This is an optimization exercise on Yosys and OpenROAD, whose aim is small area, a short achievable clock period and few clock cycles per item, not a production implementation.
Some runs may be left out. An edit can pass the tests and still lose a function that they never use.
No run shown here included a check of the RTL's function; only the layout flow was run.
Power figures rest on the tool's default switching activity, not on a simulated workload.

[flow/config.mk]
export PLATFORM = sky130hd
export DESIGN_NAME = cnm_top
export DESIGN_NICKNAME = cnm_top
export VERILOG_FILES = /design/flow/design.v
export SDC_FILE = /design/flow/constraint.sdc
export NUM_CORES = 4
export LEC_CHECK = 0
export CAP_MARGIN = 20
export CORE_MARGIN = 2
export CORE_UTILIZATION = 40
export SLEW_MARGIN = 20
[flow/constraint.sdc]
create_clock -name core_clock -period 7.0 [get_ports {clk}]
set_input_delay 1.4000 -clock core_clock [delete_from_list [all_inputs] [get_ports {clk}]]
set_output_delay 1.4000 -clock core_clock [all_outputs]
set_load 0.01 [all_outputs]
[flow/design.v]
module cnm_top (
    input  logic               clk,
    input  logic               rst,
    input  logic               in_valid,
    input  logic signed [7:0]  rea,
    input  logic signed [7:0]  ima,
    input  logic signed [7:0]  req,
    input  logic signed [7:0]  imq,
    output logic               out_valid,
    output logic signed [15:0] rep,
    output logic signed [15:0] imp
);
    logic [7:0] rea_r, ima_r, req_r, imq_r;
    logic rep_p0_1;
    logic rep_p0_2;
    logic rep_p1_3;
    logic rep_p1_4;
    logic rep_p1_5;
    logic rep_p1_6;
    logic rep_p2_7;
    logic rep_p2_8;
    logic rep_p2_9;
    logic rep_p2_10;
    logic rep_p2_11;
    logic rep_p2_12;
    logic rep_p3_13;
    logic rep_p3_14;
    logic rep_p3_15;
    logic rep_p3_16;
    logic rep_p3_17;
    logic rep_p3_18;
    logic rep_p3_19;
    logic rep_p3_20;
    logic rep_p4_21;
    logic rep_p4_22;
    logic rep_p4_23;
    logic rep_p4_24;
    logic rep_p4_25;
    logic rep_p4_26;
    logic rep_p4_27;
    logic rep_p4_28;
    logic rep_p4_29;
    logic rep_p4_30;
    logic rep_p5_31;
    logic rep_p5_32;
    logic rep_p5_33;
    logic rep_p5_34;
    logic rep_p5_35;
    logic rep_p5_36;
    logic rep_p5_37;
    logic rep_p5_38;
    logic rep_p5_39;
    logic rep_p5_40;
    logic rep_p5_41;
    logic rep_p5_42;
    logic rep_p6_43;
    logic rep_p6_44;
    logic rep_p6_45;
    logic rep_p6_46;
    logic rep_p6_47;
    logic rep_p6_48;
    logic rep_p6_49;
    logic rep_p6_50;
    logic rep_p6_51;
    logic rep_p6_52;
    logic rep_p6_53;
    logic rep_p6_54;
    logic rep_p6_55;
    logic rep_p6_56;
    logic rep_p7_57;
    logic rep_p7_58;
    logic rep_p7_59;
    logic rep_p7_60;
    logic rep_p7_61;
    logic rep_p7_62;
    logic rep_p7_63;
    logic rep_p7_64;
    logic rep_p7_65;
    logic rep_p7_66;
    logic rep_p7_67;
    logic rep_p7_68;
    logic rep_p7_69;
    logic rep_p7_70;
    logic rep_p7_71;
    logic rep_p7_72;
    logic rep_p8_73;
    logic rep_p8_74;
    logic rep_p8_75;
    logic rep_p8_76;
    logic rep_p8_77;
    logic rep_p8_78;
    logic rep_p8_79;
    logic rep_p8_80;
    logic rep_p8_81;
    logic rep_p8_82;
    logic rep_p8_83;
    logic rep_p8_84;
    logic rep_p8_85;
    logic rep_p8_86;
    logic rep_p9_87;
    logic rep_p9_88;
    logic rep_p9_89;
    logic rep_p9_90;
    logic rep_p9_91;
    logic rep_p9_92;
    logic rep_p9_93;
    logic rep_p9_94;
    logic rep_p9_95;
    logic rep_p9_96;
    logic rep_p9_97;
    logic rep_p9_98;
    logic rep_p10_99;
    logic rep_p10_100;
    logic rep_p10_101;
    logic rep_p10_102;
    logic rep_p10_103;
    logic rep_p10_104;
    logic rep_p10_105;
    logic rep_p10_106;
    logic rep_p10_107;
    logic rep_p10_108;
    logic rep_p11_109;
    logic rep_p11_110;
    logic rep_p11_111;
    logic rep_p11_112;
    logic rep_p11_113;
    logic rep_p11_114;
    logic rep_p11_115;
    logic rep_p11_116;
    logic rep_p12_117;
    logic rep_p12_118;
    logic rep_p12_119;
    logic rep_p12_120;
    logic rep_p12_121;
    logic rep_p12_122;
    logic rep_p13_123;
    logic rep_p13_124;
    logic rep_p13_125;
    logic rep_p13_126;
    logic rep_p14_127;
    logic rep_p14_128;
    logic rep_s129;
    logic rep_c130;
    logic rep_s131;
    logic rep_c132;
    logic rep_s133;
    logic rep_c134;
    logic rep_s135;
    logic rep_c136;
    logic rep_s137;
    logic rep_c138;
    logic rep_s139;
    logic rep_c140;
    logic rep_s141;
    logic rep_c142;
    logic rep_s143;
    logic rep_c144;
    logic rep_s145;
    logic rep_c146;
    logic rep_s147;
    logic rep_c148;
    logic rep_s149;
    logic rep_c150;
    logic rep_s151;
    logic rep_c152;
    logic rep_s153;
    logic rep_c154;
    logic rep_s155;
    logic rep_c156;
    logic rep_s157;
    logic rep_c158;
    logic rep_s159;
    logic rep_c160;
    logic rep_s161;
    logic rep_c162;
    logic rep_s163;
    logic rep_c164;
    logic rep_s165;
    logic rep_c166;
    logic rep_s167;
    logic rep_c168;
    logic rep_s169;
    logic rep_c170;
    logic rep_s171;
    logic rep_c172;
    logic rep_s173;
    logic rep_c174;
    logic rep_s175;
    logic rep_c176;
    logic rep_s177;
    logic rep_c178;
    logic rep_s179;
    logic rep_c180;
    logic rep_s181;
    logic rep_c182;
    logic rep_s183;
    logic rep_c184;
    logic rep_s185;
    logic rep_c186;
    logic rep_s187;
    logic rep_c188;
    logic rep_s189;
    logic rep_c190;
    logic rep_s191;
    logic rep_c192;
    logic rep_s193;
    logic rep_c194;
    logic rep_s195;
    logic rep_c196;
    logic rep_s197;
    logic rep_c198;
    logic rep_s199;
    logic rep_c200;
    logic rep_s201;
    logic rep_c202;
    logic rep_s203;
    logic rep_c204;
    logic rep_s205;
    logic rep_c206;
    logic rep_s207;
    logic rep_c208;
    logic rep_s209;
    logic rep_c210;
    logic rep_s211;
    logic rep_c212;
    logic rep_s213;
    logic rep_c214;
    logic rep_s215;
    logic rep_c216;
    logic rep_s217;
    logic rep_c218;
    logic rep_s219;
    logic rep_c220;
    logic rep_s221;
    logic rep_c222;
    logic rep_s223;
    logic rep_c224;
    logic rep_s225;
    logic rep_c226;
    logic rep_s227;
    logic rep_c228;
    logic rep_s229;
    logic rep_c230;
    logic rep_s231;
    logic rep_c232;
    logic rep_s233;
    logic rep_c234;
    logic rep_s235;
    logic rep_c236;
    logic rep_s237;
    logic rep_c238;
    logic rep_s239;
    logic rep_c240;
    logic rep_s241;
    logic rep_c242;
    logic rep_s243;
    logic rep_c244;
    logic rep_s245;
    logic rep_c246;
    logic rep_s247;
    logic rep_c248;
    logic rep_s249;
    logic rep_c250;
    logic rep_s251;
    logic rep_c252;
    logic rep_s253;
    logic rep_c254;
    logic rep_s255;
    logic rep_c256;
    logic rep_s257;
    logic rep_c258;
    logic rep_s259;
    logic rep_c260;
    logic rep_s261;
    logic rep_c262;
    logic rep_s263;
    logic rep_c264;
    logic rep_s265;
    logic rep_c266;
    logic rep_s267;
    logic rep_c268;
    logic rep_s269;
    logic rep_c270;
    logic rep_s271;
    logic rep_c272;
    logic rep_s273;
    logic rep_c274;
    logic rep_s275;
    logic rep_c276;
    logic rep_s277;
    logic rep_c278;
    logic rep_s279;
    logic rep_c280;
    logic rep_s281;
    logic rep_c282;
    logic rep_s283;
    logic rep_c284;
    logic rep_s285;
    logic rep_c286;
    logic rep_s287;
    logic rep_c288;
    logic rep_s289;
    logic rep_c290;
    logic rep_s291;
    logic rep_c292;
    logic rep_s293;
    logic rep_c294;
    logic rep_s295;
    logic rep_c296;
    logic rep_s297;
    logic rep_c298;
    logic rep_s299;
    logic rep_c300;
    logic rep_s301;
    logic rep_c302;
    logic rep_s303;
    logic rep_c304;
    logic rep_s305;
    logic rep_c306;
    logic rep_s307;
    logic rep_c308;
    logic rep_s309;
    logic rep_c310;
    logic rep_s311;
    logic rep_c312;
    logic rep_s313;
    logic rep_c314;
    logic rep_s315;
    logic rep_c316;
    logic rep_s317;
    logic rep_c318;
    logic rep_s319;
    logic rep_c320;
    logic rep_s321;
    logic rep_c322;
    logic rep_s323;
    logic rep_c324;
    logic rep_s325;
    logic rep_c326;
    logic rep_s327;
    logic rep_c328;
    logic rep_s329;
    logic rep_c330;
    logic rep_s331;
    logic rep_c332;
    logic rep_s333;
    logic rep_c334;
    logic rep_s335;
    logic rep_c336;
    logic rep_s337;
    logic rep_c338;
    logic rep_s339;
    logic rep_c340;
    logic rep_s341;
    logic rep_c342;
    logic rep_s343;
    logic rep_c344;
    logic rep_s345;
    logic rep_c346;
    logic rep_s347;
    logic rep_c348;
    logic rep_s349;
    logic rep_c350;
    logic rep_s351;
    logic rep_c352;
    logic rep_s353;
    logic rep_c354;
    logic rep_s355;
    logic rep_c356;
    logic rep_s357;
    logic rep_c358;
    logic rep_r99_359;
    logic rep_r99_360;
    logic rep_r99_361;
    logic rep_r99_362;
    logic rep_r99_363;
    logic rep_r99_364;
    logic rep_r99_365;
    logic rep_r99_366;
    logic rep_r99_367;
    logic rep_r99_368;
    logic rep_r99_369;
    logic rep_r99_370;
    logic rep_r99_371;
    logic rep_r99_372;
    logic rep_r99_373;
    logic rep_r99_374;
    logic rep_r99_375;
    logic rep_r99_376;
    logic rep_r99_377;
    logic rep_r99_378;
    logic rep_r99_379;
    logic rep_r99_380;
    logic rep_r99_381;
    logic rep_r99_382;
    logic rep_r99_383;
    logic rep_r99_384;
    logic rep_r99_385;
    logic rep_r99_386;
    logic rep_r99_387;
    logic rep_r99_388;
    logic rep_r99_389;
    logic [15:0] rep_sum;
    logic imp_p0_390;
    logic imp_p0_391;
    logic imp_p1_392;
    logic imp_p1_393;
    logic imp_p1_394;
    logic imp_p1_395;
    logic imp_p2_396;
    logic imp_p2_397;
    logic imp_p2_398;
    logic imp_p2_399;
    logic imp_p2_400;
    logic imp_p2_401;
    logic imp_p3_402;
    logic imp_p3_403;
    logic imp_p3_404;
    logic imp_p3_405;
    logic imp_p3_406;
    logic imp_p3_407;
    logic imp_p3_408;
    logic imp_p3_409;
    logic imp_p4_410;
    logic imp_p4_411;
    logic imp_p4_412;
    logic imp_p4_413;
    logic imp_p4_414;
    logic imp_p4_415;
    logic imp_p4_416;
    logic imp_p4_417;
    logic imp_p4_418;
    logic imp_p4_419;
    logic imp_p5_420;
    logic imp_p5_421;
    logic imp_p5_422;
    logic imp_p5_423;
    logic imp_p5_424;
    logic imp_p5_425;
    logic imp_p5_426;
    logic imp_p5_427;
    logic imp_p5_428;
    logic imp_p5_429;
    logic imp_p5_430;
    logic imp_p5_431;
    logic imp_p6_432;
    logic imp_p6_433;
    logic imp_p6_434;
    logic imp_p6_435;
    logic imp_p6_436;
    logic imp_p6_437;
    logic imp_p6_438;
    logic imp_p6_439;
    logic imp_p6_440;
    logic imp_p6_441;
    logic imp_p6_442;
    logic imp_p6_443;
    logic imp_p6_444;
    logic imp_p6_445;
    logic imp_p7_446;
    logic imp_p7_447;
    logic imp_p7_448;
    logic imp_p7_449;
    logic imp_p7_450;
    logic imp_p7_451;
    logic imp_p7_452;
    logic imp_p7_453;
    logic imp_p7_454;
    logic imp_p7_455;
    logic imp_p7_456;
    logic imp_p7_457;
    logic imp_p7_458;
    logic imp_p7_459;
    logic imp_p7_460;
    logic imp_p7_461;
    logic imp_p8_462;
    logic imp_p8_463;
    logic imp_p8_464;
    logic imp_p8_465;
    logic imp_p8_466;
    logic imp_p8_467;
    logic imp_p8_468;
    logic imp_p8_469;
    logic imp_p8_470;
    logic imp_p8_471;
    logic imp_p8_472;
    logic imp_p8_473;
    logic imp_p8_474;
    logic imp_p8_475;
    logic imp_p9_476;
    logic imp_p9_477;
    logic imp_p9_478;
    logic imp_p9_479;
    logic imp_p9_480;
    logic imp_p9_481;
    logic imp_p9_482;
    logic imp_p9_483;
    logic imp_p9_484;
    logic imp_p9_485;
    logic imp_p9_486;
    logic imp_p9_487;
    logic imp_p10_488;
    logic imp_p10_489;
    logic imp_p10_490;
    logic imp_p10_491;
    logic imp_p10_492;
    logic imp_p10_493;
    logic imp_p10_494;
    logic imp_p10_495;
    logic imp_p10_496;
    logic imp_p10_497;
    logic imp_p11_498;
    logic imp_p11_499;
    logic imp_p11_500;
    logic imp_p11_501;
    logic imp_p11_502;
    logic imp_p11_503;
    logic imp_p11_504;
    logic imp_p11_505;
    logic imp_p12_506;
    logic imp_p12_507;
    logic imp_p12_508;
    logic imp_p12_509;
    logic imp_p12_510;
    logic imp_p12_511;
    logic imp_p13_512;
    logic imp_p13_513;
    logic imp_p13_514;
    logic imp_p13_515;
    logic imp_p14_516;
    logic imp_p14_517;
    logic imp_s518;
    logic imp_c519;
    logic imp_s520;
    logic imp_c521;
    logic imp_s522;
    logic imp_c523;
    logic imp_s524;
    logic imp_c525;
    logic imp_s526;
    logic imp_c527;
    logic imp_s528;
    logic imp_c529;
    logic imp_s530;
    logic imp_c531;
    logic imp_s532;
    logic imp_c533;
    logic imp_s534;
    logic imp_c535;
    logic imp_s536;
    logic imp_c537;
    logic imp_s538;
    logic imp_c539;
    logic imp_s540;
    logic imp_c541;
    logic imp_s542;
    logic imp_c543;
    logic imp_s544;
    logic imp_c545;
    logic imp_s546;
    logic imp_c547;
    logic imp_s548;
    logic imp_c549;
    logic imp_s550;
    logic imp_c551;
    logic imp_s552;
    logic imp_c553;
    logic imp_s554;
    logic imp_c555;
    logic imp_s556;
    logic imp_c557;
    logic imp_s558;
    logic imp_c559;
    logic imp_s560;
    logic imp_c561;
    logic imp_s562;
    logic imp_c563;
    logic imp_s564;
    logic imp_c565;
    logic imp_s566;
    logic imp_c567;
    logic imp_s568;
    logic imp_c569;
    logic imp_s570;
    logic imp_c571;
    logic imp_s572;
    logic imp_c573;
    logic imp_s574;
    logic imp_c575;
    logic imp_s576;
    logic imp_c577;
    logic imp_s578;
    logic imp_c579;
    logic imp_s580;
    logic imp_c581;
    logic imp_s582;
    logic imp_c583;
    logic imp_s584;
    logic imp_c585;
    logic imp_s586;
    logic imp_c587;
    logic imp_s588;
    logic imp_c589;
    logic imp_s590;
    logic imp_c591;
    logic imp_s592;
    logic imp_c593;
    logic imp_s594;
    logic imp_c595;
    logic imp_s596;
    logic imp_c597;
    logic imp_s598;
    logic imp_c599;
    logic imp_s600;
    logic imp_c601;
    logic imp_s602;
    logic imp_c603;
    logic imp_s604;
    logic imp_c605;
    logic imp_s606;
    logic imp_c607;
    logic imp_s608;
    logic imp_c609;
    logic imp_s610;
    logic imp_c611;
    logic imp_s612;
    logic imp_c613;
    logic imp_s614;
    logic imp_c615;
    logic imp_s616;
    logic imp_c617;
    logic imp_s618;
    logic imp_c619;
    logic imp_s620;
    logic imp_c621;
    logic imp_s622;
    logic imp_c623;
    logic imp_s624;
    logic imp_c625;
    logic imp_s626;
    logic imp_c627;
    logic imp_s628;
    logic imp_c629;
    logic imp_s630;
    logic imp_c631;
    logic imp_s632;
    logic imp_c633;
    logic imp_s634;
    logic imp_c635;
    logic imp_s636;
    logic imp_c637;
    logic imp_s638;
    logic imp_c639;
    logic imp_s640;
    logic imp_c641;
    logic imp_s642;
    logic imp_c643;
    logic imp_s644;
    logic imp_c645;
    logic imp_s646;
    logic imp_c647;
    logic imp_s648;
    logic imp_c649;
    logic imp_s650;
    logic imp_c651;
    logic imp_s652;
    logic imp_c653;
    logic imp_s654;
    logic imp_c655;
    logic imp_s656;
    logic imp_c657;
    logic imp_s658;
    logic imp_c659;
    logic imp_s660;
    logic imp_c661;
    logic imp_s662;
    logic imp_c663;
    logic imp_s664;
    logic imp_c665;
    logic imp_s666;
    logic imp_c667;
    logic imp_s668;
    logic imp_c669;
    logic imp_s670;
    logic imp_c671;
    logic imp_s672;
    logic imp_c673;
    logic imp_s674;
    logic imp_c675;
    logic imp_s676;
    logic imp_c677;
    logic imp_s678;
    logic imp_c679;
    logic imp_s680;
    logic imp_c681;
    logic imp_s682;
    logic imp_c683;
    logic imp_s684;
    logic imp_c685;
    logic imp_s686;
    logic imp_c687;
    logic imp_s688;
    logic imp_c689;
    logic imp_s690;
    logic imp_c691;
    logic imp_s692;
    logic imp_c693;
    logic imp_s694;
    logic imp_c695;
    logic imp_s696;
    logic imp_c697;
    logic imp_s698;
    logic imp_c699;
    logic imp_s700;
    logic imp_c701;
    logic imp_s702;
    logic imp_c703;
    logic imp_s704;
    logic imp_c705;
    logic imp_s706;
    logic imp_c707;
    logic imp_s708;
    logic imp_c709;
    logic imp_s710;
    logic imp_c711;
    logic imp_s712;
    logic imp_c713;
    logic imp_s714;
    logic imp_c715;
    logic imp_s716;
    logic imp_c717;
    logic imp_s718;
    logic imp_c719;
    logic imp_s720;
    logic imp_c721;
    logic imp_s722;
    logic imp_c723;
    logic imp_s724;
    logic imp_c725;
    logic imp_s726;
    logic imp_c727;
    logic imp_r99_728;
    logic imp_r99_729;
    logic imp_r99_730;
    logic imp_r99_731;
    logic imp_r99_732;
    logic imp_r99_733;
    logic imp_r99_734;
    logic imp_r99_735;
    logic imp_r99_736;
    logic imp_r99_737;
    logic imp_r99_738;
    logic imp_r99_739;
    logic imp_r99_740;
    logic imp_r99_741;
    logic imp_r99_742;
    logic imp_r99_743;
    logic imp_r99_744;
    logic imp_r99_745;
    logic imp_r99_746;
    logic imp_r99_747;
    logic imp_r99_748;
    logic imp_r99_749;
    logic imp_r99_750;
    logic imp_r99_751;
    logic imp_r99_752;
    logic imp_r99_753;
    logic imp_r99_754;
    logic imp_r99_755;
    logic imp_r99_756;
    logic imp_r99_757;
    logic imp_r99_758;
    logic imp_r99_759;
    logic [15:0] imp_sum;
    logic [2:0] vld;
    assign rep_p0_1 = (rea_r[0] & req_r[0]);
    assign rep_p0_2 = (~ima_r[0] | ~imq_r[0]);
    assign rep_p1_3 = (rea_r[0] & req_r[1]);
    assign rep_p1_4 = (rea_r[1] & req_r[0]);
    assign rep_p1_5 = (~ima_r[0] | ~imq_r[1]);
    assign rep_p1_6 = (~ima_r[1] | ~imq_r[0]);
    assign rep_p2_7 = (rea_r[0] & req_r[2]);
    assign rep_p2_8 = (rea_r[1] & req_r[1]);
    assign rep_p2_9 = (rea_r[2] & req_r[0]);
    assign rep_p2_10 = (~ima_r[0] | ~imq_r[2]);
    assign rep_p2_11 = (~ima_r[1] | ~imq_r[1]);
    assign rep_p2_12 = (~ima_r[2] | ~imq_r[0]);
    assign rep_p3_13 = (rea_r[0] & req_r[3]);
    assign rep_p3_14 = (rea_r[1] & req_r[2]);
    assign rep_p3_15 = (rea_r[2] & req_r[1]);
    assign rep_p3_16 = (rea_r[3] & req_r[0]);
    assign rep_p3_17 = (~ima_r[0] | ~imq_r[3]);
    assign rep_p3_18 = (~ima_r[1] | ~imq_r[2]);
    assign rep_p3_19 = (~ima_r[2] | ~imq_r[1]);
    assign rep_p3_20 = (~ima_r[3] | ~imq_r[0]);
    assign rep_p4_21 = (rea_r[0] & req_r[4]);
    assign rep_p4_22 = (rea_r[1] & req_r[3]);
    assign rep_p4_23 = (rea_r[2] & req_r[2]);
    assign rep_p4_24 = (rea_r[3] & req_r[1]);
    assign rep_p4_25 = (rea_r[4] & req_r[0]);
    assign rep_p4_26 = (~ima_r[0] | ~imq_r[4]);
    assign rep_p4_27 = (~ima_r[1] | ~imq_r[3]);
    assign rep_p4_28 = (~ima_r[2] | ~imq_r[2]);
    assign rep_p4_29 = (~ima_r[3] | ~imq_r[1]);
    assign rep_p4_30 = (~ima_r[4] | ~imq_r[0]);
    assign rep_p5_31 = (rea_r[0] & req_r[5]);
    assign rep_p5_32 = (rea_r[1] & req_r[4]);
    assign rep_p5_33 = (rea_r[2] & req_r[3]);
    assign rep_p5_34 = (rea_r[3] & req_r[2]);
    assign rep_p5_35 = (rea_r[4] & req_r[1]);
    assign rep_p5_36 = (rea_r[5] & req_r[0]);
    assign rep_p5_37 = (~ima_r[0] | ~imq_r[5]);
    assign rep_p5_38 = (~ima_r[1] | ~imq_r[4]);
    assign rep_p5_39 = (~ima_r[2] | ~imq_r[3]);
    assign rep_p5_40 = (~ima_r[3] | ~imq_r[2]);
    assign rep_p5_41 = (~ima_r[4] | ~imq_r[1]);
    assign rep_p5_42 = (~ima_r[5] | ~imq_r[0]);
    assign rep_p6_43 = (rea_r[0] & req_r[6]);
    assign rep_p6_44 = (rea_r[1] & req_r[5]);
    assign rep_p6_45 = (rea_r[2] & req_r[4]);
    assign rep_p6_46 = (rea_r[3] & req_r[3]);
    assign rep_p6_47 = (rea_r[4] & req_r[2]);
    assign rep_p6_48 = (rea_r[5] & req_r[1]);
    assign rep_p6_49 = (rea_r[6] & req_r[0]);
    assign rep_p6_50 = (~ima_r[0] | ~imq_r[6]);
    assign rep_p6_51 = (~ima_r[1] | ~imq_r[5]);
    assign rep_p6_52 = (~ima_r[2] | ~imq_r[4]);
    assign rep_p6_53 = (~ima_r[3] | ~imq_r[3]);
    assign rep_p6_54 = (~ima_r[4] | ~imq_r[2]);
    assign rep_p6_55 = (~ima_r[5] | ~imq_r[1]);
    assign rep_p6_56 = (~ima_r[6] | ~imq_r[0]);
    assign rep_p7_57 = (~rea_r[0] | ~req_r[7]);
    assign rep_p7_58 = (rea_r[1] & req_r[6]);
    assign rep_p7_59 = (rea_r[2] & req_r[5]);
    assign rep_p7_60 = (rea_r[3] & req_r[4]);
    assign rep_p7_61 = (rea_r[4] & req_r[3]);
    assign rep_p7_62 = (rea_r[5] & req_r[2]);
    assign rep_p7_63 = (rea_r[6] & req_r[1]);
    assign rep_p7_64 = (~rea_r[7] | ~req_r[0]);
    assign rep_p7_65 = (ima_r[0] & imq_r[7]);
    assign rep_p7_66 = (~ima_r[1] | ~imq_r[6]);
    assign rep_p7_67 = (~ima_r[2] | ~imq_r[5]);
    assign rep_p7_68 = (~ima_r[3] | ~imq_r[4]);
    assign rep_p7_69 = (~ima_r[4] | ~imq_r[3]);
    assign rep_p7_70 = (~ima_r[5] | ~imq_r[2]);
    assign rep_p7_71 = (~ima_r[6] | ~imq_r[1]);
    assign rep_p7_72 = (ima_r[7] & imq_r[0]);
    assign rep_p8_73 = (~rea_r[1] | ~req_r[7]);
    assign rep_p8_74 = (rea_r[2] & req_r[6]);
    assign rep_p8_75 = (rea_r[3] & req_r[5]);
    assign rep_p8_76 = (rea_r[4] & req_r[4]);
    assign rep_p8_77 = (rea_r[5] & req_r[3]);
    assign rep_p8_78 = (rea_r[6] & req_r[2]);
    assign rep_p8_79 = (~rea_r[7] | ~req_r[1]);
    assign rep_p8_80 = (ima_r[1] & imq_r[7]);
    assign rep_p8_81 = (~ima_r[2] | ~imq_r[6]);
    assign rep_p8_82 = (~ima_r[3] | ~imq_r[5]);
    assign rep_p8_83 = (~ima_r[4] | ~imq_r[4]);
    assign rep_p8_84 = (~ima_r[5] | ~imq_r[3]);
    assign rep_p8_85 = (~ima_r[6] | ~imq_r[2]);
    assign rep_p8_86 = (ima_r[7] & imq_r[1]);
    assign rep_p9_87 = (~rea_r[2] | ~req_r[7]);
    assign rep_p9_88 = (rea_r[3] & req_r[6]);
    assign rep_p9_89 = (rea_r[4] & req_r[5]);
    assign rep_p9_90 = (rea_r[5] & req_r[4]);
    assign rep_p9_91 = (rea_r[6] & req_r[3]);
    assign rep_p9_92 = (~rea_r[7] | ~req_r[2]);
    assign rep_p9_93 = (ima_r[2] & imq_r[7]);
    assign rep_p9_94 = (~ima_r[3] | ~imq_r[6]);
    assign rep_p9_95 = (~ima_r[4] | ~imq_r[5]);
    assign rep_p9_96 = (~ima_r[5] | ~imq_r[4]);
    assign rep_p9_97 = (~ima_r[6] | ~imq_r[3]);
    assign rep_p9_98 = (ima_r[7] & imq_r[2]);
    assign rep_p10_99 = (~rea_r[3] | ~req_r[7]);
    assign rep_p10_100 = (rea_r[4] & req_r[6]);
    assign rep_p10_101 = (rea_r[5] & req_r[5]);
    assign rep_p10_102 = (rea_r[6] & req_r[4]);
    assign rep_p10_103 = (~rea_r[7] | ~req_r[3]);
    assign rep_p10_104 = (ima_r[3] & imq_r[7]);
    assign rep_p10_105 = (~ima_r[4] | ~imq_r[6]);
    assign rep_p10_106 = (~ima_r[5] | ~imq_r[5]);
    assign rep_p10_107 = (~ima_r[6] | ~imq_r[4]);
    assign rep_p10_108 = (ima_r[7] & imq_r[3]);
    assign rep_p11_109 = (~rea_r[4] | ~req_r[7]);
    assign rep_p11_110 = (rea_r[5] & req_r[6]);
    assign rep_p11_111 = (rea_r[6] & req_r[5]);
    assign rep_p11_112 = (~rea_r[7] | ~req_r[4]);
    assign rep_p11_113 = (ima_r[4] & imq_r[7]);
    assign rep_p11_114 = (~ima_r[5] | ~imq_r[6]);
    assign rep_p11_115 = (~ima_r[6] | ~imq_r[5]);
    assign rep_p11_116 = (ima_r[7] & imq_r[4]);
    assign rep_p12_117 = (~rea_r[5] | ~req_r[7]);
    assign rep_p12_118 = (rea_r[6] & req_r[6]);
    assign rep_p12_119 = (~rea_r[7] | ~req_r[5]);
    assign rep_p12_120 = (ima_r[5] & imq_r[7]);
    assign rep_p12_121 = (~ima_r[6] | ~imq_r[6]);
    assign rep_p12_122 = (ima_r[7] & imq_r[5]);
    assign rep_p13_123 = (~rea_r[6] | ~req_r[7]);
    assign rep_p13_124 = (~rea_r[7] | ~req_r[6]);
    assign rep_p13_125 = (ima_r[6] & imq_r[7]);
    assign rep_p13_126 = (ima_r[7] & imq_r[6]);
    assign rep_p14_127 = (rea_r[7] & req_r[7]);
    assign rep_p14_128 = (~ima_r[7] | ~imq_r[7]);
    assign rep_s129 = rep_p6_43 ^ rep_p6_44 ^ rep_p6_45;
    assign rep_c130 = (rep_p6_43 & rep_p6_44) | (rep_p6_43 & rep_p6_45) | (rep_p6_44 & rep_p6_45);
    assign rep_s131 = rep_p7_57 ^ rep_p7_58 ^ rep_p7_59;
    assign rep_c132 = (rep_p7_57 & rep_p7_58) | (rep_p7_57 & rep_p7_59) | (rep_p7_58 & rep_p7_59);
    assign rep_s133 = rep_p7_60 ^ rep_p7_61 ^ rep_p7_62;
    assign rep_c134 = (rep_p7_60 & rep_p7_61) | (rep_p7_60 & rep_p7_62) | (rep_p7_61 & rep_p7_62);
    assign rep_s135 = rep_p7_63 ^ rep_p7_64;
    assign rep_c136 = rep_p7_63 & rep_p7_64;
    assign rep_s137 = rep_p8_73 ^ rep_p8_74 ^ rep_p8_75;
    assign rep_c138 = (rep_p8_73 & rep_p8_74) | (rep_p8_73 & rep_p8_75) | (rep_p8_74 & rep_p8_75);
    assign rep_s139 = rep_p8_76 ^ rep_p8_77 ^ rep_p8_78;
    assign rep_c140 = (rep_p8_76 & rep_p8_77) | (rep_p8_76 & rep_p8_78) | (rep_p8_77 & rep_p8_78);
    assign rep_s141 = rep_p8_79 ^ rep_p8_80;
    assign rep_c142 = rep_p8_79 & rep_p8_80;
    assign rep_s143 = rep_p9_87 ^ rep_p9_88 ^ rep_p9_89;
    assign rep_c144 = (rep_p9_87 & rep_p9_88) | (rep_p9_87 & rep_p9_89) | (rep_p9_88 & rep_p9_89);
    assign rep_s145 = rep_p4_21 ^ rep_p4_22 ^ rep_p4_23;
    assign rep_c146 = (rep_p4_21 & rep_p4_22) | (rep_p4_21 & rep_p4_23) | (rep_p4_22 & rep_p4_23);
    assign rep_s147 = rep_p5_31 ^ rep_p5_32 ^ rep_p5_33;
    assign rep_c148 = (rep_p5_31 & rep_p5_32) | (rep_p5_31 & rep_p5_33) | (rep_p5_32 & rep_p5_33);
    assign rep_s149 = rep_p5_34 ^ rep_p5_35 ^ rep_p5_36;
    assign rep_c150 = (rep_p5_34 & rep_p5_35) | (rep_p5_34 & rep_p5_36) | (rep_p5_35 & rep_p5_36);
    assign rep_s151 = rep_p5_37 ^ rep_p5_38;
    assign rep_c152 = rep_p5_37 & rep_p5_38;
    assign rep_s153 = rep_s129 ^ rep_p6_46 ^ rep_p6_47;
    assign rep_c154 = (rep_s129 & rep_p6_46) | (rep_s129 & rep_p6_47) | (rep_p6_46 & rep_p6_47);
    assign rep_s155 = rep_p6_48 ^ rep_p6_49 ^ rep_p6_50;
    assign rep_c156 = (rep_p6_48 & rep_p6_49) | (rep_p6_48 & rep_p6_50) | (rep_p6_49 & rep_p6_50);
    assign rep_s157 = rep_p6_51 ^ rep_p6_52 ^ rep_p6_53;
    assign rep_c158 = (rep_p6_51 & rep_p6_52) | (rep_p6_51 & rep_p6_53) | (rep_p6_52 & rep_p6_53);
    assign rep_s159 = rep_p6_54 ^ rep_p6_55;
    assign rep_c160 = rep_p6_54 & rep_p6_55;
    assign rep_s161 = rep_s131 ^ rep_s133 ^ rep_s135;
    assign rep_c162 = (rep_s131 & rep_s133) | (rep_s131 & rep_s135) | (rep_s133 & rep_s135);
    assign rep_s163 = rep_p7_65 ^ rep_p7_66 ^ rep_p7_67;
    assign rep_c164 = (rep_p7_65 & rep_p7_66) | (rep_p7_65 & rep_p7_67) | (rep_p7_66 & rep_p7_67);
    assign rep_s165 = rep_p7_68 ^ rep_p7_69 ^ rep_p7_70;
    assign rep_c166 = (rep_p7_68 & rep_p7_69) | (rep_p7_68 & rep_p7_70) | (rep_p7_69 & rep_p7_70);
    assign rep_s167 = rep_p7_71 ^ rep_p7_72 ^ 1'b1;
    assign rep_c168 = (rep_p7_71 & rep_p7_72) | (rep_p7_71 & 1'b1) | (rep_p7_72 & 1'b1);
    assign rep_s169 = rep_s137 ^ rep_s139 ^ rep_s141;
    assign rep_c170 = (rep_s137 & rep_s139) | (rep_s137 & rep_s141) | (rep_s139 & rep_s141);
    assign rep_s171 = rep_p8_81 ^ rep_p8_82 ^ rep_p8_83;
    assign rep_c172 = (rep_p8_81 & rep_p8_82) | (rep_p8_81 & rep_p8_83) | (rep_p8_82 & rep_p8_83);
    assign rep_s173 = rep_p8_84 ^ rep_p8_85 ^ rep_p8_86;
    assign rep_c174 = (rep_p8_84 & rep_p8_85) | (rep_p8_84 & rep_p8_86) | (rep_p8_85 & rep_p8_86);
    assign rep_s175 = 1'b1 ^ rep_c132 ^ rep_c134;
    assign rep_c176 = (1'b1 & rep_c132) | (1'b1 & rep_c134) | (rep_c132 & rep_c134);
    assign rep_s177 = rep_s143 ^ rep_p9_90 ^ rep_p9_91;
    assign rep_c178 = (rep_s143 & rep_p9_90) | (rep_s143 & rep_p9_91) | (rep_p9_90 & rep_p9_91);
    assign rep_s179 = rep_p9_92 ^ rep_p9_93 ^ rep_p9_94;
    assign rep_c180 = (rep_p9_92 & rep_p9_93) | (rep_p9_92 & rep_p9_94) | (rep_p9_93 & rep_p9_94);
    assign rep_s181 = rep_p9_95 ^ rep_p9_96 ^ rep_p9_97;
    assign rep_c182 = (rep_p9_95 & rep_p9_96) | (rep_p9_95 & rep_p9_97) | (rep_p9_96 & rep_p9_97);
    assign rep_s183 = rep_p9_98 ^ rep_c138 ^ rep_c140;
    assign rep_c184 = (rep_p9_98 & rep_c138) | (rep_p9_98 & rep_c140) | (rep_c138 & rep_c140);
    assign rep_s185 = rep_p10_99 ^ rep_p10_100 ^ rep_p10_101;
    assign rep_c186 = (rep_p10_99 & rep_p10_100) | (rep_p10_99 & rep_p10_101) | (rep_p10_100 & rep_p10_101);
    assign rep_s187 = rep_p10_102 ^ rep_p10_103 ^ rep_p10_104;
    assign rep_c188 = (rep_p10_102 & rep_p10_103) | (rep_p10_102 & rep_p10_104) | (rep_p10_103 & rep_p10_104);
    assign rep_s189 = rep_p10_105 ^ rep_p10_106 ^ rep_p10_107;
    assign rep_c190 = (rep_p10_105 & rep_p10_106) | (rep_p10_105 & rep_p10_107) | (rep_p10_106 & rep_p10_107);
    assign rep_s191 = rep_p11_109 ^ rep_p11_110 ^ rep_p11_111;
    assign rep_c192 = (rep_p11_109 & rep_p11_110) | (rep_p11_109 & rep_p11_111) | (rep_p11_110 & rep_p11_111);
    assign rep_s193 = rep_p2_7 ^ rep_p2_8;
    assign rep_c194 = rep_p2_7 & rep_p2_8;
    assign rep_s195 = rep_p3_13 ^ rep_p3_14 ^ rep_p3_15;
    assign rep_c196 = (rep_p3_13 & rep_p3_14) | (rep_p3_13 & rep_p3_15) | (rep_p3_14 & rep_p3_15);
    assign rep_s197 = rep_p3_16 ^ rep_p3_17 ^ rep_p3_18;
    assign rep_c198 = (rep_p3_16 & rep_p3_17) | (rep_p3_16 & rep_p3_18) | (rep_p3_17 & rep_p3_18);
    assign rep_s199 = rep_s145 ^ rep_p4_24 ^ rep_p4_25;
    assign rep_c200 = (rep_s145 & rep_p4_24) | (rep_s145 & rep_p4_25) | (rep_p4_24 & rep_p4_25);
    assign rep_s201 = rep_p4_26 ^ rep_p4_27 ^ rep_p4_28;
    assign rep_c202 = (rep_p4_26 & rep_p4_27) | (rep_p4_26 & rep_p4_28) | (rep_p4_27 & rep_p4_28);
    assign rep_s203 = rep_p4_29 ^ rep_p4_30;
    assign rep_c204 = rep_p4_29 & rep_p4_30;
    assign rep_s205 = rep_s147 ^ rep_s149 ^ rep_s151;
    assign rep_c206 = (rep_s147 & rep_s149) | (rep_s147 & rep_s151) | (rep_s149 & rep_s151);
    assign rep_s207 = rep_p5_39 ^ rep_p5_40 ^ rep_p5_41;
    assign rep_c208 = (rep_p5_39 & rep_p5_40) | (rep_p5_39 & rep_p5_41) | (rep_p5_40 & rep_p5_41);
    assign rep_s209 = rep_p5_42 ^ 1'b1 ^ rep_c146;
    assign rep_c210 = (rep_p5_42 & 1'b1) | (rep_p5_42 & rep_c146) | (1'b1 & rep_c146);
    assign rep_s211 = rep_s153 ^ rep_s155 ^ rep_s157;
    assign rep_c212 = (rep_s153 & rep_s155) | (rep_s153 & rep_s157) | (rep_s155 & rep_s157);
    assign rep_s213 = rep_s159 ^ rep_p6_56 ^ 1'b1;
    assign rep_c214 = (rep_s159 & rep_p6_56) | (rep_s159 & 1'b1) | (rep_p6_56 & 1'b1);
    assign rep_s215 = rep_c148 ^ rep_c150 ^ rep_c152;
    assign rep_c216 = (rep_c148 & rep_c150) | (rep_c148 & rep_c152) | (rep_c150 & rep_c152);
    assign rep_s217 = rep_s161 ^ rep_s163 ^ rep_s165;
    assign rep_c218 = (rep_s161 & rep_s163) | (rep_s161 & rep_s165) | (rep_s163 & rep_s165);
    assign rep_s219 = rep_s167 ^ rep_c130 ^ rep_c154;
    assign rep_c220 = (rep_s167 & rep_c130) | (rep_s167 & rep_c154) | (rep_c130 & rep_c154);
    assign rep_s221 = rep_c156 ^ rep_c158 ^ rep_c160;
    assign rep_c222 = (rep_c156 & rep_c158) | (rep_c156 & rep_c160) | (rep_c158 & rep_c160);
    assign rep_s223 = rep_s169 ^ rep_s171 ^ rep_s173;
    assign rep_c224 = (rep_s169 & rep_s171) | (rep_s169 & rep_s173) | (rep_s171 & rep_s173);
    assign rep_s225 = rep_s175 ^ rep_c136 ^ rep_c162;
    assign rep_c226 = (rep_s175 & rep_c136) | (rep_s175 & rep_c162) | (rep_c136 & rep_c162);
    assign rep_s227 = rep_c164 ^ rep_c166 ^ rep_c168;
    assign rep_c228 = (rep_c164 & rep_c166) | (rep_c164 & rep_c168) | (rep_c166 & rep_c168);
    assign rep_s229 = rep_s177 ^ rep_s179 ^ rep_s181;
    assign rep_c230 = (rep_s177 & rep_s179) | (rep_s177 & rep_s181) | (rep_s179 & rep_s181);
    assign rep_s231 = rep_s183 ^ rep_c142 ^ rep_c170;
    assign rep_c232 = (rep_s183 & rep_c142) | (rep_s183 & rep_c170) | (rep_c142 & rep_c170);
    assign rep_s233 = rep_c172 ^ rep_c174 ^ rep_c176;
    assign rep_c234 = (rep_c172 & rep_c174) | (rep_c172 & rep_c176) | (rep_c174 & rep_c176);
    assign rep_s235 = rep_s185 ^ rep_s187 ^ rep_s189;
    assign rep_c236 = (rep_s185 & rep_s187) | (rep_s185 & rep_s189) | (rep_s187 & rep_s189);
    assign rep_s237 = rep_p10_108 ^ rep_c144 ^ rep_c178;
    assign rep_c238 = (rep_p10_108 & rep_c144) | (rep_p10_108 & rep_c178) | (rep_c144 & rep_c178);
    assign rep_s239 = rep_c180 ^ rep_c182 ^ rep_c184;
    assign rep_c240 = (rep_c180 & rep_c182) | (rep_c180 & rep_c184) | (rep_c182 & rep_c184);
    assign rep_s241 = rep_s191 ^ rep_p11_112 ^ rep_p11_113;
    assign rep_c242 = (rep_s191 & rep_p11_112) | (rep_s191 & rep_p11_113) | (rep_p11_112 & rep_p11_113);
    assign rep_s243 = rep_p11_114 ^ rep_p11_115 ^ rep_p11_116;
    assign rep_c244 = (rep_p11_114 & rep_p11_115) | (rep_p11_114 & rep_p11_116) | (rep_p11_115 & rep_p11_116);
    assign rep_s245 = rep_c186 ^ rep_c188 ^ rep_c190;
    assign rep_c246 = (rep_c186 & rep_c188) | (rep_c186 & rep_c190) | (rep_c188 & rep_c190);
    assign rep_s247 = rep_p12_117 ^ rep_p12_118 ^ rep_p12_119;
    assign rep_c248 = (rep_p12_117 & rep_p12_118) | (rep_p12_117 & rep_p12_119) | (rep_p12_118 & rep_p12_119);
    assign rep_s249 = rep_p12_120 ^ rep_p12_121 ^ rep_p12_122;
    assign rep_c250 = (rep_p12_120 & rep_p12_121) | (rep_p12_120 & rep_p12_122) | (rep_p12_121 & rep_p12_122);
    assign rep_s251 = rep_p1_3 ^ rep_p1_4;
    assign rep_c252 = rep_p1_3 & rep_p1_4;
    assign rep_s253 = rep_s193 ^ rep_p2_9 ^ rep_p2_10;
    assign rep_c254 = (rep_s193 & rep_p2_9) | (rep_s193 & rep_p2_10) | (rep_p2_9 & rep_p2_10);
    assign rep_s255 = rep_p2_11 ^ rep_p2_12;
    assign rep_c256 = rep_p2_11 & rep_p2_12;
    assign rep_s257 = rep_s195 ^ rep_s197 ^ rep_p3_19;
    assign rep_c258 = (rep_s195 & rep_s197) | (rep_s195 & rep_p3_19) | (rep_s197 & rep_p3_19);
    assign rep_s259 = rep_p3_20 ^ 1'b1 ^ rep_c194;
    assign rep_c260 = (rep_p3_20 & 1'b1) | (rep_p3_20 & rep_c194) | (1'b1 & rep_c194);
    assign rep_s261 = rep_s199 ^ rep_s201 ^ rep_s203;
    assign rep_c262 = (rep_s199 & rep_s201) | (rep_s199 & rep_s203) | (rep_s201 & rep_s203);
    assign rep_s263 = 1'b1 ^ rep_c196 ^ rep_c198;
    assign rep_c264 = (1'b1 & rep_c196) | (1'b1 & rep_c198) | (rep_c196 & rep_c198);
    assign rep_s265 = rep_s205 ^ rep_s207 ^ rep_s209;
    assign rep_c266 = (rep_s205 & rep_s207) | (rep_s205 & rep_s209) | (rep_s207 & rep_s209);
    assign rep_s267 = rep_c200 ^ rep_c202 ^ rep_c204;
    assign rep_c268 = (rep_c200 & rep_c202) | (rep_c200 & rep_c204) | (rep_c202 & rep_c204);
    assign rep_s269 = rep_s211 ^ rep_s213 ^ rep_s215;
    assign rep_c270 = (rep_s211 & rep_s213) | (rep_s211 & rep_s215) | (rep_s213 & rep_s215);
    assign rep_s271 = rep_c206 ^ rep_c208 ^ rep_c210;
    assign rep_c272 = (rep_c206 & rep_c208) | (rep_c206 & rep_c210) | (rep_c208 & rep_c210);
    assign rep_s273 = rep_s217 ^ rep_s219 ^ rep_s221;
    assign rep_c274 = (rep_s217 & rep_s219) | (rep_s217 & rep_s221) | (rep_s219 & rep_s221);
    assign rep_s275 = rep_c212 ^ rep_c214 ^ rep_c216;
    assign rep_c276 = (rep_c212 & rep_c214) | (rep_c212 & rep_c216) | (rep_c214 & rep_c216);
    assign rep_s277 = rep_s223 ^ rep_s225 ^ rep_s227;
    assign rep_c278 = (rep_s223 & rep_s225) | (rep_s223 & rep_s227) | (rep_s225 & rep_s227);
    assign rep_s279 = rep_c218 ^ rep_c220 ^ rep_c222;
    assign rep_c280 = (rep_c218 & rep_c220) | (rep_c218 & rep_c222) | (rep_c220 & rep_c222);
    assign rep_s281 = rep_s229 ^ rep_s231 ^ rep_s233;
    assign rep_c282 = (rep_s229 & rep_s231) | (rep_s229 & rep_s233) | (rep_s231 & rep_s233);
    assign rep_s283 = rep_c224 ^ rep_c226 ^ rep_c228;
    assign rep_c284 = (rep_c224 & rep_c226) | (rep_c224 & rep_c228) | (rep_c226 & rep_c228);
    assign rep_s285 = rep_s235 ^ rep_s237 ^ rep_s239;
    assign rep_c286 = (rep_s235 & rep_s237) | (rep_s235 & rep_s239) | (rep_s237 & rep_s239);
    assign rep_s287 = rep_c230 ^ rep_c232 ^ rep_c234;
    assign rep_c288 = (rep_c230 & rep_c232) | (rep_c230 & rep_c234) | (rep_c232 & rep_c234);
    assign rep_s289 = rep_s241 ^ rep_s243 ^ rep_s245;
    assign rep_c290 = (rep_s241 & rep_s243) | (rep_s241 & rep_s245) | (rep_s243 & rep_s245);
    assign rep_s291 = rep_c236 ^ rep_c238 ^ rep_c240;
    assign rep_c292 = (rep_c236 & rep_c238) | (rep_c236 & rep_c240) | (rep_c238 & rep_c240);
    assign rep_s293 = rep_s247 ^ rep_s249 ^ rep_c192;
    assign rep_c294 = (rep_s247 & rep_s249) | (rep_s247 & rep_c192) | (rep_s249 & rep_c192);
    assign rep_s295 = rep_c242 ^ rep_c244 ^ rep_c246;
    assign rep_c296 = (rep_c242 & rep_c244) | (rep_c242 & rep_c246) | (rep_c244 & rep_c246);
    assign rep_s297 = rep_p13_123 ^ rep_p13_124 ^ rep_p13_125;
    assign rep_c298 = (rep_p13_123 & rep_p13_124) | (rep_p13_123 & rep_p13_125) | (rep_p13_124 & rep_p13_125);
    assign rep_s299 = rep_p13_126 ^ rep_c248 ^ rep_c250;
    assign rep_c300 = (rep_p13_126 & rep_c248) | (rep_p13_126 & rep_c250) | (rep_c248 & rep_c250);
    assign rep_s301 = rep_s251 ^ rep_p1_5;
    assign rep_c302 = rep_s251 & rep_p1_5;
    assign rep_s303 = rep_s253 ^ rep_s255 ^ 1'b1;
    assign rep_c304 = (rep_s253 & rep_s255) | (rep_s253 & 1'b1) | (rep_s255 & 1'b1);
    assign rep_s305 = rep_s257 ^ rep_s259 ^ rep_c254;
    assign rep_c306 = (rep_s257 & rep_s259) | (rep_s257 & rep_c254) | (rep_s259 & rep_c254);
    assign rep_s307 = rep_s261 ^ rep_s263 ^ rep_c258;
    assign rep_c308 = (rep_s261 & rep_s263) | (rep_s261 & rep_c258) | (rep_s263 & rep_c258);
    assign rep_s309 = rep_s265 ^ rep_s267 ^ rep_c262;
    assign rep_c310 = (rep_s265 & rep_s267) | (rep_s265 & rep_c262) | (rep_s267 & rep_c262);
    assign rep_s311 = rep_s269 ^ rep_s271 ^ rep_c266;
    assign rep_c312 = (rep_s269 & rep_s271) | (rep_s269 & rep_c266) | (rep_s271 & rep_c266);
    assign rep_s313 = rep_s273 ^ rep_s275 ^ rep_c270;
    assign rep_c314 = (rep_s273 & rep_s275) | (rep_s273 & rep_c270) | (rep_s275 & rep_c270);
    assign rep_s315 = rep_s277 ^ rep_s279 ^ rep_c274;
    assign rep_c316 = (rep_s277 & rep_s279) | (rep_s277 & rep_c274) | (rep_s279 & rep_c274);
    assign rep_s317 = rep_s281 ^ rep_s283 ^ rep_c278;
    assign rep_c318 = (rep_s281 & rep_s283) | (rep_s281 & rep_c278) | (rep_s283 & rep_c278);
    assign rep_s319 = rep_s285 ^ rep_s287 ^ rep_c282;
    assign rep_c320 = (rep_s285 & rep_s287) | (rep_s285 & rep_c282) | (rep_s287 & rep_c282);
    assign rep_s321 = rep_s289 ^ rep_s291 ^ rep_c286;
    assign rep_c322 = (rep_s289 & rep_s291) | (rep_s289 & rep_c286) | (rep_s291 & rep_c286);
    assign rep_s323 = rep_s293 ^ rep_s295 ^ rep_c290;
    assign rep_c324 = (rep_s293 & rep_s295) | (rep_s293 & rep_c290) | (rep_s295 & rep_c290);
    assign rep_s325 = rep_s297 ^ rep_s299 ^ rep_c294;
    assign rep_c326 = (rep_s297 & rep_s299) | (rep_s297 & rep_c294) | (rep_s299 & rep_c294);
    assign rep_s327 = rep_p14_127 ^ rep_p14_128 ^ rep_c298;
    assign rep_c328 = (rep_p14_127 & rep_p14_128) | (rep_p14_127 & rep_c298) | (rep_p14_128 & rep_c298);
    assign rep_s329 = rep_p0_1 ^ rep_p0_2;
    assign rep_c330 = rep_p0_1 & rep_p0_2;
    assign rep_s331 = rep_s301 ^ rep_p1_6 ^ 1'b1;
    assign rep_c332 = (rep_s301 & rep_p1_6) | (rep_s301 & 1'b1) | (rep_p1_6 & 1'b1);
    assign rep_s333 = rep_s303 ^ rep_c252 ^ rep_c302;
    assign rep_c334 = (rep_s303 & rep_c252) | (rep_s303 & rep_c302) | (rep_c252 & rep_c302);
    assign rep_s335 = rep_s305 ^ rep_c256 ^ rep_c304;
    assign rep_c336 = (rep_s305 & rep_c256) | (rep_s305 & rep_c304) | (rep_c256 & rep_c304);
    assign rep_s337 = rep_s307 ^ rep_c260 ^ rep_c306;
    assign rep_c338 = (rep_s307 & rep_c260) | (rep_s307 & rep_c306) | (rep_c260 & rep_c306);
    assign rep_s339 = rep_s309 ^ rep_c264 ^ rep_c308;
    assign rep_c340 = (rep_s309 & rep_c264) | (rep_s309 & rep_c308) | (rep_c264 & rep_c308);
    assign rep_s341 = rep_s311 ^ rep_c268 ^ rep_c310;
    assign rep_c342 = (rep_s311 & rep_c268) | (rep_s311 & rep_c310) | (rep_c268 & rep_c310);
    assign rep_s343 = rep_s313 ^ rep_c272 ^ rep_c312;
    assign rep_c344 = (rep_s313 & rep_c272) | (rep_s313 & rep_c312) | (rep_c272 & rep_c312);
    assign rep_s345 = rep_s315 ^ rep_c276 ^ rep_c314;
    assign rep_c346 = (rep_s315 & rep_c276) | (rep_s315 & rep_c314) | (rep_c276 & rep_c314);
    assign rep_s347 = rep_s317 ^ rep_c280 ^ rep_c316;
    assign rep_c348 = (rep_s317 & rep_c280) | (rep_s317 & rep_c316) | (rep_c280 & rep_c316);
    assign rep_s349 = rep_s319 ^ rep_c284 ^ rep_c318;
    assign rep_c350 = (rep_s319 & rep_c284) | (rep_s319 & rep_c318) | (rep_c284 & rep_c318);
    assign rep_s351 = rep_s321 ^ rep_c288 ^ rep_c320;
    assign rep_c352 = (rep_s321 & rep_c288) | (rep_s321 & rep_c320) | (rep_c288 & rep_c320);
    assign rep_s353 = rep_s323 ^ rep_c292 ^ rep_c322;
    assign rep_c354 = (rep_s323 & rep_c292) | (rep_s323 & rep_c322) | (rep_c292 & rep_c322);
    assign rep_s355 = rep_s325 ^ rep_c296 ^ rep_c324;
    assign rep_c356 = (rep_s325 & rep_c296) | (rep_s325 & rep_c324) | (rep_c296 & rep_c324);
    assign rep_s357 = rep_s327 ^ rep_c300 ^ rep_c326;
    assign rep_c358 = (rep_s327 & rep_c300) | (rep_s327 & rep_c326) | (rep_c300 & rep_c326);
    assign rep_sum = {rep_r99_388, rep_r99_386, rep_r99_384, rep_r99_382, rep_r99_380, rep_r99_378, rep_r99_376, rep_r99_374, rep_r99_372, rep_r99_370, rep_r99_368, rep_r99_366, rep_r99_364, rep_r99_362, rep_r99_360, rep_r99_359} + {rep_r99_389, rep_r99_387, rep_r99_385, rep_r99_383, rep_r99_381, rep_r99_379, rep_r99_377, rep_r99_375, rep_r99_373, rep_r99_371, rep_r99_369, rep_r99_367, rep_r99_365, rep_r99_363, rep_r99_361, 1'b1};
    assign imp_p0_390 = (rea_r[0] & imq_r[0]);
    assign imp_p0_391 = (ima_r[0] & req_r[0]);
    assign imp_p1_392 = (rea_r[0] & imq_r[1]);
    assign imp_p1_393 = (rea_r[1] & imq_r[0]);
    assign imp_p1_394 = (ima_r[0] & req_r[1]);
    assign imp_p1_395 = (ima_r[1] & req_r[0]);
    assign imp_p2_396 = (rea_r[0] & imq_r[2]);
    assign imp_p2_397 = (rea_r[1] & imq_r[1]);
    assign imp_p2_398 = (rea_r[2] & imq_r[0]);
    assign imp_p2_399 = (ima_r[0] & req_r[2]);
    assign imp_p2_400 = (ima_r[1] & req_r[1]);
    assign imp_p2_401 = (ima_r[2] & req_r[0]);
    assign imp_p3_402 = (rea_r[0] & imq_r[3]);
    assign imp_p3_403 = (rea_r[1] & imq_r[2]);
    assign imp_p3_404 = (rea_r[2] & imq_r[1]);
    assign imp_p3_405 = (rea_r[3] & imq_r[0]);
    assign imp_p3_406 = (ima_r[0] & req_r[3]);
    assign imp_p3_407 = (ima_r[1] & req_r[2]);
    assign imp_p3_408 = (ima_r[2] & req_r[1]);
    assign imp_p3_409 = (ima_r[3] & req_r[0]);
    assign imp_p4_410 = (rea_r[0] & imq_r[4]);
    assign imp_p4_411 = (rea_r[1] & imq_r[3]);
    assign imp_p4_412 = (rea_r[2] & imq_r[2]);
    assign imp_p4_413 = (rea_r[3] & imq_r[1]);
    assign imp_p4_414 = (rea_r[4] & imq_r[0]);
    assign imp_p4_415 = (ima_r[0] & req_r[4]);
    assign imp_p4_416 = (ima_r[1] & req_r[3]);
    assign imp_p4_417 = (ima_r[2] & req_r[2]);
    assign imp_p4_418 = (ima_r[3] & req_r[1]);
    assign imp_p4_419 = (ima_r[4] & req_r[0]);
    assign imp_p5_420 = (rea_r[0] & imq_r[5]);
    assign imp_p5_421 = (rea_r[1] & imq_r[4]);
    assign imp_p5_422 = (rea_r[2] & imq_r[3]);
    assign imp_p5_423 = (rea_r[3] & imq_r[2]);
    assign imp_p5_424 = (rea_r[4] & imq_r[1]);
    assign imp_p5_425 = (rea_r[5] & imq_r[0]);
    assign imp_p5_426 = (ima_r[0] & req_r[5]);
    assign imp_p5_427 = (ima_r[1] & req_r[4]);
    assign imp_p5_428 = (ima_r[2] & req_r[3]);
    assign imp_p5_429 = (ima_r[3] & req_r[2]);
    assign imp_p5_430 = (ima_r[4] & req_r[1]);
    assign imp_p5_431 = (ima_r[5] & req_r[0]);
    assign imp_p6_432 = (rea_r[0] & imq_r[6]);
    assign imp_p6_433 = (rea_r[1] & imq_r[5]);
    assign imp_p6_434 = (rea_r[2] & imq_r[4]);
    assign imp_p6_435 = (rea_r[3] & imq_r[3]);
    assign imp_p6_436 = (rea_r[4] & imq_r[2]);
    assign imp_p6_437 = (rea_r[5] & imq_r[1]);
    assign imp_p6_438 = (rea_r[6] & imq_r[0]);
    assign imp_p6_439 = (ima_r[0] & req_r[6]);
    assign imp_p6_440 = (ima_r[1] & req_r[5]);
    assign imp_p6_441 = (ima_r[2] & req_r[4]);
    assign imp_p6_442 = (ima_r[3] & req_r[3]);
    assign imp_p6_443 = (ima_r[4] & req_r[2]);
    assign imp_p6_444 = (ima_r[5] & req_r[1]);
    assign imp_p6_445 = (ima_r[6] & req_r[0]);
    assign imp_p7_446 = (~rea_r[0] | ~imq_r[7]);
    assign imp_p7_447 = (rea_r[1] & imq_r[6]);
    assign imp_p7_448 = (rea_r[2] & imq_r[5]);
    assign imp_p7_449 = (rea_r[3] & imq_r[4]);
    assign imp_p7_450 = (rea_r[4] & imq_r[3]);
    assign imp_p7_451 = (rea_r[5] & imq_r[2]);
    assign imp_p7_452 = (rea_r[6] & imq_r[1]);
    assign imp_p7_453 = (~rea_r[7] | ~imq_r[0]);
    assign imp_p7_454 = (~ima_r[0] | ~req_r[7]);
    assign imp_p7_455 = (ima_r[1] & req_r[6]);
    assign imp_p7_456 = (ima_r[2] & req_r[5]);
    assign imp_p7_457 = (ima_r[3] & req_r[4]);
    assign imp_p7_458 = (ima_r[4] & req_r[3]);
    assign imp_p7_459 = (ima_r[5] & req_r[2]);
    assign imp_p7_460 = (ima_r[6] & req_r[1]);
    assign imp_p7_461 = (~ima_r[7] | ~req_r[0]);
    assign imp_p8_462 = (~rea_r[1] | ~imq_r[7]);
    assign imp_p8_463 = (rea_r[2] & imq_r[6]);
    assign imp_p8_464 = (rea_r[3] & imq_r[5]);
    assign imp_p8_465 = (rea_r[4] & imq_r[4]);
    assign imp_p8_466 = (rea_r[5] & imq_r[3]);
    assign imp_p8_467 = (rea_r[6] & imq_r[2]);
    assign imp_p8_468 = (~rea_r[7] | ~imq_r[1]);
    assign imp_p8_469 = (~ima_r[1] | ~req_r[7]);
    assign imp_p8_470 = (ima_r[2] & req_r[6]);
    assign imp_p8_471 = (ima_r[3] & req_r[5]);
    assign imp_p8_472 = (ima_r[4] & req_r[4]);
    assign imp_p8_473 = (ima_r[5] & req_r[3]);
    assign imp_p8_474 = (ima_r[6] & req_r[2]);
    assign imp_p8_475 = (~ima_r[7] | ~req_r[1]);
    assign imp_p9_476 = (~rea_r[2] | ~imq_r[7]);
    assign imp_p9_477 = (rea_r[3] & imq_r[6]);
    assign imp_p9_478 = (rea_r[4] & imq_r[5]);
    assign imp_p9_479 = (rea_r[5] & imq_r[4]);
    assign imp_p9_480 = (rea_r[6] & imq_r[3]);
    assign imp_p9_481 = (~rea_r[7] | ~imq_r[2]);
    assign imp_p9_482 = (~ima_r[2] | ~req_r[7]);
    assign imp_p9_483 = (ima_r[3] & req_r[6]);
    assign imp_p9_484 = (ima_r[4] & req_r[5]);
    assign imp_p9_485 = (ima_r[5] & req_r[4]);
    assign imp_p9_486 = (ima_r[6] & req_r[3]);
    assign imp_p9_487 = (~ima_r[7] | ~req_r[2]);
    assign imp_p10_488 = (~rea_r[3] | ~imq_r[7]);
    assign imp_p10_489 = (rea_r[4] & imq_r[6]);
    assign imp_p10_490 = (rea_r[5] & imq_r[5]);
    assign imp_p10_491 = (rea_r[6] & imq_r[4]);
    assign imp_p10_492 = (~rea_r[7] | ~imq_r[3]);
    assign imp_p10_493 = (~ima_r[3] | ~req_r[7]);
    assign imp_p10_494 = (ima_r[4] & req_r[6]);
    assign imp_p10_495 = (ima_r[5] & req_r[5]);
    assign imp_p10_496 = (ima_r[6] & req_r[4]);
    assign imp_p10_497 = (~ima_r[7] | ~req_r[3]);
    assign imp_p11_498 = (~rea_r[4] | ~imq_r[7]);
    assign imp_p11_499 = (rea_r[5] & imq_r[6]);
    assign imp_p11_500 = (rea_r[6] & imq_r[5]);
    assign imp_p11_501 = (~rea_r[7] | ~imq_r[4]);
    assign imp_p11_502 = (~ima_r[4] | ~req_r[7]);
    assign imp_p11_503 = (ima_r[5] & req_r[6]);
    assign imp_p11_504 = (ima_r[6] & req_r[5]);
    assign imp_p11_505 = (~ima_r[7] | ~req_r[4]);
    assign imp_p12_506 = (~rea_r[5] | ~imq_r[7]);
    assign imp_p12_507 = (rea_r[6] & imq_r[6]);
    assign imp_p12_508 = (~rea_r[7] | ~imq_r[5]);
    assign imp_p12_509 = (~ima_r[5] | ~req_r[7]);
    assign imp_p12_510 = (ima_r[6] & req_r[6]);
    assign imp_p12_511 = (~ima_r[7] | ~req_r[5]);
    assign imp_p13_512 = (~rea_r[6] | ~imq_r[7]);
    assign imp_p13_513 = (~rea_r[7] | ~imq_r[6]);
    assign imp_p13_514 = (~ima_r[6] | ~req_r[7]);
    assign imp_p13_515 = (~ima_r[7] | ~req_r[6]);
    assign imp_p14_516 = (rea_r[7] & imq_r[7]);
    assign imp_p14_517 = (ima_r[7] & req_r[7]);
    assign imp_s518 = imp_p6_432 ^ imp_p6_433;
    assign imp_c519 = imp_p6_432 & imp_p6_433;
    assign imp_s520 = imp_p7_446 ^ imp_p7_447 ^ imp_p7_448;
    assign imp_c521 = (imp_p7_446 & imp_p7_447) | (imp_p7_446 & imp_p7_448) | (imp_p7_447 & imp_p7_448);
    assign imp_s522 = imp_p7_449 ^ imp_p7_450 ^ imp_p7_451;
    assign imp_c523 = (imp_p7_449 & imp_p7_450) | (imp_p7_449 & imp_p7_451) | (imp_p7_450 & imp_p7_451);
    assign imp_s524 = imp_p8_462 ^ imp_p8_463 ^ imp_p8_464;
    assign imp_c525 = (imp_p8_462 & imp_p8_463) | (imp_p8_462 & imp_p8_464) | (imp_p8_463 & imp_p8_464);
    assign imp_s526 = imp_p8_465 ^ imp_p8_466;
    assign imp_c527 = imp_p8_465 & imp_p8_466;
    assign imp_s528 = imp_p9_476 ^ imp_p9_477 ^ imp_p9_478;
    assign imp_c529 = (imp_p9_476 & imp_p9_477) | (imp_p9_476 & imp_p9_478) | (imp_p9_477 & imp_p9_478);
    assign imp_s530 = imp_p4_410 ^ imp_p4_411;
    assign imp_c531 = imp_p4_410 & imp_p4_411;
    assign imp_s532 = imp_p5_420 ^ imp_p5_421 ^ imp_p5_422;
    assign imp_c533 = (imp_p5_420 & imp_p5_421) | (imp_p5_420 & imp_p5_422) | (imp_p5_421 & imp_p5_422);
    assign imp_s534 = imp_p5_423 ^ imp_p5_424 ^ imp_p5_425;
    assign imp_c535 = (imp_p5_423 & imp_p5_424) | (imp_p5_423 & imp_p5_425) | (imp_p5_424 & imp_p5_425);
    assign imp_s536 = imp_s518 ^ imp_p6_434 ^ imp_p6_435;
    assign imp_c537 = (imp_s518 & imp_p6_434) | (imp_s518 & imp_p6_435) | (imp_p6_434 & imp_p6_435);
    assign imp_s538 = imp_p6_436 ^ imp_p6_437 ^ imp_p6_438;
    assign imp_c539 = (imp_p6_436 & imp_p6_437) | (imp_p6_436 & imp_p6_438) | (imp_p6_437 & imp_p6_438);
    assign imp_s540 = imp_p6_439 ^ imp_p6_440 ^ imp_p6_441;
    assign imp_c541 = (imp_p6_439 & imp_p6_440) | (imp_p6_439 & imp_p6_441) | (imp_p6_440 & imp_p6_441);
    assign imp_s542 = imp_s520 ^ imp_s522 ^ imp_p7_452;
    assign imp_c543 = (imp_s520 & imp_s522) | (imp_s520 & imp_p7_452) | (imp_s522 & imp_p7_452);
    assign imp_s544 = imp_p7_453 ^ imp_p7_454 ^ imp_p7_455;
    assign imp_c545 = (imp_p7_453 & imp_p7_454) | (imp_p7_453 & imp_p7_455) | (imp_p7_454 & imp_p7_455);
    assign imp_s546 = imp_p7_456 ^ imp_p7_457 ^ imp_p7_458;
    assign imp_c547 = (imp_p7_456 & imp_p7_457) | (imp_p7_456 & imp_p7_458) | (imp_p7_457 & imp_p7_458);
    assign imp_s548 = imp_p7_459 ^ imp_p7_460;
    assign imp_c549 = imp_p7_459 & imp_p7_460;
    assign imp_s550 = imp_s524 ^ imp_s526 ^ imp_p8_467;
    assign imp_c551 = (imp_s524 & imp_s526) | (imp_s524 & imp_p8_467) | (imp_s526 & imp_p8_467);
    assign imp_s552 = imp_p8_468 ^ imp_p8_469 ^ imp_p8_470;
    assign imp_c553 = (imp_p8_468 & imp_p8_469) | (imp_p8_468 & imp_p8_470) | (imp_p8_469 & imp_p8_470);
    assign imp_s554 = imp_p8_471 ^ imp_p8_472 ^ imp_p8_473;
    assign imp_c555 = (imp_p8_471 & imp_p8_472) | (imp_p8_471 & imp_p8_473) | (imp_p8_472 & imp_p8_473);
    assign imp_s556 = imp_p8_474 ^ imp_p8_475 ^ imp_c521;
    assign imp_c557 = (imp_p8_474 & imp_p8_475) | (imp_p8_474 & imp_c521) | (imp_p8_475 & imp_c521);
    assign imp_s558 = imp_s528 ^ imp_p9_479 ^ imp_p9_480;
    assign imp_c559 = (imp_s528 & imp_p9_479) | (imp_s528 & imp_p9_480) | (imp_p9_479 & imp_p9_480);
    assign imp_s560 = imp_p9_481 ^ imp_p9_482 ^ imp_p9_483;
    assign imp_c561 = (imp_p9_481 & imp_p9_482) | (imp_p9_481 & imp_p9_483) | (imp_p9_482 & imp_p9_483);
    assign imp_s562 = imp_p9_484 ^ imp_p9_485 ^ imp_p9_486;
    assign imp_c563 = (imp_p9_484 & imp_p9_485) | (imp_p9_484 & imp_p9_486) | (imp_p9_485 & imp_p9_486);
    assign imp_s564 = imp_p9_487 ^ 1'b1 ^ imp_c525;
    assign imp_c565 = (imp_p9_487 & 1'b1) | (imp_p9_487 & imp_c525) | (1'b1 & imp_c525);
    assign imp_s566 = imp_p10_488 ^ imp_p10_489 ^ imp_p10_490;
    assign imp_c567 = (imp_p10_488 & imp_p10_489) | (imp_p10_488 & imp_p10_490) | (imp_p10_489 & imp_p10_490);
    assign imp_s568 = imp_p10_491 ^ imp_p10_492 ^ imp_p10_493;
    assign imp_c569 = (imp_p10_491 & imp_p10_492) | (imp_p10_491 & imp_p10_493) | (imp_p10_492 & imp_p10_493);
    assign imp_s570 = imp_p10_494 ^ imp_p10_495 ^ imp_p10_496;
    assign imp_c571 = (imp_p10_494 & imp_p10_495) | (imp_p10_494 & imp_p10_496) | (imp_p10_495 & imp_p10_496);
    assign imp_s572 = imp_p11_498 ^ imp_p11_499 ^ imp_p11_500;
    assign imp_c573 = (imp_p11_498 & imp_p11_499) | (imp_p11_498 & imp_p11_500) | (imp_p11_499 & imp_p11_500);
    assign imp_s574 = imp_p3_402 ^ imp_p3_403 ^ imp_p3_404;
    assign imp_c575 = (imp_p3_402 & imp_p3_403) | (imp_p3_402 & imp_p3_404) | (imp_p3_403 & imp_p3_404);
    assign imp_s576 = imp_s530 ^ imp_p4_412 ^ imp_p4_413;
    assign imp_c577 = (imp_s530 & imp_p4_412) | (imp_s530 & imp_p4_413) | (imp_p4_412 & imp_p4_413);
    assign imp_s578 = imp_p4_414 ^ imp_p4_415 ^ imp_p4_416;
    assign imp_c579 = (imp_p4_414 & imp_p4_415) | (imp_p4_414 & imp_p4_416) | (imp_p4_415 & imp_p4_416);
    assign imp_s580 = imp_s532 ^ imp_s534 ^ imp_p5_426;
    assign imp_c581 = (imp_s532 & imp_s534) | (imp_s532 & imp_p5_426) | (imp_s534 & imp_p5_426);
    assign imp_s582 = imp_p5_427 ^ imp_p5_428 ^ imp_p5_429;
    assign imp_c583 = (imp_p5_427 & imp_p5_428) | (imp_p5_427 & imp_p5_429) | (imp_p5_428 & imp_p5_429);
    assign imp_s584 = imp_p5_430 ^ imp_p5_431;
    assign imp_c585 = imp_p5_430 & imp_p5_431;
    assign imp_s586 = imp_s536 ^ imp_s538 ^ imp_s540;
    assign imp_c587 = (imp_s536 & imp_s538) | (imp_s536 & imp_s540) | (imp_s538 & imp_s540);
    assign imp_s588 = imp_p6_442 ^ imp_p6_443 ^ imp_p6_444;
    assign imp_c589 = (imp_p6_442 & imp_p6_443) | (imp_p6_442 & imp_p6_444) | (imp_p6_443 & imp_p6_444);
    assign imp_s590 = imp_p6_445 ^ imp_c533 ^ imp_c535;
    assign imp_c591 = (imp_p6_445 & imp_c533) | (imp_p6_445 & imp_c535) | (imp_c533 & imp_c535);
    assign imp_s592 = imp_s542 ^ imp_s544 ^ imp_s546;
    assign imp_c593 = (imp_s542 & imp_s544) | (imp_s542 & imp_s546) | (imp_s544 & imp_s546);
    assign imp_s594 = imp_s548 ^ imp_p7_461 ^ imp_c519;
    assign imp_c595 = (imp_s548 & imp_p7_461) | (imp_s548 & imp_c519) | (imp_p7_461 & imp_c519);
    assign imp_s596 = imp_c537 ^ imp_c539 ^ imp_c541;
    assign imp_c597 = (imp_c537 & imp_c539) | (imp_c537 & imp_c541) | (imp_c539 & imp_c541);
    assign imp_s598 = imp_s550 ^ imp_s552 ^ imp_s554;
    assign imp_c599 = (imp_s550 & imp_s552) | (imp_s550 & imp_s554) | (imp_s552 & imp_s554);
    assign imp_s600 = imp_s556 ^ imp_c523 ^ imp_c543;
    assign imp_c601 = (imp_s556 & imp_c523) | (imp_s556 & imp_c543) | (imp_c523 & imp_c543);
    assign imp_s602 = imp_c545 ^ imp_c547 ^ imp_c549;
    assign imp_c603 = (imp_c545 & imp_c547) | (imp_c545 & imp_c549) | (imp_c547 & imp_c549);
    assign imp_s604 = imp_s558 ^ imp_s560 ^ imp_s562;
    assign imp_c605 = (imp_s558 & imp_s560) | (imp_s558 & imp_s562) | (imp_s560 & imp_s562);
    assign imp_s606 = imp_s564 ^ imp_c527 ^ imp_c551;
    assign imp_c607 = (imp_s564 & imp_c527) | (imp_s564 & imp_c551) | (imp_c527 & imp_c551);
    assign imp_s608 = imp_c553 ^ imp_c555 ^ imp_c557;
    assign imp_c609 = (imp_c553 & imp_c555) | (imp_c553 & imp_c557) | (imp_c555 & imp_c557);
    assign imp_s610 = imp_s566 ^ imp_s568 ^ imp_s570;
    assign imp_c611 = (imp_s566 & imp_s568) | (imp_s566 & imp_s570) | (imp_s568 & imp_s570);
    assign imp_s612 = imp_p10_497 ^ imp_c529 ^ imp_c559;
    assign imp_c613 = (imp_p10_497 & imp_c529) | (imp_p10_497 & imp_c559) | (imp_c529 & imp_c559);
    assign imp_s614 = imp_c561 ^ imp_c563 ^ imp_c565;
    assign imp_c615 = (imp_c561 & imp_c563) | (imp_c561 & imp_c565) | (imp_c563 & imp_c565);
    assign imp_s616 = imp_s572 ^ imp_p11_501 ^ imp_p11_502;
    assign imp_c617 = (imp_s572 & imp_p11_501) | (imp_s572 & imp_p11_502) | (imp_p11_501 & imp_p11_502);
    assign imp_s618 = imp_p11_503 ^ imp_p11_504 ^ imp_p11_505;
    assign imp_c619 = (imp_p11_503 & imp_p11_504) | (imp_p11_503 & imp_p11_505) | (imp_p11_504 & imp_p11_505);
    assign imp_s620 = imp_c567 ^ imp_c569 ^ imp_c571;
    assign imp_c621 = (imp_c567 & imp_c569) | (imp_c567 & imp_c571) | (imp_c569 & imp_c571);
    assign imp_s622 = imp_p12_506 ^ imp_p12_507 ^ imp_p12_508;
    assign imp_c623 = (imp_p12_506 & imp_p12_507) | (imp_p12_506 & imp_p12_508) | (imp_p12_507 & imp_p12_508);
    assign imp_s624 = imp_p12_509 ^ imp_p12_510 ^ imp_p12_511;
    assign imp_c625 = (imp_p12_509 & imp_p12_510) | (imp_p12_509 & imp_p12_511) | (imp_p12_510 & imp_p12_511);
    assign imp_s626 = imp_p2_396 ^ imp_p2_397 ^ imp_p2_398;
    assign imp_c627 = (imp_p2_396 & imp_p2_397) | (imp_p2_396 & imp_p2_398) | (imp_p2_397 & imp_p2_398);
    assign imp_s628 = imp_s574 ^ imp_p3_405 ^ imp_p3_406;
    assign imp_c629 = (imp_s574 & imp_p3_405) | (imp_s574 & imp_p3_406) | (imp_p3_405 & imp_p3_406);
    assign imp_s630 = imp_p3_407 ^ imp_p3_408;
    assign imp_c631 = imp_p3_407 & imp_p3_408;
    assign imp_s632 = imp_s576 ^ imp_s578 ^ imp_p4_417;
    assign imp_c633 = (imp_s576 & imp_s578) | (imp_s576 & imp_p4_417) | (imp_s578 & imp_p4_417);
    assign imp_s634 = imp_p4_418 ^ imp_p4_419 ^ imp_c575;
    assign imp_c635 = (imp_p4_418 & imp_p4_419) | (imp_p4_418 & imp_c575) | (imp_p4_419 & imp_c575);
    assign imp_s636 = imp_s580 ^ imp_s582 ^ imp_s584;
    assign imp_c637 = (imp_s580 & imp_s582) | (imp_s580 & imp_s584) | (imp_s582 & imp_s584);
    assign imp_s638 = imp_c531 ^ imp_c577 ^ imp_c579;
    assign imp_c639 = (imp_c531 & imp_c577) | (imp_c531 & imp_c579) | (imp_c577 & imp_c579);
    assign imp_s640 = imp_s586 ^ imp_s588 ^ imp_s590;
    assign imp_c641 = (imp_s586 & imp_s588) | (imp_s586 & imp_s590) | (imp_s588 & imp_s590);
    assign imp_s642 = imp_c581 ^ imp_c583 ^ imp_c585;
    assign imp_c643 = (imp_c581 & imp_c583) | (imp_c581 & imp_c585) | (imp_c583 & imp_c585);
    assign imp_s644 = imp_s592 ^ imp_s594 ^ imp_s596;
    assign imp_c645 = (imp_s592 & imp_s594) | (imp_s592 & imp_s596) | (imp_s594 & imp_s596);
    assign imp_s646 = imp_c587 ^ imp_c589 ^ imp_c591;
    assign imp_c647 = (imp_c587 & imp_c589) | (imp_c587 & imp_c591) | (imp_c589 & imp_c591);
    assign imp_s648 = imp_s598 ^ imp_s600 ^ imp_s602;
    assign imp_c649 = (imp_s598 & imp_s600) | (imp_s598 & imp_s602) | (imp_s600 & imp_s602);
    assign imp_s650 = imp_c593 ^ imp_c595 ^ imp_c597;
    assign imp_c651 = (imp_c593 & imp_c595) | (imp_c593 & imp_c597) | (imp_c595 & imp_c597);
    assign imp_s652 = imp_s604 ^ imp_s606 ^ imp_s608;
    assign imp_c653 = (imp_s604 & imp_s606) | (imp_s604 & imp_s608) | (imp_s606 & imp_s608);
    assign imp_s654 = imp_c599 ^ imp_c601 ^ imp_c603;
    assign imp_c655 = (imp_c599 & imp_c601) | (imp_c599 & imp_c603) | (imp_c601 & imp_c603);
    assign imp_s656 = imp_s610 ^ imp_s612 ^ imp_s614;
    assign imp_c657 = (imp_s610 & imp_s612) | (imp_s610 & imp_s614) | (imp_s612 & imp_s614);
    assign imp_s658 = imp_c605 ^ imp_c607 ^ imp_c609;
    assign imp_c659 = (imp_c605 & imp_c607) | (imp_c605 & imp_c609) | (imp_c607 & imp_c609);
    assign imp_s660 = imp_s616 ^ imp_s618 ^ imp_s620;
    assign imp_c661 = (imp_s616 & imp_s618) | (imp_s616 & imp_s620) | (imp_s618 & imp_s620);
    assign imp_s662 = imp_c611 ^ imp_c613 ^ imp_c615;
    assign imp_c663 = (imp_c611 & imp_c613) | (imp_c611 & imp_c615) | (imp_c613 & imp_c615);
    assign imp_s664 = imp_s622 ^ imp_s624 ^ imp_c573;
    assign imp_c665 = (imp_s622 & imp_s624) | (imp_s622 & imp_c573) | (imp_s624 & imp_c573);
    assign imp_s666 = imp_c617 ^ imp_c619 ^ imp_c621;
    assign imp_c667 = (imp_c617 & imp_c619) | (imp_c617 & imp_c621) | (imp_c619 & imp_c621);
    assign imp_s668 = imp_p13_512 ^ imp_p13_513 ^ imp_p13_514;
    assign imp_c669 = (imp_p13_512 & imp_p13_513) | (imp_p13_512 & imp_p13_514) | (imp_p13_513 & imp_p13_514);
    assign imp_s670 = imp_p13_515 ^ imp_c623 ^ imp_c625;
    assign imp_c671 = (imp_p13_515 & imp_c623) | (imp_p13_515 & imp_c625) | (imp_c623 & imp_c625);
    assign imp_s672 = imp_p1_392 ^ imp_p1_393;
    assign imp_c673 = imp_p1_392 & imp_p1_393;
    assign imp_s674 = imp_s626 ^ imp_p2_399 ^ imp_p2_400;
    assign imp_c675 = (imp_s626 & imp_p2_399) | (imp_s626 & imp_p2_400) | (imp_p2_399 & imp_p2_400);
    assign imp_s676 = imp_s628 ^ imp_s630 ^ imp_p3_409;
    assign imp_c677 = (imp_s628 & imp_s630) | (imp_s628 & imp_p3_409) | (imp_s630 & imp_p3_409);
    assign imp_s678 = imp_s632 ^ imp_s634 ^ imp_c629;
    assign imp_c679 = (imp_s632 & imp_s634) | (imp_s632 & imp_c629) | (imp_s634 & imp_c629);
    assign imp_s680 = imp_s636 ^ imp_s638 ^ imp_c633;
    assign imp_c681 = (imp_s636 & imp_s638) | (imp_s636 & imp_c633) | (imp_s638 & imp_c633);
    assign imp_s682 = imp_s640 ^ imp_s642 ^ imp_c637;
    assign imp_c683 = (imp_s640 & imp_s642) | (imp_s640 & imp_c637) | (imp_s642 & imp_c637);
    assign imp_s684 = imp_s644 ^ imp_s646 ^ imp_c641;
    assign imp_c685 = (imp_s644 & imp_s646) | (imp_s644 & imp_c641) | (imp_s646 & imp_c641);
    assign imp_s686 = imp_s648 ^ imp_s650 ^ imp_c645;
    assign imp_c687 = (imp_s648 & imp_s650) | (imp_s648 & imp_c645) | (imp_s650 & imp_c645);
    assign imp_s688 = imp_s652 ^ imp_s654 ^ imp_c649;
    assign imp_c689 = (imp_s652 & imp_s654) | (imp_s652 & imp_c649) | (imp_s654 & imp_c649);
    assign imp_s690 = imp_s656 ^ imp_s658 ^ imp_c653;
    assign imp_c691 = (imp_s656 & imp_s658) | (imp_s656 & imp_c653) | (imp_s658 & imp_c653);
    assign imp_s692 = imp_s660 ^ imp_s662 ^ imp_c657;
    assign imp_c693 = (imp_s660 & imp_s662) | (imp_s660 & imp_c657) | (imp_s662 & imp_c657);
    assign imp_s694 = imp_s664 ^ imp_s666 ^ imp_c661;
    assign imp_c695 = (imp_s664 & imp_s666) | (imp_s664 & imp_c661) | (imp_s666 & imp_c661);
    assign imp_s696 = imp_s668 ^ imp_s670 ^ imp_c665;
    assign imp_c697 = (imp_s668 & imp_s670) | (imp_s668 & imp_c665) | (imp_s670 & imp_c665);
    assign imp_s698 = imp_p14_516 ^ imp_p14_517 ^ imp_c669;
    assign imp_c699 = (imp_p14_516 & imp_p14_517) | (imp_p14_516 & imp_c669) | (imp_p14_517 & imp_c669);
    assign imp_s700 = imp_s672 ^ imp_p1_394;
    assign imp_c701 = imp_s672 & imp_p1_394;
    assign imp_s702 = imp_s674 ^ imp_p2_401 ^ imp_c673;
    assign imp_c703 = (imp_s674 & imp_p2_401) | (imp_s674 & imp_c673) | (imp_p2_401 & imp_c673);
    assign imp_s704 = imp_s676 ^ imp_c627 ^ imp_c675;
    assign imp_c705 = (imp_s676 & imp_c627) | (imp_s676 & imp_c675) | (imp_c627 & imp_c675);
    assign imp_s706 = imp_s678 ^ imp_c631 ^ imp_c677;
    assign imp_c707 = (imp_s678 & imp_c631) | (imp_s678 & imp_c677) | (imp_c631 & imp_c677);
    assign imp_s708 = imp_s680 ^ imp_c635 ^ imp_c679;
    assign imp_c709 = (imp_s680 & imp_c635) | (imp_s680 & imp_c679) | (imp_c635 & imp_c679);
    assign imp_s710 = imp_s682 ^ imp_c639 ^ imp_c681;
    assign imp_c711 = (imp_s682 & imp_c639) | (imp_s682 & imp_c681) | (imp_c639 & imp_c681);
    assign imp_s712 = imp_s684 ^ imp_c643 ^ imp_c683;
    assign imp_c713 = (imp_s684 & imp_c643) | (imp_s684 & imp_c683) | (imp_c643 & imp_c683);
    assign imp_s714 = imp_s686 ^ imp_c647 ^ imp_c685;
    assign imp_c715 = (imp_s686 & imp_c647) | (imp_s686 & imp_c685) | (imp_c647 & imp_c685);
    assign imp_s716 = imp_s688 ^ imp_c651 ^ imp_c687;
    assign imp_c717 = (imp_s688 & imp_c651) | (imp_s688 & imp_c687) | (imp_c651 & imp_c687);
    assign imp_s718 = imp_s690 ^ imp_c655 ^ imp_c689;
    assign imp_c719 = (imp_s690 & imp_c655) | (imp_s690 & imp_c689) | (imp_c655 & imp_c689);
    assign imp_s720 = imp_s692 ^ imp_c659 ^ imp_c691;
    assign imp_c721 = (imp_s692 & imp_c659) | (imp_s692 & imp_c691) | (imp_c659 & imp_c691);
    assign imp_s722 = imp_s694 ^ imp_c663 ^ imp_c693;
    assign imp_c723 = (imp_s694 & imp_c663) | (imp_s694 & imp_c693) | (imp_c663 & imp_c693);
    assign imp_s724 = imp_s696 ^ imp_c667 ^ imp_c695;
    assign imp_c725 = (imp_s696 & imp_c667) | (imp_s696 & imp_c695) | (imp_c667 & imp_c695);
    assign imp_s726 = imp_s698 ^ imp_c671 ^ imp_c697;
    assign imp_c727 = (imp_s698 & imp_c671) | (imp_s698 & imp_c697) | (imp_c671 & imp_c697);
    assign imp_sum = {imp_r99_758, imp_r99_756, imp_r99_754, imp_r99_752, imp_r99_750, imp_r99_748, imp_r99_746, imp_r99_744, imp_r99_742, imp_r99_740, imp_r99_738, imp_r99_736, imp_r99_734, imp_r99_732, imp_r99_730, imp_r99_728} + {imp_r99_759, imp_r99_757, imp_r99_755, imp_r99_753, imp_r99_751, imp_r99_749, imp_r99_747, imp_r99_745, imp_r99_743, imp_r99_741, imp_r99_739, imp_r99_737, imp_r99_735, imp_r99_733, imp_r99_731, imp_r99_729};
    always_ff @(posedge clk) begin
        rea_r <= rea; ima_r <= ima; req_r <= req; imq_r <= imq;
        rep_r99_359 <= rep_s329;
        rep_r99_360 <= rep_s331;
        rep_r99_361 <= rep_c330;
        rep_r99_362 <= rep_s333;
        rep_r99_363 <= rep_c332;
        rep_r99_364 <= rep_s335;
        rep_r99_365 <= rep_c334;
        rep_r99_366 <= rep_s337;
        rep_r99_367 <= rep_c336;
        rep_r99_368 <= rep_s339;
        rep_r99_369 <= rep_c338;
        rep_r99_370 <= rep_s341;
        rep_r99_371 <= rep_c340;
        rep_r99_372 <= rep_s343;
        rep_r99_373 <= rep_c342;
        rep_r99_374 <= rep_s345;
        rep_r99_375 <= rep_c344;
        rep_r99_376 <= rep_s347;
        rep_r99_377 <= rep_c346;
        rep_r99_378 <= rep_s349;
        rep_r99_379 <= rep_c348;
        rep_r99_380 <= rep_s351;
        rep_r99_381 <= rep_c350;
        rep_r99_382 <= rep_s353;
        rep_r99_383 <= rep_c352;
        rep_r99_384 <= rep_s355;
        rep_r99_385 <= rep_c354;
        rep_r99_386 <= rep_s357;
        rep_r99_387 <= rep_c356;
        rep_r99_388 <= rep_c328;
        rep_r99_389 <= rep_c358;
        imp_r99_728 <= imp_p0_390;
        imp_r99_729 <= imp_p0_391;
        imp_r99_730 <= imp_s700;
        imp_r99_731 <= imp_p1_395;
        imp_r99_732 <= imp_s702;
        imp_r99_733 <= imp_c701;
        imp_r99_734 <= imp_s704;
        imp_r99_735 <= imp_c703;
        imp_r99_736 <= imp_s706;
        imp_r99_737 <= imp_c705;
        imp_r99_738 <= imp_s708;
        imp_r99_739 <= imp_c707;
        imp_r99_740 <= imp_s710;
        imp_r99_741 <= imp_c709;
        imp_r99_742 <= imp_s712;
        imp_r99_743 <= imp_c711;
        imp_r99_744 <= imp_s714;
        imp_r99_745 <= imp_c713;
        imp_r99_746 <= imp_s716;
        imp_r99_747 <= imp_c715;
        imp_r99_748 <= imp_s718;
        imp_r99_749 <= imp_c717;
        imp_r99_750 <= imp_s720;
        imp_r99_751 <= imp_c719;
        imp_r99_752 <= imp_s722;
        imp_r99_753 <= imp_c721;
        imp_r99_754 <= imp_s724;
        imp_r99_755 <= imp_c723;
        imp_r99_756 <= imp_s726;
        imp_r99_757 <= imp_c725;
        imp_r99_758 <= imp_c699;
        imp_r99_759 <= imp_c727;
        rep <= rep_sum; imp <= imp_sum;
        if (rst) vld <= '0;
        else vld <= {vld[1:0], in_valid};
    end
    assign out_valid = vld[2];
endmodule
[flow/run.sh]
#!/bin/bash
# synth_recipe.tcl (not shown) runs the flow's synth.tcl, then flattens the netlist and writes it again
# the make line also repeats each setting of config.mk as NAME=value (left out here)
make -C /OpenROAD-flow-scripts/flow DESIGN_CONFIG=/design/flow/config.mk WORK_HOME=/design/flow/orfs CLKGATE_MAP_FILE= SYNTH_SCRIPT=/design/flow/synth_recipe.tcl finish
==> summary.txt, run 1 <==
Worst setup path
  – Startpoint Class: flop
  – Worst Path Arrival: 4.57 ns
  – Most Frequent Cell on Critical Path: fa_1
  – Largest delay share family, worst path: adder cells
  – CP Cell Sequence: nand2_1 > fa_1 > inv_1 > fa_1 > fa_1 > fa_1 > inv_1 > fa_1 > inv_1 > fa_1
  – CP max stage delay: between 0.7 and 0.8 ns
  – Req. time, crit path: about 7.3 ns
  – Critical path type: reg2reg
  – Setup crit end kind: flop
  – Crit path buf inv count: 3
  – CP max stage cell: dfxtp_1

Hold path
  – Hold Crit Class: reg2reg

Layout
  – Register area: ~2600 sq um
  – #MultiIn Comb: 655
  – Clkbuf count: 19
  – Multi-input combinational area share: 0.5780
  – Num sequential: between 100 and 150
  – Clock-cell share: 0.04843
  – Final nets: around 1,400
  – Non-clk bufs: 67
  – Inverters: 204
  – Largest cell class: multi-input gates
  – Multi-input logic area: 6899 sq um
  – Fill count: approximately 2,400
  – Fraction of cell area in non-clock buffers: 0.05619
  – Area grow syn2layout: 14.69%

Yosys
  – Top cell type's share of synthesized area: 0.3751
  – Ranking of synthesized cells by area: fa_1 (38%), dfxtp_1 (25%), and2_1 (8.8%)
  – Cell Area, Synth: 10,410 sq um
  – Synth warn: 1
  – Ys async rst share: 0
  – Seq/Total Area, Yosys: 0.2501
  – Number of synthesized flops with an enable pin: 0
  – Yosys top cell by area: fa_1
  – Commonest cells post-synth: inv_1 (203), fa_1 (195), and2_1 (146), dfxtp_1 (130), nand2_1 (123)
  – FF+latch count, synth: 130
  – Most common cell in the netlist: inv_1
  – Unique masters post-synth: between 40 and 50
  – Synthesized net count: 1,310
  – Top_reg_cell synth: dfxtp_1
  – Mean Syn Cell Area: ~10 sq um
  – Cell count after synthesis: 1,024

Global route
  – GRT overflow: 0
  – Number of global-route vias before repair: a little over 7,000
  – Initial antenna violation count: 0
  – First-pass GRT wire length: 35.03 mm

Power
  – Worst IR drop on VDD: approximately 0.25 mV
  – LEAKAGE: between 5 and 6 nW

Timing
  – Final Hold Vio Count: 0
  – Min Hold Slack: ~0.44 ns
  – Final period utilization: 0.6092
  – RSZ-0062 raised after global routing: no
  – Achievable frequency: 234.5 MHz
  – Worst-margin pin slew: a little over 0.8 ns
  – Worst Skew: 0.01184 ns
  – Final Critical Period: about 4.3 ns
  – Final Max Tran Viols: 0
  – Final setup violating endpoints: 0
  – TNS Setup: 0 ns

Drt
  – Routed wire per std cell: about 14 microns
  – Drt first pass iters: 4
  – Post-DRT Antenna Nets: 0
  – Total Wirelength: about 20 mm
  – Routed vias: slightly below 7,000
  – DR vias/cell: 4.748
  – Initial drt markers: 369
  – Residual DRC: 0

Floorplanning
  – Die X: 165.3 microns
  – Die height: between 150 and 200 microns
  – Top-Level Pins: 68
  – Initial core utilization: 0.4039
  – Full die area: roughly 27,000 sq um
  – Core Area: roughly 26,000 sq um
  – Num tapcells: 335
  – Rows: just under 60

Clock tree
  – Clock-pin slew on the worst setup and hold paths: about 0.06 ns
  – CTS tree: built
  – H-tree depth: 4
  – Num CTS Buffers: 17
  – CTS hold repair buffers: 0
  – # clock sinks: 130
  – Clk Latency, worst-skew pair: 0.43 ns
  – # Post-CTS Setup Buffers: 0
  – Post-cts gate resize count: 0
  – Root Buffer: clkbuf_16
  – CTS max path bufs: 2

Placed design
  – GP Congestion: slightly below 0.8
  – DP HPWL: 15.00 mm
  – PortBufs: 67

Flow run
  – Max-cap violation count: 0

Run status
  – Status: finished clean
==> run 1: per-layer routing <==
layer | vias up | GRT usage | wire length [microns]
met5 | - | 0 | 0
met2 | 151 | 0.2797 | 9949
met3 | 10 | 0.03771 | 1061
met1 | 3451 | 0.2213 | 9154
li1 | 3144 | - | -
met4 | 0 | 0.03644 | 189
==> run 1: metrics by stage <==
| step | std cells | worst slack (ns) | cell area, sq um | utilization |
|---|---|---|---|---|
| after floorplan | 1024 | 2.990 | 10410 | - |
| after global placement | 1391 | 2.828 | 11360 | 0.4408 |
| after detailed placement | 1391 | 2.736 | 11360 | 0.4408 |
| after CTS | 1423 | 2.719 | 11940 | 0.4633 |
| after global routing | 1423 | 2.549 | 11940 | 0.4633 |
| final | 1423 | 2.735 | 11940 | 0.4633 |
==> run 1: sequential cells by signal (all words and copies together) (netlist names), 3 cells and up <==
name,flops
imp,16
rep,16
ima_r,8
imq_r,8
rea_r,8
req_r,8
vld,3
==> run 1: path summary, 6_finish.rpt <==
| kind | startpoint | end | slack, ns | cells past startpoint |
|---|---|---|---|---|
| min reg2reg | vld[1]$_SDFF_PP0_ | vld[2]$_SDFF_PP0_ | 0.44 | 1 |
| min | vld[1]$_SDFF_PP0_ | vld[2]$_SDFF_PP0_ | 0.44 | 1 |
| max reg2reg | imq_r[6]$_DFF_P_ | imp_r99_742$_DFF_P_ | 2.74 | 10 |
| max | imq_r[6]$_DFF_P_ | imp_r99_742$_DFF_P_ | 2.74 | 10 |
==> run 1: layout by cell type, fill, tap and decap left out, types with 3 or more instances in the layout <==
cell type	instances
o311ai_1	3
nor4_1	3
ha_1	56
o21ai_0	6
o21ai_1	6
clkdlybuf4s50_1	67
nand3_1	10
a21o_1	9
xnor2_1	15
xor2_1	8
inv_6	4
and2_1	146
a21oi_1	25
inv_1	203
clkbuf_16	17
nor2_1	12
clkinvlp_4	4
nor2b_1	5
nand2_1	123
nand2b_1	3
a31oi_1	3
fa_1	195
dfxtp_1	130
o21a_1	3
==> run 1: cells by family after synthesis <==
logic type	Yosys count	share of synthesized area
AND/OR/NAND/NOR	306	0.1504
adder cells (fa/ha/maj)	251	0.4425
buffers and inverters	239	0.08693
flip-flops	130	0.2501
AO/OA/AOI/OAI	74	0.04918
XOR/XNOR	24	0.02092
==> run 1: power breakdown <==
part	internal, W	switching (W)
combinational	0.00111	0.00125
clock	0.000513	0.000368
sequential	0.00105	0.000115
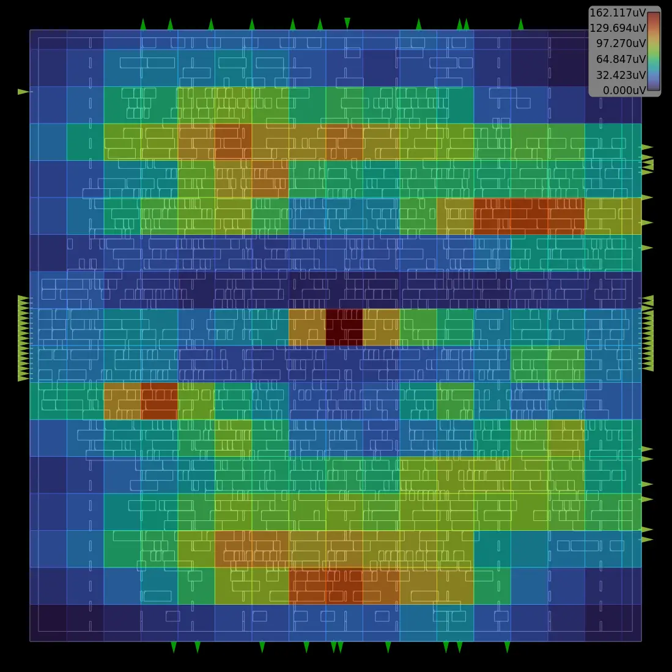
Fig. 1. IR drop over the die (run 1).
Tot Pwr: 0.004406 W
NetSw: 0.001734 W
cell internal pwr: 0.002672 W
PwrDens: 369.1 nW/um^2

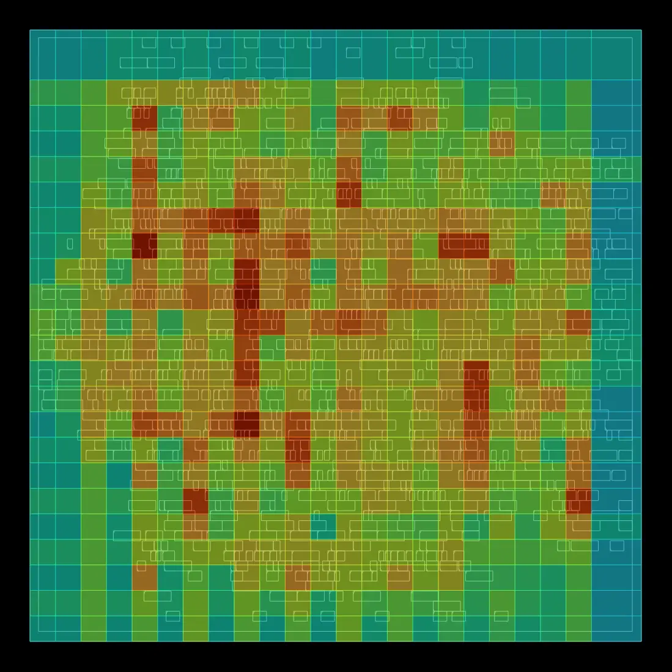
Fig. 2. Routing congestion (run 1).
met2 Track Usage GR: 0.2797
met3 Track Usage GR: 0.03771
Global Route Usage Sum: 0.1666

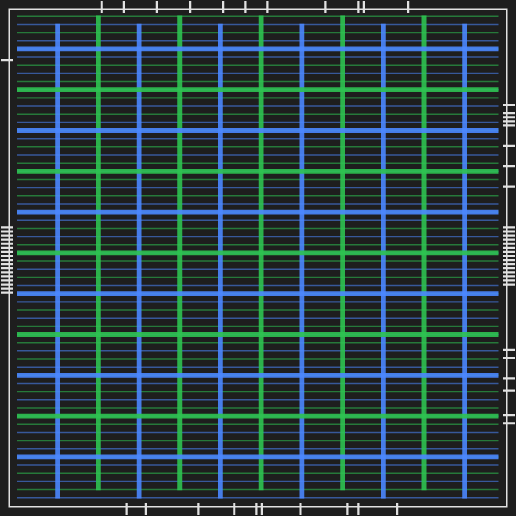
Fig. 3. PDN straps and rails (run 1).
Scale: 3 px per micron. Pins as bars on the die edge.
| net | color |
|---|---|
| VDD | green |
| VSS | blue |
rows: 59
met4 straps: 11
met5 straps: 11

==> run 2: a larger rewrite; changed files in full <==
==> flow/design.v <==
module cnm_top (
    input  logic               clk,
    input  logic               rst,
    input  logic               in_valid,
    input  logic signed [7:0]  rea,
    input  logic signed [7:0]  ima,
    input  logic signed [7:0]  req,
    input  logic signed [7:0]  imq,
    output logic               out_valid,
    output logic signed [15:0] rep,
    output logic signed [15:0] imp
);
    logic [7:0] rea_r, ima_r, req_r, imq_r;
    logic rep_p0_1;
    logic rep_p1_2;
    logic rep_p2_3;
    logic rep_p3_4;
    logic rep_p4_5;
    logic rep_p5_6;
    logic rep_p6_7;
    logic rep_p7_8;
    logic rep_p1_9;
    logic rep_p2_10;
    logic rep_p3_11;
    logic rep_p4_12;
    logic rep_p5_13;
    logic rep_p6_14;
    logic rep_p7_15;
    logic rep_p8_16;
    logic rep_p2_17;
    logic rep_p3_18;
    logic rep_p4_19;
    logic rep_p5_20;
    logic rep_p6_21;
    logic rep_p7_22;
    logic rep_p8_23;
    logic rep_p9_24;
    logic rep_p3_25;
    logic rep_p4_26;
    logic rep_p5_27;
    logic rep_p6_28;
    logic rep_p7_29;
    logic rep_p8_30;
    logic rep_p9_31;
    logic rep_p10_32;
    logic rep_p4_33;
    logic rep_p5_34;
    logic rep_p6_35;
    logic rep_p7_36;
    logic rep_p8_37;
    logic rep_p9_38;
    logic rep_p10_39;
    logic rep_p11_40;
    logic rep_p5_41;
    logic rep_p6_42;
    logic rep_p7_43;
    logic rep_p8_44;
    logic rep_p9_45;
    logic rep_p10_46;
    logic rep_p11_47;
    logic rep_p12_48;
    logic rep_p6_49;
    logic rep_p7_50;
    logic rep_p8_51;
    logic rep_p9_52;
    logic rep_p10_53;
    logic rep_p11_54;
    logic rep_p12_55;
    logic rep_p13_56;
    logic rep_p7_57;
    logic rep_p8_58;
    logic rep_p9_59;
    logic rep_p10_60;
    logic rep_p11_61;
    logic rep_p12_62;
    logic rep_p13_63;
    logic rep_p14_64;
    logic rep_p0_65;
    logic rep_p1_66;
    logic rep_p2_67;
    logic rep_p3_68;
    logic rep_p4_69;
    logic rep_p5_70;
    logic rep_p6_71;
    logic rep_p7_72;
    logic rep_p1_73;
    logic rep_p2_74;
    logic rep_p3_75;
    logic rep_p4_76;
    logic rep_p5_77;
    logic rep_p6_78;
    logic rep_p7_79;
    logic rep_p8_80;
    logic rep_p2_81;
    logic rep_p3_82;
    logic rep_p4_83;
    logic rep_p5_84;
    logic rep_p6_85;
    logic rep_p7_86;
    logic rep_p8_87;
    logic rep_p9_88;
    logic rep_p3_89;
    logic rep_p4_90;
    logic rep_p5_91;
    logic rep_p6_92;
    logic rep_p7_93;
    logic rep_p8_94;
    logic rep_p9_95;
    logic rep_p10_96;
    logic rep_p4_97;
    logic rep_p5_98;
    logic rep_p6_99;
    logic rep_p7_100;
    logic rep_p8_101;
    logic rep_p9_102;
    logic rep_p10_103;
    logic rep_p11_104;
    logic rep_p5_105;
    logic rep_p6_106;
    logic rep_p7_107;
    logic rep_p8_108;
    logic rep_p9_109;
    logic rep_p10_110;
    logic rep_p11_111;
    logic rep_p12_112;
    logic rep_p6_113;
    logic rep_p7_114;
    logic rep_p8_115;
    logic rep_p9_116;
    logic rep_p10_117;
    logic rep_p11_118;
    logic rep_p12_119;
    logic rep_p13_120;
    logic rep_p7_121;
    logic rep_p8_122;
    logic rep_p9_123;
    logic rep_p10_124;
    logic rep_p11_125;
    logic rep_p12_126;
    logic rep_p13_127;
    logic rep_p14_128;
    logic rep_s129;
    logic rep_c130;
    logic rep_s131;
    logic rep_c132;
    logic rep_s133;
    logic rep_c134;
    logic rep_s135;
    logic rep_c136;
    logic rep_s137;
    logic rep_c138;
    logic rep_s139;
    logic rep_c140;
    logic rep_s141;
    logic rep_c142;
    logic rep_s143;
    logic rep_c144;
    logic rep_s145;
    logic rep_c146;
    logic rep_s147;
    logic rep_c148;
    logic rep_s149;
    logic rep_c150;
    logic rep_s151;
    logic rep_c152;
    logic rep_s153;
    logic rep_c154;
    logic rep_s155;
    logic rep_c156;
    logic rep_s157;
    logic rep_c158;
    logic rep_s159;
    logic rep_c160;
    logic rep_s161;
    logic rep_c162;
    logic rep_s163;
    logic rep_c164;
    logic rep_s165;
    logic rep_c166;
    logic rep_s167;
    logic rep_c168;
    logic rep_s169;
    logic rep_c170;
    logic rep_s171;
    logic rep_c172;
    logic rep_s173;
    logic rep_c174;
    logic rep_s175;
    logic rep_c176;
    logic rep_s177;
    logic rep_c178;
    logic rep_s179;
    logic rep_c180;
    logic rep_s181;
    logic rep_c182;
    logic rep_s183;
    logic rep_c184;
    logic rep_s185;
    logic rep_c186;
    logic rep_s187;
    logic rep_c188;
    logic rep_s189;
    logic rep_c190;
    logic rep_s191;
    logic rep_c192;
    logic rep_s193;
    logic rep_c194;
    logic rep_s195;
    logic rep_c196;
    logic rep_s197;
    logic rep_c198;
    logic rep_s199;
    logic rep_c200;
    logic rep_s201;
    logic rep_c202;
    logic rep_s203;
    logic rep_c204;
    logic rep_s205;
    logic rep_c206;
    logic rep_s207;
    logic rep_c208;
    logic rep_s209;
    logic rep_c210;
    logic rep_s211;
    logic rep_c212;
    logic rep_s213;
    logic rep_c214;
    logic rep_s215;
    logic rep_c216;
    logic rep_s217;
    logic rep_c218;
    logic rep_s219;
    logic rep_c220;
    logic rep_s221;
    logic rep_c222;
    logic rep_s223;
    logic rep_c224;
    logic rep_s225;
    logic rep_c226;
    logic rep_s227;
    logic rep_c228;
    logic rep_s229;
    logic rep_c230;
    logic rep_s231;
    logic rep_c232;
    logic rep_s233;
    logic rep_c234;
    logic rep_s235;
    logic rep_c236;
    logic rep_s237;
    logic rep_c238;
    logic rep_s239;
    logic rep_c240;
    logic rep_s241;
    logic rep_c242;
    logic rep_s243;
    logic rep_c244;
    logic rep_s245;
    logic rep_c246;
    logic rep_s247;
    logic rep_c248;
    logic rep_s249;
    logic rep_c250;
    logic rep_s251;
    logic rep_c252;
    logic rep_s253;
    logic rep_c254;
    logic n255;
    logic rep_s256;
    logic rep_c257;
    logic rep_s258;
    logic rep_c259;
    logic rep_s260;
    logic rep_c261;
    logic rep_s262;
    logic rep_c263;
    logic rep_s264;
    logic rep_c265;
    logic rep_s266;
    logic rep_c267;
    logic rep_s268;
    logic rep_c269;
    logic rep_s270;
    logic rep_c271;
    logic rep_s272;
    logic rep_c273;
    logic rep_s274;
    logic rep_c275;
    logic rep_s276;
    logic rep_c277;
    logic rep_s278;
    logic rep_c279;
    logic rep_s280;
    logic rep_c281;
    logic rep_s282;
    logic rep_c283;
    logic rep_s284;
    logic rep_c285;
    logic rep_s286;
    logic rep_c287;
    logic rep_s288;
    logic rep_c289;
    logic rep_s290;
    logic rep_c291;
    logic rep_s292;
    logic rep_c293;
    logic rep_s294;
    logic rep_c295;
    logic rep_s296;
    logic rep_c297;
    logic rep_s298;
    logic rep_c299;
    logic rep_s300;
    logic rep_c301;
    logic rep_s302;
    logic rep_c303;
    logic rep_s304;
    logic rep_c305;
    logic rep_s306;
    logic rep_c307;
    logic rep_s308;
    logic rep_c309;
    logic rep_s310;
    logic rep_c311;
    logic rep_s312;
    logic rep_c313;
    logic rep_s314;
    logic rep_c315;
    logic rep_s316;
    logic rep_c317;
    logic rep_s318;
    logic rep_c319;
    logic rep_s320;
    logic rep_c321;
    logic rep_s322;
    logic rep_c323;
    logic rep_s324;
    logic rep_c325;
    logic rep_s326;
    logic rep_c327;
    logic rep_s328;
    logic rep_c329;
    logic rep_s330;
    logic rep_c331;
    logic rep_s332;
    logic rep_c333;
    logic rep_s334;
    logic rep_c335;
    logic n336;
    logic rep_s337;
    logic rep_c338;
    logic rep_s339;
    logic rep_c340;
    logic rep_s341;
    logic rep_c342;
    logic rep_s343;
    logic rep_c344;
    logic rep_s345;
    logic rep_c346;
    logic rep_s347;
    logic rep_c348;
    logic rep_s349;
    logic rep_c350;
    logic rep_s351;
    logic rep_c352;
    logic rep_s353;
    logic rep_c354;
    logic rep_s355;
    logic rep_c356;
    logic rep_s357;
    logic rep_c358;
    logic rep_s359;
    logic rep_c360;
    logic [15:0] rep_sum;
    logic repl_s361;
    logic repl_c362;
    logic repl_s363;
    logic repl_c364;
    logic n365;
    logic repl_s366;
    logic repl_c367;
    logic repl_s368;
    logic repl_c369;
    logic rep_q370;
    logic rep_q371;
    logic rep_q372;
    logic rep_q373;
    logic rep_q374;
    logic rep_q375;
    logic rep_q376;
    logic rep_q377;
    logic rep_q378;
    logic rep_q379;
    logic rep_q380;
    logic rep_q381;
    logic rep_q382;
    logic rep_q383;
    logic rep_q384;
    logic rep_q385;
    logic rep_q386;
    logic rep_q387;
    logic rep_q388;
    logic rep_q389;
    logic rep_q390;
    logic rep_q391;
    logic rep_q392;
    logic rep_q393;
    logic rep_q394;
    logic rep_q395;
    logic rep_q396;
    logic rep_q397;
    logic rep_q398;
    logic imp_p0_399;
    logic imp_p1_400;
    logic imp_p2_401;
    logic imp_p3_402;
    logic imp_p4_403;
    logic imp_p5_404;
    logic imp_p6_405;
    logic imp_p7_406;
    logic imp_p1_407;
    logic imp_p2_408;
    logic imp_p3_409;
    logic imp_p4_410;
    logic imp_p5_411;
    logic imp_p6_412;
    logic imp_p7_413;
    logic imp_p8_414;
    logic imp_p2_415;
    logic imp_p3_416;
    logic imp_p4_417;
    logic imp_p5_418;
    logic imp_p6_419;
    logic imp_p7_420;
    logic imp_p8_421;
    logic imp_p9_422;
    logic imp_p3_423;
    logic imp_p4_424;
    logic imp_p5_425;
    logic imp_p6_426;
    logic imp_p7_427;
    logic imp_p8_428;
    logic imp_p9_429;
    logic imp_p10_430;
    logic imp_p4_431;
    logic imp_p5_432;
    logic imp_p6_433;
    logic imp_p7_434;
    logic imp_p8_435;
    logic imp_p9_436;
    logic imp_p10_437;
    logic imp_p11_438;
    logic imp_p5_439;
    logic imp_p6_440;
    logic imp_p7_441;
    logic imp_p8_442;
    logic imp_p9_443;
    logic imp_p10_444;
    logic imp_p11_445;
    logic imp_p12_446;
    logic imp_p6_447;
    logic imp_p7_448;
    logic imp_p8_449;
    logic imp_p9_450;
    logic imp_p10_451;
    logic imp_p11_452;
    logic imp_p12_453;
    logic imp_p13_454;
    logic imp_p7_455;
    logic imp_p8_456;
    logic imp_p9_457;
    logic imp_p10_458;
    logic imp_p11_459;
    logic imp_p12_460;
    logic imp_p13_461;
    logic imp_p14_462;
    logic imp_p0_463;
    logic imp_p1_464;
    logic imp_p2_465;
    logic imp_p3_466;
    logic imp_p4_467;
    logic imp_p5_468;
    logic imp_p6_469;
    logic imp_p7_470;
    logic imp_p1_471;
    logic imp_p2_472;
    logic imp_p3_473;
    logic imp_p4_474;
    logic imp_p5_475;
    logic imp_p6_476;
    logic imp_p7_477;
    logic imp_p8_478;
    logic imp_p2_479;
    logic imp_p3_480;
    logic imp_p4_481;
    logic imp_p5_482;
    logic imp_p6_483;
    logic imp_p7_484;
    logic imp_p8_485;
    logic imp_p9_486;
    logic imp_p3_487;
    logic imp_p4_488;
    logic imp_p5_489;
    logic imp_p6_490;
    logic imp_p7_491;
    logic imp_p8_492;
    logic imp_p9_493;
    logic imp_p10_494;
    logic imp_p4_495;
    logic imp_p5_496;
    logic imp_p6_497;
    logic imp_p7_498;
    logic imp_p8_499;
    logic imp_p9_500;
    logic imp_p10_501;
    logic imp_p11_502;
    logic imp_p5_503;
    logic imp_p6_504;
    logic imp_p7_505;
    logic imp_p8_506;
    logic imp_p9_507;
    logic imp_p10_508;
    logic imp_p11_509;
    logic imp_p12_510;
    logic imp_p6_511;
    logic imp_p7_512;
    logic imp_p8_513;
    logic imp_p9_514;
    logic imp_p10_515;
    logic imp_p11_516;
    logic imp_p12_517;
    logic imp_p13_518;
    logic imp_p7_519;
    logic imp_p8_520;
    logic imp_p9_521;
    logic imp_p10_522;
    logic imp_p11_523;
    logic imp_p12_524;
    logic imp_p13_525;
    logic imp_p14_526;
    logic imp_s527;
    logic imp_c528;
    logic imp_s529;
    logic imp_c530;
    logic imp_s531;
    logic imp_c532;
    logic imp_s533;
    logic imp_c534;
    logic imp_s535;
    logic imp_c536;
    logic imp_s537;
    logic imp_c538;
    logic imp_s539;
    logic imp_c540;
    logic imp_s541;
    logic imp_c542;
    logic imp_s543;
    logic imp_c544;
    logic imp_s545;
    logic imp_c546;
    logic imp_s547;
    logic imp_c548;
    logic imp_s549;
    logic imp_c550;
    logic imp_s551;
    logic imp_c552;
    logic imp_s553;
    logic imp_c554;
    logic imp_s555;
    logic imp_c556;
    logic imp_s557;
    logic imp_c558;
    logic imp_s559;
    logic imp_c560;
    logic imp_s561;
    logic imp_c562;
    logic imp_s563;
    logic imp_c564;
    logic imp_s565;
    logic imp_c566;
    logic imp_s567;
    logic imp_c568;
    logic imp_s569;
    logic imp_c570;
    logic imp_s571;
    logic imp_c572;
    logic imp_s573;
    logic imp_c574;
    logic imp_s575;
    logic imp_c576;
    logic imp_s577;
    logic imp_c578;
    logic imp_s579;
    logic imp_c580;
    logic imp_s581;
    logic imp_c582;
    logic imp_s583;
    logic imp_c584;
    logic imp_s585;
    logic imp_c586;
    logic imp_s587;
    logic imp_c588;
    logic imp_s589;
    logic imp_c590;
    logic imp_s591;
    logic imp_c592;
    logic imp_s593;
    logic imp_c594;
    logic imp_s595;
    logic imp_c596;
    logic imp_s597;
    logic imp_c598;
    logic imp_s599;
    logic imp_c600;
    logic imp_s601;
    logic imp_c602;
    logic imp_s603;
    logic imp_c604;
    logic imp_s605;
    logic imp_c606;
    logic imp_s607;
    logic imp_c608;
    logic imp_s609;
    logic imp_c610;
    logic imp_s611;
    logic imp_c612;
    logic imp_s613;
    logic imp_c614;
    logic imp_s615;
    logic imp_c616;
    logic imp_s617;
    logic imp_c618;
    logic imp_s619;
    logic imp_c620;
    logic imp_s621;
    logic imp_c622;
    logic imp_s623;
    logic imp_c624;
    logic imp_s625;
    logic imp_c626;
    logic imp_s627;
    logic imp_c628;
    logic imp_s629;
    logic imp_c630;
    logic imp_s631;
    logic imp_c632;
    logic imp_s633;
    logic imp_c634;
    logic imp_s635;
    logic imp_c636;
    logic imp_s637;
    logic imp_c638;
    logic imp_s639;
    logic imp_c640;
    logic imp_s641;
    logic imp_c642;
    logic imp_s643;
    logic imp_c644;
    logic imp_s645;
    logic imp_c646;
    logic imp_s647;
    logic imp_c648;
    logic imp_s649;
    logic imp_c650;
    logic imp_s651;
    logic imp_c652;
    logic imp_s653;
    logic imp_c654;
    logic imp_s655;
    logic imp_c656;
    logic imp_s657;
    logic imp_c658;
    logic imp_s659;
    logic imp_c660;
    logic imp_s661;
    logic imp_c662;
    logic imp_s663;
    logic imp_c664;
    logic imp_s665;
    logic imp_c666;
    logic imp_s667;
    logic imp_c668;
    logic imp_s669;
    logic imp_c670;
    logic imp_s671;
    logic imp_c672;
    logic imp_s673;
    logic imp_c674;
    logic imp_s675;
    logic imp_c676;
    logic imp_s677;
    logic imp_c678;
    logic imp_s679;
    logic imp_c680;
    logic imp_s681;
    logic imp_c682;
    logic imp_s683;
    logic imp_c684;
    logic imp_s685;
    logic imp_c686;
    logic imp_s687;
    logic imp_c688;
    logic imp_s689;
    logic imp_c690;
    logic imp_s691;
    logic imp_c692;
    logic imp_s693;
    logic imp_c694;
    logic imp_s695;
    logic imp_c696;
    logic imp_s697;
    logic imp_c698;
    logic imp_s699;
    logic imp_c700;
    logic imp_s701;
    logic imp_c702;
    logic imp_s703;
    logic imp_c704;
    logic imp_s705;
    logic imp_c706;
    logic imp_s707;
    logic imp_c708;
    logic imp_s709;
    logic imp_c710;
    logic imp_s711;
    logic imp_c712;
    logic imp_s713;
    logic imp_c714;
    logic imp_s715;
    logic imp_c716;
    logic imp_s717;
    logic imp_c718;
    logic imp_s719;
    logic imp_c720;
    logic imp_s721;
    logic imp_c722;
    logic imp_s723;
    logic imp_c724;
    logic imp_s725;
    logic imp_c726;
    logic imp_s727;
    logic imp_c728;
    logic imp_s729;
    logic imp_c730;
    logic imp_s731;
    logic imp_c732;
    logic imp_s733;
    logic imp_c734;
    logic imp_s735;
    logic imp_c736;
    logic [15:0] imp_sum;
    logic impl_s737;
    logic impl_c738;
    logic impl_s739;
    logic impl_c740;
    logic impl_s741;
    logic impl_c742;
    logic impl_s743;
    logic impl_c744;
    logic imp_q745;
    logic imp_q746;
    logic imp_q747;
    logic imp_q748;
    logic imp_q749;
    logic imp_q750;
    logic imp_q751;
    logic imp_q752;
    logic imp_q753;
    logic imp_q754;
    logic imp_q755;
    logic imp_q756;
    logic imp_q757;
    logic imp_q758;
    logic imp_q759;
    logic imp_q760;
    logic imp_q761;
    logic imp_q762;
    logic imp_q763;
    logic imp_q764;
    logic imp_q765;
    logic imp_q766;
    logic imp_q767;
    logic imp_q768;
    logic imp_q769;
    logic imp_q770;
    logic imp_q771;
    logic imp_q772;
    logic imp_q773;
    logic [1:0] vld;
    assign rep_p0_1 = ~(rea_r[0] & req_r[0]);
    assign rep_p1_2 = ~(rea_r[0] & req_r[1]);
    assign rep_p2_3 = ~(rea_r[0] & req_r[2]);
    assign rep_p3_4 = ~(rea_r[0] & req_r[3]);
    assign rep_p4_5 = ~(rea_r[0] & req_r[4]);
    assign rep_p5_6 = ~(rea_r[0] & req_r[5]);
    assign rep_p6_7 = ~(rea_r[0] & req_r[6]);
    assign rep_p7_8 = (rea_r[0] & req_r[7]);
    assign rep_p1_9 = ~(rea_r[1] & req_r[0]);
    assign rep_p2_10 = ~(rea_r[1] & req_r[1]);
    assign rep_p3_11 = ~(rea_r[1] & req_r[2]);
    assign rep_p4_12 = ~(rea_r[1] & req_r[3]);
    assign rep_p5_13 = ~(rea_r[1] & req_r[4]);
    assign rep_p6_14 = ~(rea_r[1] & req_r[5]);
    assign rep_p7_15 = ~(rea_r[1] & req_r[6]);
    assign rep_p8_16 = (rea_r[1] & req_r[7]);
    assign rep_p2_17 = ~(rea_r[2] & req_r[0]);
    assign rep_p3_18 = ~(rea_r[2] & req_r[1]);
    assign rep_p4_19 = ~(rea_r[2] & req_r[2]);
    assign rep_p5_20 = ~(rea_r[2] & req_r[3]);
    assign rep_p6_21 = ~(rea_r[2] & req_r[4]);
    assign rep_p7_22 = ~(rea_r[2] & req_r[5]);
    assign rep_p8_23 = ~(rea_r[2] & req_r[6]);
    assign rep_p9_24 = (rea_r[2] & req_r[7]);
    assign rep_p3_25 = ~(rea_r[3] & req_r[0]);
    assign rep_p4_26 = ~(rea_r[3] & req_r[1]);
    assign rep_p5_27 = ~(rea_r[3] & req_r[2]);
    assign rep_p6_28 = ~(rea_r[3] & req_r[3]);
    assign rep_p7_29 = ~(rea_r[3] & req_r[4]);
    assign rep_p8_30 = ~(rea_r[3] & req_r[5]);
    assign rep_p9_31 = ~(rea_r[3] & req_r[6]);
    assign rep_p10_32 = (rea_r[3] & req_r[7]);
    assign rep_p4_33 = ~(rea_r[4] & req_r[0]);
    assign rep_p5_34 = ~(rea_r[4] & req_r[1]);
    assign rep_p6_35 = ~(rea_r[4] & req_r[2]);
    assign rep_p7_36 = ~(rea_r[4] & req_r[3]);
    assign rep_p8_37 = ~(rea_r[4] & req_r[4]);
    assign rep_p9_38 = ~(rea_r[4] & req_r[5]);
    assign rep_p10_39 = ~(rea_r[4] & req_r[6]);
    assign rep_p11_40 = (rea_r[4] & req_r[7]);
    assign rep_p5_41 = ~(rea_r[5] & req_r[0]);
    assign rep_p6_42 = ~(rea_r[5] & req_r[1]);
    assign rep_p7_43 = ~(rea_r[5] & req_r[2]);
    assign rep_p8_44 = ~(rea_r[5] & req_r[3]);
    assign rep_p9_45 = ~(rea_r[5] & req_r[4]);
    assign rep_p10_46 = ~(rea_r[5] & req_r[5]);
    assign rep_p11_47 = ~(rea_r[5] & req_r[6]);
    assign rep_p12_48 = (rea_r[5] & req_r[7]);
    assign rep_p6_49 = ~(rea_r[6] & req_r[0]);
    assign rep_p7_50 = ~(rea_r[6] & req_r[1]);
    assign rep_p8_51 = ~(rea_r[6] & req_r[2]);
    assign rep_p9_52 = ~(rea_r[6] & req_r[3]);
    assign rep_p10_53 = ~(rea_r[6] & req_r[4]);
    assign rep_p11_54 = ~(rea_r[6] & req_r[5]);
    assign rep_p12_55 = ~(rea_r[6] & req_r[6]);
    assign rep_p13_56 = (rea_r[6] & req_r[7]);
    assign rep_p7_57 = (rea_r[7] & req_r[0]);
    assign rep_p8_58 = (rea_r[7] & req_r[1]);
    assign rep_p9_59 = (rea_r[7] & req_r[2]);
    assign rep_p10_60 = (rea_r[7] & req_r[3]);
    assign rep_p11_61 = (rea_r[7] & req_r[4]);
    assign rep_p12_62 = (rea_r[7] & req_r[5]);
    assign rep_p13_63 = (rea_r[7] & req_r[6]);
    assign rep_p14_64 = ~(rea_r[7] & req_r[7]);
    assign rep_p0_65 = (ima_r[0] & imq_r[0]);
    assign rep_p1_66 = (ima_r[0] & imq_r[1]);
    assign rep_p2_67 = (ima_r[0] & imq_r[2]);
    assign rep_p3_68 = (ima_r[0] & imq_r[3]);
    assign rep_p4_69 = (ima_r[0] & imq_r[4]);
    assign rep_p5_70 = (ima_r[0] & imq_r[5]);
    assign rep_p6_71 = (ima_r[0] & imq_r[6]);
    assign rep_p7_72 = ~(ima_r[0] & imq_r[7]);
    assign rep_p1_73 = (ima_r[1] & imq_r[0]);
    assign rep_p2_74 = (ima_r[1] & imq_r[1]);
    assign rep_p3_75 = (ima_r[1] & imq_r[2]);
    assign rep_p4_76 = (ima_r[1] & imq_r[3]);
    assign rep_p5_77 = (ima_r[1] & imq_r[4]);
    assign rep_p6_78 = (ima_r[1] & imq_r[5]);
    assign rep_p7_79 = (ima_r[1] & imq_r[6]);
    assign rep_p8_80 = ~(ima_r[1] & imq_r[7]);
    assign rep_p2_81 = (ima_r[2] & imq_r[0]);
    assign rep_p3_82 = (ima_r[2] & imq_r[1]);
    assign rep_p4_83 = (ima_r[2] & imq_r[2]);
    assign rep_p5_84 = (ima_r[2] & imq_r[3]);
    assign rep_p6_85 = (ima_r[2] & imq_r[4]);
    assign rep_p7_86 = (ima_r[2] & imq_r[5]);
    assign rep_p8_87 = (ima_r[2] & imq_r[6]);
    assign rep_p9_88 = ~(ima_r[2] & imq_r[7]);
    assign rep_p3_89 = (ima_r[3] & imq_r[0]);
    assign rep_p4_90 = (ima_r[3] & imq_r[1]);
    assign rep_p5_91 = (ima_r[3] & imq_r[2]);
    assign rep_p6_92 = (ima_r[3] & imq_r[3]);
    assign rep_p7_93 = (ima_r[3] & imq_r[4]);
    assign rep_p8_94 = (ima_r[3] & imq_r[5]);
    assign rep_p9_95 = (ima_r[3] & imq_r[6]);
    assign rep_p10_96 = ~(ima_r[3] & imq_r[7]);
    assign rep_p4_97 = (ima_r[4] & imq_r[0]);
    assign rep_p5_98 = (ima_r[4] & imq_r[1]);
    assign rep_p6_99 = (ima_r[4] & imq_r[2]);
    assign rep_p7_100 = (ima_r[4] & imq_r[3]);
    assign rep_p8_101 = (ima_r[4] & imq_r[4]);
    assign rep_p9_102 = (ima_r[4] & imq_r[5]);
    assign rep_p10_103 = (ima_r[4] & imq_r[6]);
    assign rep_p11_104 = ~(ima_r[4] & imq_r[7]);
    assign rep_p5_105 = (ima_r[5] & imq_r[0]);
    assign rep_p6_106 = (ima_r[5] & imq_r[1]);
    assign rep_p7_107 = (ima_r[5] & imq_r[2]);
    assign rep_p8_108 = (ima_r[5] & imq_r[3]);
    assign rep_p9_109 = (ima_r[5] & imq_r[4]);
    assign rep_p10_110 = (ima_r[5] & imq_r[5]);
    assign rep_p11_111 = (ima_r[5] & imq_r[6]);
    assign rep_p12_112 = ~(ima_r[5] & imq_r[7]);
    assign rep_p6_113 = (ima_r[6] & imq_r[0]);
    assign rep_p7_114 = (ima_r[6] & imq_r[1]);
    assign rep_p8_115 = (ima_r[6] & imq_r[2]);
    assign rep_p9_116 = (ima_r[6] & imq_r[3]);
    assign rep_p10_117 = (ima_r[6] & imq_r[4]);
    assign rep_p11_118 = (ima_r[6] & imq_r[5]);
    assign rep_p12_119 = (ima_r[6] & imq_r[6]);
    assign rep_p13_120 = ~(ima_r[6] & imq_r[7]);
    assign rep_p7_121 = ~(ima_r[7] & imq_r[0]);
    assign rep_p8_122 = ~(ima_r[7] & imq_r[1]);
    assign rep_p9_123 = ~(ima_r[7] & imq_r[2]);
    assign rep_p10_124 = ~(ima_r[7] & imq_r[3]);
    assign rep_p11_125 = ~(ima_r[7] & imq_r[4]);
    assign rep_p12_126 = ~(ima_r[7] & imq_r[5]);
    assign rep_p13_127 = ~(ima_r[7] & imq_r[6]);
    assign rep_p14_128 = (ima_r[7] & imq_r[7]);
    cnm_ha u_rep_s129 (.a(rep_p6_71), .b(rep_p6_78), .s(rep_s129), .co(rep_c130));
    cnm_ha u_rep_s131 (.a(rep_p7_8), .b(rep_p7_57), .s(rep_s131), .co(rep_c132));
    cnm_fa u_rep_s133 (.a(rep_p7_79), .b(rep_p7_86), .c(rep_p7_93), .s(rep_s133), .co(rep_c134));
    assign rep_s135 = ~(rep_p7_100 ^ rep_p7_107);
    assign rep_c136 = rep_p7_100 | rep_p7_107;
    cnm_ha u_rep_s137 (.a(rep_p8_16), .b(rep_p8_58), .s(rep_s137), .co(rep_c138));
    cnm_fa u_rep_s139 (.a(rep_p8_87), .b(rep_p8_94), .c(rep_p8_101), .s(rep_s139), .co(rep_c140));
    assign rep_s141 = ~(rep_p8_108 ^ rep_p8_115);
    assign rep_c142 = rep_p8_108 | rep_p8_115;
    cnm_fa u_rep_s143 (.a(rep_p9_24), .b(rep_p9_59), .c(rep_p9_95), .s(rep_s143), .co(rep_c144));
    cnm_ha u_rep_s145 (.a(rep_p4_69), .b(rep_p4_76), .s(rep_s145), .co(rep_c146));
    cnm_ha u_rep_s147 (.a(rep_p5_70), .b(rep_p5_77), .s(rep_s147), .co(rep_c148));
    cnm_fa u_rep_s149 (.a(rep_p5_84), .b(rep_p5_91), .c(rep_p5_98), .s(rep_s149), .co(rep_c150));
    assign rep_s151 = ~(rep_p5_105 ^ rep_p5_6);
    assign rep_c152 = rep_p5_105 | rep_p5_6;
    cnm_fa u_rep_s153 (.a(rep_p6_85), .b(rep_p6_92), .c(rep_p6_99), .s(rep_s153), .co(rep_c154));
    cnm_fa u_rep_s155 (.a(rep_p6_106), .b(rep_p6_113), .c(rep_p6_7), .s(rep_s155), .co(rep_c156));
    cnm_fa u_rep_s157 (.a(rep_p6_14), .b(rep_p6_21), .c(rep_p6_28), .s(rep_s157), .co(rep_c158));
    assign rep_s159 = ~(rep_p6_35 ^ rep_p6_42);
    assign rep_c160 = rep_p6_35 | rep_p6_42;
    cnm_fa u_rep_s161 (.a(rep_p7_114), .b(rep_p7_15), .c(rep_p7_22), .s(rep_s161), .co(rep_c162));
    cnm_fa u_rep_s163 (.a(rep_p7_29), .b(rep_p7_36), .c(rep_p7_43), .s(rep_s163), .co(rep_c164));
    cnm_fa u_rep_s165 (.a(rep_p7_50), .b(rep_p7_72), .c(rep_p7_121), .s(rep_s165), .co(rep_c166));
    cnm_fa u_rep_s167 (.a(rep_c130), .b(rep_s135), .c(rep_s131), .s(rep_s167), .co(rep_c168));
    cnm_fa u_rep_s169 (.a(rep_p8_23), .b(rep_p8_30), .c(rep_p8_37), .s(rep_s169), .co(rep_c170));
    cnm_fa u_rep_s171 (.a(rep_p8_44), .b(rep_p8_51), .c(rep_p8_80), .s(rep_s171), .co(rep_c172));
    cnm_fa u_rep_s173 (.a(rep_p8_122), .b(rep_c136), .c(rep_c132), .s(rep_s173), .co(rep_c174));
    cnm_fa u_rep_s175 (.a(rep_s141), .b(rep_s137), .c(rep_c134), .s(rep_s175), .co(rep_c176));
    cnm_fa u_rep_s177 (.a(rep_p9_102), .b(rep_p9_109), .c(rep_p9_116), .s(rep_s177), .co(rep_c178));
    cnm_fa u_rep_s179 (.a(rep_p9_31), .b(rep_p9_38), .c(rep_p9_45), .s(rep_s179), .co(rep_c180));
    cnm_fa u_rep_s181 (.a(rep_p9_52), .b(rep_p9_88), .c(rep_p9_123), .s(rep_s181), .co(rep_c182));
    cnm_fa u_rep_s183 (.a(rep_c142), .b(rep_c138), .c(rep_c140), .s(rep_s183), .co(rep_c184));
    cnm_fa u_rep_s185 (.a(rep_p10_32), .b(rep_p10_60), .c(rep_p10_103), .s(rep_s185), .co(rep_c186));
    cnm_fa u_rep_s187 (.a(rep_p10_110), .b(rep_p10_117), .c(rep_p10_39), .s(rep_s187), .co(rep_c188));
    cnm_fa u_rep_s189 (.a(rep_p10_46), .b(rep_p10_53), .c(rep_p10_96), .s(rep_s189), .co(rep_c190));
    cnm_fa u_rep_s191 (.a(rep_p11_40), .b(rep_p11_61), .c(rep_p11_111), .s(rep_s191), .co(rep_c192));
    cnm_ha u_rep_s195 (.a(rep_p3_68), .b(rep_p3_75), .s(rep_s195), .co(rep_c196));
    cnm_fa u_rep_s197 (.a(rep_p3_82), .b(rep_p3_89), .c(rep_p3_4), .s(rep_s197), .co(rep_c198));
    cnm_fa u_rep_s199 (.a(rep_p4_83), .b(rep_p4_90), .c(rep_p4_97), .s(rep_s199), .co(rep_c200));
    cnm_fa u_rep_s201 (.a(rep_p4_5), .b(rep_p4_12), .c(rep_p4_19), .s(rep_s201), .co(rep_c202));
    assign rep_s203 = ~(rep_p4_26 ^ rep_p4_33);
    assign rep_c204 = rep_p4_26 | rep_p4_33;
    cnm_fa u_rep_s205 (.a(rep_p5_13), .b(rep_p5_20), .c(rep_p5_27), .s(rep_s205), .co(rep_c206));
    cnm_fa u_rep_s207 (.a(rep_p5_34), .b(rep_p5_41), .c(rep_c146), .s(rep_s207), .co(rep_c208));
    cnm_fa u_rep_s209 (.a(rep_s151), .b(rep_s147), .c(rep_s149), .s(rep_s209), .co(rep_c210));
    cnm_fa u_rep_s211 (.a(rep_p6_49), .b(rep_c148), .c(rep_c152), .s(rep_s211), .co(rep_c212));
    cnm_fa u_rep_s213 (.a(rep_s159), .b(rep_s129), .c(rep_c150), .s(rep_s213), .co(rep_c214));
    cnm_fa u_rep_s215 (.a(rep_s153), .b(rep_s155), .c(rep_s157), .s(rep_s215), .co(rep_c216));
    cnm_fa u_rep_s217 (.a(rep_c160), .b(rep_c154), .c(rep_c156), .s(rep_s217), .co(rep_c218));
    cnm_fa u_rep_s219 (.a(rep_c158), .b(rep_s133), .c(rep_s161), .s(rep_s219), .co(rep_c220));
    cnm_fa u_rep_s221 (.a(rep_s163), .b(rep_s165), .c(rep_s167), .s(rep_s221), .co(rep_c222));
    cnm_fa u_rep_s223 (.a(rep_c162), .b(rep_c164), .c(rep_c166), .s(rep_s223), .co(rep_c224));
    cnm_fa u_rep_s225 (.a(rep_s139), .b(rep_s169), .c(rep_s171), .s(rep_s225), .co(rep_c226));
    cnm_fa u_rep_s227 (.a(rep_c168), .b(rep_s173), .c(rep_s175), .s(rep_s227), .co(rep_c228));
    cnm_fa u_rep_s229 (.a(rep_c170), .b(rep_c172), .c(rep_s177), .s(rep_s229), .co(rep_c230));
    cnm_fa u_rep_s231 (.a(rep_s143), .b(rep_s179), .c(rep_s181), .s(rep_s231), .co(rep_c232));
    cnm_fa u_rep_s233 (.a(rep_c174), .b(rep_c176), .c(rep_s183), .s(rep_s233), .co(rep_c234));
    cnm_fa u_rep_s235 (.a(rep_p10_124), .b(rep_c144), .c(rep_c178), .s(rep_s235), .co(rep_c236));
    cnm_fa u_rep_s237 (.a(rep_c180), .b(rep_c182), .c(rep_s185), .s(rep_s237), .co(rep_c238));
    cnm_fa u_rep_s239 (.a(rep_s187), .b(rep_s189), .c(rep_c184), .s(rep_s239), .co(rep_c240));
    cnm_fa u_rep_s241 (.a(rep_p11_118), .b(rep_p11_47), .c(rep_p11_54), .s(rep_s241), .co(rep_c242));
    cnm_fa u_rep_s243 (.a(rep_p11_104), .b(rep_p11_125), .c(rep_c186), .s(rep_s243), .co(rep_c244));
    cnm_fa u_rep_s245 (.a(rep_c188), .b(rep_c190), .c(rep_s191), .s(rep_s245), .co(rep_c246));
    cnm_fa u_rep_s247 (.a(rep_p12_48), .b(rep_p12_62), .c(rep_p12_119), .s(rep_s247), .co(rep_c248));
    cnm_fa u_rep_s249 (.a(rep_p12_55), .b(rep_p12_112), .c(rep_p12_126), .s(rep_s249), .co(rep_c250));
    assign n255 = ~rep_p2_67;
    cnm_fa u_rep_s253 (.a(rep_p2_74), .b(rep_p2_81), .c(n255), .s(rep_s253), .co(rep_c254));
    assign rep_s256 = ~(rep_p2_3 ^ rep_p2_10);
    assign rep_c257 = rep_p2_3 | rep_p2_10;
    cnm_fa u_rep_s258 (.a(rep_p2_67), .b(rep_p3_11), .c(rep_p3_18), .s(rep_s258), .co(rep_c259));
    cnm_fa u_rep_s260 (.a(rep_p3_25), .b(rep_s195), .c(rep_s197), .s(rep_s260), .co(rep_c261));
    cnm_fa u_rep_s262 (.a(rep_c196), .b(rep_s203), .c(rep_s145), .s(rep_s262), .co(rep_c263));
    cnm_fa u_rep_s264 (.a(rep_c198), .b(rep_s199), .c(rep_s201), .s(rep_s264), .co(rep_c265));
    cnm_fa u_rep_s266 (.a(rep_c204), .b(rep_c200), .c(rep_c202), .s(rep_s266), .co(rep_c267));
    cnm_fa u_rep_s268 (.a(rep_s205), .b(rep_s207), .c(rep_s209), .s(rep_s268), .co(rep_c269));
    cnm_fa u_rep_s270 (.a(rep_c206), .b(rep_c208), .c(rep_s211), .s(rep_s270), .co(rep_c271));
    cnm_fa u_rep_s272 (.a(rep_s213), .b(rep_c210), .c(rep_s215), .s(rep_s272), .co(rep_c273));
    cnm_fa u_rep_s274 (.a(rep_c212), .b(rep_c214), .c(rep_s217), .s(rep_s274), .co(rep_c275));
    cnm_fa u_rep_s276 (.a(rep_c216), .b(rep_s219), .c(rep_s221), .s(rep_s276), .co(rep_c277));
    cnm_fa u_rep_s278 (.a(rep_c218), .b(rep_c220), .c(rep_s223), .s(rep_s278), .co(rep_c279));
    cnm_fa u_rep_s280 (.a(rep_s225), .b(rep_c222), .c(rep_s227), .s(rep_s280), .co(rep_c281));
    cnm_fa u_rep_s282 (.a(rep_c224), .b(rep_c226), .c(rep_s229), .s(rep_s282), .co(rep_c283));
    cnm_fa u_rep_s284 (.a(rep_s231), .b(rep_c228), .c(rep_s233), .s(rep_s284), .co(rep_c285));
    cnm_fa u_rep_s286 (.a(rep_c230), .b(rep_s235), .c(rep_c232), .s(rep_s286), .co(rep_c287));
    cnm_fa u_rep_s288 (.a(rep_s237), .b(rep_s239), .c(rep_c234), .s(rep_s288), .co(rep_c289));
    cnm_fa u_rep_s290 (.a(rep_s241), .b(rep_c236), .c(rep_s243), .s(rep_s290), .co(rep_c291));
    cnm_fa u_rep_s292 (.a(rep_c238), .b(rep_s245), .c(rep_c240), .s(rep_s292), .co(rep_c293));
    cnm_fa u_rep_s294 (.a(rep_c192), .b(rep_c242), .c(rep_s247), .s(rep_s294), .co(rep_c295));
    cnm_fa u_rep_s296 (.a(rep_s249), .b(rep_c244), .c(rep_c246), .s(rep_s296), .co(rep_c297));
    cnm_fa u_rep_s298 (.a(rep_p13_56), .b(rep_p13_63), .c(rep_p13_120), .s(rep_s298), .co(rep_c299));
    cnm_fa u_rep_s300 (.a(rep_p13_127), .b(rep_c248), .c(rep_c250), .s(rep_s300), .co(rep_c301));
    assign rep_s302 = rep_p1_66 ^ rep_p1_73;
    assign rep_c303 = rep_p1_66 & ~rep_p1_73;
    cnm_fa u_rep_s304 (.a(rep_p1_66), .b(rep_p2_17), .c(rep_s256), .s(rep_s304), .co(rep_c305));
    cnm_fa u_rep_s306 (.a(rep_c257), .b(rep_c254), .c(rep_s258), .s(rep_s306), .co(rep_c307));
    cnm_fa u_rep_s308 (.a(rep_c259), .b(rep_s262), .c(rep_c261), .s(rep_s308), .co(rep_c309));
    cnm_fa u_rep_s310 (.a(rep_c263), .b(rep_s266), .c(rep_c265), .s(rep_s310), .co(rep_c311));
    cnm_fa u_rep_s312 (.a(rep_c267), .b(rep_s270), .c(rep_c269), .s(rep_s312), .co(rep_c313));
    cnm_fa u_rep_s314 (.a(rep_c271), .b(rep_s274), .c(rep_c273), .s(rep_s314), .co(rep_c315));
    cnm_fa u_rep_s316 (.a(rep_c275), .b(rep_s278), .c(rep_c277), .s(rep_s316), .co(rep_c317));
    cnm_fa u_rep_s318 (.a(rep_c279), .b(rep_s282), .c(rep_c281), .s(rep_s318), .co(rep_c319));
    cnm_fa u_rep_s320 (.a(rep_c283), .b(rep_s286), .c(rep_c285), .s(rep_s320), .co(rep_c321));
    cnm_fa u_rep_s322 (.a(rep_c287), .b(rep_s290), .c(rep_s292), .s(rep_s322), .co(rep_c323));
    cnm_fa u_rep_s324 (.a(rep_s294), .b(rep_c291), .c(rep_s296), .s(rep_s324), .co(rep_c325));
    cnm_fa u_rep_s326 (.a(rep_s298), .b(rep_c295), .c(rep_s300), .s(rep_s326), .co(rep_c327));
    cnm_fa u_rep_s328 (.a(rep_p14_128), .b(rep_p14_64), .c(rep_c299), .s(rep_s328), .co(rep_c329));
    cnm_fa u_rep_s332 (.a(rep_p1_2), .b(rep_p1_9), .c(rep_s302), .s(rep_s332), .co(rep_c333));
    assign n336 = ~rep_c303;
    cnm_fa u_rep_s334 (.a(n336), .b(rep_s253), .c(rep_s304), .s(rep_s334), .co(rep_c335));
    cnm_fa u_rep_s337 (.a(rep_c305), .b(rep_s260), .c(rep_s306), .s(rep_s337), .co(rep_c338));
    cnm_fa u_rep_s339 (.a(rep_c307), .b(rep_s264), .c(rep_s308), .s(rep_s339), .co(rep_c340));
    cnm_fa u_rep_s341 (.a(rep_c309), .b(rep_s310), .c(rep_s268), .s(rep_s341), .co(rep_c342));
    cnm_fa u_rep_s343 (.a(rep_c311), .b(rep_s272), .c(rep_s312), .s(rep_s343), .co(rep_c344));
    cnm_fa u_rep_s345 (.a(rep_s276), .b(rep_c313), .c(rep_s314), .s(rep_s345), .co(rep_c346));
    cnm_fa u_rep_s347 (.a(rep_c315), .b(rep_s280), .c(rep_s316), .s(rep_s347), .co(rep_c348));
    cnm_fa u_rep_s349 (.a(rep_s284), .b(rep_c317), .c(rep_s318), .s(rep_s349), .co(rep_c350));
    cnm_fa u_rep_s351 (.a(rep_s288), .b(rep_c319), .c(rep_s320), .s(rep_s351), .co(rep_c352));
    cnm_fa u_rep_s353 (.a(rep_c289), .b(rep_s322), .c(rep_c321), .s(rep_s353), .co(rep_c354));
    cnm_fa u_rep_s355 (.a(rep_c293), .b(rep_s324), .c(rep_c323), .s(rep_s355), .co(rep_c356));
    cnm_fa u_rep_s357 (.a(rep_c297), .b(rep_s326), .c(rep_c325), .s(rep_s357), .co(rep_c358));
    cnm_fa u_rep_s359 (.a(rep_c301), .b(rep_s328), .c(rep_c327), .s(rep_s359), .co(rep_c360));
    assign repl_s361 = rep_p0_65 ^ rep_p0_1;
    assign repl_c362 = rep_p0_65 & ~rep_p0_1;
    assign n365 = ~repl_c362;
    cnm_fa u_repl_s363 (.a(rep_p0_65), .b(n365), .c(rep_s332), .s(repl_s363), .co(repl_c364));
    cnm_fa u_repl_s366 (.a(rep_c333), .b(repl_c364), .c(rep_s334), .s(repl_s366), .co(repl_c367));
    cnm_fa u_repl_s368 (.a(rep_c335), .b(rep_s337), .c(repl_c367), .s(repl_s368), .co(repl_c369));
    assign rep_sum[0] = ~rep_q370;
    assign rep_sum[1] = ~rep_q371;
    assign rep_sum[2] = ~rep_q372;
    assign rep_sum[3] = ~rep_q373;
    assign rep_sum[15:4] = ~({rep_q397, rep_q395, rep_q393, rep_q391, rep_q389, rep_q387, rep_q385, rep_q383, rep_q381, rep_q379, rep_q377, rep_q375} + {rep_q398, rep_q396, rep_q394, rep_q392, rep_q390, rep_q388, rep_q386, rep_q384, rep_q382, rep_q380, rep_q378, rep_q376} + 12'(rep_q374));
    assign imp_p0_399 = ~(rea_r[0] & imq_r[0]);
    assign imp_p1_400 = ~(rea_r[0] & imq_r[1]);
    assign imp_p2_401 = ~(rea_r[0] & imq_r[2]);
    assign imp_p3_402 = ~(rea_r[0] & imq_r[3]);
    assign imp_p4_403 = ~(rea_r[0] & imq_r[4]);
    assign imp_p5_404 = ~(rea_r[0] & imq_r[5]);
    assign imp_p6_405 = ~(rea_r[0] & imq_r[6]);
    assign imp_p7_406 = (rea_r[0] & imq_r[7]);
    assign imp_p1_407 = ~(rea_r[1] & imq_r[0]);
    assign imp_p2_408 = ~(rea_r[1] & imq_r[1]);
    assign imp_p3_409 = ~(rea_r[1] & imq_r[2]);
    assign imp_p4_410 = ~(rea_r[1] & imq_r[3]);
    assign imp_p5_411 = ~(rea_r[1] & imq_r[4]);
    assign imp_p6_412 = ~(rea_r[1] & imq_r[5]);
    assign imp_p7_413 = ~(rea_r[1] & imq_r[6]);
    assign imp_p8_414 = (rea_r[1] & imq_r[7]);
    assign imp_p2_415 = ~(rea_r[2] & imq_r[0]);
    assign imp_p3_416 = ~(rea_r[2] & imq_r[1]);
    assign imp_p4_417 = ~(rea_r[2] & imq_r[2]);
    assign imp_p5_418 = ~(rea_r[2] & imq_r[3]);
    assign imp_p6_419 = ~(rea_r[2] & imq_r[4]);
    assign imp_p7_420 = ~(rea_r[2] & imq_r[5]);
    assign imp_p8_421 = ~(rea_r[2] & imq_r[6]);
    assign imp_p9_422 = (rea_r[2] & imq_r[7]);
    assign imp_p3_423 = ~(rea_r[3] & imq_r[0]);
    assign imp_p4_424 = ~(rea_r[3] & imq_r[1]);
    assign imp_p5_425 = ~(rea_r[3] & imq_r[2]);
    assign imp_p6_426 = ~(rea_r[3] & imq_r[3]);
    assign imp_p7_427 = ~(rea_r[3] & imq_r[4]);
    assign imp_p8_428 = ~(rea_r[3] & imq_r[5]);
    assign imp_p9_429 = ~(rea_r[3] & imq_r[6]);
    assign imp_p10_430 = (rea_r[3] & imq_r[7]);
    assign imp_p4_431 = ~(rea_r[4] & imq_r[0]);
    assign imp_p5_432 = ~(rea_r[4] & imq_r[1]);
    assign imp_p6_433 = ~(rea_r[4] & imq_r[2]);
    assign imp_p7_434 = ~(rea_r[4] & imq_r[3]);
    assign imp_p8_435 = ~(rea_r[4] & imq_r[4]);
    assign imp_p9_436 = ~(rea_r[4] & imq_r[5]);
    assign imp_p10_437 = ~(rea_r[4] & imq_r[6]);
    assign imp_p11_438 = (rea_r[4] & imq_r[7]);
    assign imp_p5_439 = ~(rea_r[5] & imq_r[0]);
    assign imp_p6_440 = ~(rea_r[5] & imq_r[1]);
    assign imp_p7_441 = ~(rea_r[5] & imq_r[2]);
    assign imp_p8_442 = ~(rea_r[5] & imq_r[3]);
    assign imp_p9_443 = ~(rea_r[5] & imq_r[4]);
    assign imp_p10_444 = ~(rea_r[5] & imq_r[5]);
    assign imp_p11_445 = ~(rea_r[5] & imq_r[6]);
    assign imp_p12_446 = (rea_r[5] & imq_r[7]);
    assign imp_p6_447 = ~(rea_r[6] & imq_r[0]);
    assign imp_p7_448 = ~(rea_r[6] & imq_r[1]);
    assign imp_p8_449 = ~(rea_r[6] & imq_r[2]);
    assign imp_p9_450 = ~(rea_r[6] & imq_r[3]);
    assign imp_p10_451 = ~(rea_r[6] & imq_r[4]);
    assign imp_p11_452 = ~(rea_r[6] & imq_r[5]);
    assign imp_p12_453 = ~(rea_r[6] & imq_r[6]);
    assign imp_p13_454 = (rea_r[6] & imq_r[7]);
    assign imp_p7_455 = (rea_r[7] & imq_r[0]);
    assign imp_p8_456 = (rea_r[7] & imq_r[1]);
    assign imp_p9_457 = (rea_r[7] & imq_r[2]);
    assign imp_p10_458 = (rea_r[7] & imq_r[3]);
    assign imp_p11_459 = (rea_r[7] & imq_r[4]);
    assign imp_p12_460 = (rea_r[7] & imq_r[5]);
    assign imp_p13_461 = (rea_r[7] & imq_r[6]);
    assign imp_p14_462 = ~(rea_r[7] & imq_r[7]);
    assign imp_p0_463 = ~(ima_r[0] & req_r[0]);
    assign imp_p1_464 = ~(ima_r[0] & req_r[1]);
    assign imp_p2_465 = ~(ima_r[0] & req_r[2]);
    assign imp_p3_466 = ~(ima_r[0] & req_r[3]);
    assign imp_p4_467 = ~(ima_r[0] & req_r[4]);
    assign imp_p5_468 = ~(ima_r[0] & req_r[5]);
    assign imp_p6_469 = ~(ima_r[0] & req_r[6]);
    assign imp_p7_470 = (ima_r[0] & req_r[7]);
    assign imp_p1_471 = ~(ima_r[1] & req_r[0]);
    assign imp_p2_472 = ~(ima_r[1] & req_r[1]);
    assign imp_p3_473 = ~(ima_r[1] & req_r[2]);
    assign imp_p4_474 = ~(ima_r[1] & req_r[3]);
    assign imp_p5_475 = ~(ima_r[1] & req_r[4]);
    assign imp_p6_476 = ~(ima_r[1] & req_r[5]);
    assign imp_p7_477 = ~(ima_r[1] & req_r[6]);
    assign imp_p8_478 = (ima_r[1] & req_r[7]);
    assign imp_p2_479 = ~(ima_r[2] & req_r[0]);
    assign imp_p3_480 = ~(ima_r[2] & req_r[1]);
    assign imp_p4_481 = ~(ima_r[2] & req_r[2]);
    assign imp_p5_482 = ~(ima_r[2] & req_r[3]);
    assign imp_p6_483 = ~(ima_r[2] & req_r[4]);
    assign imp_p7_484 = ~(ima_r[2] & req_r[5]);
    assign imp_p8_485 = ~(ima_r[2] & req_r[6]);
    assign imp_p9_486 = (ima_r[2] & req_r[7]);
    assign imp_p3_487 = ~(ima_r[3] & req_r[0]);
    assign imp_p4_488 = ~(ima_r[3] & req_r[1]);
    assign imp_p5_489 = ~(ima_r[3] & req_r[2]);
    assign imp_p6_490 = ~(ima_r[3] & req_r[3]);
    assign imp_p7_491 = ~(ima_r[3] & req_r[4]);
    assign imp_p8_492 = ~(ima_r[3] & req_r[5]);
    assign imp_p9_493 = ~(ima_r[3] & req_r[6]);
    assign imp_p10_494 = (ima_r[3] & req_r[7]);
    assign imp_p4_495 = ~(ima_r[4] & req_r[0]);
    assign imp_p5_496 = ~(ima_r[4] & req_r[1]);
    assign imp_p6_497 = ~(ima_r[4] & req_r[2]);
    assign imp_p7_498 = ~(ima_r[4] & req_r[3]);
    assign imp_p8_499 = ~(ima_r[4] & req_r[4]);
    assign imp_p9_500 = ~(ima_r[4] & req_r[5]);
    assign imp_p10_501 = ~(ima_r[4] & req_r[6]);
    assign imp_p11_502 = (ima_r[4] & req_r[7]);
    assign imp_p5_503 = ~(ima_r[5] & req_r[0]);
    assign imp_p6_504 = ~(ima_r[5] & req_r[1]);
    assign imp_p7_505 = ~(ima_r[5] & req_r[2]);
    assign imp_p8_506 = ~(ima_r[5] & req_r[3]);
    assign imp_p9_507 = ~(ima_r[5] & req_r[4]);
    assign imp_p10_508 = ~(ima_r[5] & req_r[5]);
    assign imp_p11_509 = ~(ima_r[5] & req_r[6]);
    assign imp_p12_510 = (ima_r[5] & req_r[7]);
    assign imp_p6_511 = ~(ima_r[6] & req_r[0]);
    assign imp_p7_512 = ~(ima_r[6] & req_r[1]);
    assign imp_p8_513 = ~(ima_r[6] & req_r[2]);
    assign imp_p9_514 = ~(ima_r[6] & req_r[3]);
    assign imp_p10_515 = ~(ima_r[6] & req_r[4]);
    assign imp_p11_516 = ~(ima_r[6] & req_r[5]);
    assign imp_p12_517 = ~(ima_r[6] & req_r[6]);
    assign imp_p13_518 = (ima_r[6] & req_r[7]);
    assign imp_p7_519 = (ima_r[7] & req_r[0]);
    assign imp_p8_520 = (ima_r[7] & req_r[1]);
    assign imp_p9_521 = (ima_r[7] & req_r[2]);
    assign imp_p10_522 = (ima_r[7] & req_r[3]);
    assign imp_p11_523 = (ima_r[7] & req_r[4]);
    assign imp_p12_524 = (ima_r[7] & req_r[5]);
    assign imp_p13_525 = (ima_r[7] & req_r[6]);
    assign imp_p14_526 = ~(ima_r[7] & req_r[7]);
    assign imp_s527 = ~(imp_p6_405 ^ imp_p6_412);
    assign imp_c528 = imp_p6_405 | imp_p6_412;
    cnm_fa u_imp_s529 (.a(imp_p7_406), .b(imp_p7_455), .c(imp_p7_470), .s(imp_s529), .co(imp_c530));
    cnm_fa u_imp_s531 (.a(imp_p7_519), .b(imp_p7_413), .c(imp_p7_420), .s(imp_s531), .co(imp_c532));
    cnm_fa u_imp_s533 (.a(imp_p8_414), .b(imp_p8_456), .c(imp_p8_478), .s(imp_s533), .co(imp_c534));
    assign imp_s535 = ~(imp_p8_520 ^ imp_p8_421);
    assign imp_c536 = imp_p8_520 | imp_p8_421;
    cnm_ha u_imp_s537 (.a(imp_p9_422), .b(imp_p9_457), .s(imp_s537), .co(imp_c538));
    assign imp_s539 = ~(imp_p4_403 ^ imp_p4_410);
    assign imp_c540 = imp_p4_403 | imp_p4_410;
    cnm_fa u_imp_s541 (.a(imp_p5_404), .b(imp_p5_411), .c(imp_p5_418), .s(imp_s541), .co(imp_c542));
    cnm_fa u_imp_s543 (.a(imp_p5_425), .b(imp_p5_432), .c(imp_p5_439), .s(imp_s543), .co(imp_c544));
    cnm_fa u_imp_s545 (.a(imp_p6_419), .b(imp_p6_426), .c(imp_p6_433), .s(imp_s545), .co(imp_c546));
    cnm_fa u_imp_s547 (.a(imp_p6_440), .b(imp_p6_447), .c(imp_p6_469), .s(imp_s547), .co(imp_c548));
    cnm_fa u_imp_s549 (.a(imp_p6_476), .b(imp_p6_483), .c(imp_p6_490), .s(imp_s549), .co(imp_c550));
    cnm_fa u_imp_s551 (.a(imp_p7_427), .b(imp_p7_434), .c(imp_p7_441), .s(imp_s551), .co(imp_c552));
    cnm_fa u_imp_s553 (.a(imp_p7_448), .b(imp_p7_477), .c(imp_p7_484), .s(imp_s553), .co(imp_c554));
    cnm_fa u_imp_s555 (.a(imp_p7_491), .b(imp_p7_498), .c(imp_p7_505), .s(imp_s555), .co(imp_c556));
    assign imp_s557 = ~(imp_p7_512 ^ imp_c528);
    assign imp_c558 = imp_p7_512 | imp_c528;
    cnm_fa u_imp_s559 (.a(imp_p8_428), .b(imp_p8_435), .c(imp_p8_442), .s(imp_s559), .co(imp_c560));
    cnm_fa u_imp_s561 (.a(imp_p8_449), .b(imp_p8_485), .c(imp_p8_492), .s(imp_s561), .co(imp_c562));
    cnm_fa u_imp_s563 (.a(imp_p8_499), .b(imp_p8_506), .c(imp_p8_513), .s(imp_s563), .co(imp_c564));
    cnm_fa u_imp_s565 (.a(imp_s535), .b(imp_c530), .c(imp_c532), .s(imp_s565), .co(imp_c566));
    cnm_fa u_imp_s567 (.a(imp_p9_486), .b(imp_p9_521), .c(imp_p9_429), .s(imp_s567), .co(imp_c568));
    cnm_fa u_imp_s569 (.a(imp_p9_436), .b(imp_p9_443), .c(imp_p9_450), .s(imp_s569), .co(imp_c570));
    cnm_fa u_imp_s571 (.a(imp_p9_493), .b(imp_p9_500), .c(imp_p9_507), .s(imp_s571), .co(imp_c572));
    cnm_fa u_imp_s573 (.a(imp_p9_514), .b(imp_c536), .c(imp_s537), .s(imp_s573), .co(imp_c574));
    cnm_fa u_imp_s575 (.a(imp_p10_430), .b(imp_p10_458), .c(imp_p10_494), .s(imp_s575), .co(imp_c576));
    cnm_fa u_imp_s577 (.a(imp_p10_522), .b(imp_p10_437), .c(imp_p10_444), .s(imp_s577), .co(imp_c578));
    cnm_fa u_imp_s579 (.a(imp_p10_451), .b(imp_p10_501), .c(imp_p10_508), .s(imp_s579), .co(imp_c580));
    cnm_fa u_imp_s581 (.a(imp_p11_438), .b(imp_p11_459), .c(imp_p11_502), .s(imp_s581), .co(imp_c582));
    cnm_fa u_imp_s583 (.a(imp_p3_402), .b(imp_p3_409), .c(imp_p3_416), .s(imp_s583), .co(imp_c584));
    cnm_fa u_imp_s585 (.a(imp_p4_417), .b(imp_p4_424), .c(imp_p4_431), .s(imp_s585), .co(imp_c586));
    cnm_fa u_imp_s587 (.a(imp_p4_467), .b(imp_p4_474), .c(imp_p4_481), .s(imp_s587), .co(imp_c588));
    cnm_fa u_imp_s589 (.a(imp_p5_468), .b(imp_p5_475), .c(imp_p5_482), .s(imp_s589), .co(imp_c590));
    cnm_fa u_imp_s591 (.a(imp_p5_489), .b(imp_p5_496), .c(imp_p5_503), .s(imp_s591), .co(imp_c592));
    assign imp_s593 = ~(imp_c540 ^ imp_s541);
    assign imp_c594 = imp_c540 | imp_s541;
    cnm_fa u_imp_s595 (.a(imp_p6_497), .b(imp_p6_504), .c(imp_p6_511), .s(imp_s595), .co(imp_c596));
    cnm_fa u_imp_s597 (.a(imp_s527), .b(imp_c542), .c(imp_c544), .s(imp_s597), .co(imp_c598));
    cnm_fa u_imp_s599 (.a(imp_s545), .b(imp_s547), .c(imp_s549), .s(imp_s599), .co(imp_c600));
    cnm_fa u_imp_s601 (.a(imp_c546), .b(imp_c548), .c(imp_c550), .s(imp_s601), .co(imp_c602));
    cnm_fa u_imp_s603 (.a(imp_s557), .b(imp_s529), .c(imp_s531), .s(imp_s603), .co(imp_c604));
    cnm_fa u_imp_s605 (.a(imp_s551), .b(imp_s553), .c(imp_s555), .s(imp_s605), .co(imp_c606));
    cnm_fa u_imp_s607 (.a(imp_c558), .b(imp_c552), .c(imp_c554), .s(imp_s607), .co(imp_c608));
    cnm_fa u_imp_s609 (.a(imp_c556), .b(imp_s533), .c(imp_s559), .s(imp_s609), .co(imp_c610));
    cnm_fa u_imp_s611 (.a(imp_s561), .b(imp_s563), .c(imp_s565), .s(imp_s611), .co(imp_c612));
    cnm_fa u_imp_s613 (.a(imp_c534), .b(imp_c560), .c(imp_c562), .s(imp_s613), .co(imp_c614));
    cnm_fa u_imp_s615 (.a(imp_c564), .b(imp_s567), .c(imp_s569), .s(imp_s615), .co(imp_c616));
    cnm_fa u_imp_s617 (.a(imp_s571), .b(imp_s573), .c(imp_c566), .s(imp_s617), .co(imp_c618));
    cnm_fa u_imp_s619 (.a(imp_p10_515), .b(imp_c538), .c(imp_c568), .s(imp_s619), .co(imp_c620));
    cnm_fa u_imp_s621 (.a(imp_c570), .b(imp_c572), .c(imp_s575), .s(imp_s621), .co(imp_c622));
    cnm_fa u_imp_s623 (.a(imp_s577), .b(imp_s579), .c(imp_c574), .s(imp_s623), .co(imp_c624));
    cnm_fa u_imp_s625 (.a(imp_p11_523), .b(imp_p11_445), .c(imp_p11_452), .s(imp_s625), .co(imp_c626));
    cnm_fa u_imp_s627 (.a(imp_p11_509), .b(imp_p11_516), .c(imp_c576), .s(imp_s627), .co(imp_c628));
    cnm_fa u_imp_s629 (.a(imp_c578), .b(imp_c580), .c(imp_s581), .s(imp_s629), .co(imp_c630));
    cnm_fa u_imp_s631 (.a(imp_p12_446), .b(imp_p12_460), .c(imp_p12_510), .s(imp_s631), .co(imp_c632));
    cnm_fa u_imp_s633 (.a(imp_p12_524), .b(imp_p12_453), .c(imp_p12_517), .s(imp_s633), .co(imp_c634));
    cnm_fa u_imp_s635 (.a(imp_p2_401), .b(imp_p2_408), .c(imp_p2_415), .s(imp_s635), .co(imp_c636));
    cnm_fa u_imp_s637 (.a(imp_p3_423), .b(imp_p3_466), .c(imp_p3_473), .s(imp_s637), .co(imp_c638));
    assign imp_s639 = ~(imp_p3_480 ^ imp_p3_487);
    assign imp_c640 = imp_p3_480 | imp_p3_487;
    cnm_fa u_imp_s641 (.a(imp_p4_488), .b(imp_p4_495), .c(imp_s539), .s(imp_s641), .co(imp_c642));
    cnm_fa u_imp_s643 (.a(imp_c584), .b(imp_s585), .c(imp_s587), .s(imp_s643), .co(imp_c644));
    cnm_fa u_imp_s645 (.a(imp_c586), .b(imp_c588), .c(imp_s589), .s(imp_s645), .co(imp_c646));
    cnm_fa u_imp_s647 (.a(imp_s591), .b(imp_s543), .c(imp_s593), .s(imp_s647), .co(imp_c648));
    cnm_fa u_imp_s649 (.a(imp_c590), .b(imp_c592), .c(imp_s595), .s(imp_s649), .co(imp_c650));
    cnm_fa u_imp_s651 (.a(imp_c594), .b(imp_s597), .c(imp_s599), .s(imp_s651), .co(imp_c652));
    cnm_fa u_imp_s653 (.a(imp_c596), .b(imp_c598), .c(imp_s601), .s(imp_s653), .co(imp_c654));
    cnm_fa u_imp_s655 (.a(imp_c600), .b(imp_s603), .c(imp_s605), .s(imp_s655), .co(imp_c656));
    cnm_fa u_imp_s657 (.a(imp_c602), .b(imp_c604), .c(imp_s607), .s(imp_s657), .co(imp_c658));
    cnm_fa u_imp_s659 (.a(imp_c606), .b(imp_s609), .c(imp_s611), .s(imp_s659), .co(imp_c660));
    cnm_fa u_imp_s661 (.a(imp_c608), .b(imp_c610), .c(imp_s613), .s(imp_s661), .co(imp_c662));
    cnm_fa u_imp_s663 (.a(imp_s615), .b(imp_s617), .c(imp_c612), .s(imp_s663), .co(imp_c664));
    cnm_fa u_imp_s665 (.a(imp_c614), .b(imp_s619), .c(imp_c616), .s(imp_s665), .co(imp_c666));
    cnm_fa u_imp_s667 (.a(imp_s621), .b(imp_s623), .c(imp_c618), .s(imp_s667), .co(imp_c668));
    cnm_fa u_imp_s669 (.a(imp_s625), .b(imp_c620), .c(imp_s627), .s(imp_s669), .co(imp_c670));
    cnm_fa u_imp_s671 (.a(imp_c622), .b(imp_s629), .c(imp_c624), .s(imp_s671), .co(imp_c672));
    cnm_fa u_imp_s673 (.a(imp_c582), .b(imp_c626), .c(imp_s631), .s(imp_s673), .co(imp_c674));
    cnm_fa u_imp_s675 (.a(imp_s633), .b(imp_c628), .c(imp_c630), .s(imp_s675), .co(imp_c676));
    cnm_fa u_imp_s677 (.a(imp_p13_454), .b(imp_p13_461), .c(imp_p13_518), .s(imp_s677), .co(imp_c678));
    cnm_fa u_imp_s679 (.a(imp_p13_525), .b(imp_c632), .c(imp_c634), .s(imp_s679), .co(imp_c680));
    assign imp_s681 = ~(imp_p1_400 ^ imp_p1_407);
    assign imp_c682 = imp_p1_400 | imp_p1_407;
    cnm_fa u_imp_s683 (.a(imp_p2_465), .b(imp_p2_472), .c(imp_p2_479), .s(imp_s683), .co(imp_c684));
    cnm_fa u_imp_s685 (.a(imp_s639), .b(imp_c636), .c(imp_s637), .s(imp_s685), .co(imp_c686));
    cnm_fa u_imp_s687 (.a(imp_c640), .b(imp_c638), .c(imp_s641), .s(imp_s687), .co(imp_c688));
    cnm_fa u_imp_s689 (.a(imp_c642), .b(imp_c644), .c(imp_s645), .s(imp_s689), .co(imp_c690));
    cnm_fa u_imp_s691 (.a(imp_c646), .b(imp_s649), .c(imp_c648), .s(imp_s691), .co(imp_c692));
    cnm_fa u_imp_s693 (.a(imp_c650), .b(imp_s653), .c(imp_c652), .s(imp_s693), .co(imp_c694));
    cnm_fa u_imp_s695 (.a(imp_c654), .b(imp_s657), .c(imp_c656), .s(imp_s695), .co(imp_c696));
    cnm_fa u_imp_s697 (.a(imp_c658), .b(imp_s661), .c(imp_c660), .s(imp_s697), .co(imp_c698));
    cnm_fa u_imp_s699 (.a(imp_c662), .b(imp_s665), .c(imp_s667), .s(imp_s699), .co(imp_c700));
    cnm_fa u_imp_s701 (.a(imp_c666), .b(imp_s669), .c(imp_s671), .s(imp_s701), .co(imp_c702));
    cnm_fa u_imp_s703 (.a(imp_s673), .b(imp_c670), .c(imp_s675), .s(imp_s703), .co(imp_c704));
    cnm_fa u_imp_s705 (.a(imp_s677), .b(imp_c674), .c(imp_s679), .s(imp_s705), .co(imp_c706));
    cnm_fa u_imp_s707 (.a(imp_p14_462), .b(imp_p14_526), .c(imp_c678), .s(imp_s707), .co(imp_c708));
    assign imp_s709 = ~(imp_p1_464 ^ imp_p1_471);
    assign imp_c710 = imp_p1_464 | imp_p1_471;
    cnm_fa u_imp_s711 (.a(imp_c682), .b(imp_s683), .c(imp_s635), .s(imp_s711), .co(imp_c712));
    cnm_fa u_imp_s713 (.a(imp_c684), .b(imp_s583), .c(imp_s685), .s(imp_s713), .co(imp_c714));
    cnm_fa u_imp_s715 (.a(imp_c686), .b(imp_s643), .c(imp_s687), .s(imp_s715), .co(imp_c716));
    cnm_fa u_imp_s717 (.a(imp_c688), .b(imp_s647), .c(imp_s689), .s(imp_s717), .co(imp_c718));
    cnm_fa u_imp_s719 (.a(imp_c690), .b(imp_s651), .c(imp_s691), .s(imp_s719), .co(imp_c720));
    cnm_fa u_imp_s721 (.a(imp_c692), .b(imp_s655), .c(imp_s693), .s(imp_s721), .co(imp_c722));
    cnm_fa u_imp_s723 (.a(imp_c694), .b(imp_s659), .c(imp_s695), .s(imp_s723), .co(imp_c724));
    cnm_fa u_imp_s725 (.a(imp_s663), .b(imp_c696), .c(imp_s697), .s(imp_s725), .co(imp_c726));
    cnm_fa u_imp_s727 (.a(imp_c664), .b(imp_s699), .c(imp_c698), .s(imp_s727), .co(imp_c728));
    cnm_fa u_imp_s729 (.a(imp_c668), .b(imp_s701), .c(imp_c700), .s(imp_s729), .co(imp_c730));
    cnm_fa u_imp_s731 (.a(imp_c672), .b(imp_s703), .c(imp_c702), .s(imp_s731), .co(imp_c732));
    cnm_fa u_imp_s733 (.a(imp_c676), .b(imp_s705), .c(imp_c704), .s(imp_s733), .co(imp_c734));
    cnm_fa u_imp_s735 (.a(imp_c680), .b(imp_s707), .c(imp_c706), .s(imp_s735), .co(imp_c736));
    assign impl_s737 = ~(imp_p0_399 ^ imp_p0_463);
    assign impl_c738 = imp_p0_399 | imp_p0_463;
    cnm_fa u_impl_s739 (.a(impl_c738), .b(imp_s709), .c(imp_s681), .s(impl_s739), .co(impl_c740));
    cnm_fa u_impl_s741 (.a(imp_c710), .b(impl_c740), .c(imp_s711), .s(impl_s741), .co(impl_c742));
    cnm_fa u_impl_s743 (.a(imp_c712), .b(impl_c742), .c(imp_s713), .s(impl_s743), .co(impl_c744));
    assign imp_sum[0] = ~imp_q745;
    assign imp_sum[1] = ~imp_q746;
    assign imp_sum[2] = ~imp_q747;
    assign imp_sum[3] = ~imp_q748;
    assign imp_sum[15:4] = ~({imp_q772, imp_q770, imp_q768, imp_q766, imp_q764, imp_q762, imp_q760, imp_q758, imp_q756, imp_q754, imp_q752, imp_q750} + {imp_q773, imp_q771, imp_q769, imp_q767, imp_q765, imp_q763, imp_q761, imp_q759, imp_q757, imp_q755, imp_q753, imp_q751} + 12'(imp_q749));
    always_ff @(posedge clk) begin
        rea_r <= rea; ima_r <= ima; req_r <= req; imq_r <= imq;
        rep_q370 <= repl_s361;
        rep_q371 <= repl_s363;
        rep_q372 <= repl_s366;
        rep_q373 <= repl_s368;
        rep_q374 <= repl_c369;
        rep_q375 <= rep_s339;
        rep_q376 <= rep_c338;
        rep_q377 <= rep_s341;
        rep_q378 <= rep_c340;
        rep_q379 <= rep_s343;
        rep_q380 <= rep_c342;
        rep_q381 <= rep_s345;
        rep_q382 <= rep_c344;
        rep_q383 <= rep_s347;
        rep_q384 <= rep_c346;
        rep_q385 <= rep_s349;
        rep_q386 <= rep_c348;
        rep_q387 <= rep_s351;
        rep_q388 <= rep_c350;
        rep_q389 <= rep_s353;
        rep_q390 <= rep_c352;
        rep_q391 <= rep_s355;
        rep_q392 <= rep_c354;
        rep_q393 <= rep_s357;
        rep_q394 <= rep_c356;
        rep_q395 <= rep_s359;
        rep_q396 <= rep_c358;
        rep_q397 <= rep_c329;
        rep_q398 <= rep_c360;
        imp_q745 <= impl_s737;
        imp_q746 <= impl_s739;
        imp_q747 <= impl_s741;
        imp_q748 <= impl_s743;
        imp_q749 <= impl_c744;
        imp_q750 <= imp_s715;
        imp_q751 <= imp_c714;
        imp_q752 <= imp_s717;
        imp_q753 <= imp_c716;
        imp_q754 <= imp_s719;
        imp_q755 <= imp_c718;
        imp_q756 <= imp_s721;
        imp_q757 <= imp_c720;
        imp_q758 <= imp_s723;
        imp_q759 <= imp_c722;
        imp_q760 <= imp_s725;
        imp_q761 <= imp_c724;
        imp_q762 <= imp_s727;
        imp_q763 <= imp_c726;
        imp_q764 <= imp_s729;
        imp_q765 <= imp_c728;
        imp_q766 <= imp_s731;
        imp_q767 <= imp_c730;
        imp_q768 <= imp_s733;
        imp_q769 <= imp_c732;
        imp_q770 <= imp_s735;
        imp_q771 <= imp_c734;
        imp_q772 <= imp_c708;
        imp_q773 <= imp_c736;
        if (rst) vld <= '0;
        else vld <= {vld[0:0], in_valid};
    end
    assign out_valid = vld[1];
    assign rep = rep_sum;
    assign imp = imp_sum;
endmodule
module cnm_fa (input logic a, input logic b, input logic c, output logic s, output logic co);
    assign s  = a ^ b ^ c;
    assign co = (a & b) | (a & c) | (b & c);
endmodule
module cnm_ha (input logic a, input logic b, output logic s, output logic co);
    assign s  = a ^ b;
    assign co = a & b;
endmodule
==> flow/config.mk <==
export PLATFORM = sky130hd
export DESIGN_NAME = cnm_top
export DESIGN_NICKNAME = cnm_top
export VERILOG_FILES = /design/flow/design.v
export SDC_FILE = /design/flow/constraint.sdc
export NUM_CORES = 4
export LEC_CHECK = 0
export CAP_MARGIN = 20
export CORE_MARGIN = 2
export CORE_UTILIZATION = 40
export SETUP_SLACK_MARGIN = 3.0
export SLEW_MARGIN = 20
export SYNTH_HIERARCHICAL = 1
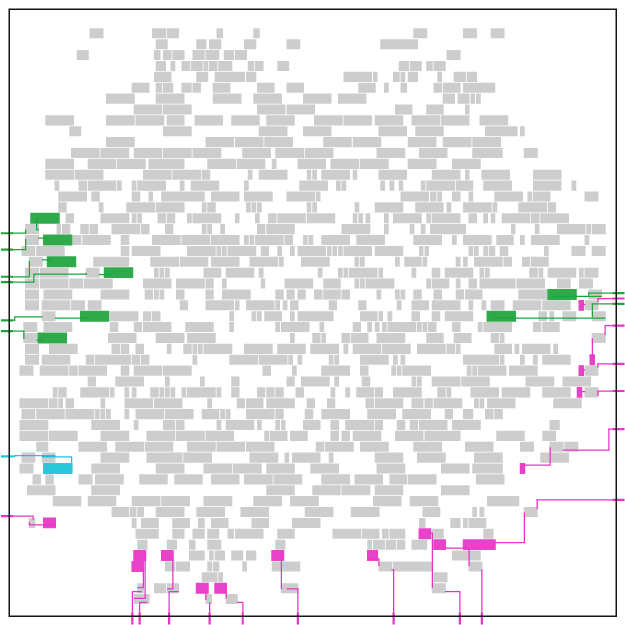
Fig. 4. Nets reached from selected ports (run 2).
Scale: 4 px per micron.
| port | color | bits | direction | end cells | buffers | wire |
|---|---|---|---|---|---|---|
| rep | magenta | 16 | output | 16 | 16 | 243 microns |
| out_valid | cyan | 1 | output | 1 | 1 | 20.4 microns |
| rea | green | 8 | input | 8 | 8 | 129 microns |

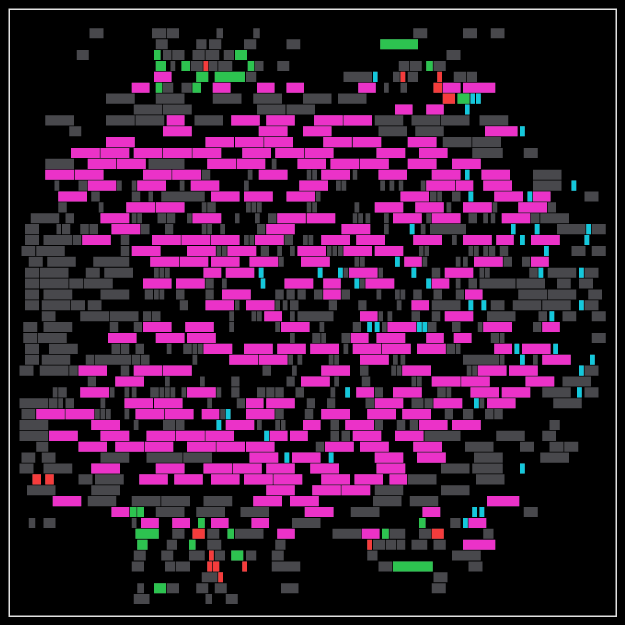
Fig. 5. Logic cells by family (run 2).
Scale: 4 px per micron.
| family | color | cells | most used |
|---|---|---|---|
| aoi and oai cells | green | 24 | a21oi_1 |
| nor cells | red | 15 | nor2_1 |
| inv cells | cyan | 51 | inv_1 |
| fa/ha/maj cells | magenta | 249 | fa_1 |

==> summary.txt, run 2 <==
Floorplanning
  – Top-Level Pins: roughly 70
  – Die X: about 150 microns
  – Initial core utilization: 0.4105
  – Core Area: 21,150 sq um
  – Die height: roughly 150 microns
  – Rows: between 50 and 60

Drt
  – DR vias/cell: between 4 and 5
  – Routed wire per std cell: between 15 and 20 microns
  – Routed vias: 5,486
  – Drt first pass iters: 4
  – Total Wirelength: between 15 and 20 mm
  – Post-DRT Antenna Nets: 0

Yosys
  – Number of synthesized flops with an enable pin: 0
  – Yosys top cell by area: fa_1
  – Ranking of synthesized cells by area: fa_1 (47%), dfxtp_1 (21%), and2_1 (7.7%)
  – Seq/Total Area, Yosys: 0.2121
  – Synthesized net count: roughly 1,100
  – FF+latch count, synth: 92
  – Cell count after synthesis: slightly below 800
  – Ys async rst share: 0
  – Mean Syn Cell Area: between 10 and 15 sq um
  – Most common cell in the netlist: fa_1
  – Top cell type's share of synthesized area: 0.4726

Layout
  – Most frequent cells in the layout: fa_1 (201), nand2_1 (153), and2_1 (107), dfxtp_1 (90), clkdlybuf4s50_1 (57)
  – Final cell count without fillers: approximately 1,100
  – Design Area, Final: roughly 10000 sq um
  – Fill count: slightly below 2,000
  – Final nets: about 1,100
  – Multi-input logic area: between 6000 and 7000 sq um
  – Fin util: 0.4715
  – Register area: 1844 sq um
  – Area grow syn2layout: 14.84%

Worst setup path
  – Worst path depth: 9
  – CP max stage delay: roughly 0.44 ns
  – CP Cell Sequence: fa_2 > inv_2 > fa_2 > nor2b_2 > o31a_1 > a2111o_1 > a21oi_2 > xor2_1 > buf_2
  – Startpoint Class: flop
  – Worst r2r path cells: 8
  – Setup crit end kind: output port
  – Worst Setup EP: rep[14]
  – Most Frequent Cell on Critical Path: fa_2
  – Worst Path Arrival: roughly 2.6 ns
  – Critical path type: reg2out
  – Worst Setup SP: rep_q376$_DFF_P_
  – Req. time, crit path: roughly 5.6 ns
  – Largest delay share family, worst path: compound AO/OA/AOI/OAI gates

Power
  – LEAKAGE: between 4 and 5 nW
  – Reg power frac: 0.215
  – Clock network power share: 0.125
  – Combinational Power Share: 0.660
  – Net Sw Frac: 0.3957
  – Clock group power: roughly 0.00048 W
  – Tot Pwr: between 0.003 and 0.004 W
  – Seq. pwr: 0.000821 W
  – Comb pwr: around 0.0025 W

Clock tree
  – Num CTS Buffers: 9
  – Root Buffer: clkbuf_16
  – # clock sinks: 92
  – Clock-pin slew on the worst setup and hold paths: 0.07 ns
  – Clk Latency, worst-skew pair: ~0.35 ns
  – CTS tree: built
  – CTS hold repair buffers: 0

Timing
  – Final period utilization: 0.5676
  – Worst-margin pin slew: 0.8132 ns
  – TNS Setup: 0 ns
  – Final Hold Vio Count: 0
  – Fin worst setup slack: between 3 and 4 ns
  – Final Critical Period: 3.973 ns
  – Final setup violating endpoints: 0
  – RSZ-0062 raised after global routing: yes
  – Worst Skew: roughly 0.0088 ns
  – Achievable frequency: 251.7 MHz
  – Min Hold Slack: 0.4427 ns

Global route
  – Global Route Usage Sum: 0.1775
  – GRT overflow: 0
  – Initial antenna violation count: 0
  – First-pass GRT wire length: 30.97 mm

Placed design
  – Pre-CTS setup slack: ~3 ns
  – DP HPWL: 13.29 mm
  – GP Congestion: about 0.80
  – Area after DPL: 9594 sq um

Run status
  – Status: finished clean
run 2: changes by cell type in the layout (fill, tap and decap cells not counted), moves of 6 or more:
cell | before | now
inv_1 | 203 | 49
dfxtp_1 | 130 | 90
and2_1 | 146 | 107
nand2_1 | 123 | 153
a21oi_1 | 25 | 6
ha_1 | 56 | 44
clkdlybuf4s50_1 | 67 | 57
buf_4 | 0 | 8
clkbuf_16 | 17 | 9
nand3_1 | 10 | 2
xnor2_1 | 15 | 8
fa_1 | 195 | 201
run 2: per-module statistics from Yosys (local to each module, per instance):
module	area, sq um	cells inside
cnm_top	4573	561
cnm_fa	20.02	1
cnm_ha	12.51	1
run 2: worst min-delay path by stage:
stage | endpoint | from | depth (start not counted)
floorplan | vld[1]$_SDFF_PP0_ | vld[0]$_SDFF_PP0_ | 1
global placement | vld[1]$_SDFF_PP0_ | vld[0]$_SDFF_PP0_ | 1
detailed placement | vld[1]$_SDFF_PP0_ | vld[0]$_SDFF_PP0_ | 1
CTS | vld[1]$_SDFF_PP0_ | vld[0]$_SDFF_PP0_ | 1
global route | vld[1]$_SDFF_PP0_ | vld[0]$_SDFF_PP0_ | 1
finish | vld[1]$_SDFF_PP0_ | vld[0]$_SDFF_PP0_ | 1
run 2: layout make-up:
| class | count | share of cell area |
|---|---|---|
| multi-input cells | 594 | 0.6611 |
| flip-flops and latches | 92 | 0.1849 |
| repair buffers | 75 | 0.07076 |
| well taps | 275 | 0.03450 |
| clock buffers | 10 | 0.02296 |
| inverters | 51 | 0.01919 |
| clock inverters | 6 | 0.006524 |
run 2: kinds of logic after synthesis:
| family | Yosys count | share of synthesized area |
|---|---|---|
| AO/OA/AOI/OAI | 41 | 0.03616 |
| flip-flops | 92 | 0.2121 |
| adder cells (fa/ha/maj) | 249 | 0.5359 |
| buffers and inverters | 83 | 0.03587 |
| AND/OR/NAND/NOR | 284 | 0.1598 |
| XOR/XNOR | 20 | 0.02017 |
run 2: metal layers:
metal / track usage / vias to the layer above / wire, microns
met4: 0.05327 / 0 / 229
met3: 0.03494 / 17 / 1241
met1: 0.2310 / 2837 / 7488
met2: 0.3011 / 166 / 9412
li1: - / 2466 / -
met5: 0 / - / 0
run 2: what timing repair did:
action | CTS | global route
pin swaps | 7 | 12
setup endpoints to repair | 12 | 11
buffers inserted | 4 | 2
resized for setup | 29 | 15
--- run 3: outline of the changes from run 2 ---
flow/design.v: 1375 -> 1380 lines; modules unchanged: 2
  cnm_top: edited, 1367 -> 1368 lines
  cnm_hn: new, 4 lines
==> module cnm_hn as of run 3 <==
module cnm_hn (input logic a, input logic b, output logic s, output logic co);
    assign s  = ~(a ^ b);
    assign co = a | b;
endmodule
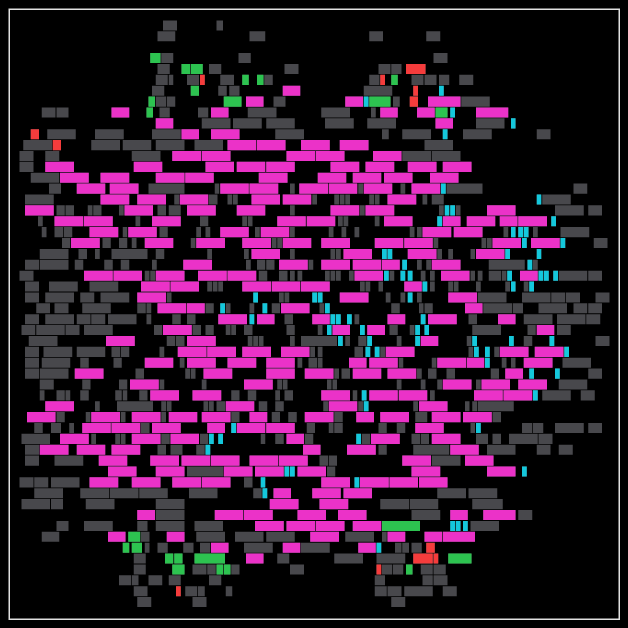
Fig. 6. Logic cells by family (run 3).
Scale: 4 px per micron.
| family | color | cells |
|---|---|---|
| inv cells | cyan | 81 |
| aoi and oai cells | green | 24 |
| fa/ha/maj cells | magenta | 249 |
| nor cells | red | 12 |

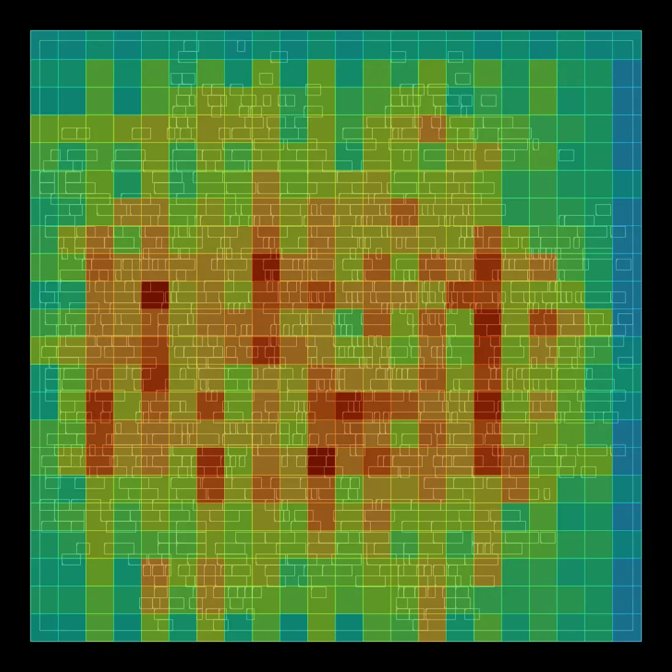
Fig. 7. Routing congestion (run 3).
Routed wire per std cell: 16.23 microns
met3 Track Usage GR: 0.03052
Global Route met1 Usage: 0.2342

==> summary.txt, run 3 <==
Hold path
  – Hold-critical path depth: 1
  – Hold Crit Class: reg2reg

Worst setup path
  – CP max stage cell: clkdlybuf4s50_1
  – Worst Path Arrival: approximately 2.6 ns
  – CP max stage delay: approximately 0.55 ns
  – CP Cell Sequence: fa_2 > a21oi_2 > o2111ai_2 > a31oi_2 > buf_4 > o21bai_1 > xnor2_1 > clkdlybuf4s50_1
  – Worst r2r path cells: 9
  – Critical path type: reg2out

Timing
  – Achievable frequency: about 250 MHz
  – Worst Skew: roughly 0.01 ns
  – RSZ-0062 raised after global routing: yes
  – Final setup violating endpoints: 0
  – TNS Setup: 0 ns
  – Final Max Tran Viols: 0
  – Worst-margin pin slew: roughly 0.8 ns

Layout
  – Most common cell after layout, fill and taps aside: fa_1
  – Most frequent cells in the layout: fa_1 (201), nand2_1 (169), and2_1 (91), dfxtp_1 (91), inv_1 (80)
  – Area grow syn2layout: 14.30%

Placed design
  – PortBufs: 67
  – Area after DPL: 9641 sq um
  – DP HPWL: 13.22 mm
  – Placed cells: roughly 1,100

Yosys
  – Top cell type's share of synthesized area: 0.4678
  – Synth warn: 7
  – Top_reg_cell synth: dfxtp_1
  – Synthesized net count: roughly 1,100
  – Cell Area, Synth: 8773 sq um
  – Yosys top cell by area: fa_1
  – Seq/Total Area, Yosys: 0.2099

Global route
  – First-pass GRT wire length: ~32 mm
  – Initial antenna violation count: 0
  – Global Route Usage Sum: 0.1752

Floorplanning
  – Core Area: 21,690 sq um
  – Die height: 152.1 microns
  – Initial core utilization: 0.4045
  – Full die area: 23,130 sq um
  – Top-Level Pins: 68
  – Rows: 54

Clock tree
  – Clk Latency, worst-skew pair: around 0.36 ns
  – H-tree depth: 3
  – Num CTS Buffers: 9

Drt
  – Routed vias: 5,496
  – Initial drt markers: 204
  – Total Wirelength: ~18 mm

Power
  – Clock group power: 0.000466 W
  – Comb pwr: approximately 0.0025 W
  – Combinational Power Share: 0.664
  – NetSw: roughly 0.0015 W
  – LEAKAGE: about 4.3 nW
  – Top power group: combinational logic

Run status
  – Status: finished clean
[run 3: layout make-up]
type / count / area (sq um)
clock buffers: 9 / 225.2
repair buffers: 77 / 730.7
well taps: 280 / 350.3
fillers: 2027 / 11660
multi-input cells: 591 / 6518
inverters: 81 / 304.0
flip-flops and latches: 92 / 1843
clock inverters: 7 / 57.56
[run 3: final timing paths]
path	startpoint	endpoint	slack, ns
max reg2reg	ima_r[5]$_DFF_P_	rep_q389$_DFF_P_	3.21
max	imp_q757$_DFF_P_	imp[13]	2.98
min reg2reg	vld[0]$_SDFF_PP0_	vld[1]$_SDFF_PP0_	0.44
min	vld[0]$_SDFF_PP0_	vld[1]$_SDFF_PP0_	0.44
[run 3: modules after synthesis, one instance, submodules excluded]
module	times used	area, sq um	flip-flops and latches
cnm_top	1	4249	92
cnm_hn	15	27.53	0
cnm_ha	7	12.51	0
cnm_fa	201	20.02	0
[run 3: layer usage]
layer,global-route usage,up-vias,wire length [microns]
li1,-,2520,-
met1,0.2342,2830,7948
met2,0.2960,125,9398
met3,0.03052,21,826
met4,0.04806,0,278
met5,0,-,0
[run 3: logic make-up (layout without fill, tap and decap cells)]
family | Yosys count | after routing | synth area share
DFF | 92 | 92 | 0.2099
AOI/OAI and AO/OA | 40 | 40 | 0.03166
adders and majority gates | 249 | 249 | 0.5305
xor gates and xnor gates | 20 | 20 | 0.01997
and+or+nand+nor | 282 | 282 | 0.1523
buffers and inverters | 122 | 174 | 0.05562
[run 3: worst max-delay path, delay by kind of cell (launching register included)]
kind | cells | cell delay, ns
buffers and inverters | 2 | 0.70
DFF | 1 | 0.32
AOI/OAI and AO/OA | 4 | 0.70
xor gates and xnor gates | 1 | 0.15
adders and majority gates | 1 | 0.40
[run 3: stage by stage]
stage / hold slack [ns] / power, W / utilization / setup slack, ns
final: 0.4427 / 0.003818 / 0.4624 / 2.975
after global routing: 0.4581 / 0.004228 / 0.4624 / 2.836
after CTS: 0.4455 / 0.003870 / 0.4600 / 2.818
after detailed placement: 0.4313 / 0.003372 / 0.4445 / 2.930
after global placement: 0.4214 / 0.003345 / 0.4445 / 2.939
after floorplan: 0.4138 / 0.002412 / - / 3.499
[run 3: repair_timing]
item	CTS	global route
pin swaps	5	7
buffers inserted	4	2
cloned	0	0
gates resized for setup	26	14
endpoints found under the setup margin	12	13
==> inputs of run 4 (changes only) <==
--- a/flow/config.mk
+++ b/flow/config.mk
@@ -8,6 +8,6 @@
 export CAP_MARGIN = 20
 export CORE_MARGIN = 2
 export CORE_UTILIZATION = 40
-export SETUP_SLACK_MARGIN = 3.0
+export SETUP_SLACK_MARGIN = 3.4
 export SLEW_MARGIN = 20
 export SYNTH_HIERARCHICAL = 1
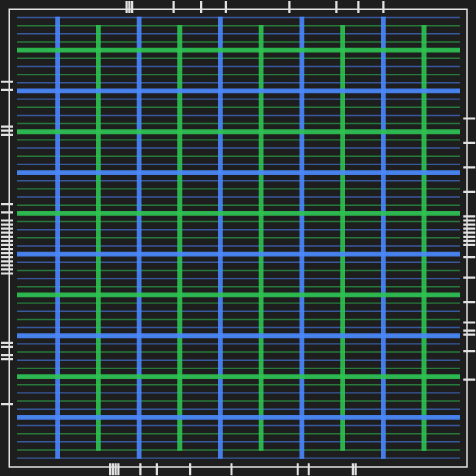
Fig. 8. PDN straps and rails (run 4).
Scale: 3 px per micron. Pins as bars on the die edge.
| net | color |
|---|---|
| VSS | blue |
| VDD | green |
signal pins: 68
met1 rails: 55

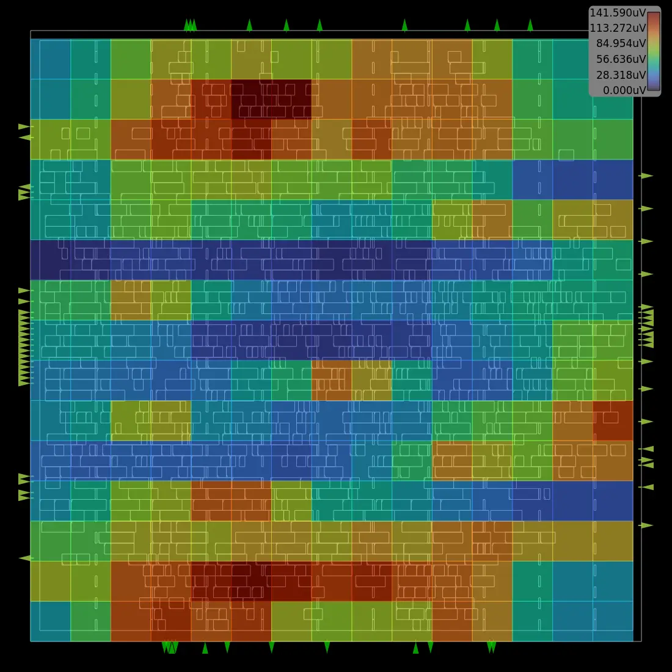
Fig. 9. IR drop over the die (run 4).
Tot Pwr: 0.003935 W
NetSw: 0.001624 W
cell internal pwr: 0.002311 W
PwrDens: 384.6 nW/um^2

==> summary.txt, run 4 <==
Yosys
  – Post-synthesis simple-gate area fraction: 0.1523
  – Mux contribution to synthesized area: 0
  – Synth warn: 7
  – Cell Area, Synth: ~8800 sq um
  – Synthesized net count: between 1,000 and 1,500
  – Top cell type's share of synthesized area: 0.4678
  – Synth Area in Adders: 0.5305
  – Ranking of synthesized cells by area: fa_1 (47%), dfxtp_1 (21%), nand2_1 (7.2%)
  – Seq/Total Area, Yosys: 0.2099
  – Top_reg_cell synth: dfxtp_1
  – Yosys top cell by area: fa_1
  – FF+latch count, synth: between 90 and 100
  – Post-Synth XOR/XNOR Area: 0.01997
  – Synth Area in Compound Gates: 0.03166
  – Unique masters post-synth: 28
  – Cell count after synthesis: 805
  – Ys async rst share: 0
  – Commonest cells post-synth: fa_1 (205), nand2_1 (169), dfxtp_1 (92), and2_1 (91), inv_1 (81)
  – Most common cell in the netlist: fa_1
  – Mean Syn Cell Area: about 11 sq um
  – Largest family of logic cells by synthesized area: adder cells
  – Number of synthesized flops with an enable pin: 0

Global route
  – Initial antenna violation count: 0
  – First-pass GRT wire length: around 32 mm
  – GRT overflow: 0
  – Number of global-route vias before repair: 6,265
  – Largest net degree at the start of global routing: 18
  – Global Route Usage Sum: 0.1770

Timing
  – Fin worst setup slack: approximately 3.0 ns
  – Rel. slew slack: 0.5869
  – Final setup violating endpoints: 0
  – Final Max Tran Viols: 0
  – RSZ-0062 raised after global routing: yes
  – Worst Skew: ~0.009 ns
  – Achievable frequency: 253.0 MHz
  – Final Critical Period: 3.952 ns
  – Final Hold Vio Count: 0
  – Worst-margin pin slew: between 0.6 and 0.7 ns
  – Final period utilization: 0.5646
  – TNS Setup: 0 ns

Drt
  – Residual DRC: 0
  – Drt first pass iters: 4
  – Routed vias: ~5,600
  – Post-DRT Antenna Nets: 0
  – Total Wirelength: between 15 and 20 mm
  – DR vias/cell: slightly below 5
  – Routed wire per std cell: approximately 16 microns
  – Initial drt markers: 189

Placed design
  – Area after DPL: approximately 9600 sq um
  – Placed cells: about 1,100
  – DP HPWL: around 13 mm
  – PortBufs: 67
  – GP Congestion: ~0.8
  – Pre-CTS setup slack: between 2 and 3 ns

Floorplanning
  – Initial core utilization: 0.4045
  – Die height: 152.1 microns
  – Full die area: about 23,000 sq um
  – Top-Level Pins: 68
  – Core Area: about 22,000 sq um
  – Rows: 54
  – Die X: about 150 microns

Worst setup path
  – Critical Path Fanout Max: 2
  – Critical path type: reg2out
  – Startpoint Class: flop
  – Worst r2r path cells: 8
  – Req. time, crit path: 5.60 ns
  – Setup crit end kind: output port
  – Reg2Reg Setup Slack: approximately 3.5 ns
  – Worst Path Arrival: 2.55 ns

Hold path
  – Hold Crit Class: reg2reg
  – Hold-critical path depth: 1

Layout
  – Fill count: about 2,000
  – Area grow syn2layout: 16.61%
  – Most common cell after layout, fill and taps aside: fa_1
  – Share of cells above drive strength 1: 0.1206
  – Fin util: 0.4717
  – Final cell count without fillers: about 1,200
  – Most frequent cells in the layout: fa_1 (201), nand2_1 (169), and2_1 (91), inv_1 (79), dfxtp_1 (62)
  – Antenna diode count: 0
  – Design Area, Final: around 10,000 sq um
  – Final nets: approximately 1,200

Clock tree
  – CTS tree: built
  – CTS hold repair buffers: 0
  – Clock-pin slew on the worst setup and hold paths: 0.07 ns
  – Num CTS Buffers: 9
  – Root Buffer: clkbuf_16
  – # clock sinks: 92
  – CTS max path bufs: 2
  – H-tree depth: 3
  – Clk Latency, worst-skew pair: 0.36 ns

Run status
  – Status: finished clean

Power
  – LEAKAGE: roughly 4.3 nW
  – Worst IR drop on VDD: slightly below 0.2 mV

Flow run
  – Max-cap violation count: 0
## run 4: path summary, 6_finish.rpt
kind                     startpoint                 to
setup / recovery   imp_q759$_DFF_P_            imp[12]
hold / removal    vld[0]$_SDFF_PP0_  vld[1]$_SDFF_PP0_
setup reg to reg   ima_r[2]$_DFF_P_   rep_q391$_DFF_P_
hold reg to reg   vld[0]$_SDFF_PP0_  vld[1]$_SDFF_PP0_
## run 4: cells by family after synthesis
family | count (synthesis)
compound gates | 40
xor+xnor | 20
fa+ha+maj | 249
buf+inv | 122
flops | 92
simple gates | 282
## run 4: power breakdown
group	total (W)	switching (W)	internal, W
clock network	0.000466	0.000220	0.000246
registers	0.000818	0.000101	0.000717
logic	0.00265	0.00130	0.00135
## run 4: per-layer routing
| layer | vias up | share of wire | GRT usage |
|---|---|---|---|
| met1 | 2866 | 0.42 | 0.2359 |
| met4 | 0 | 0.015 | 0.04806 |
| met5 | - | 0 | 0 |
| met2 | 149 | 0.52 | 0.3005 |
| li1 | 2544 | - | - |
| met3 | 20 | 0.052 | 0.03052 |
## run 4: critical path: stages, from the launching register on
cell	delay, ns
dfxtp_2	0.32
fa_2	0.39
inv_2	0.07
fa_2	0.23
nor2b_4	0.05
o31a_1	0.25
or2_1	0.25
a221o_1	0.32
xnor2_1	0.16
buf_2	0.15
## run 4: final cells by class
cell class | count | area (sq um) | share of cell area
clock buffers | 9 | 225.2 | 0.02201
clock inverters | 7 | 57.56 | 0.005626
repair buffers | 91 | 809.5 | 0.07912
inverters | 81 | 304.0 | 0.02972
flip-flops and latches | 92 | 1902 | 0.1859
multi-input cells | 591 | 6583 | 0.6434
well taps | 280 | 350.3 | 0.03424
## run 4: what timing repair did
item	in CTS	in global routing
pin swaps	14	19
setup endpoints to repair	30	31
gates cloned	0	0
gates resized for setup	100	35
endpoints found under the hold margin	0	0
setup buffers	11	9
## run 4: Yosys stat by module, one instance, submodules excluded
module / flops+latches / copies in the design / cell area, sq um / cells inside
cnm_top: 92 / 1 / 4249 / 522
cnm_fa: 0 / 201 / 20.02 / 1
cnm_ha: 0 / 7 / 12.51 / 1
cnm_hn: 0 / 15 / 27.53 / 5
## run 4: metrics by stage
stage,hold slack (ns),total power [W]
after floorplan,0.4138,0.002412
after global placement,0.4214,0.003345
after detailed placement,0.4313,0.003372
after CTS,0.4455,0.003832
after global routing,0.4581,0.004348
final,0.4426,0.003935
==> run 5: too many edits to list; what changed since run 4 <==
flow/design.v: 1380 -> 1420 lines; modules unchanged: 2
  cnm_top: edited, 1368 -> 1404 lines
  cnm_fx: new, 5 lines
  cnm_x2: new, 3 lines
  removed: cnm_hn
==> module cnm_fx as of run 5 <==
module cnm_fx (input logic a, input logic b, input logic c, output logic x, output logic s, output logic co);
    cnm_x2 u_ab (.a(a), .b(b), .y(x));
    cnm_x2 u_xc (.a(x), .b(c), .y(s));
    assign co = (a & b) | (a & c) | (b & c);
endmodule
==> module cnm_x2 as of run 5 <==
module cnm_x2 (input logic a, input logic b, output logic y);
    assign y = a ^ b;
endmodule
--- a/flow/config.mk
+++ b/flow/config.mk
@@ -9,5 +9,5 @@
 export CORE_MARGIN = 2
 export CORE_UTILIZATION = 40
-export SETUP_SLACK_MARGIN = 3.4
+export SETUP_SLACK_MARGIN = 3.0
 export SLEW_MARGIN = 20
 export SYNTH_HIERARCHICAL = 1
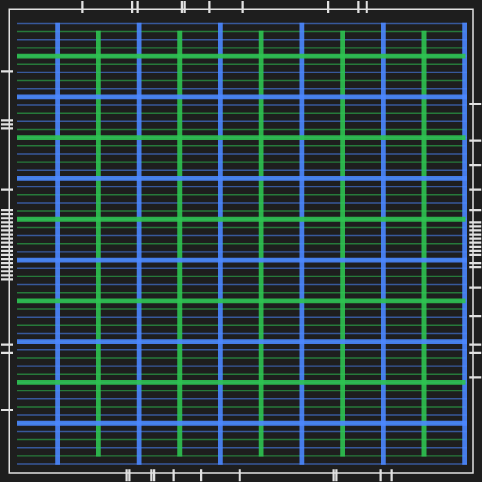
Fig. 10. PDN straps and rails (run 5).
Scale: 3 px per micron. Pins as bars on the die edge.
| net | color |
|---|---|
| VSS | blue |
| VDD | green |
rows: 54
met4 straps: 11
met1 rails: 55
signal pins: 68

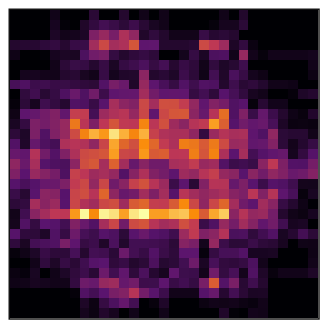
Fig. 11. Wiring heat map (run 5).
Scale: 2 px per micron. The die is cut into 31 by 31 equal tiles; black is low, pale yellow is high, scaled to the fullest tile. Values are wire area over tile area, all layers added.
emptiest ninth of the die: top right
tiles over half the peak: 11%
nearly empty tiles: 17%
fullest tile: 0.57

==> summary.txt, run 5 <==
Run status
  – Status: finished clean

Drt
  – Total Wirelength: approximately 20 mm
  – Post-DRT Antenna Nets: 0
  – Residual DRC: 0
  – Drt first pass iters: 5
  – Routed vias: between 5,000 and 6,000
  – DR vias/cell: ~5.0
  – M1 wire length: about 8.4 mm
  – Initial drt markers: 241

Hold path
  – Hold Crit Class: reg2reg
  – Hold-critical path depth: 1

Power
  – Clock network power share: 0.118
  – Combinational Power Share: 0.688
  – Net Sw Frac: 0.4068
  – Reg power frac: 0.194
  – LEAKAGE: 4.189 nW
  – PwrDens: 411.5 nW/um^2
  – Worst IR drop on VDD: 0.1775 mV

Floorplanning
  – Core Area: 21,960 sq um
  – Full die area: roughly 24,000 sq um
  – Die X: approximately 150 microns
  – Die height: roughly 150 microns
  – Initial core utilization: 0.4103
  – Top-Level Pins: slightly below 70
  – Rows: 54

Yosys
  – Ys async rst share: 0
  – Most common cell in the netlist: fa_1
  – Unique masters post-synth: 40
  – Synthesized net count: roughly 1,100
  – Mean Syn Cell Area: roughly 11 sq um
  – Yosys top cell by area: fa_1
  – Number of synthesized flops with an enable pin: 0
  – Cell Area, Synth: about 9000 sq um
  – Top_reg_cell synth: dfxtp_1
  – Ranking of synthesized cells by area: fa_1 (37%), dfxtp_1 (20%), xor2_1 (8.4%)
  – FF+latch count, synth: slightly above 90
  – Seq/Total Area, Yosys: 0.2044
  – Commonest cells post-synth: fa_1 (168), nand2_1 (153), and2_1 (107), dfxtp_1 (92), xor2_1 (86)

Timing
  – Worst-margin pin slew: roughly 0.85 ns
  – Fin worst setup slack: between 3 and 4 ns
  – Worst Skew: ~0.010 ns
  – Min Hold Slack: roughly 0.45 ns
  – Final period utilization: 0.5692
  – TNS Setup: 0 ns
  – Final Max Tran Viols: 0
  – Achievable frequency: 251.0 MHz
  – Final Critical Period: between 3 and 4 ns
  – Final Hold Vio Count: 0
  – Rel. slew slack: 0.4333

Worst setup path
  – Req. time, crit path: 5.60 ns
  – Critical path type: reg2out
  – Worst r2r path cells: 7
  – Startpoint Class: flop
  – Setup crit end kind: output port
  – Worst Path Arrival: 2.58 ns
  – Critical Path Fanout Max: 3

Global route
  – Initial antenna violation count: 0
  – Met2 Track Usage GR: 0.3037
  – Met3 Track Usage GR: 0.03439
  – Global Route met1 Usage: 0.2308
  – GRT overflow: 0
  – Largest net degree at the start of global routing: 17
  – Number of global-route vias before repair: 6,526
  – Global Route Usage Sum: 0.1770

Clock tree
  – Root Buffer: clkbuf_16
  – Num CTS Buffers: 9
  – Clk Latency, worst-skew pair: roughly 0.36 ns
  – Clock-pin slew on the worst setup and hold paths: 0.07 ns
  – CTS max path bufs: 2
  – CTS tree: built

Placed design
  – Pre-CTS setup slack: about 3 ns
  – DP HPWL: between 10 and 15 mm
  – PortBufs: 67

Layout
  – Area grow syn2layout: 14.28%
  – Fill count: around 2,000
  – Final nets: approximately 1,100

Flow run
  – Max-cap violation count: 0
-- run 5: cell count changes after synthesis, moves of 3 or more --
cell and change:
xor2_1 +74, fa_1 -37, maj3_2 +37, inv_1 -30, and2_1 +16, nand2_1 -16, buf_4 -8, a31oi_1 -3
-- run 5: power groups by stage --
stage / logic (W) / clock network (W) / registers, W
CTS: 0.00290 / 0.000517 / 0.000826
global route: 0.00325 / 0.000536 / 0.000847
floorplan: 0.00203 / 0 / 0.000777
detailed placement: 0.00293 / 0 / 0.000835
finish: 0.00291 / 0.000499 / 0.000823
global placement: 0.00291 / 0 / 0.000832
-- run 5: critical path: stages, from the launching register on --
cell and delay [ns]:
dfxtp_2 0.32, fa_2 0.40, inv_2 0.07, fa_2 0.21
nor2b_2 0.05, o31a_1 0.29, a2111o_1 0.45, a21oi_2 0.14
xor2_1 0.14, buf_2 0.14
-- run 5: worst paths after layout --
kind | from | endpoint | slack (ns)
worst min-delay path | vld[0]$_SDFF_PP0_ | vld[1]$_SDFF_PP0_ | 0.45
worst max register to register | imq_r[2]$_DFF_P_ | imp_q804$_DFF_P_ | 3.53
worst min register to register | vld[0]$_SDFF_PP0_ | vld[1]$_SDFF_PP0_ | 0.45
worst max-delay path | rep_q396$_DFF_P_ | rep[14] | 3.02
-- run 5: logic make-up after synthesis --
group                      synth area share
DFF                                  0.2044
AOI/OAI and AO/OA                   0.03486
xor gates and xnor gates            0.09139
adders and majority gates            0.4807
buffers and inverters               0.03458
and+or+nand+nor                      0.1540
-- run 5: stage by stage --
step                        util  std cells  instance area (sq um)
after floorplan                -        843                   9009
after global placement    0.4516       1159                   9917
after detailed placement  0.4516       1159                   9917
after CTS                 0.4666       1177                  10240
after global routing      0.4688       1178                  10290
final                     0.4688       1178                  10290
-- run 5: what timing repair did --
action,in CTS,in global routing
setup endpoints to repair,12,11
gates resized for setup,27,15
buffers inserted,2,1
hold endpoints to repair,0,0
pin swaps,7,12
-- run 5: area by class of cell --
cell class                      instances  area (sq um)  share of cell area
Clock buffer                           10         229.0             0.02224
Multi-Input combinational cell        668          6937              0.6738
Tap cell                              280         350.3             0.03403
Timing Repair Buffer                   71         673.1             0.06539
Inverter                               51         191.4             0.01860
Sequential cell                        92          1843              0.1790
Clock inverter                          6         71.32            0.006928

==> screenshots <==
Logic cells by family.
Scale: 4 px per micron.
picture 1
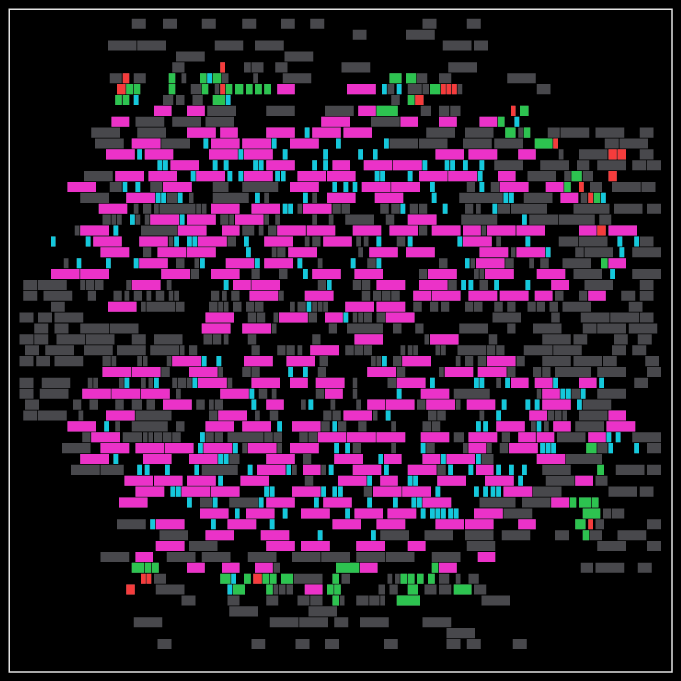
picture 2
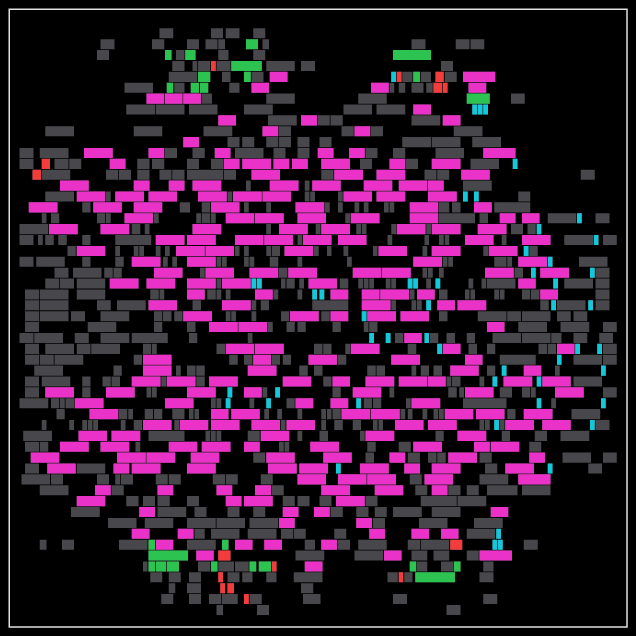
picture 3
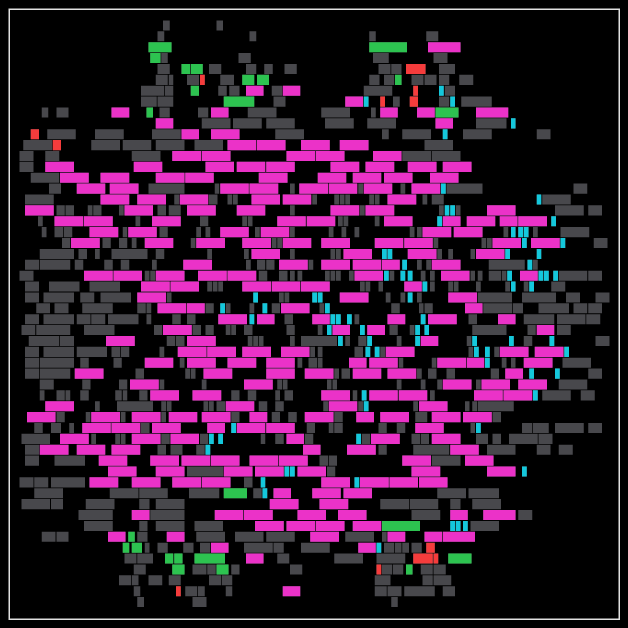
run 5: picture 2
run 4: picture 3
run 1: picture 1

Key to picture 3:
| family | color | cells | most used |
|---|---|---|---|
| fa/ha/maj cells | magenta | 249 | fa_1 |
| inv cells | cyan | 81 | inv_1 |
| nor cells | red | 12 | nor2_1 |
| aoi and oai cells | green | 24 | a31oi_1 |

-- port drivers added, routing unchanged --
In the flow no input, the clock included, has a driving cell. The finished layouts below were timed again as built, in two steps. Step 1, drivers: a clkbuf_16 drives clk and a buf_2 each remaining input, both assumed. Step 2, shift: input delay + t, output delay - t, t = (earliest + latest rising clock arrival at the registers) / 2. This alone moves slack from input paths to output paths. a / b / c = ideal ports / drivers / drivers and shift; a / b = the first two.
run	t (ns)	setup WS [ns]	hold slack, ns	worst setup path at the end	worst slew at a driven data input, ns
run 1	0.472	2.735 / 2.735 / 2.735	0.436 / 0.436 / 0.436	register to register	0.05
run 2	0.395	3.027 / 2.983 / 3.244	0.443 / 0.443 / 0.443	register to register	0.05
run 3	0.404	2.975 / 2.929 / 3.209	0.443 / 0.443 / 0.443	register to register	0.04
run 4	0.404	3.048 / 3.001 / 3.406	0.443 / 0.443 / 0.443	register to output	0.04
run 5	0.401	3.016 / 2.972 / 3.372	0.451 / 0.451 / 0.451	register to output	0.04
After both steps setup and hold are still met in every run listed.
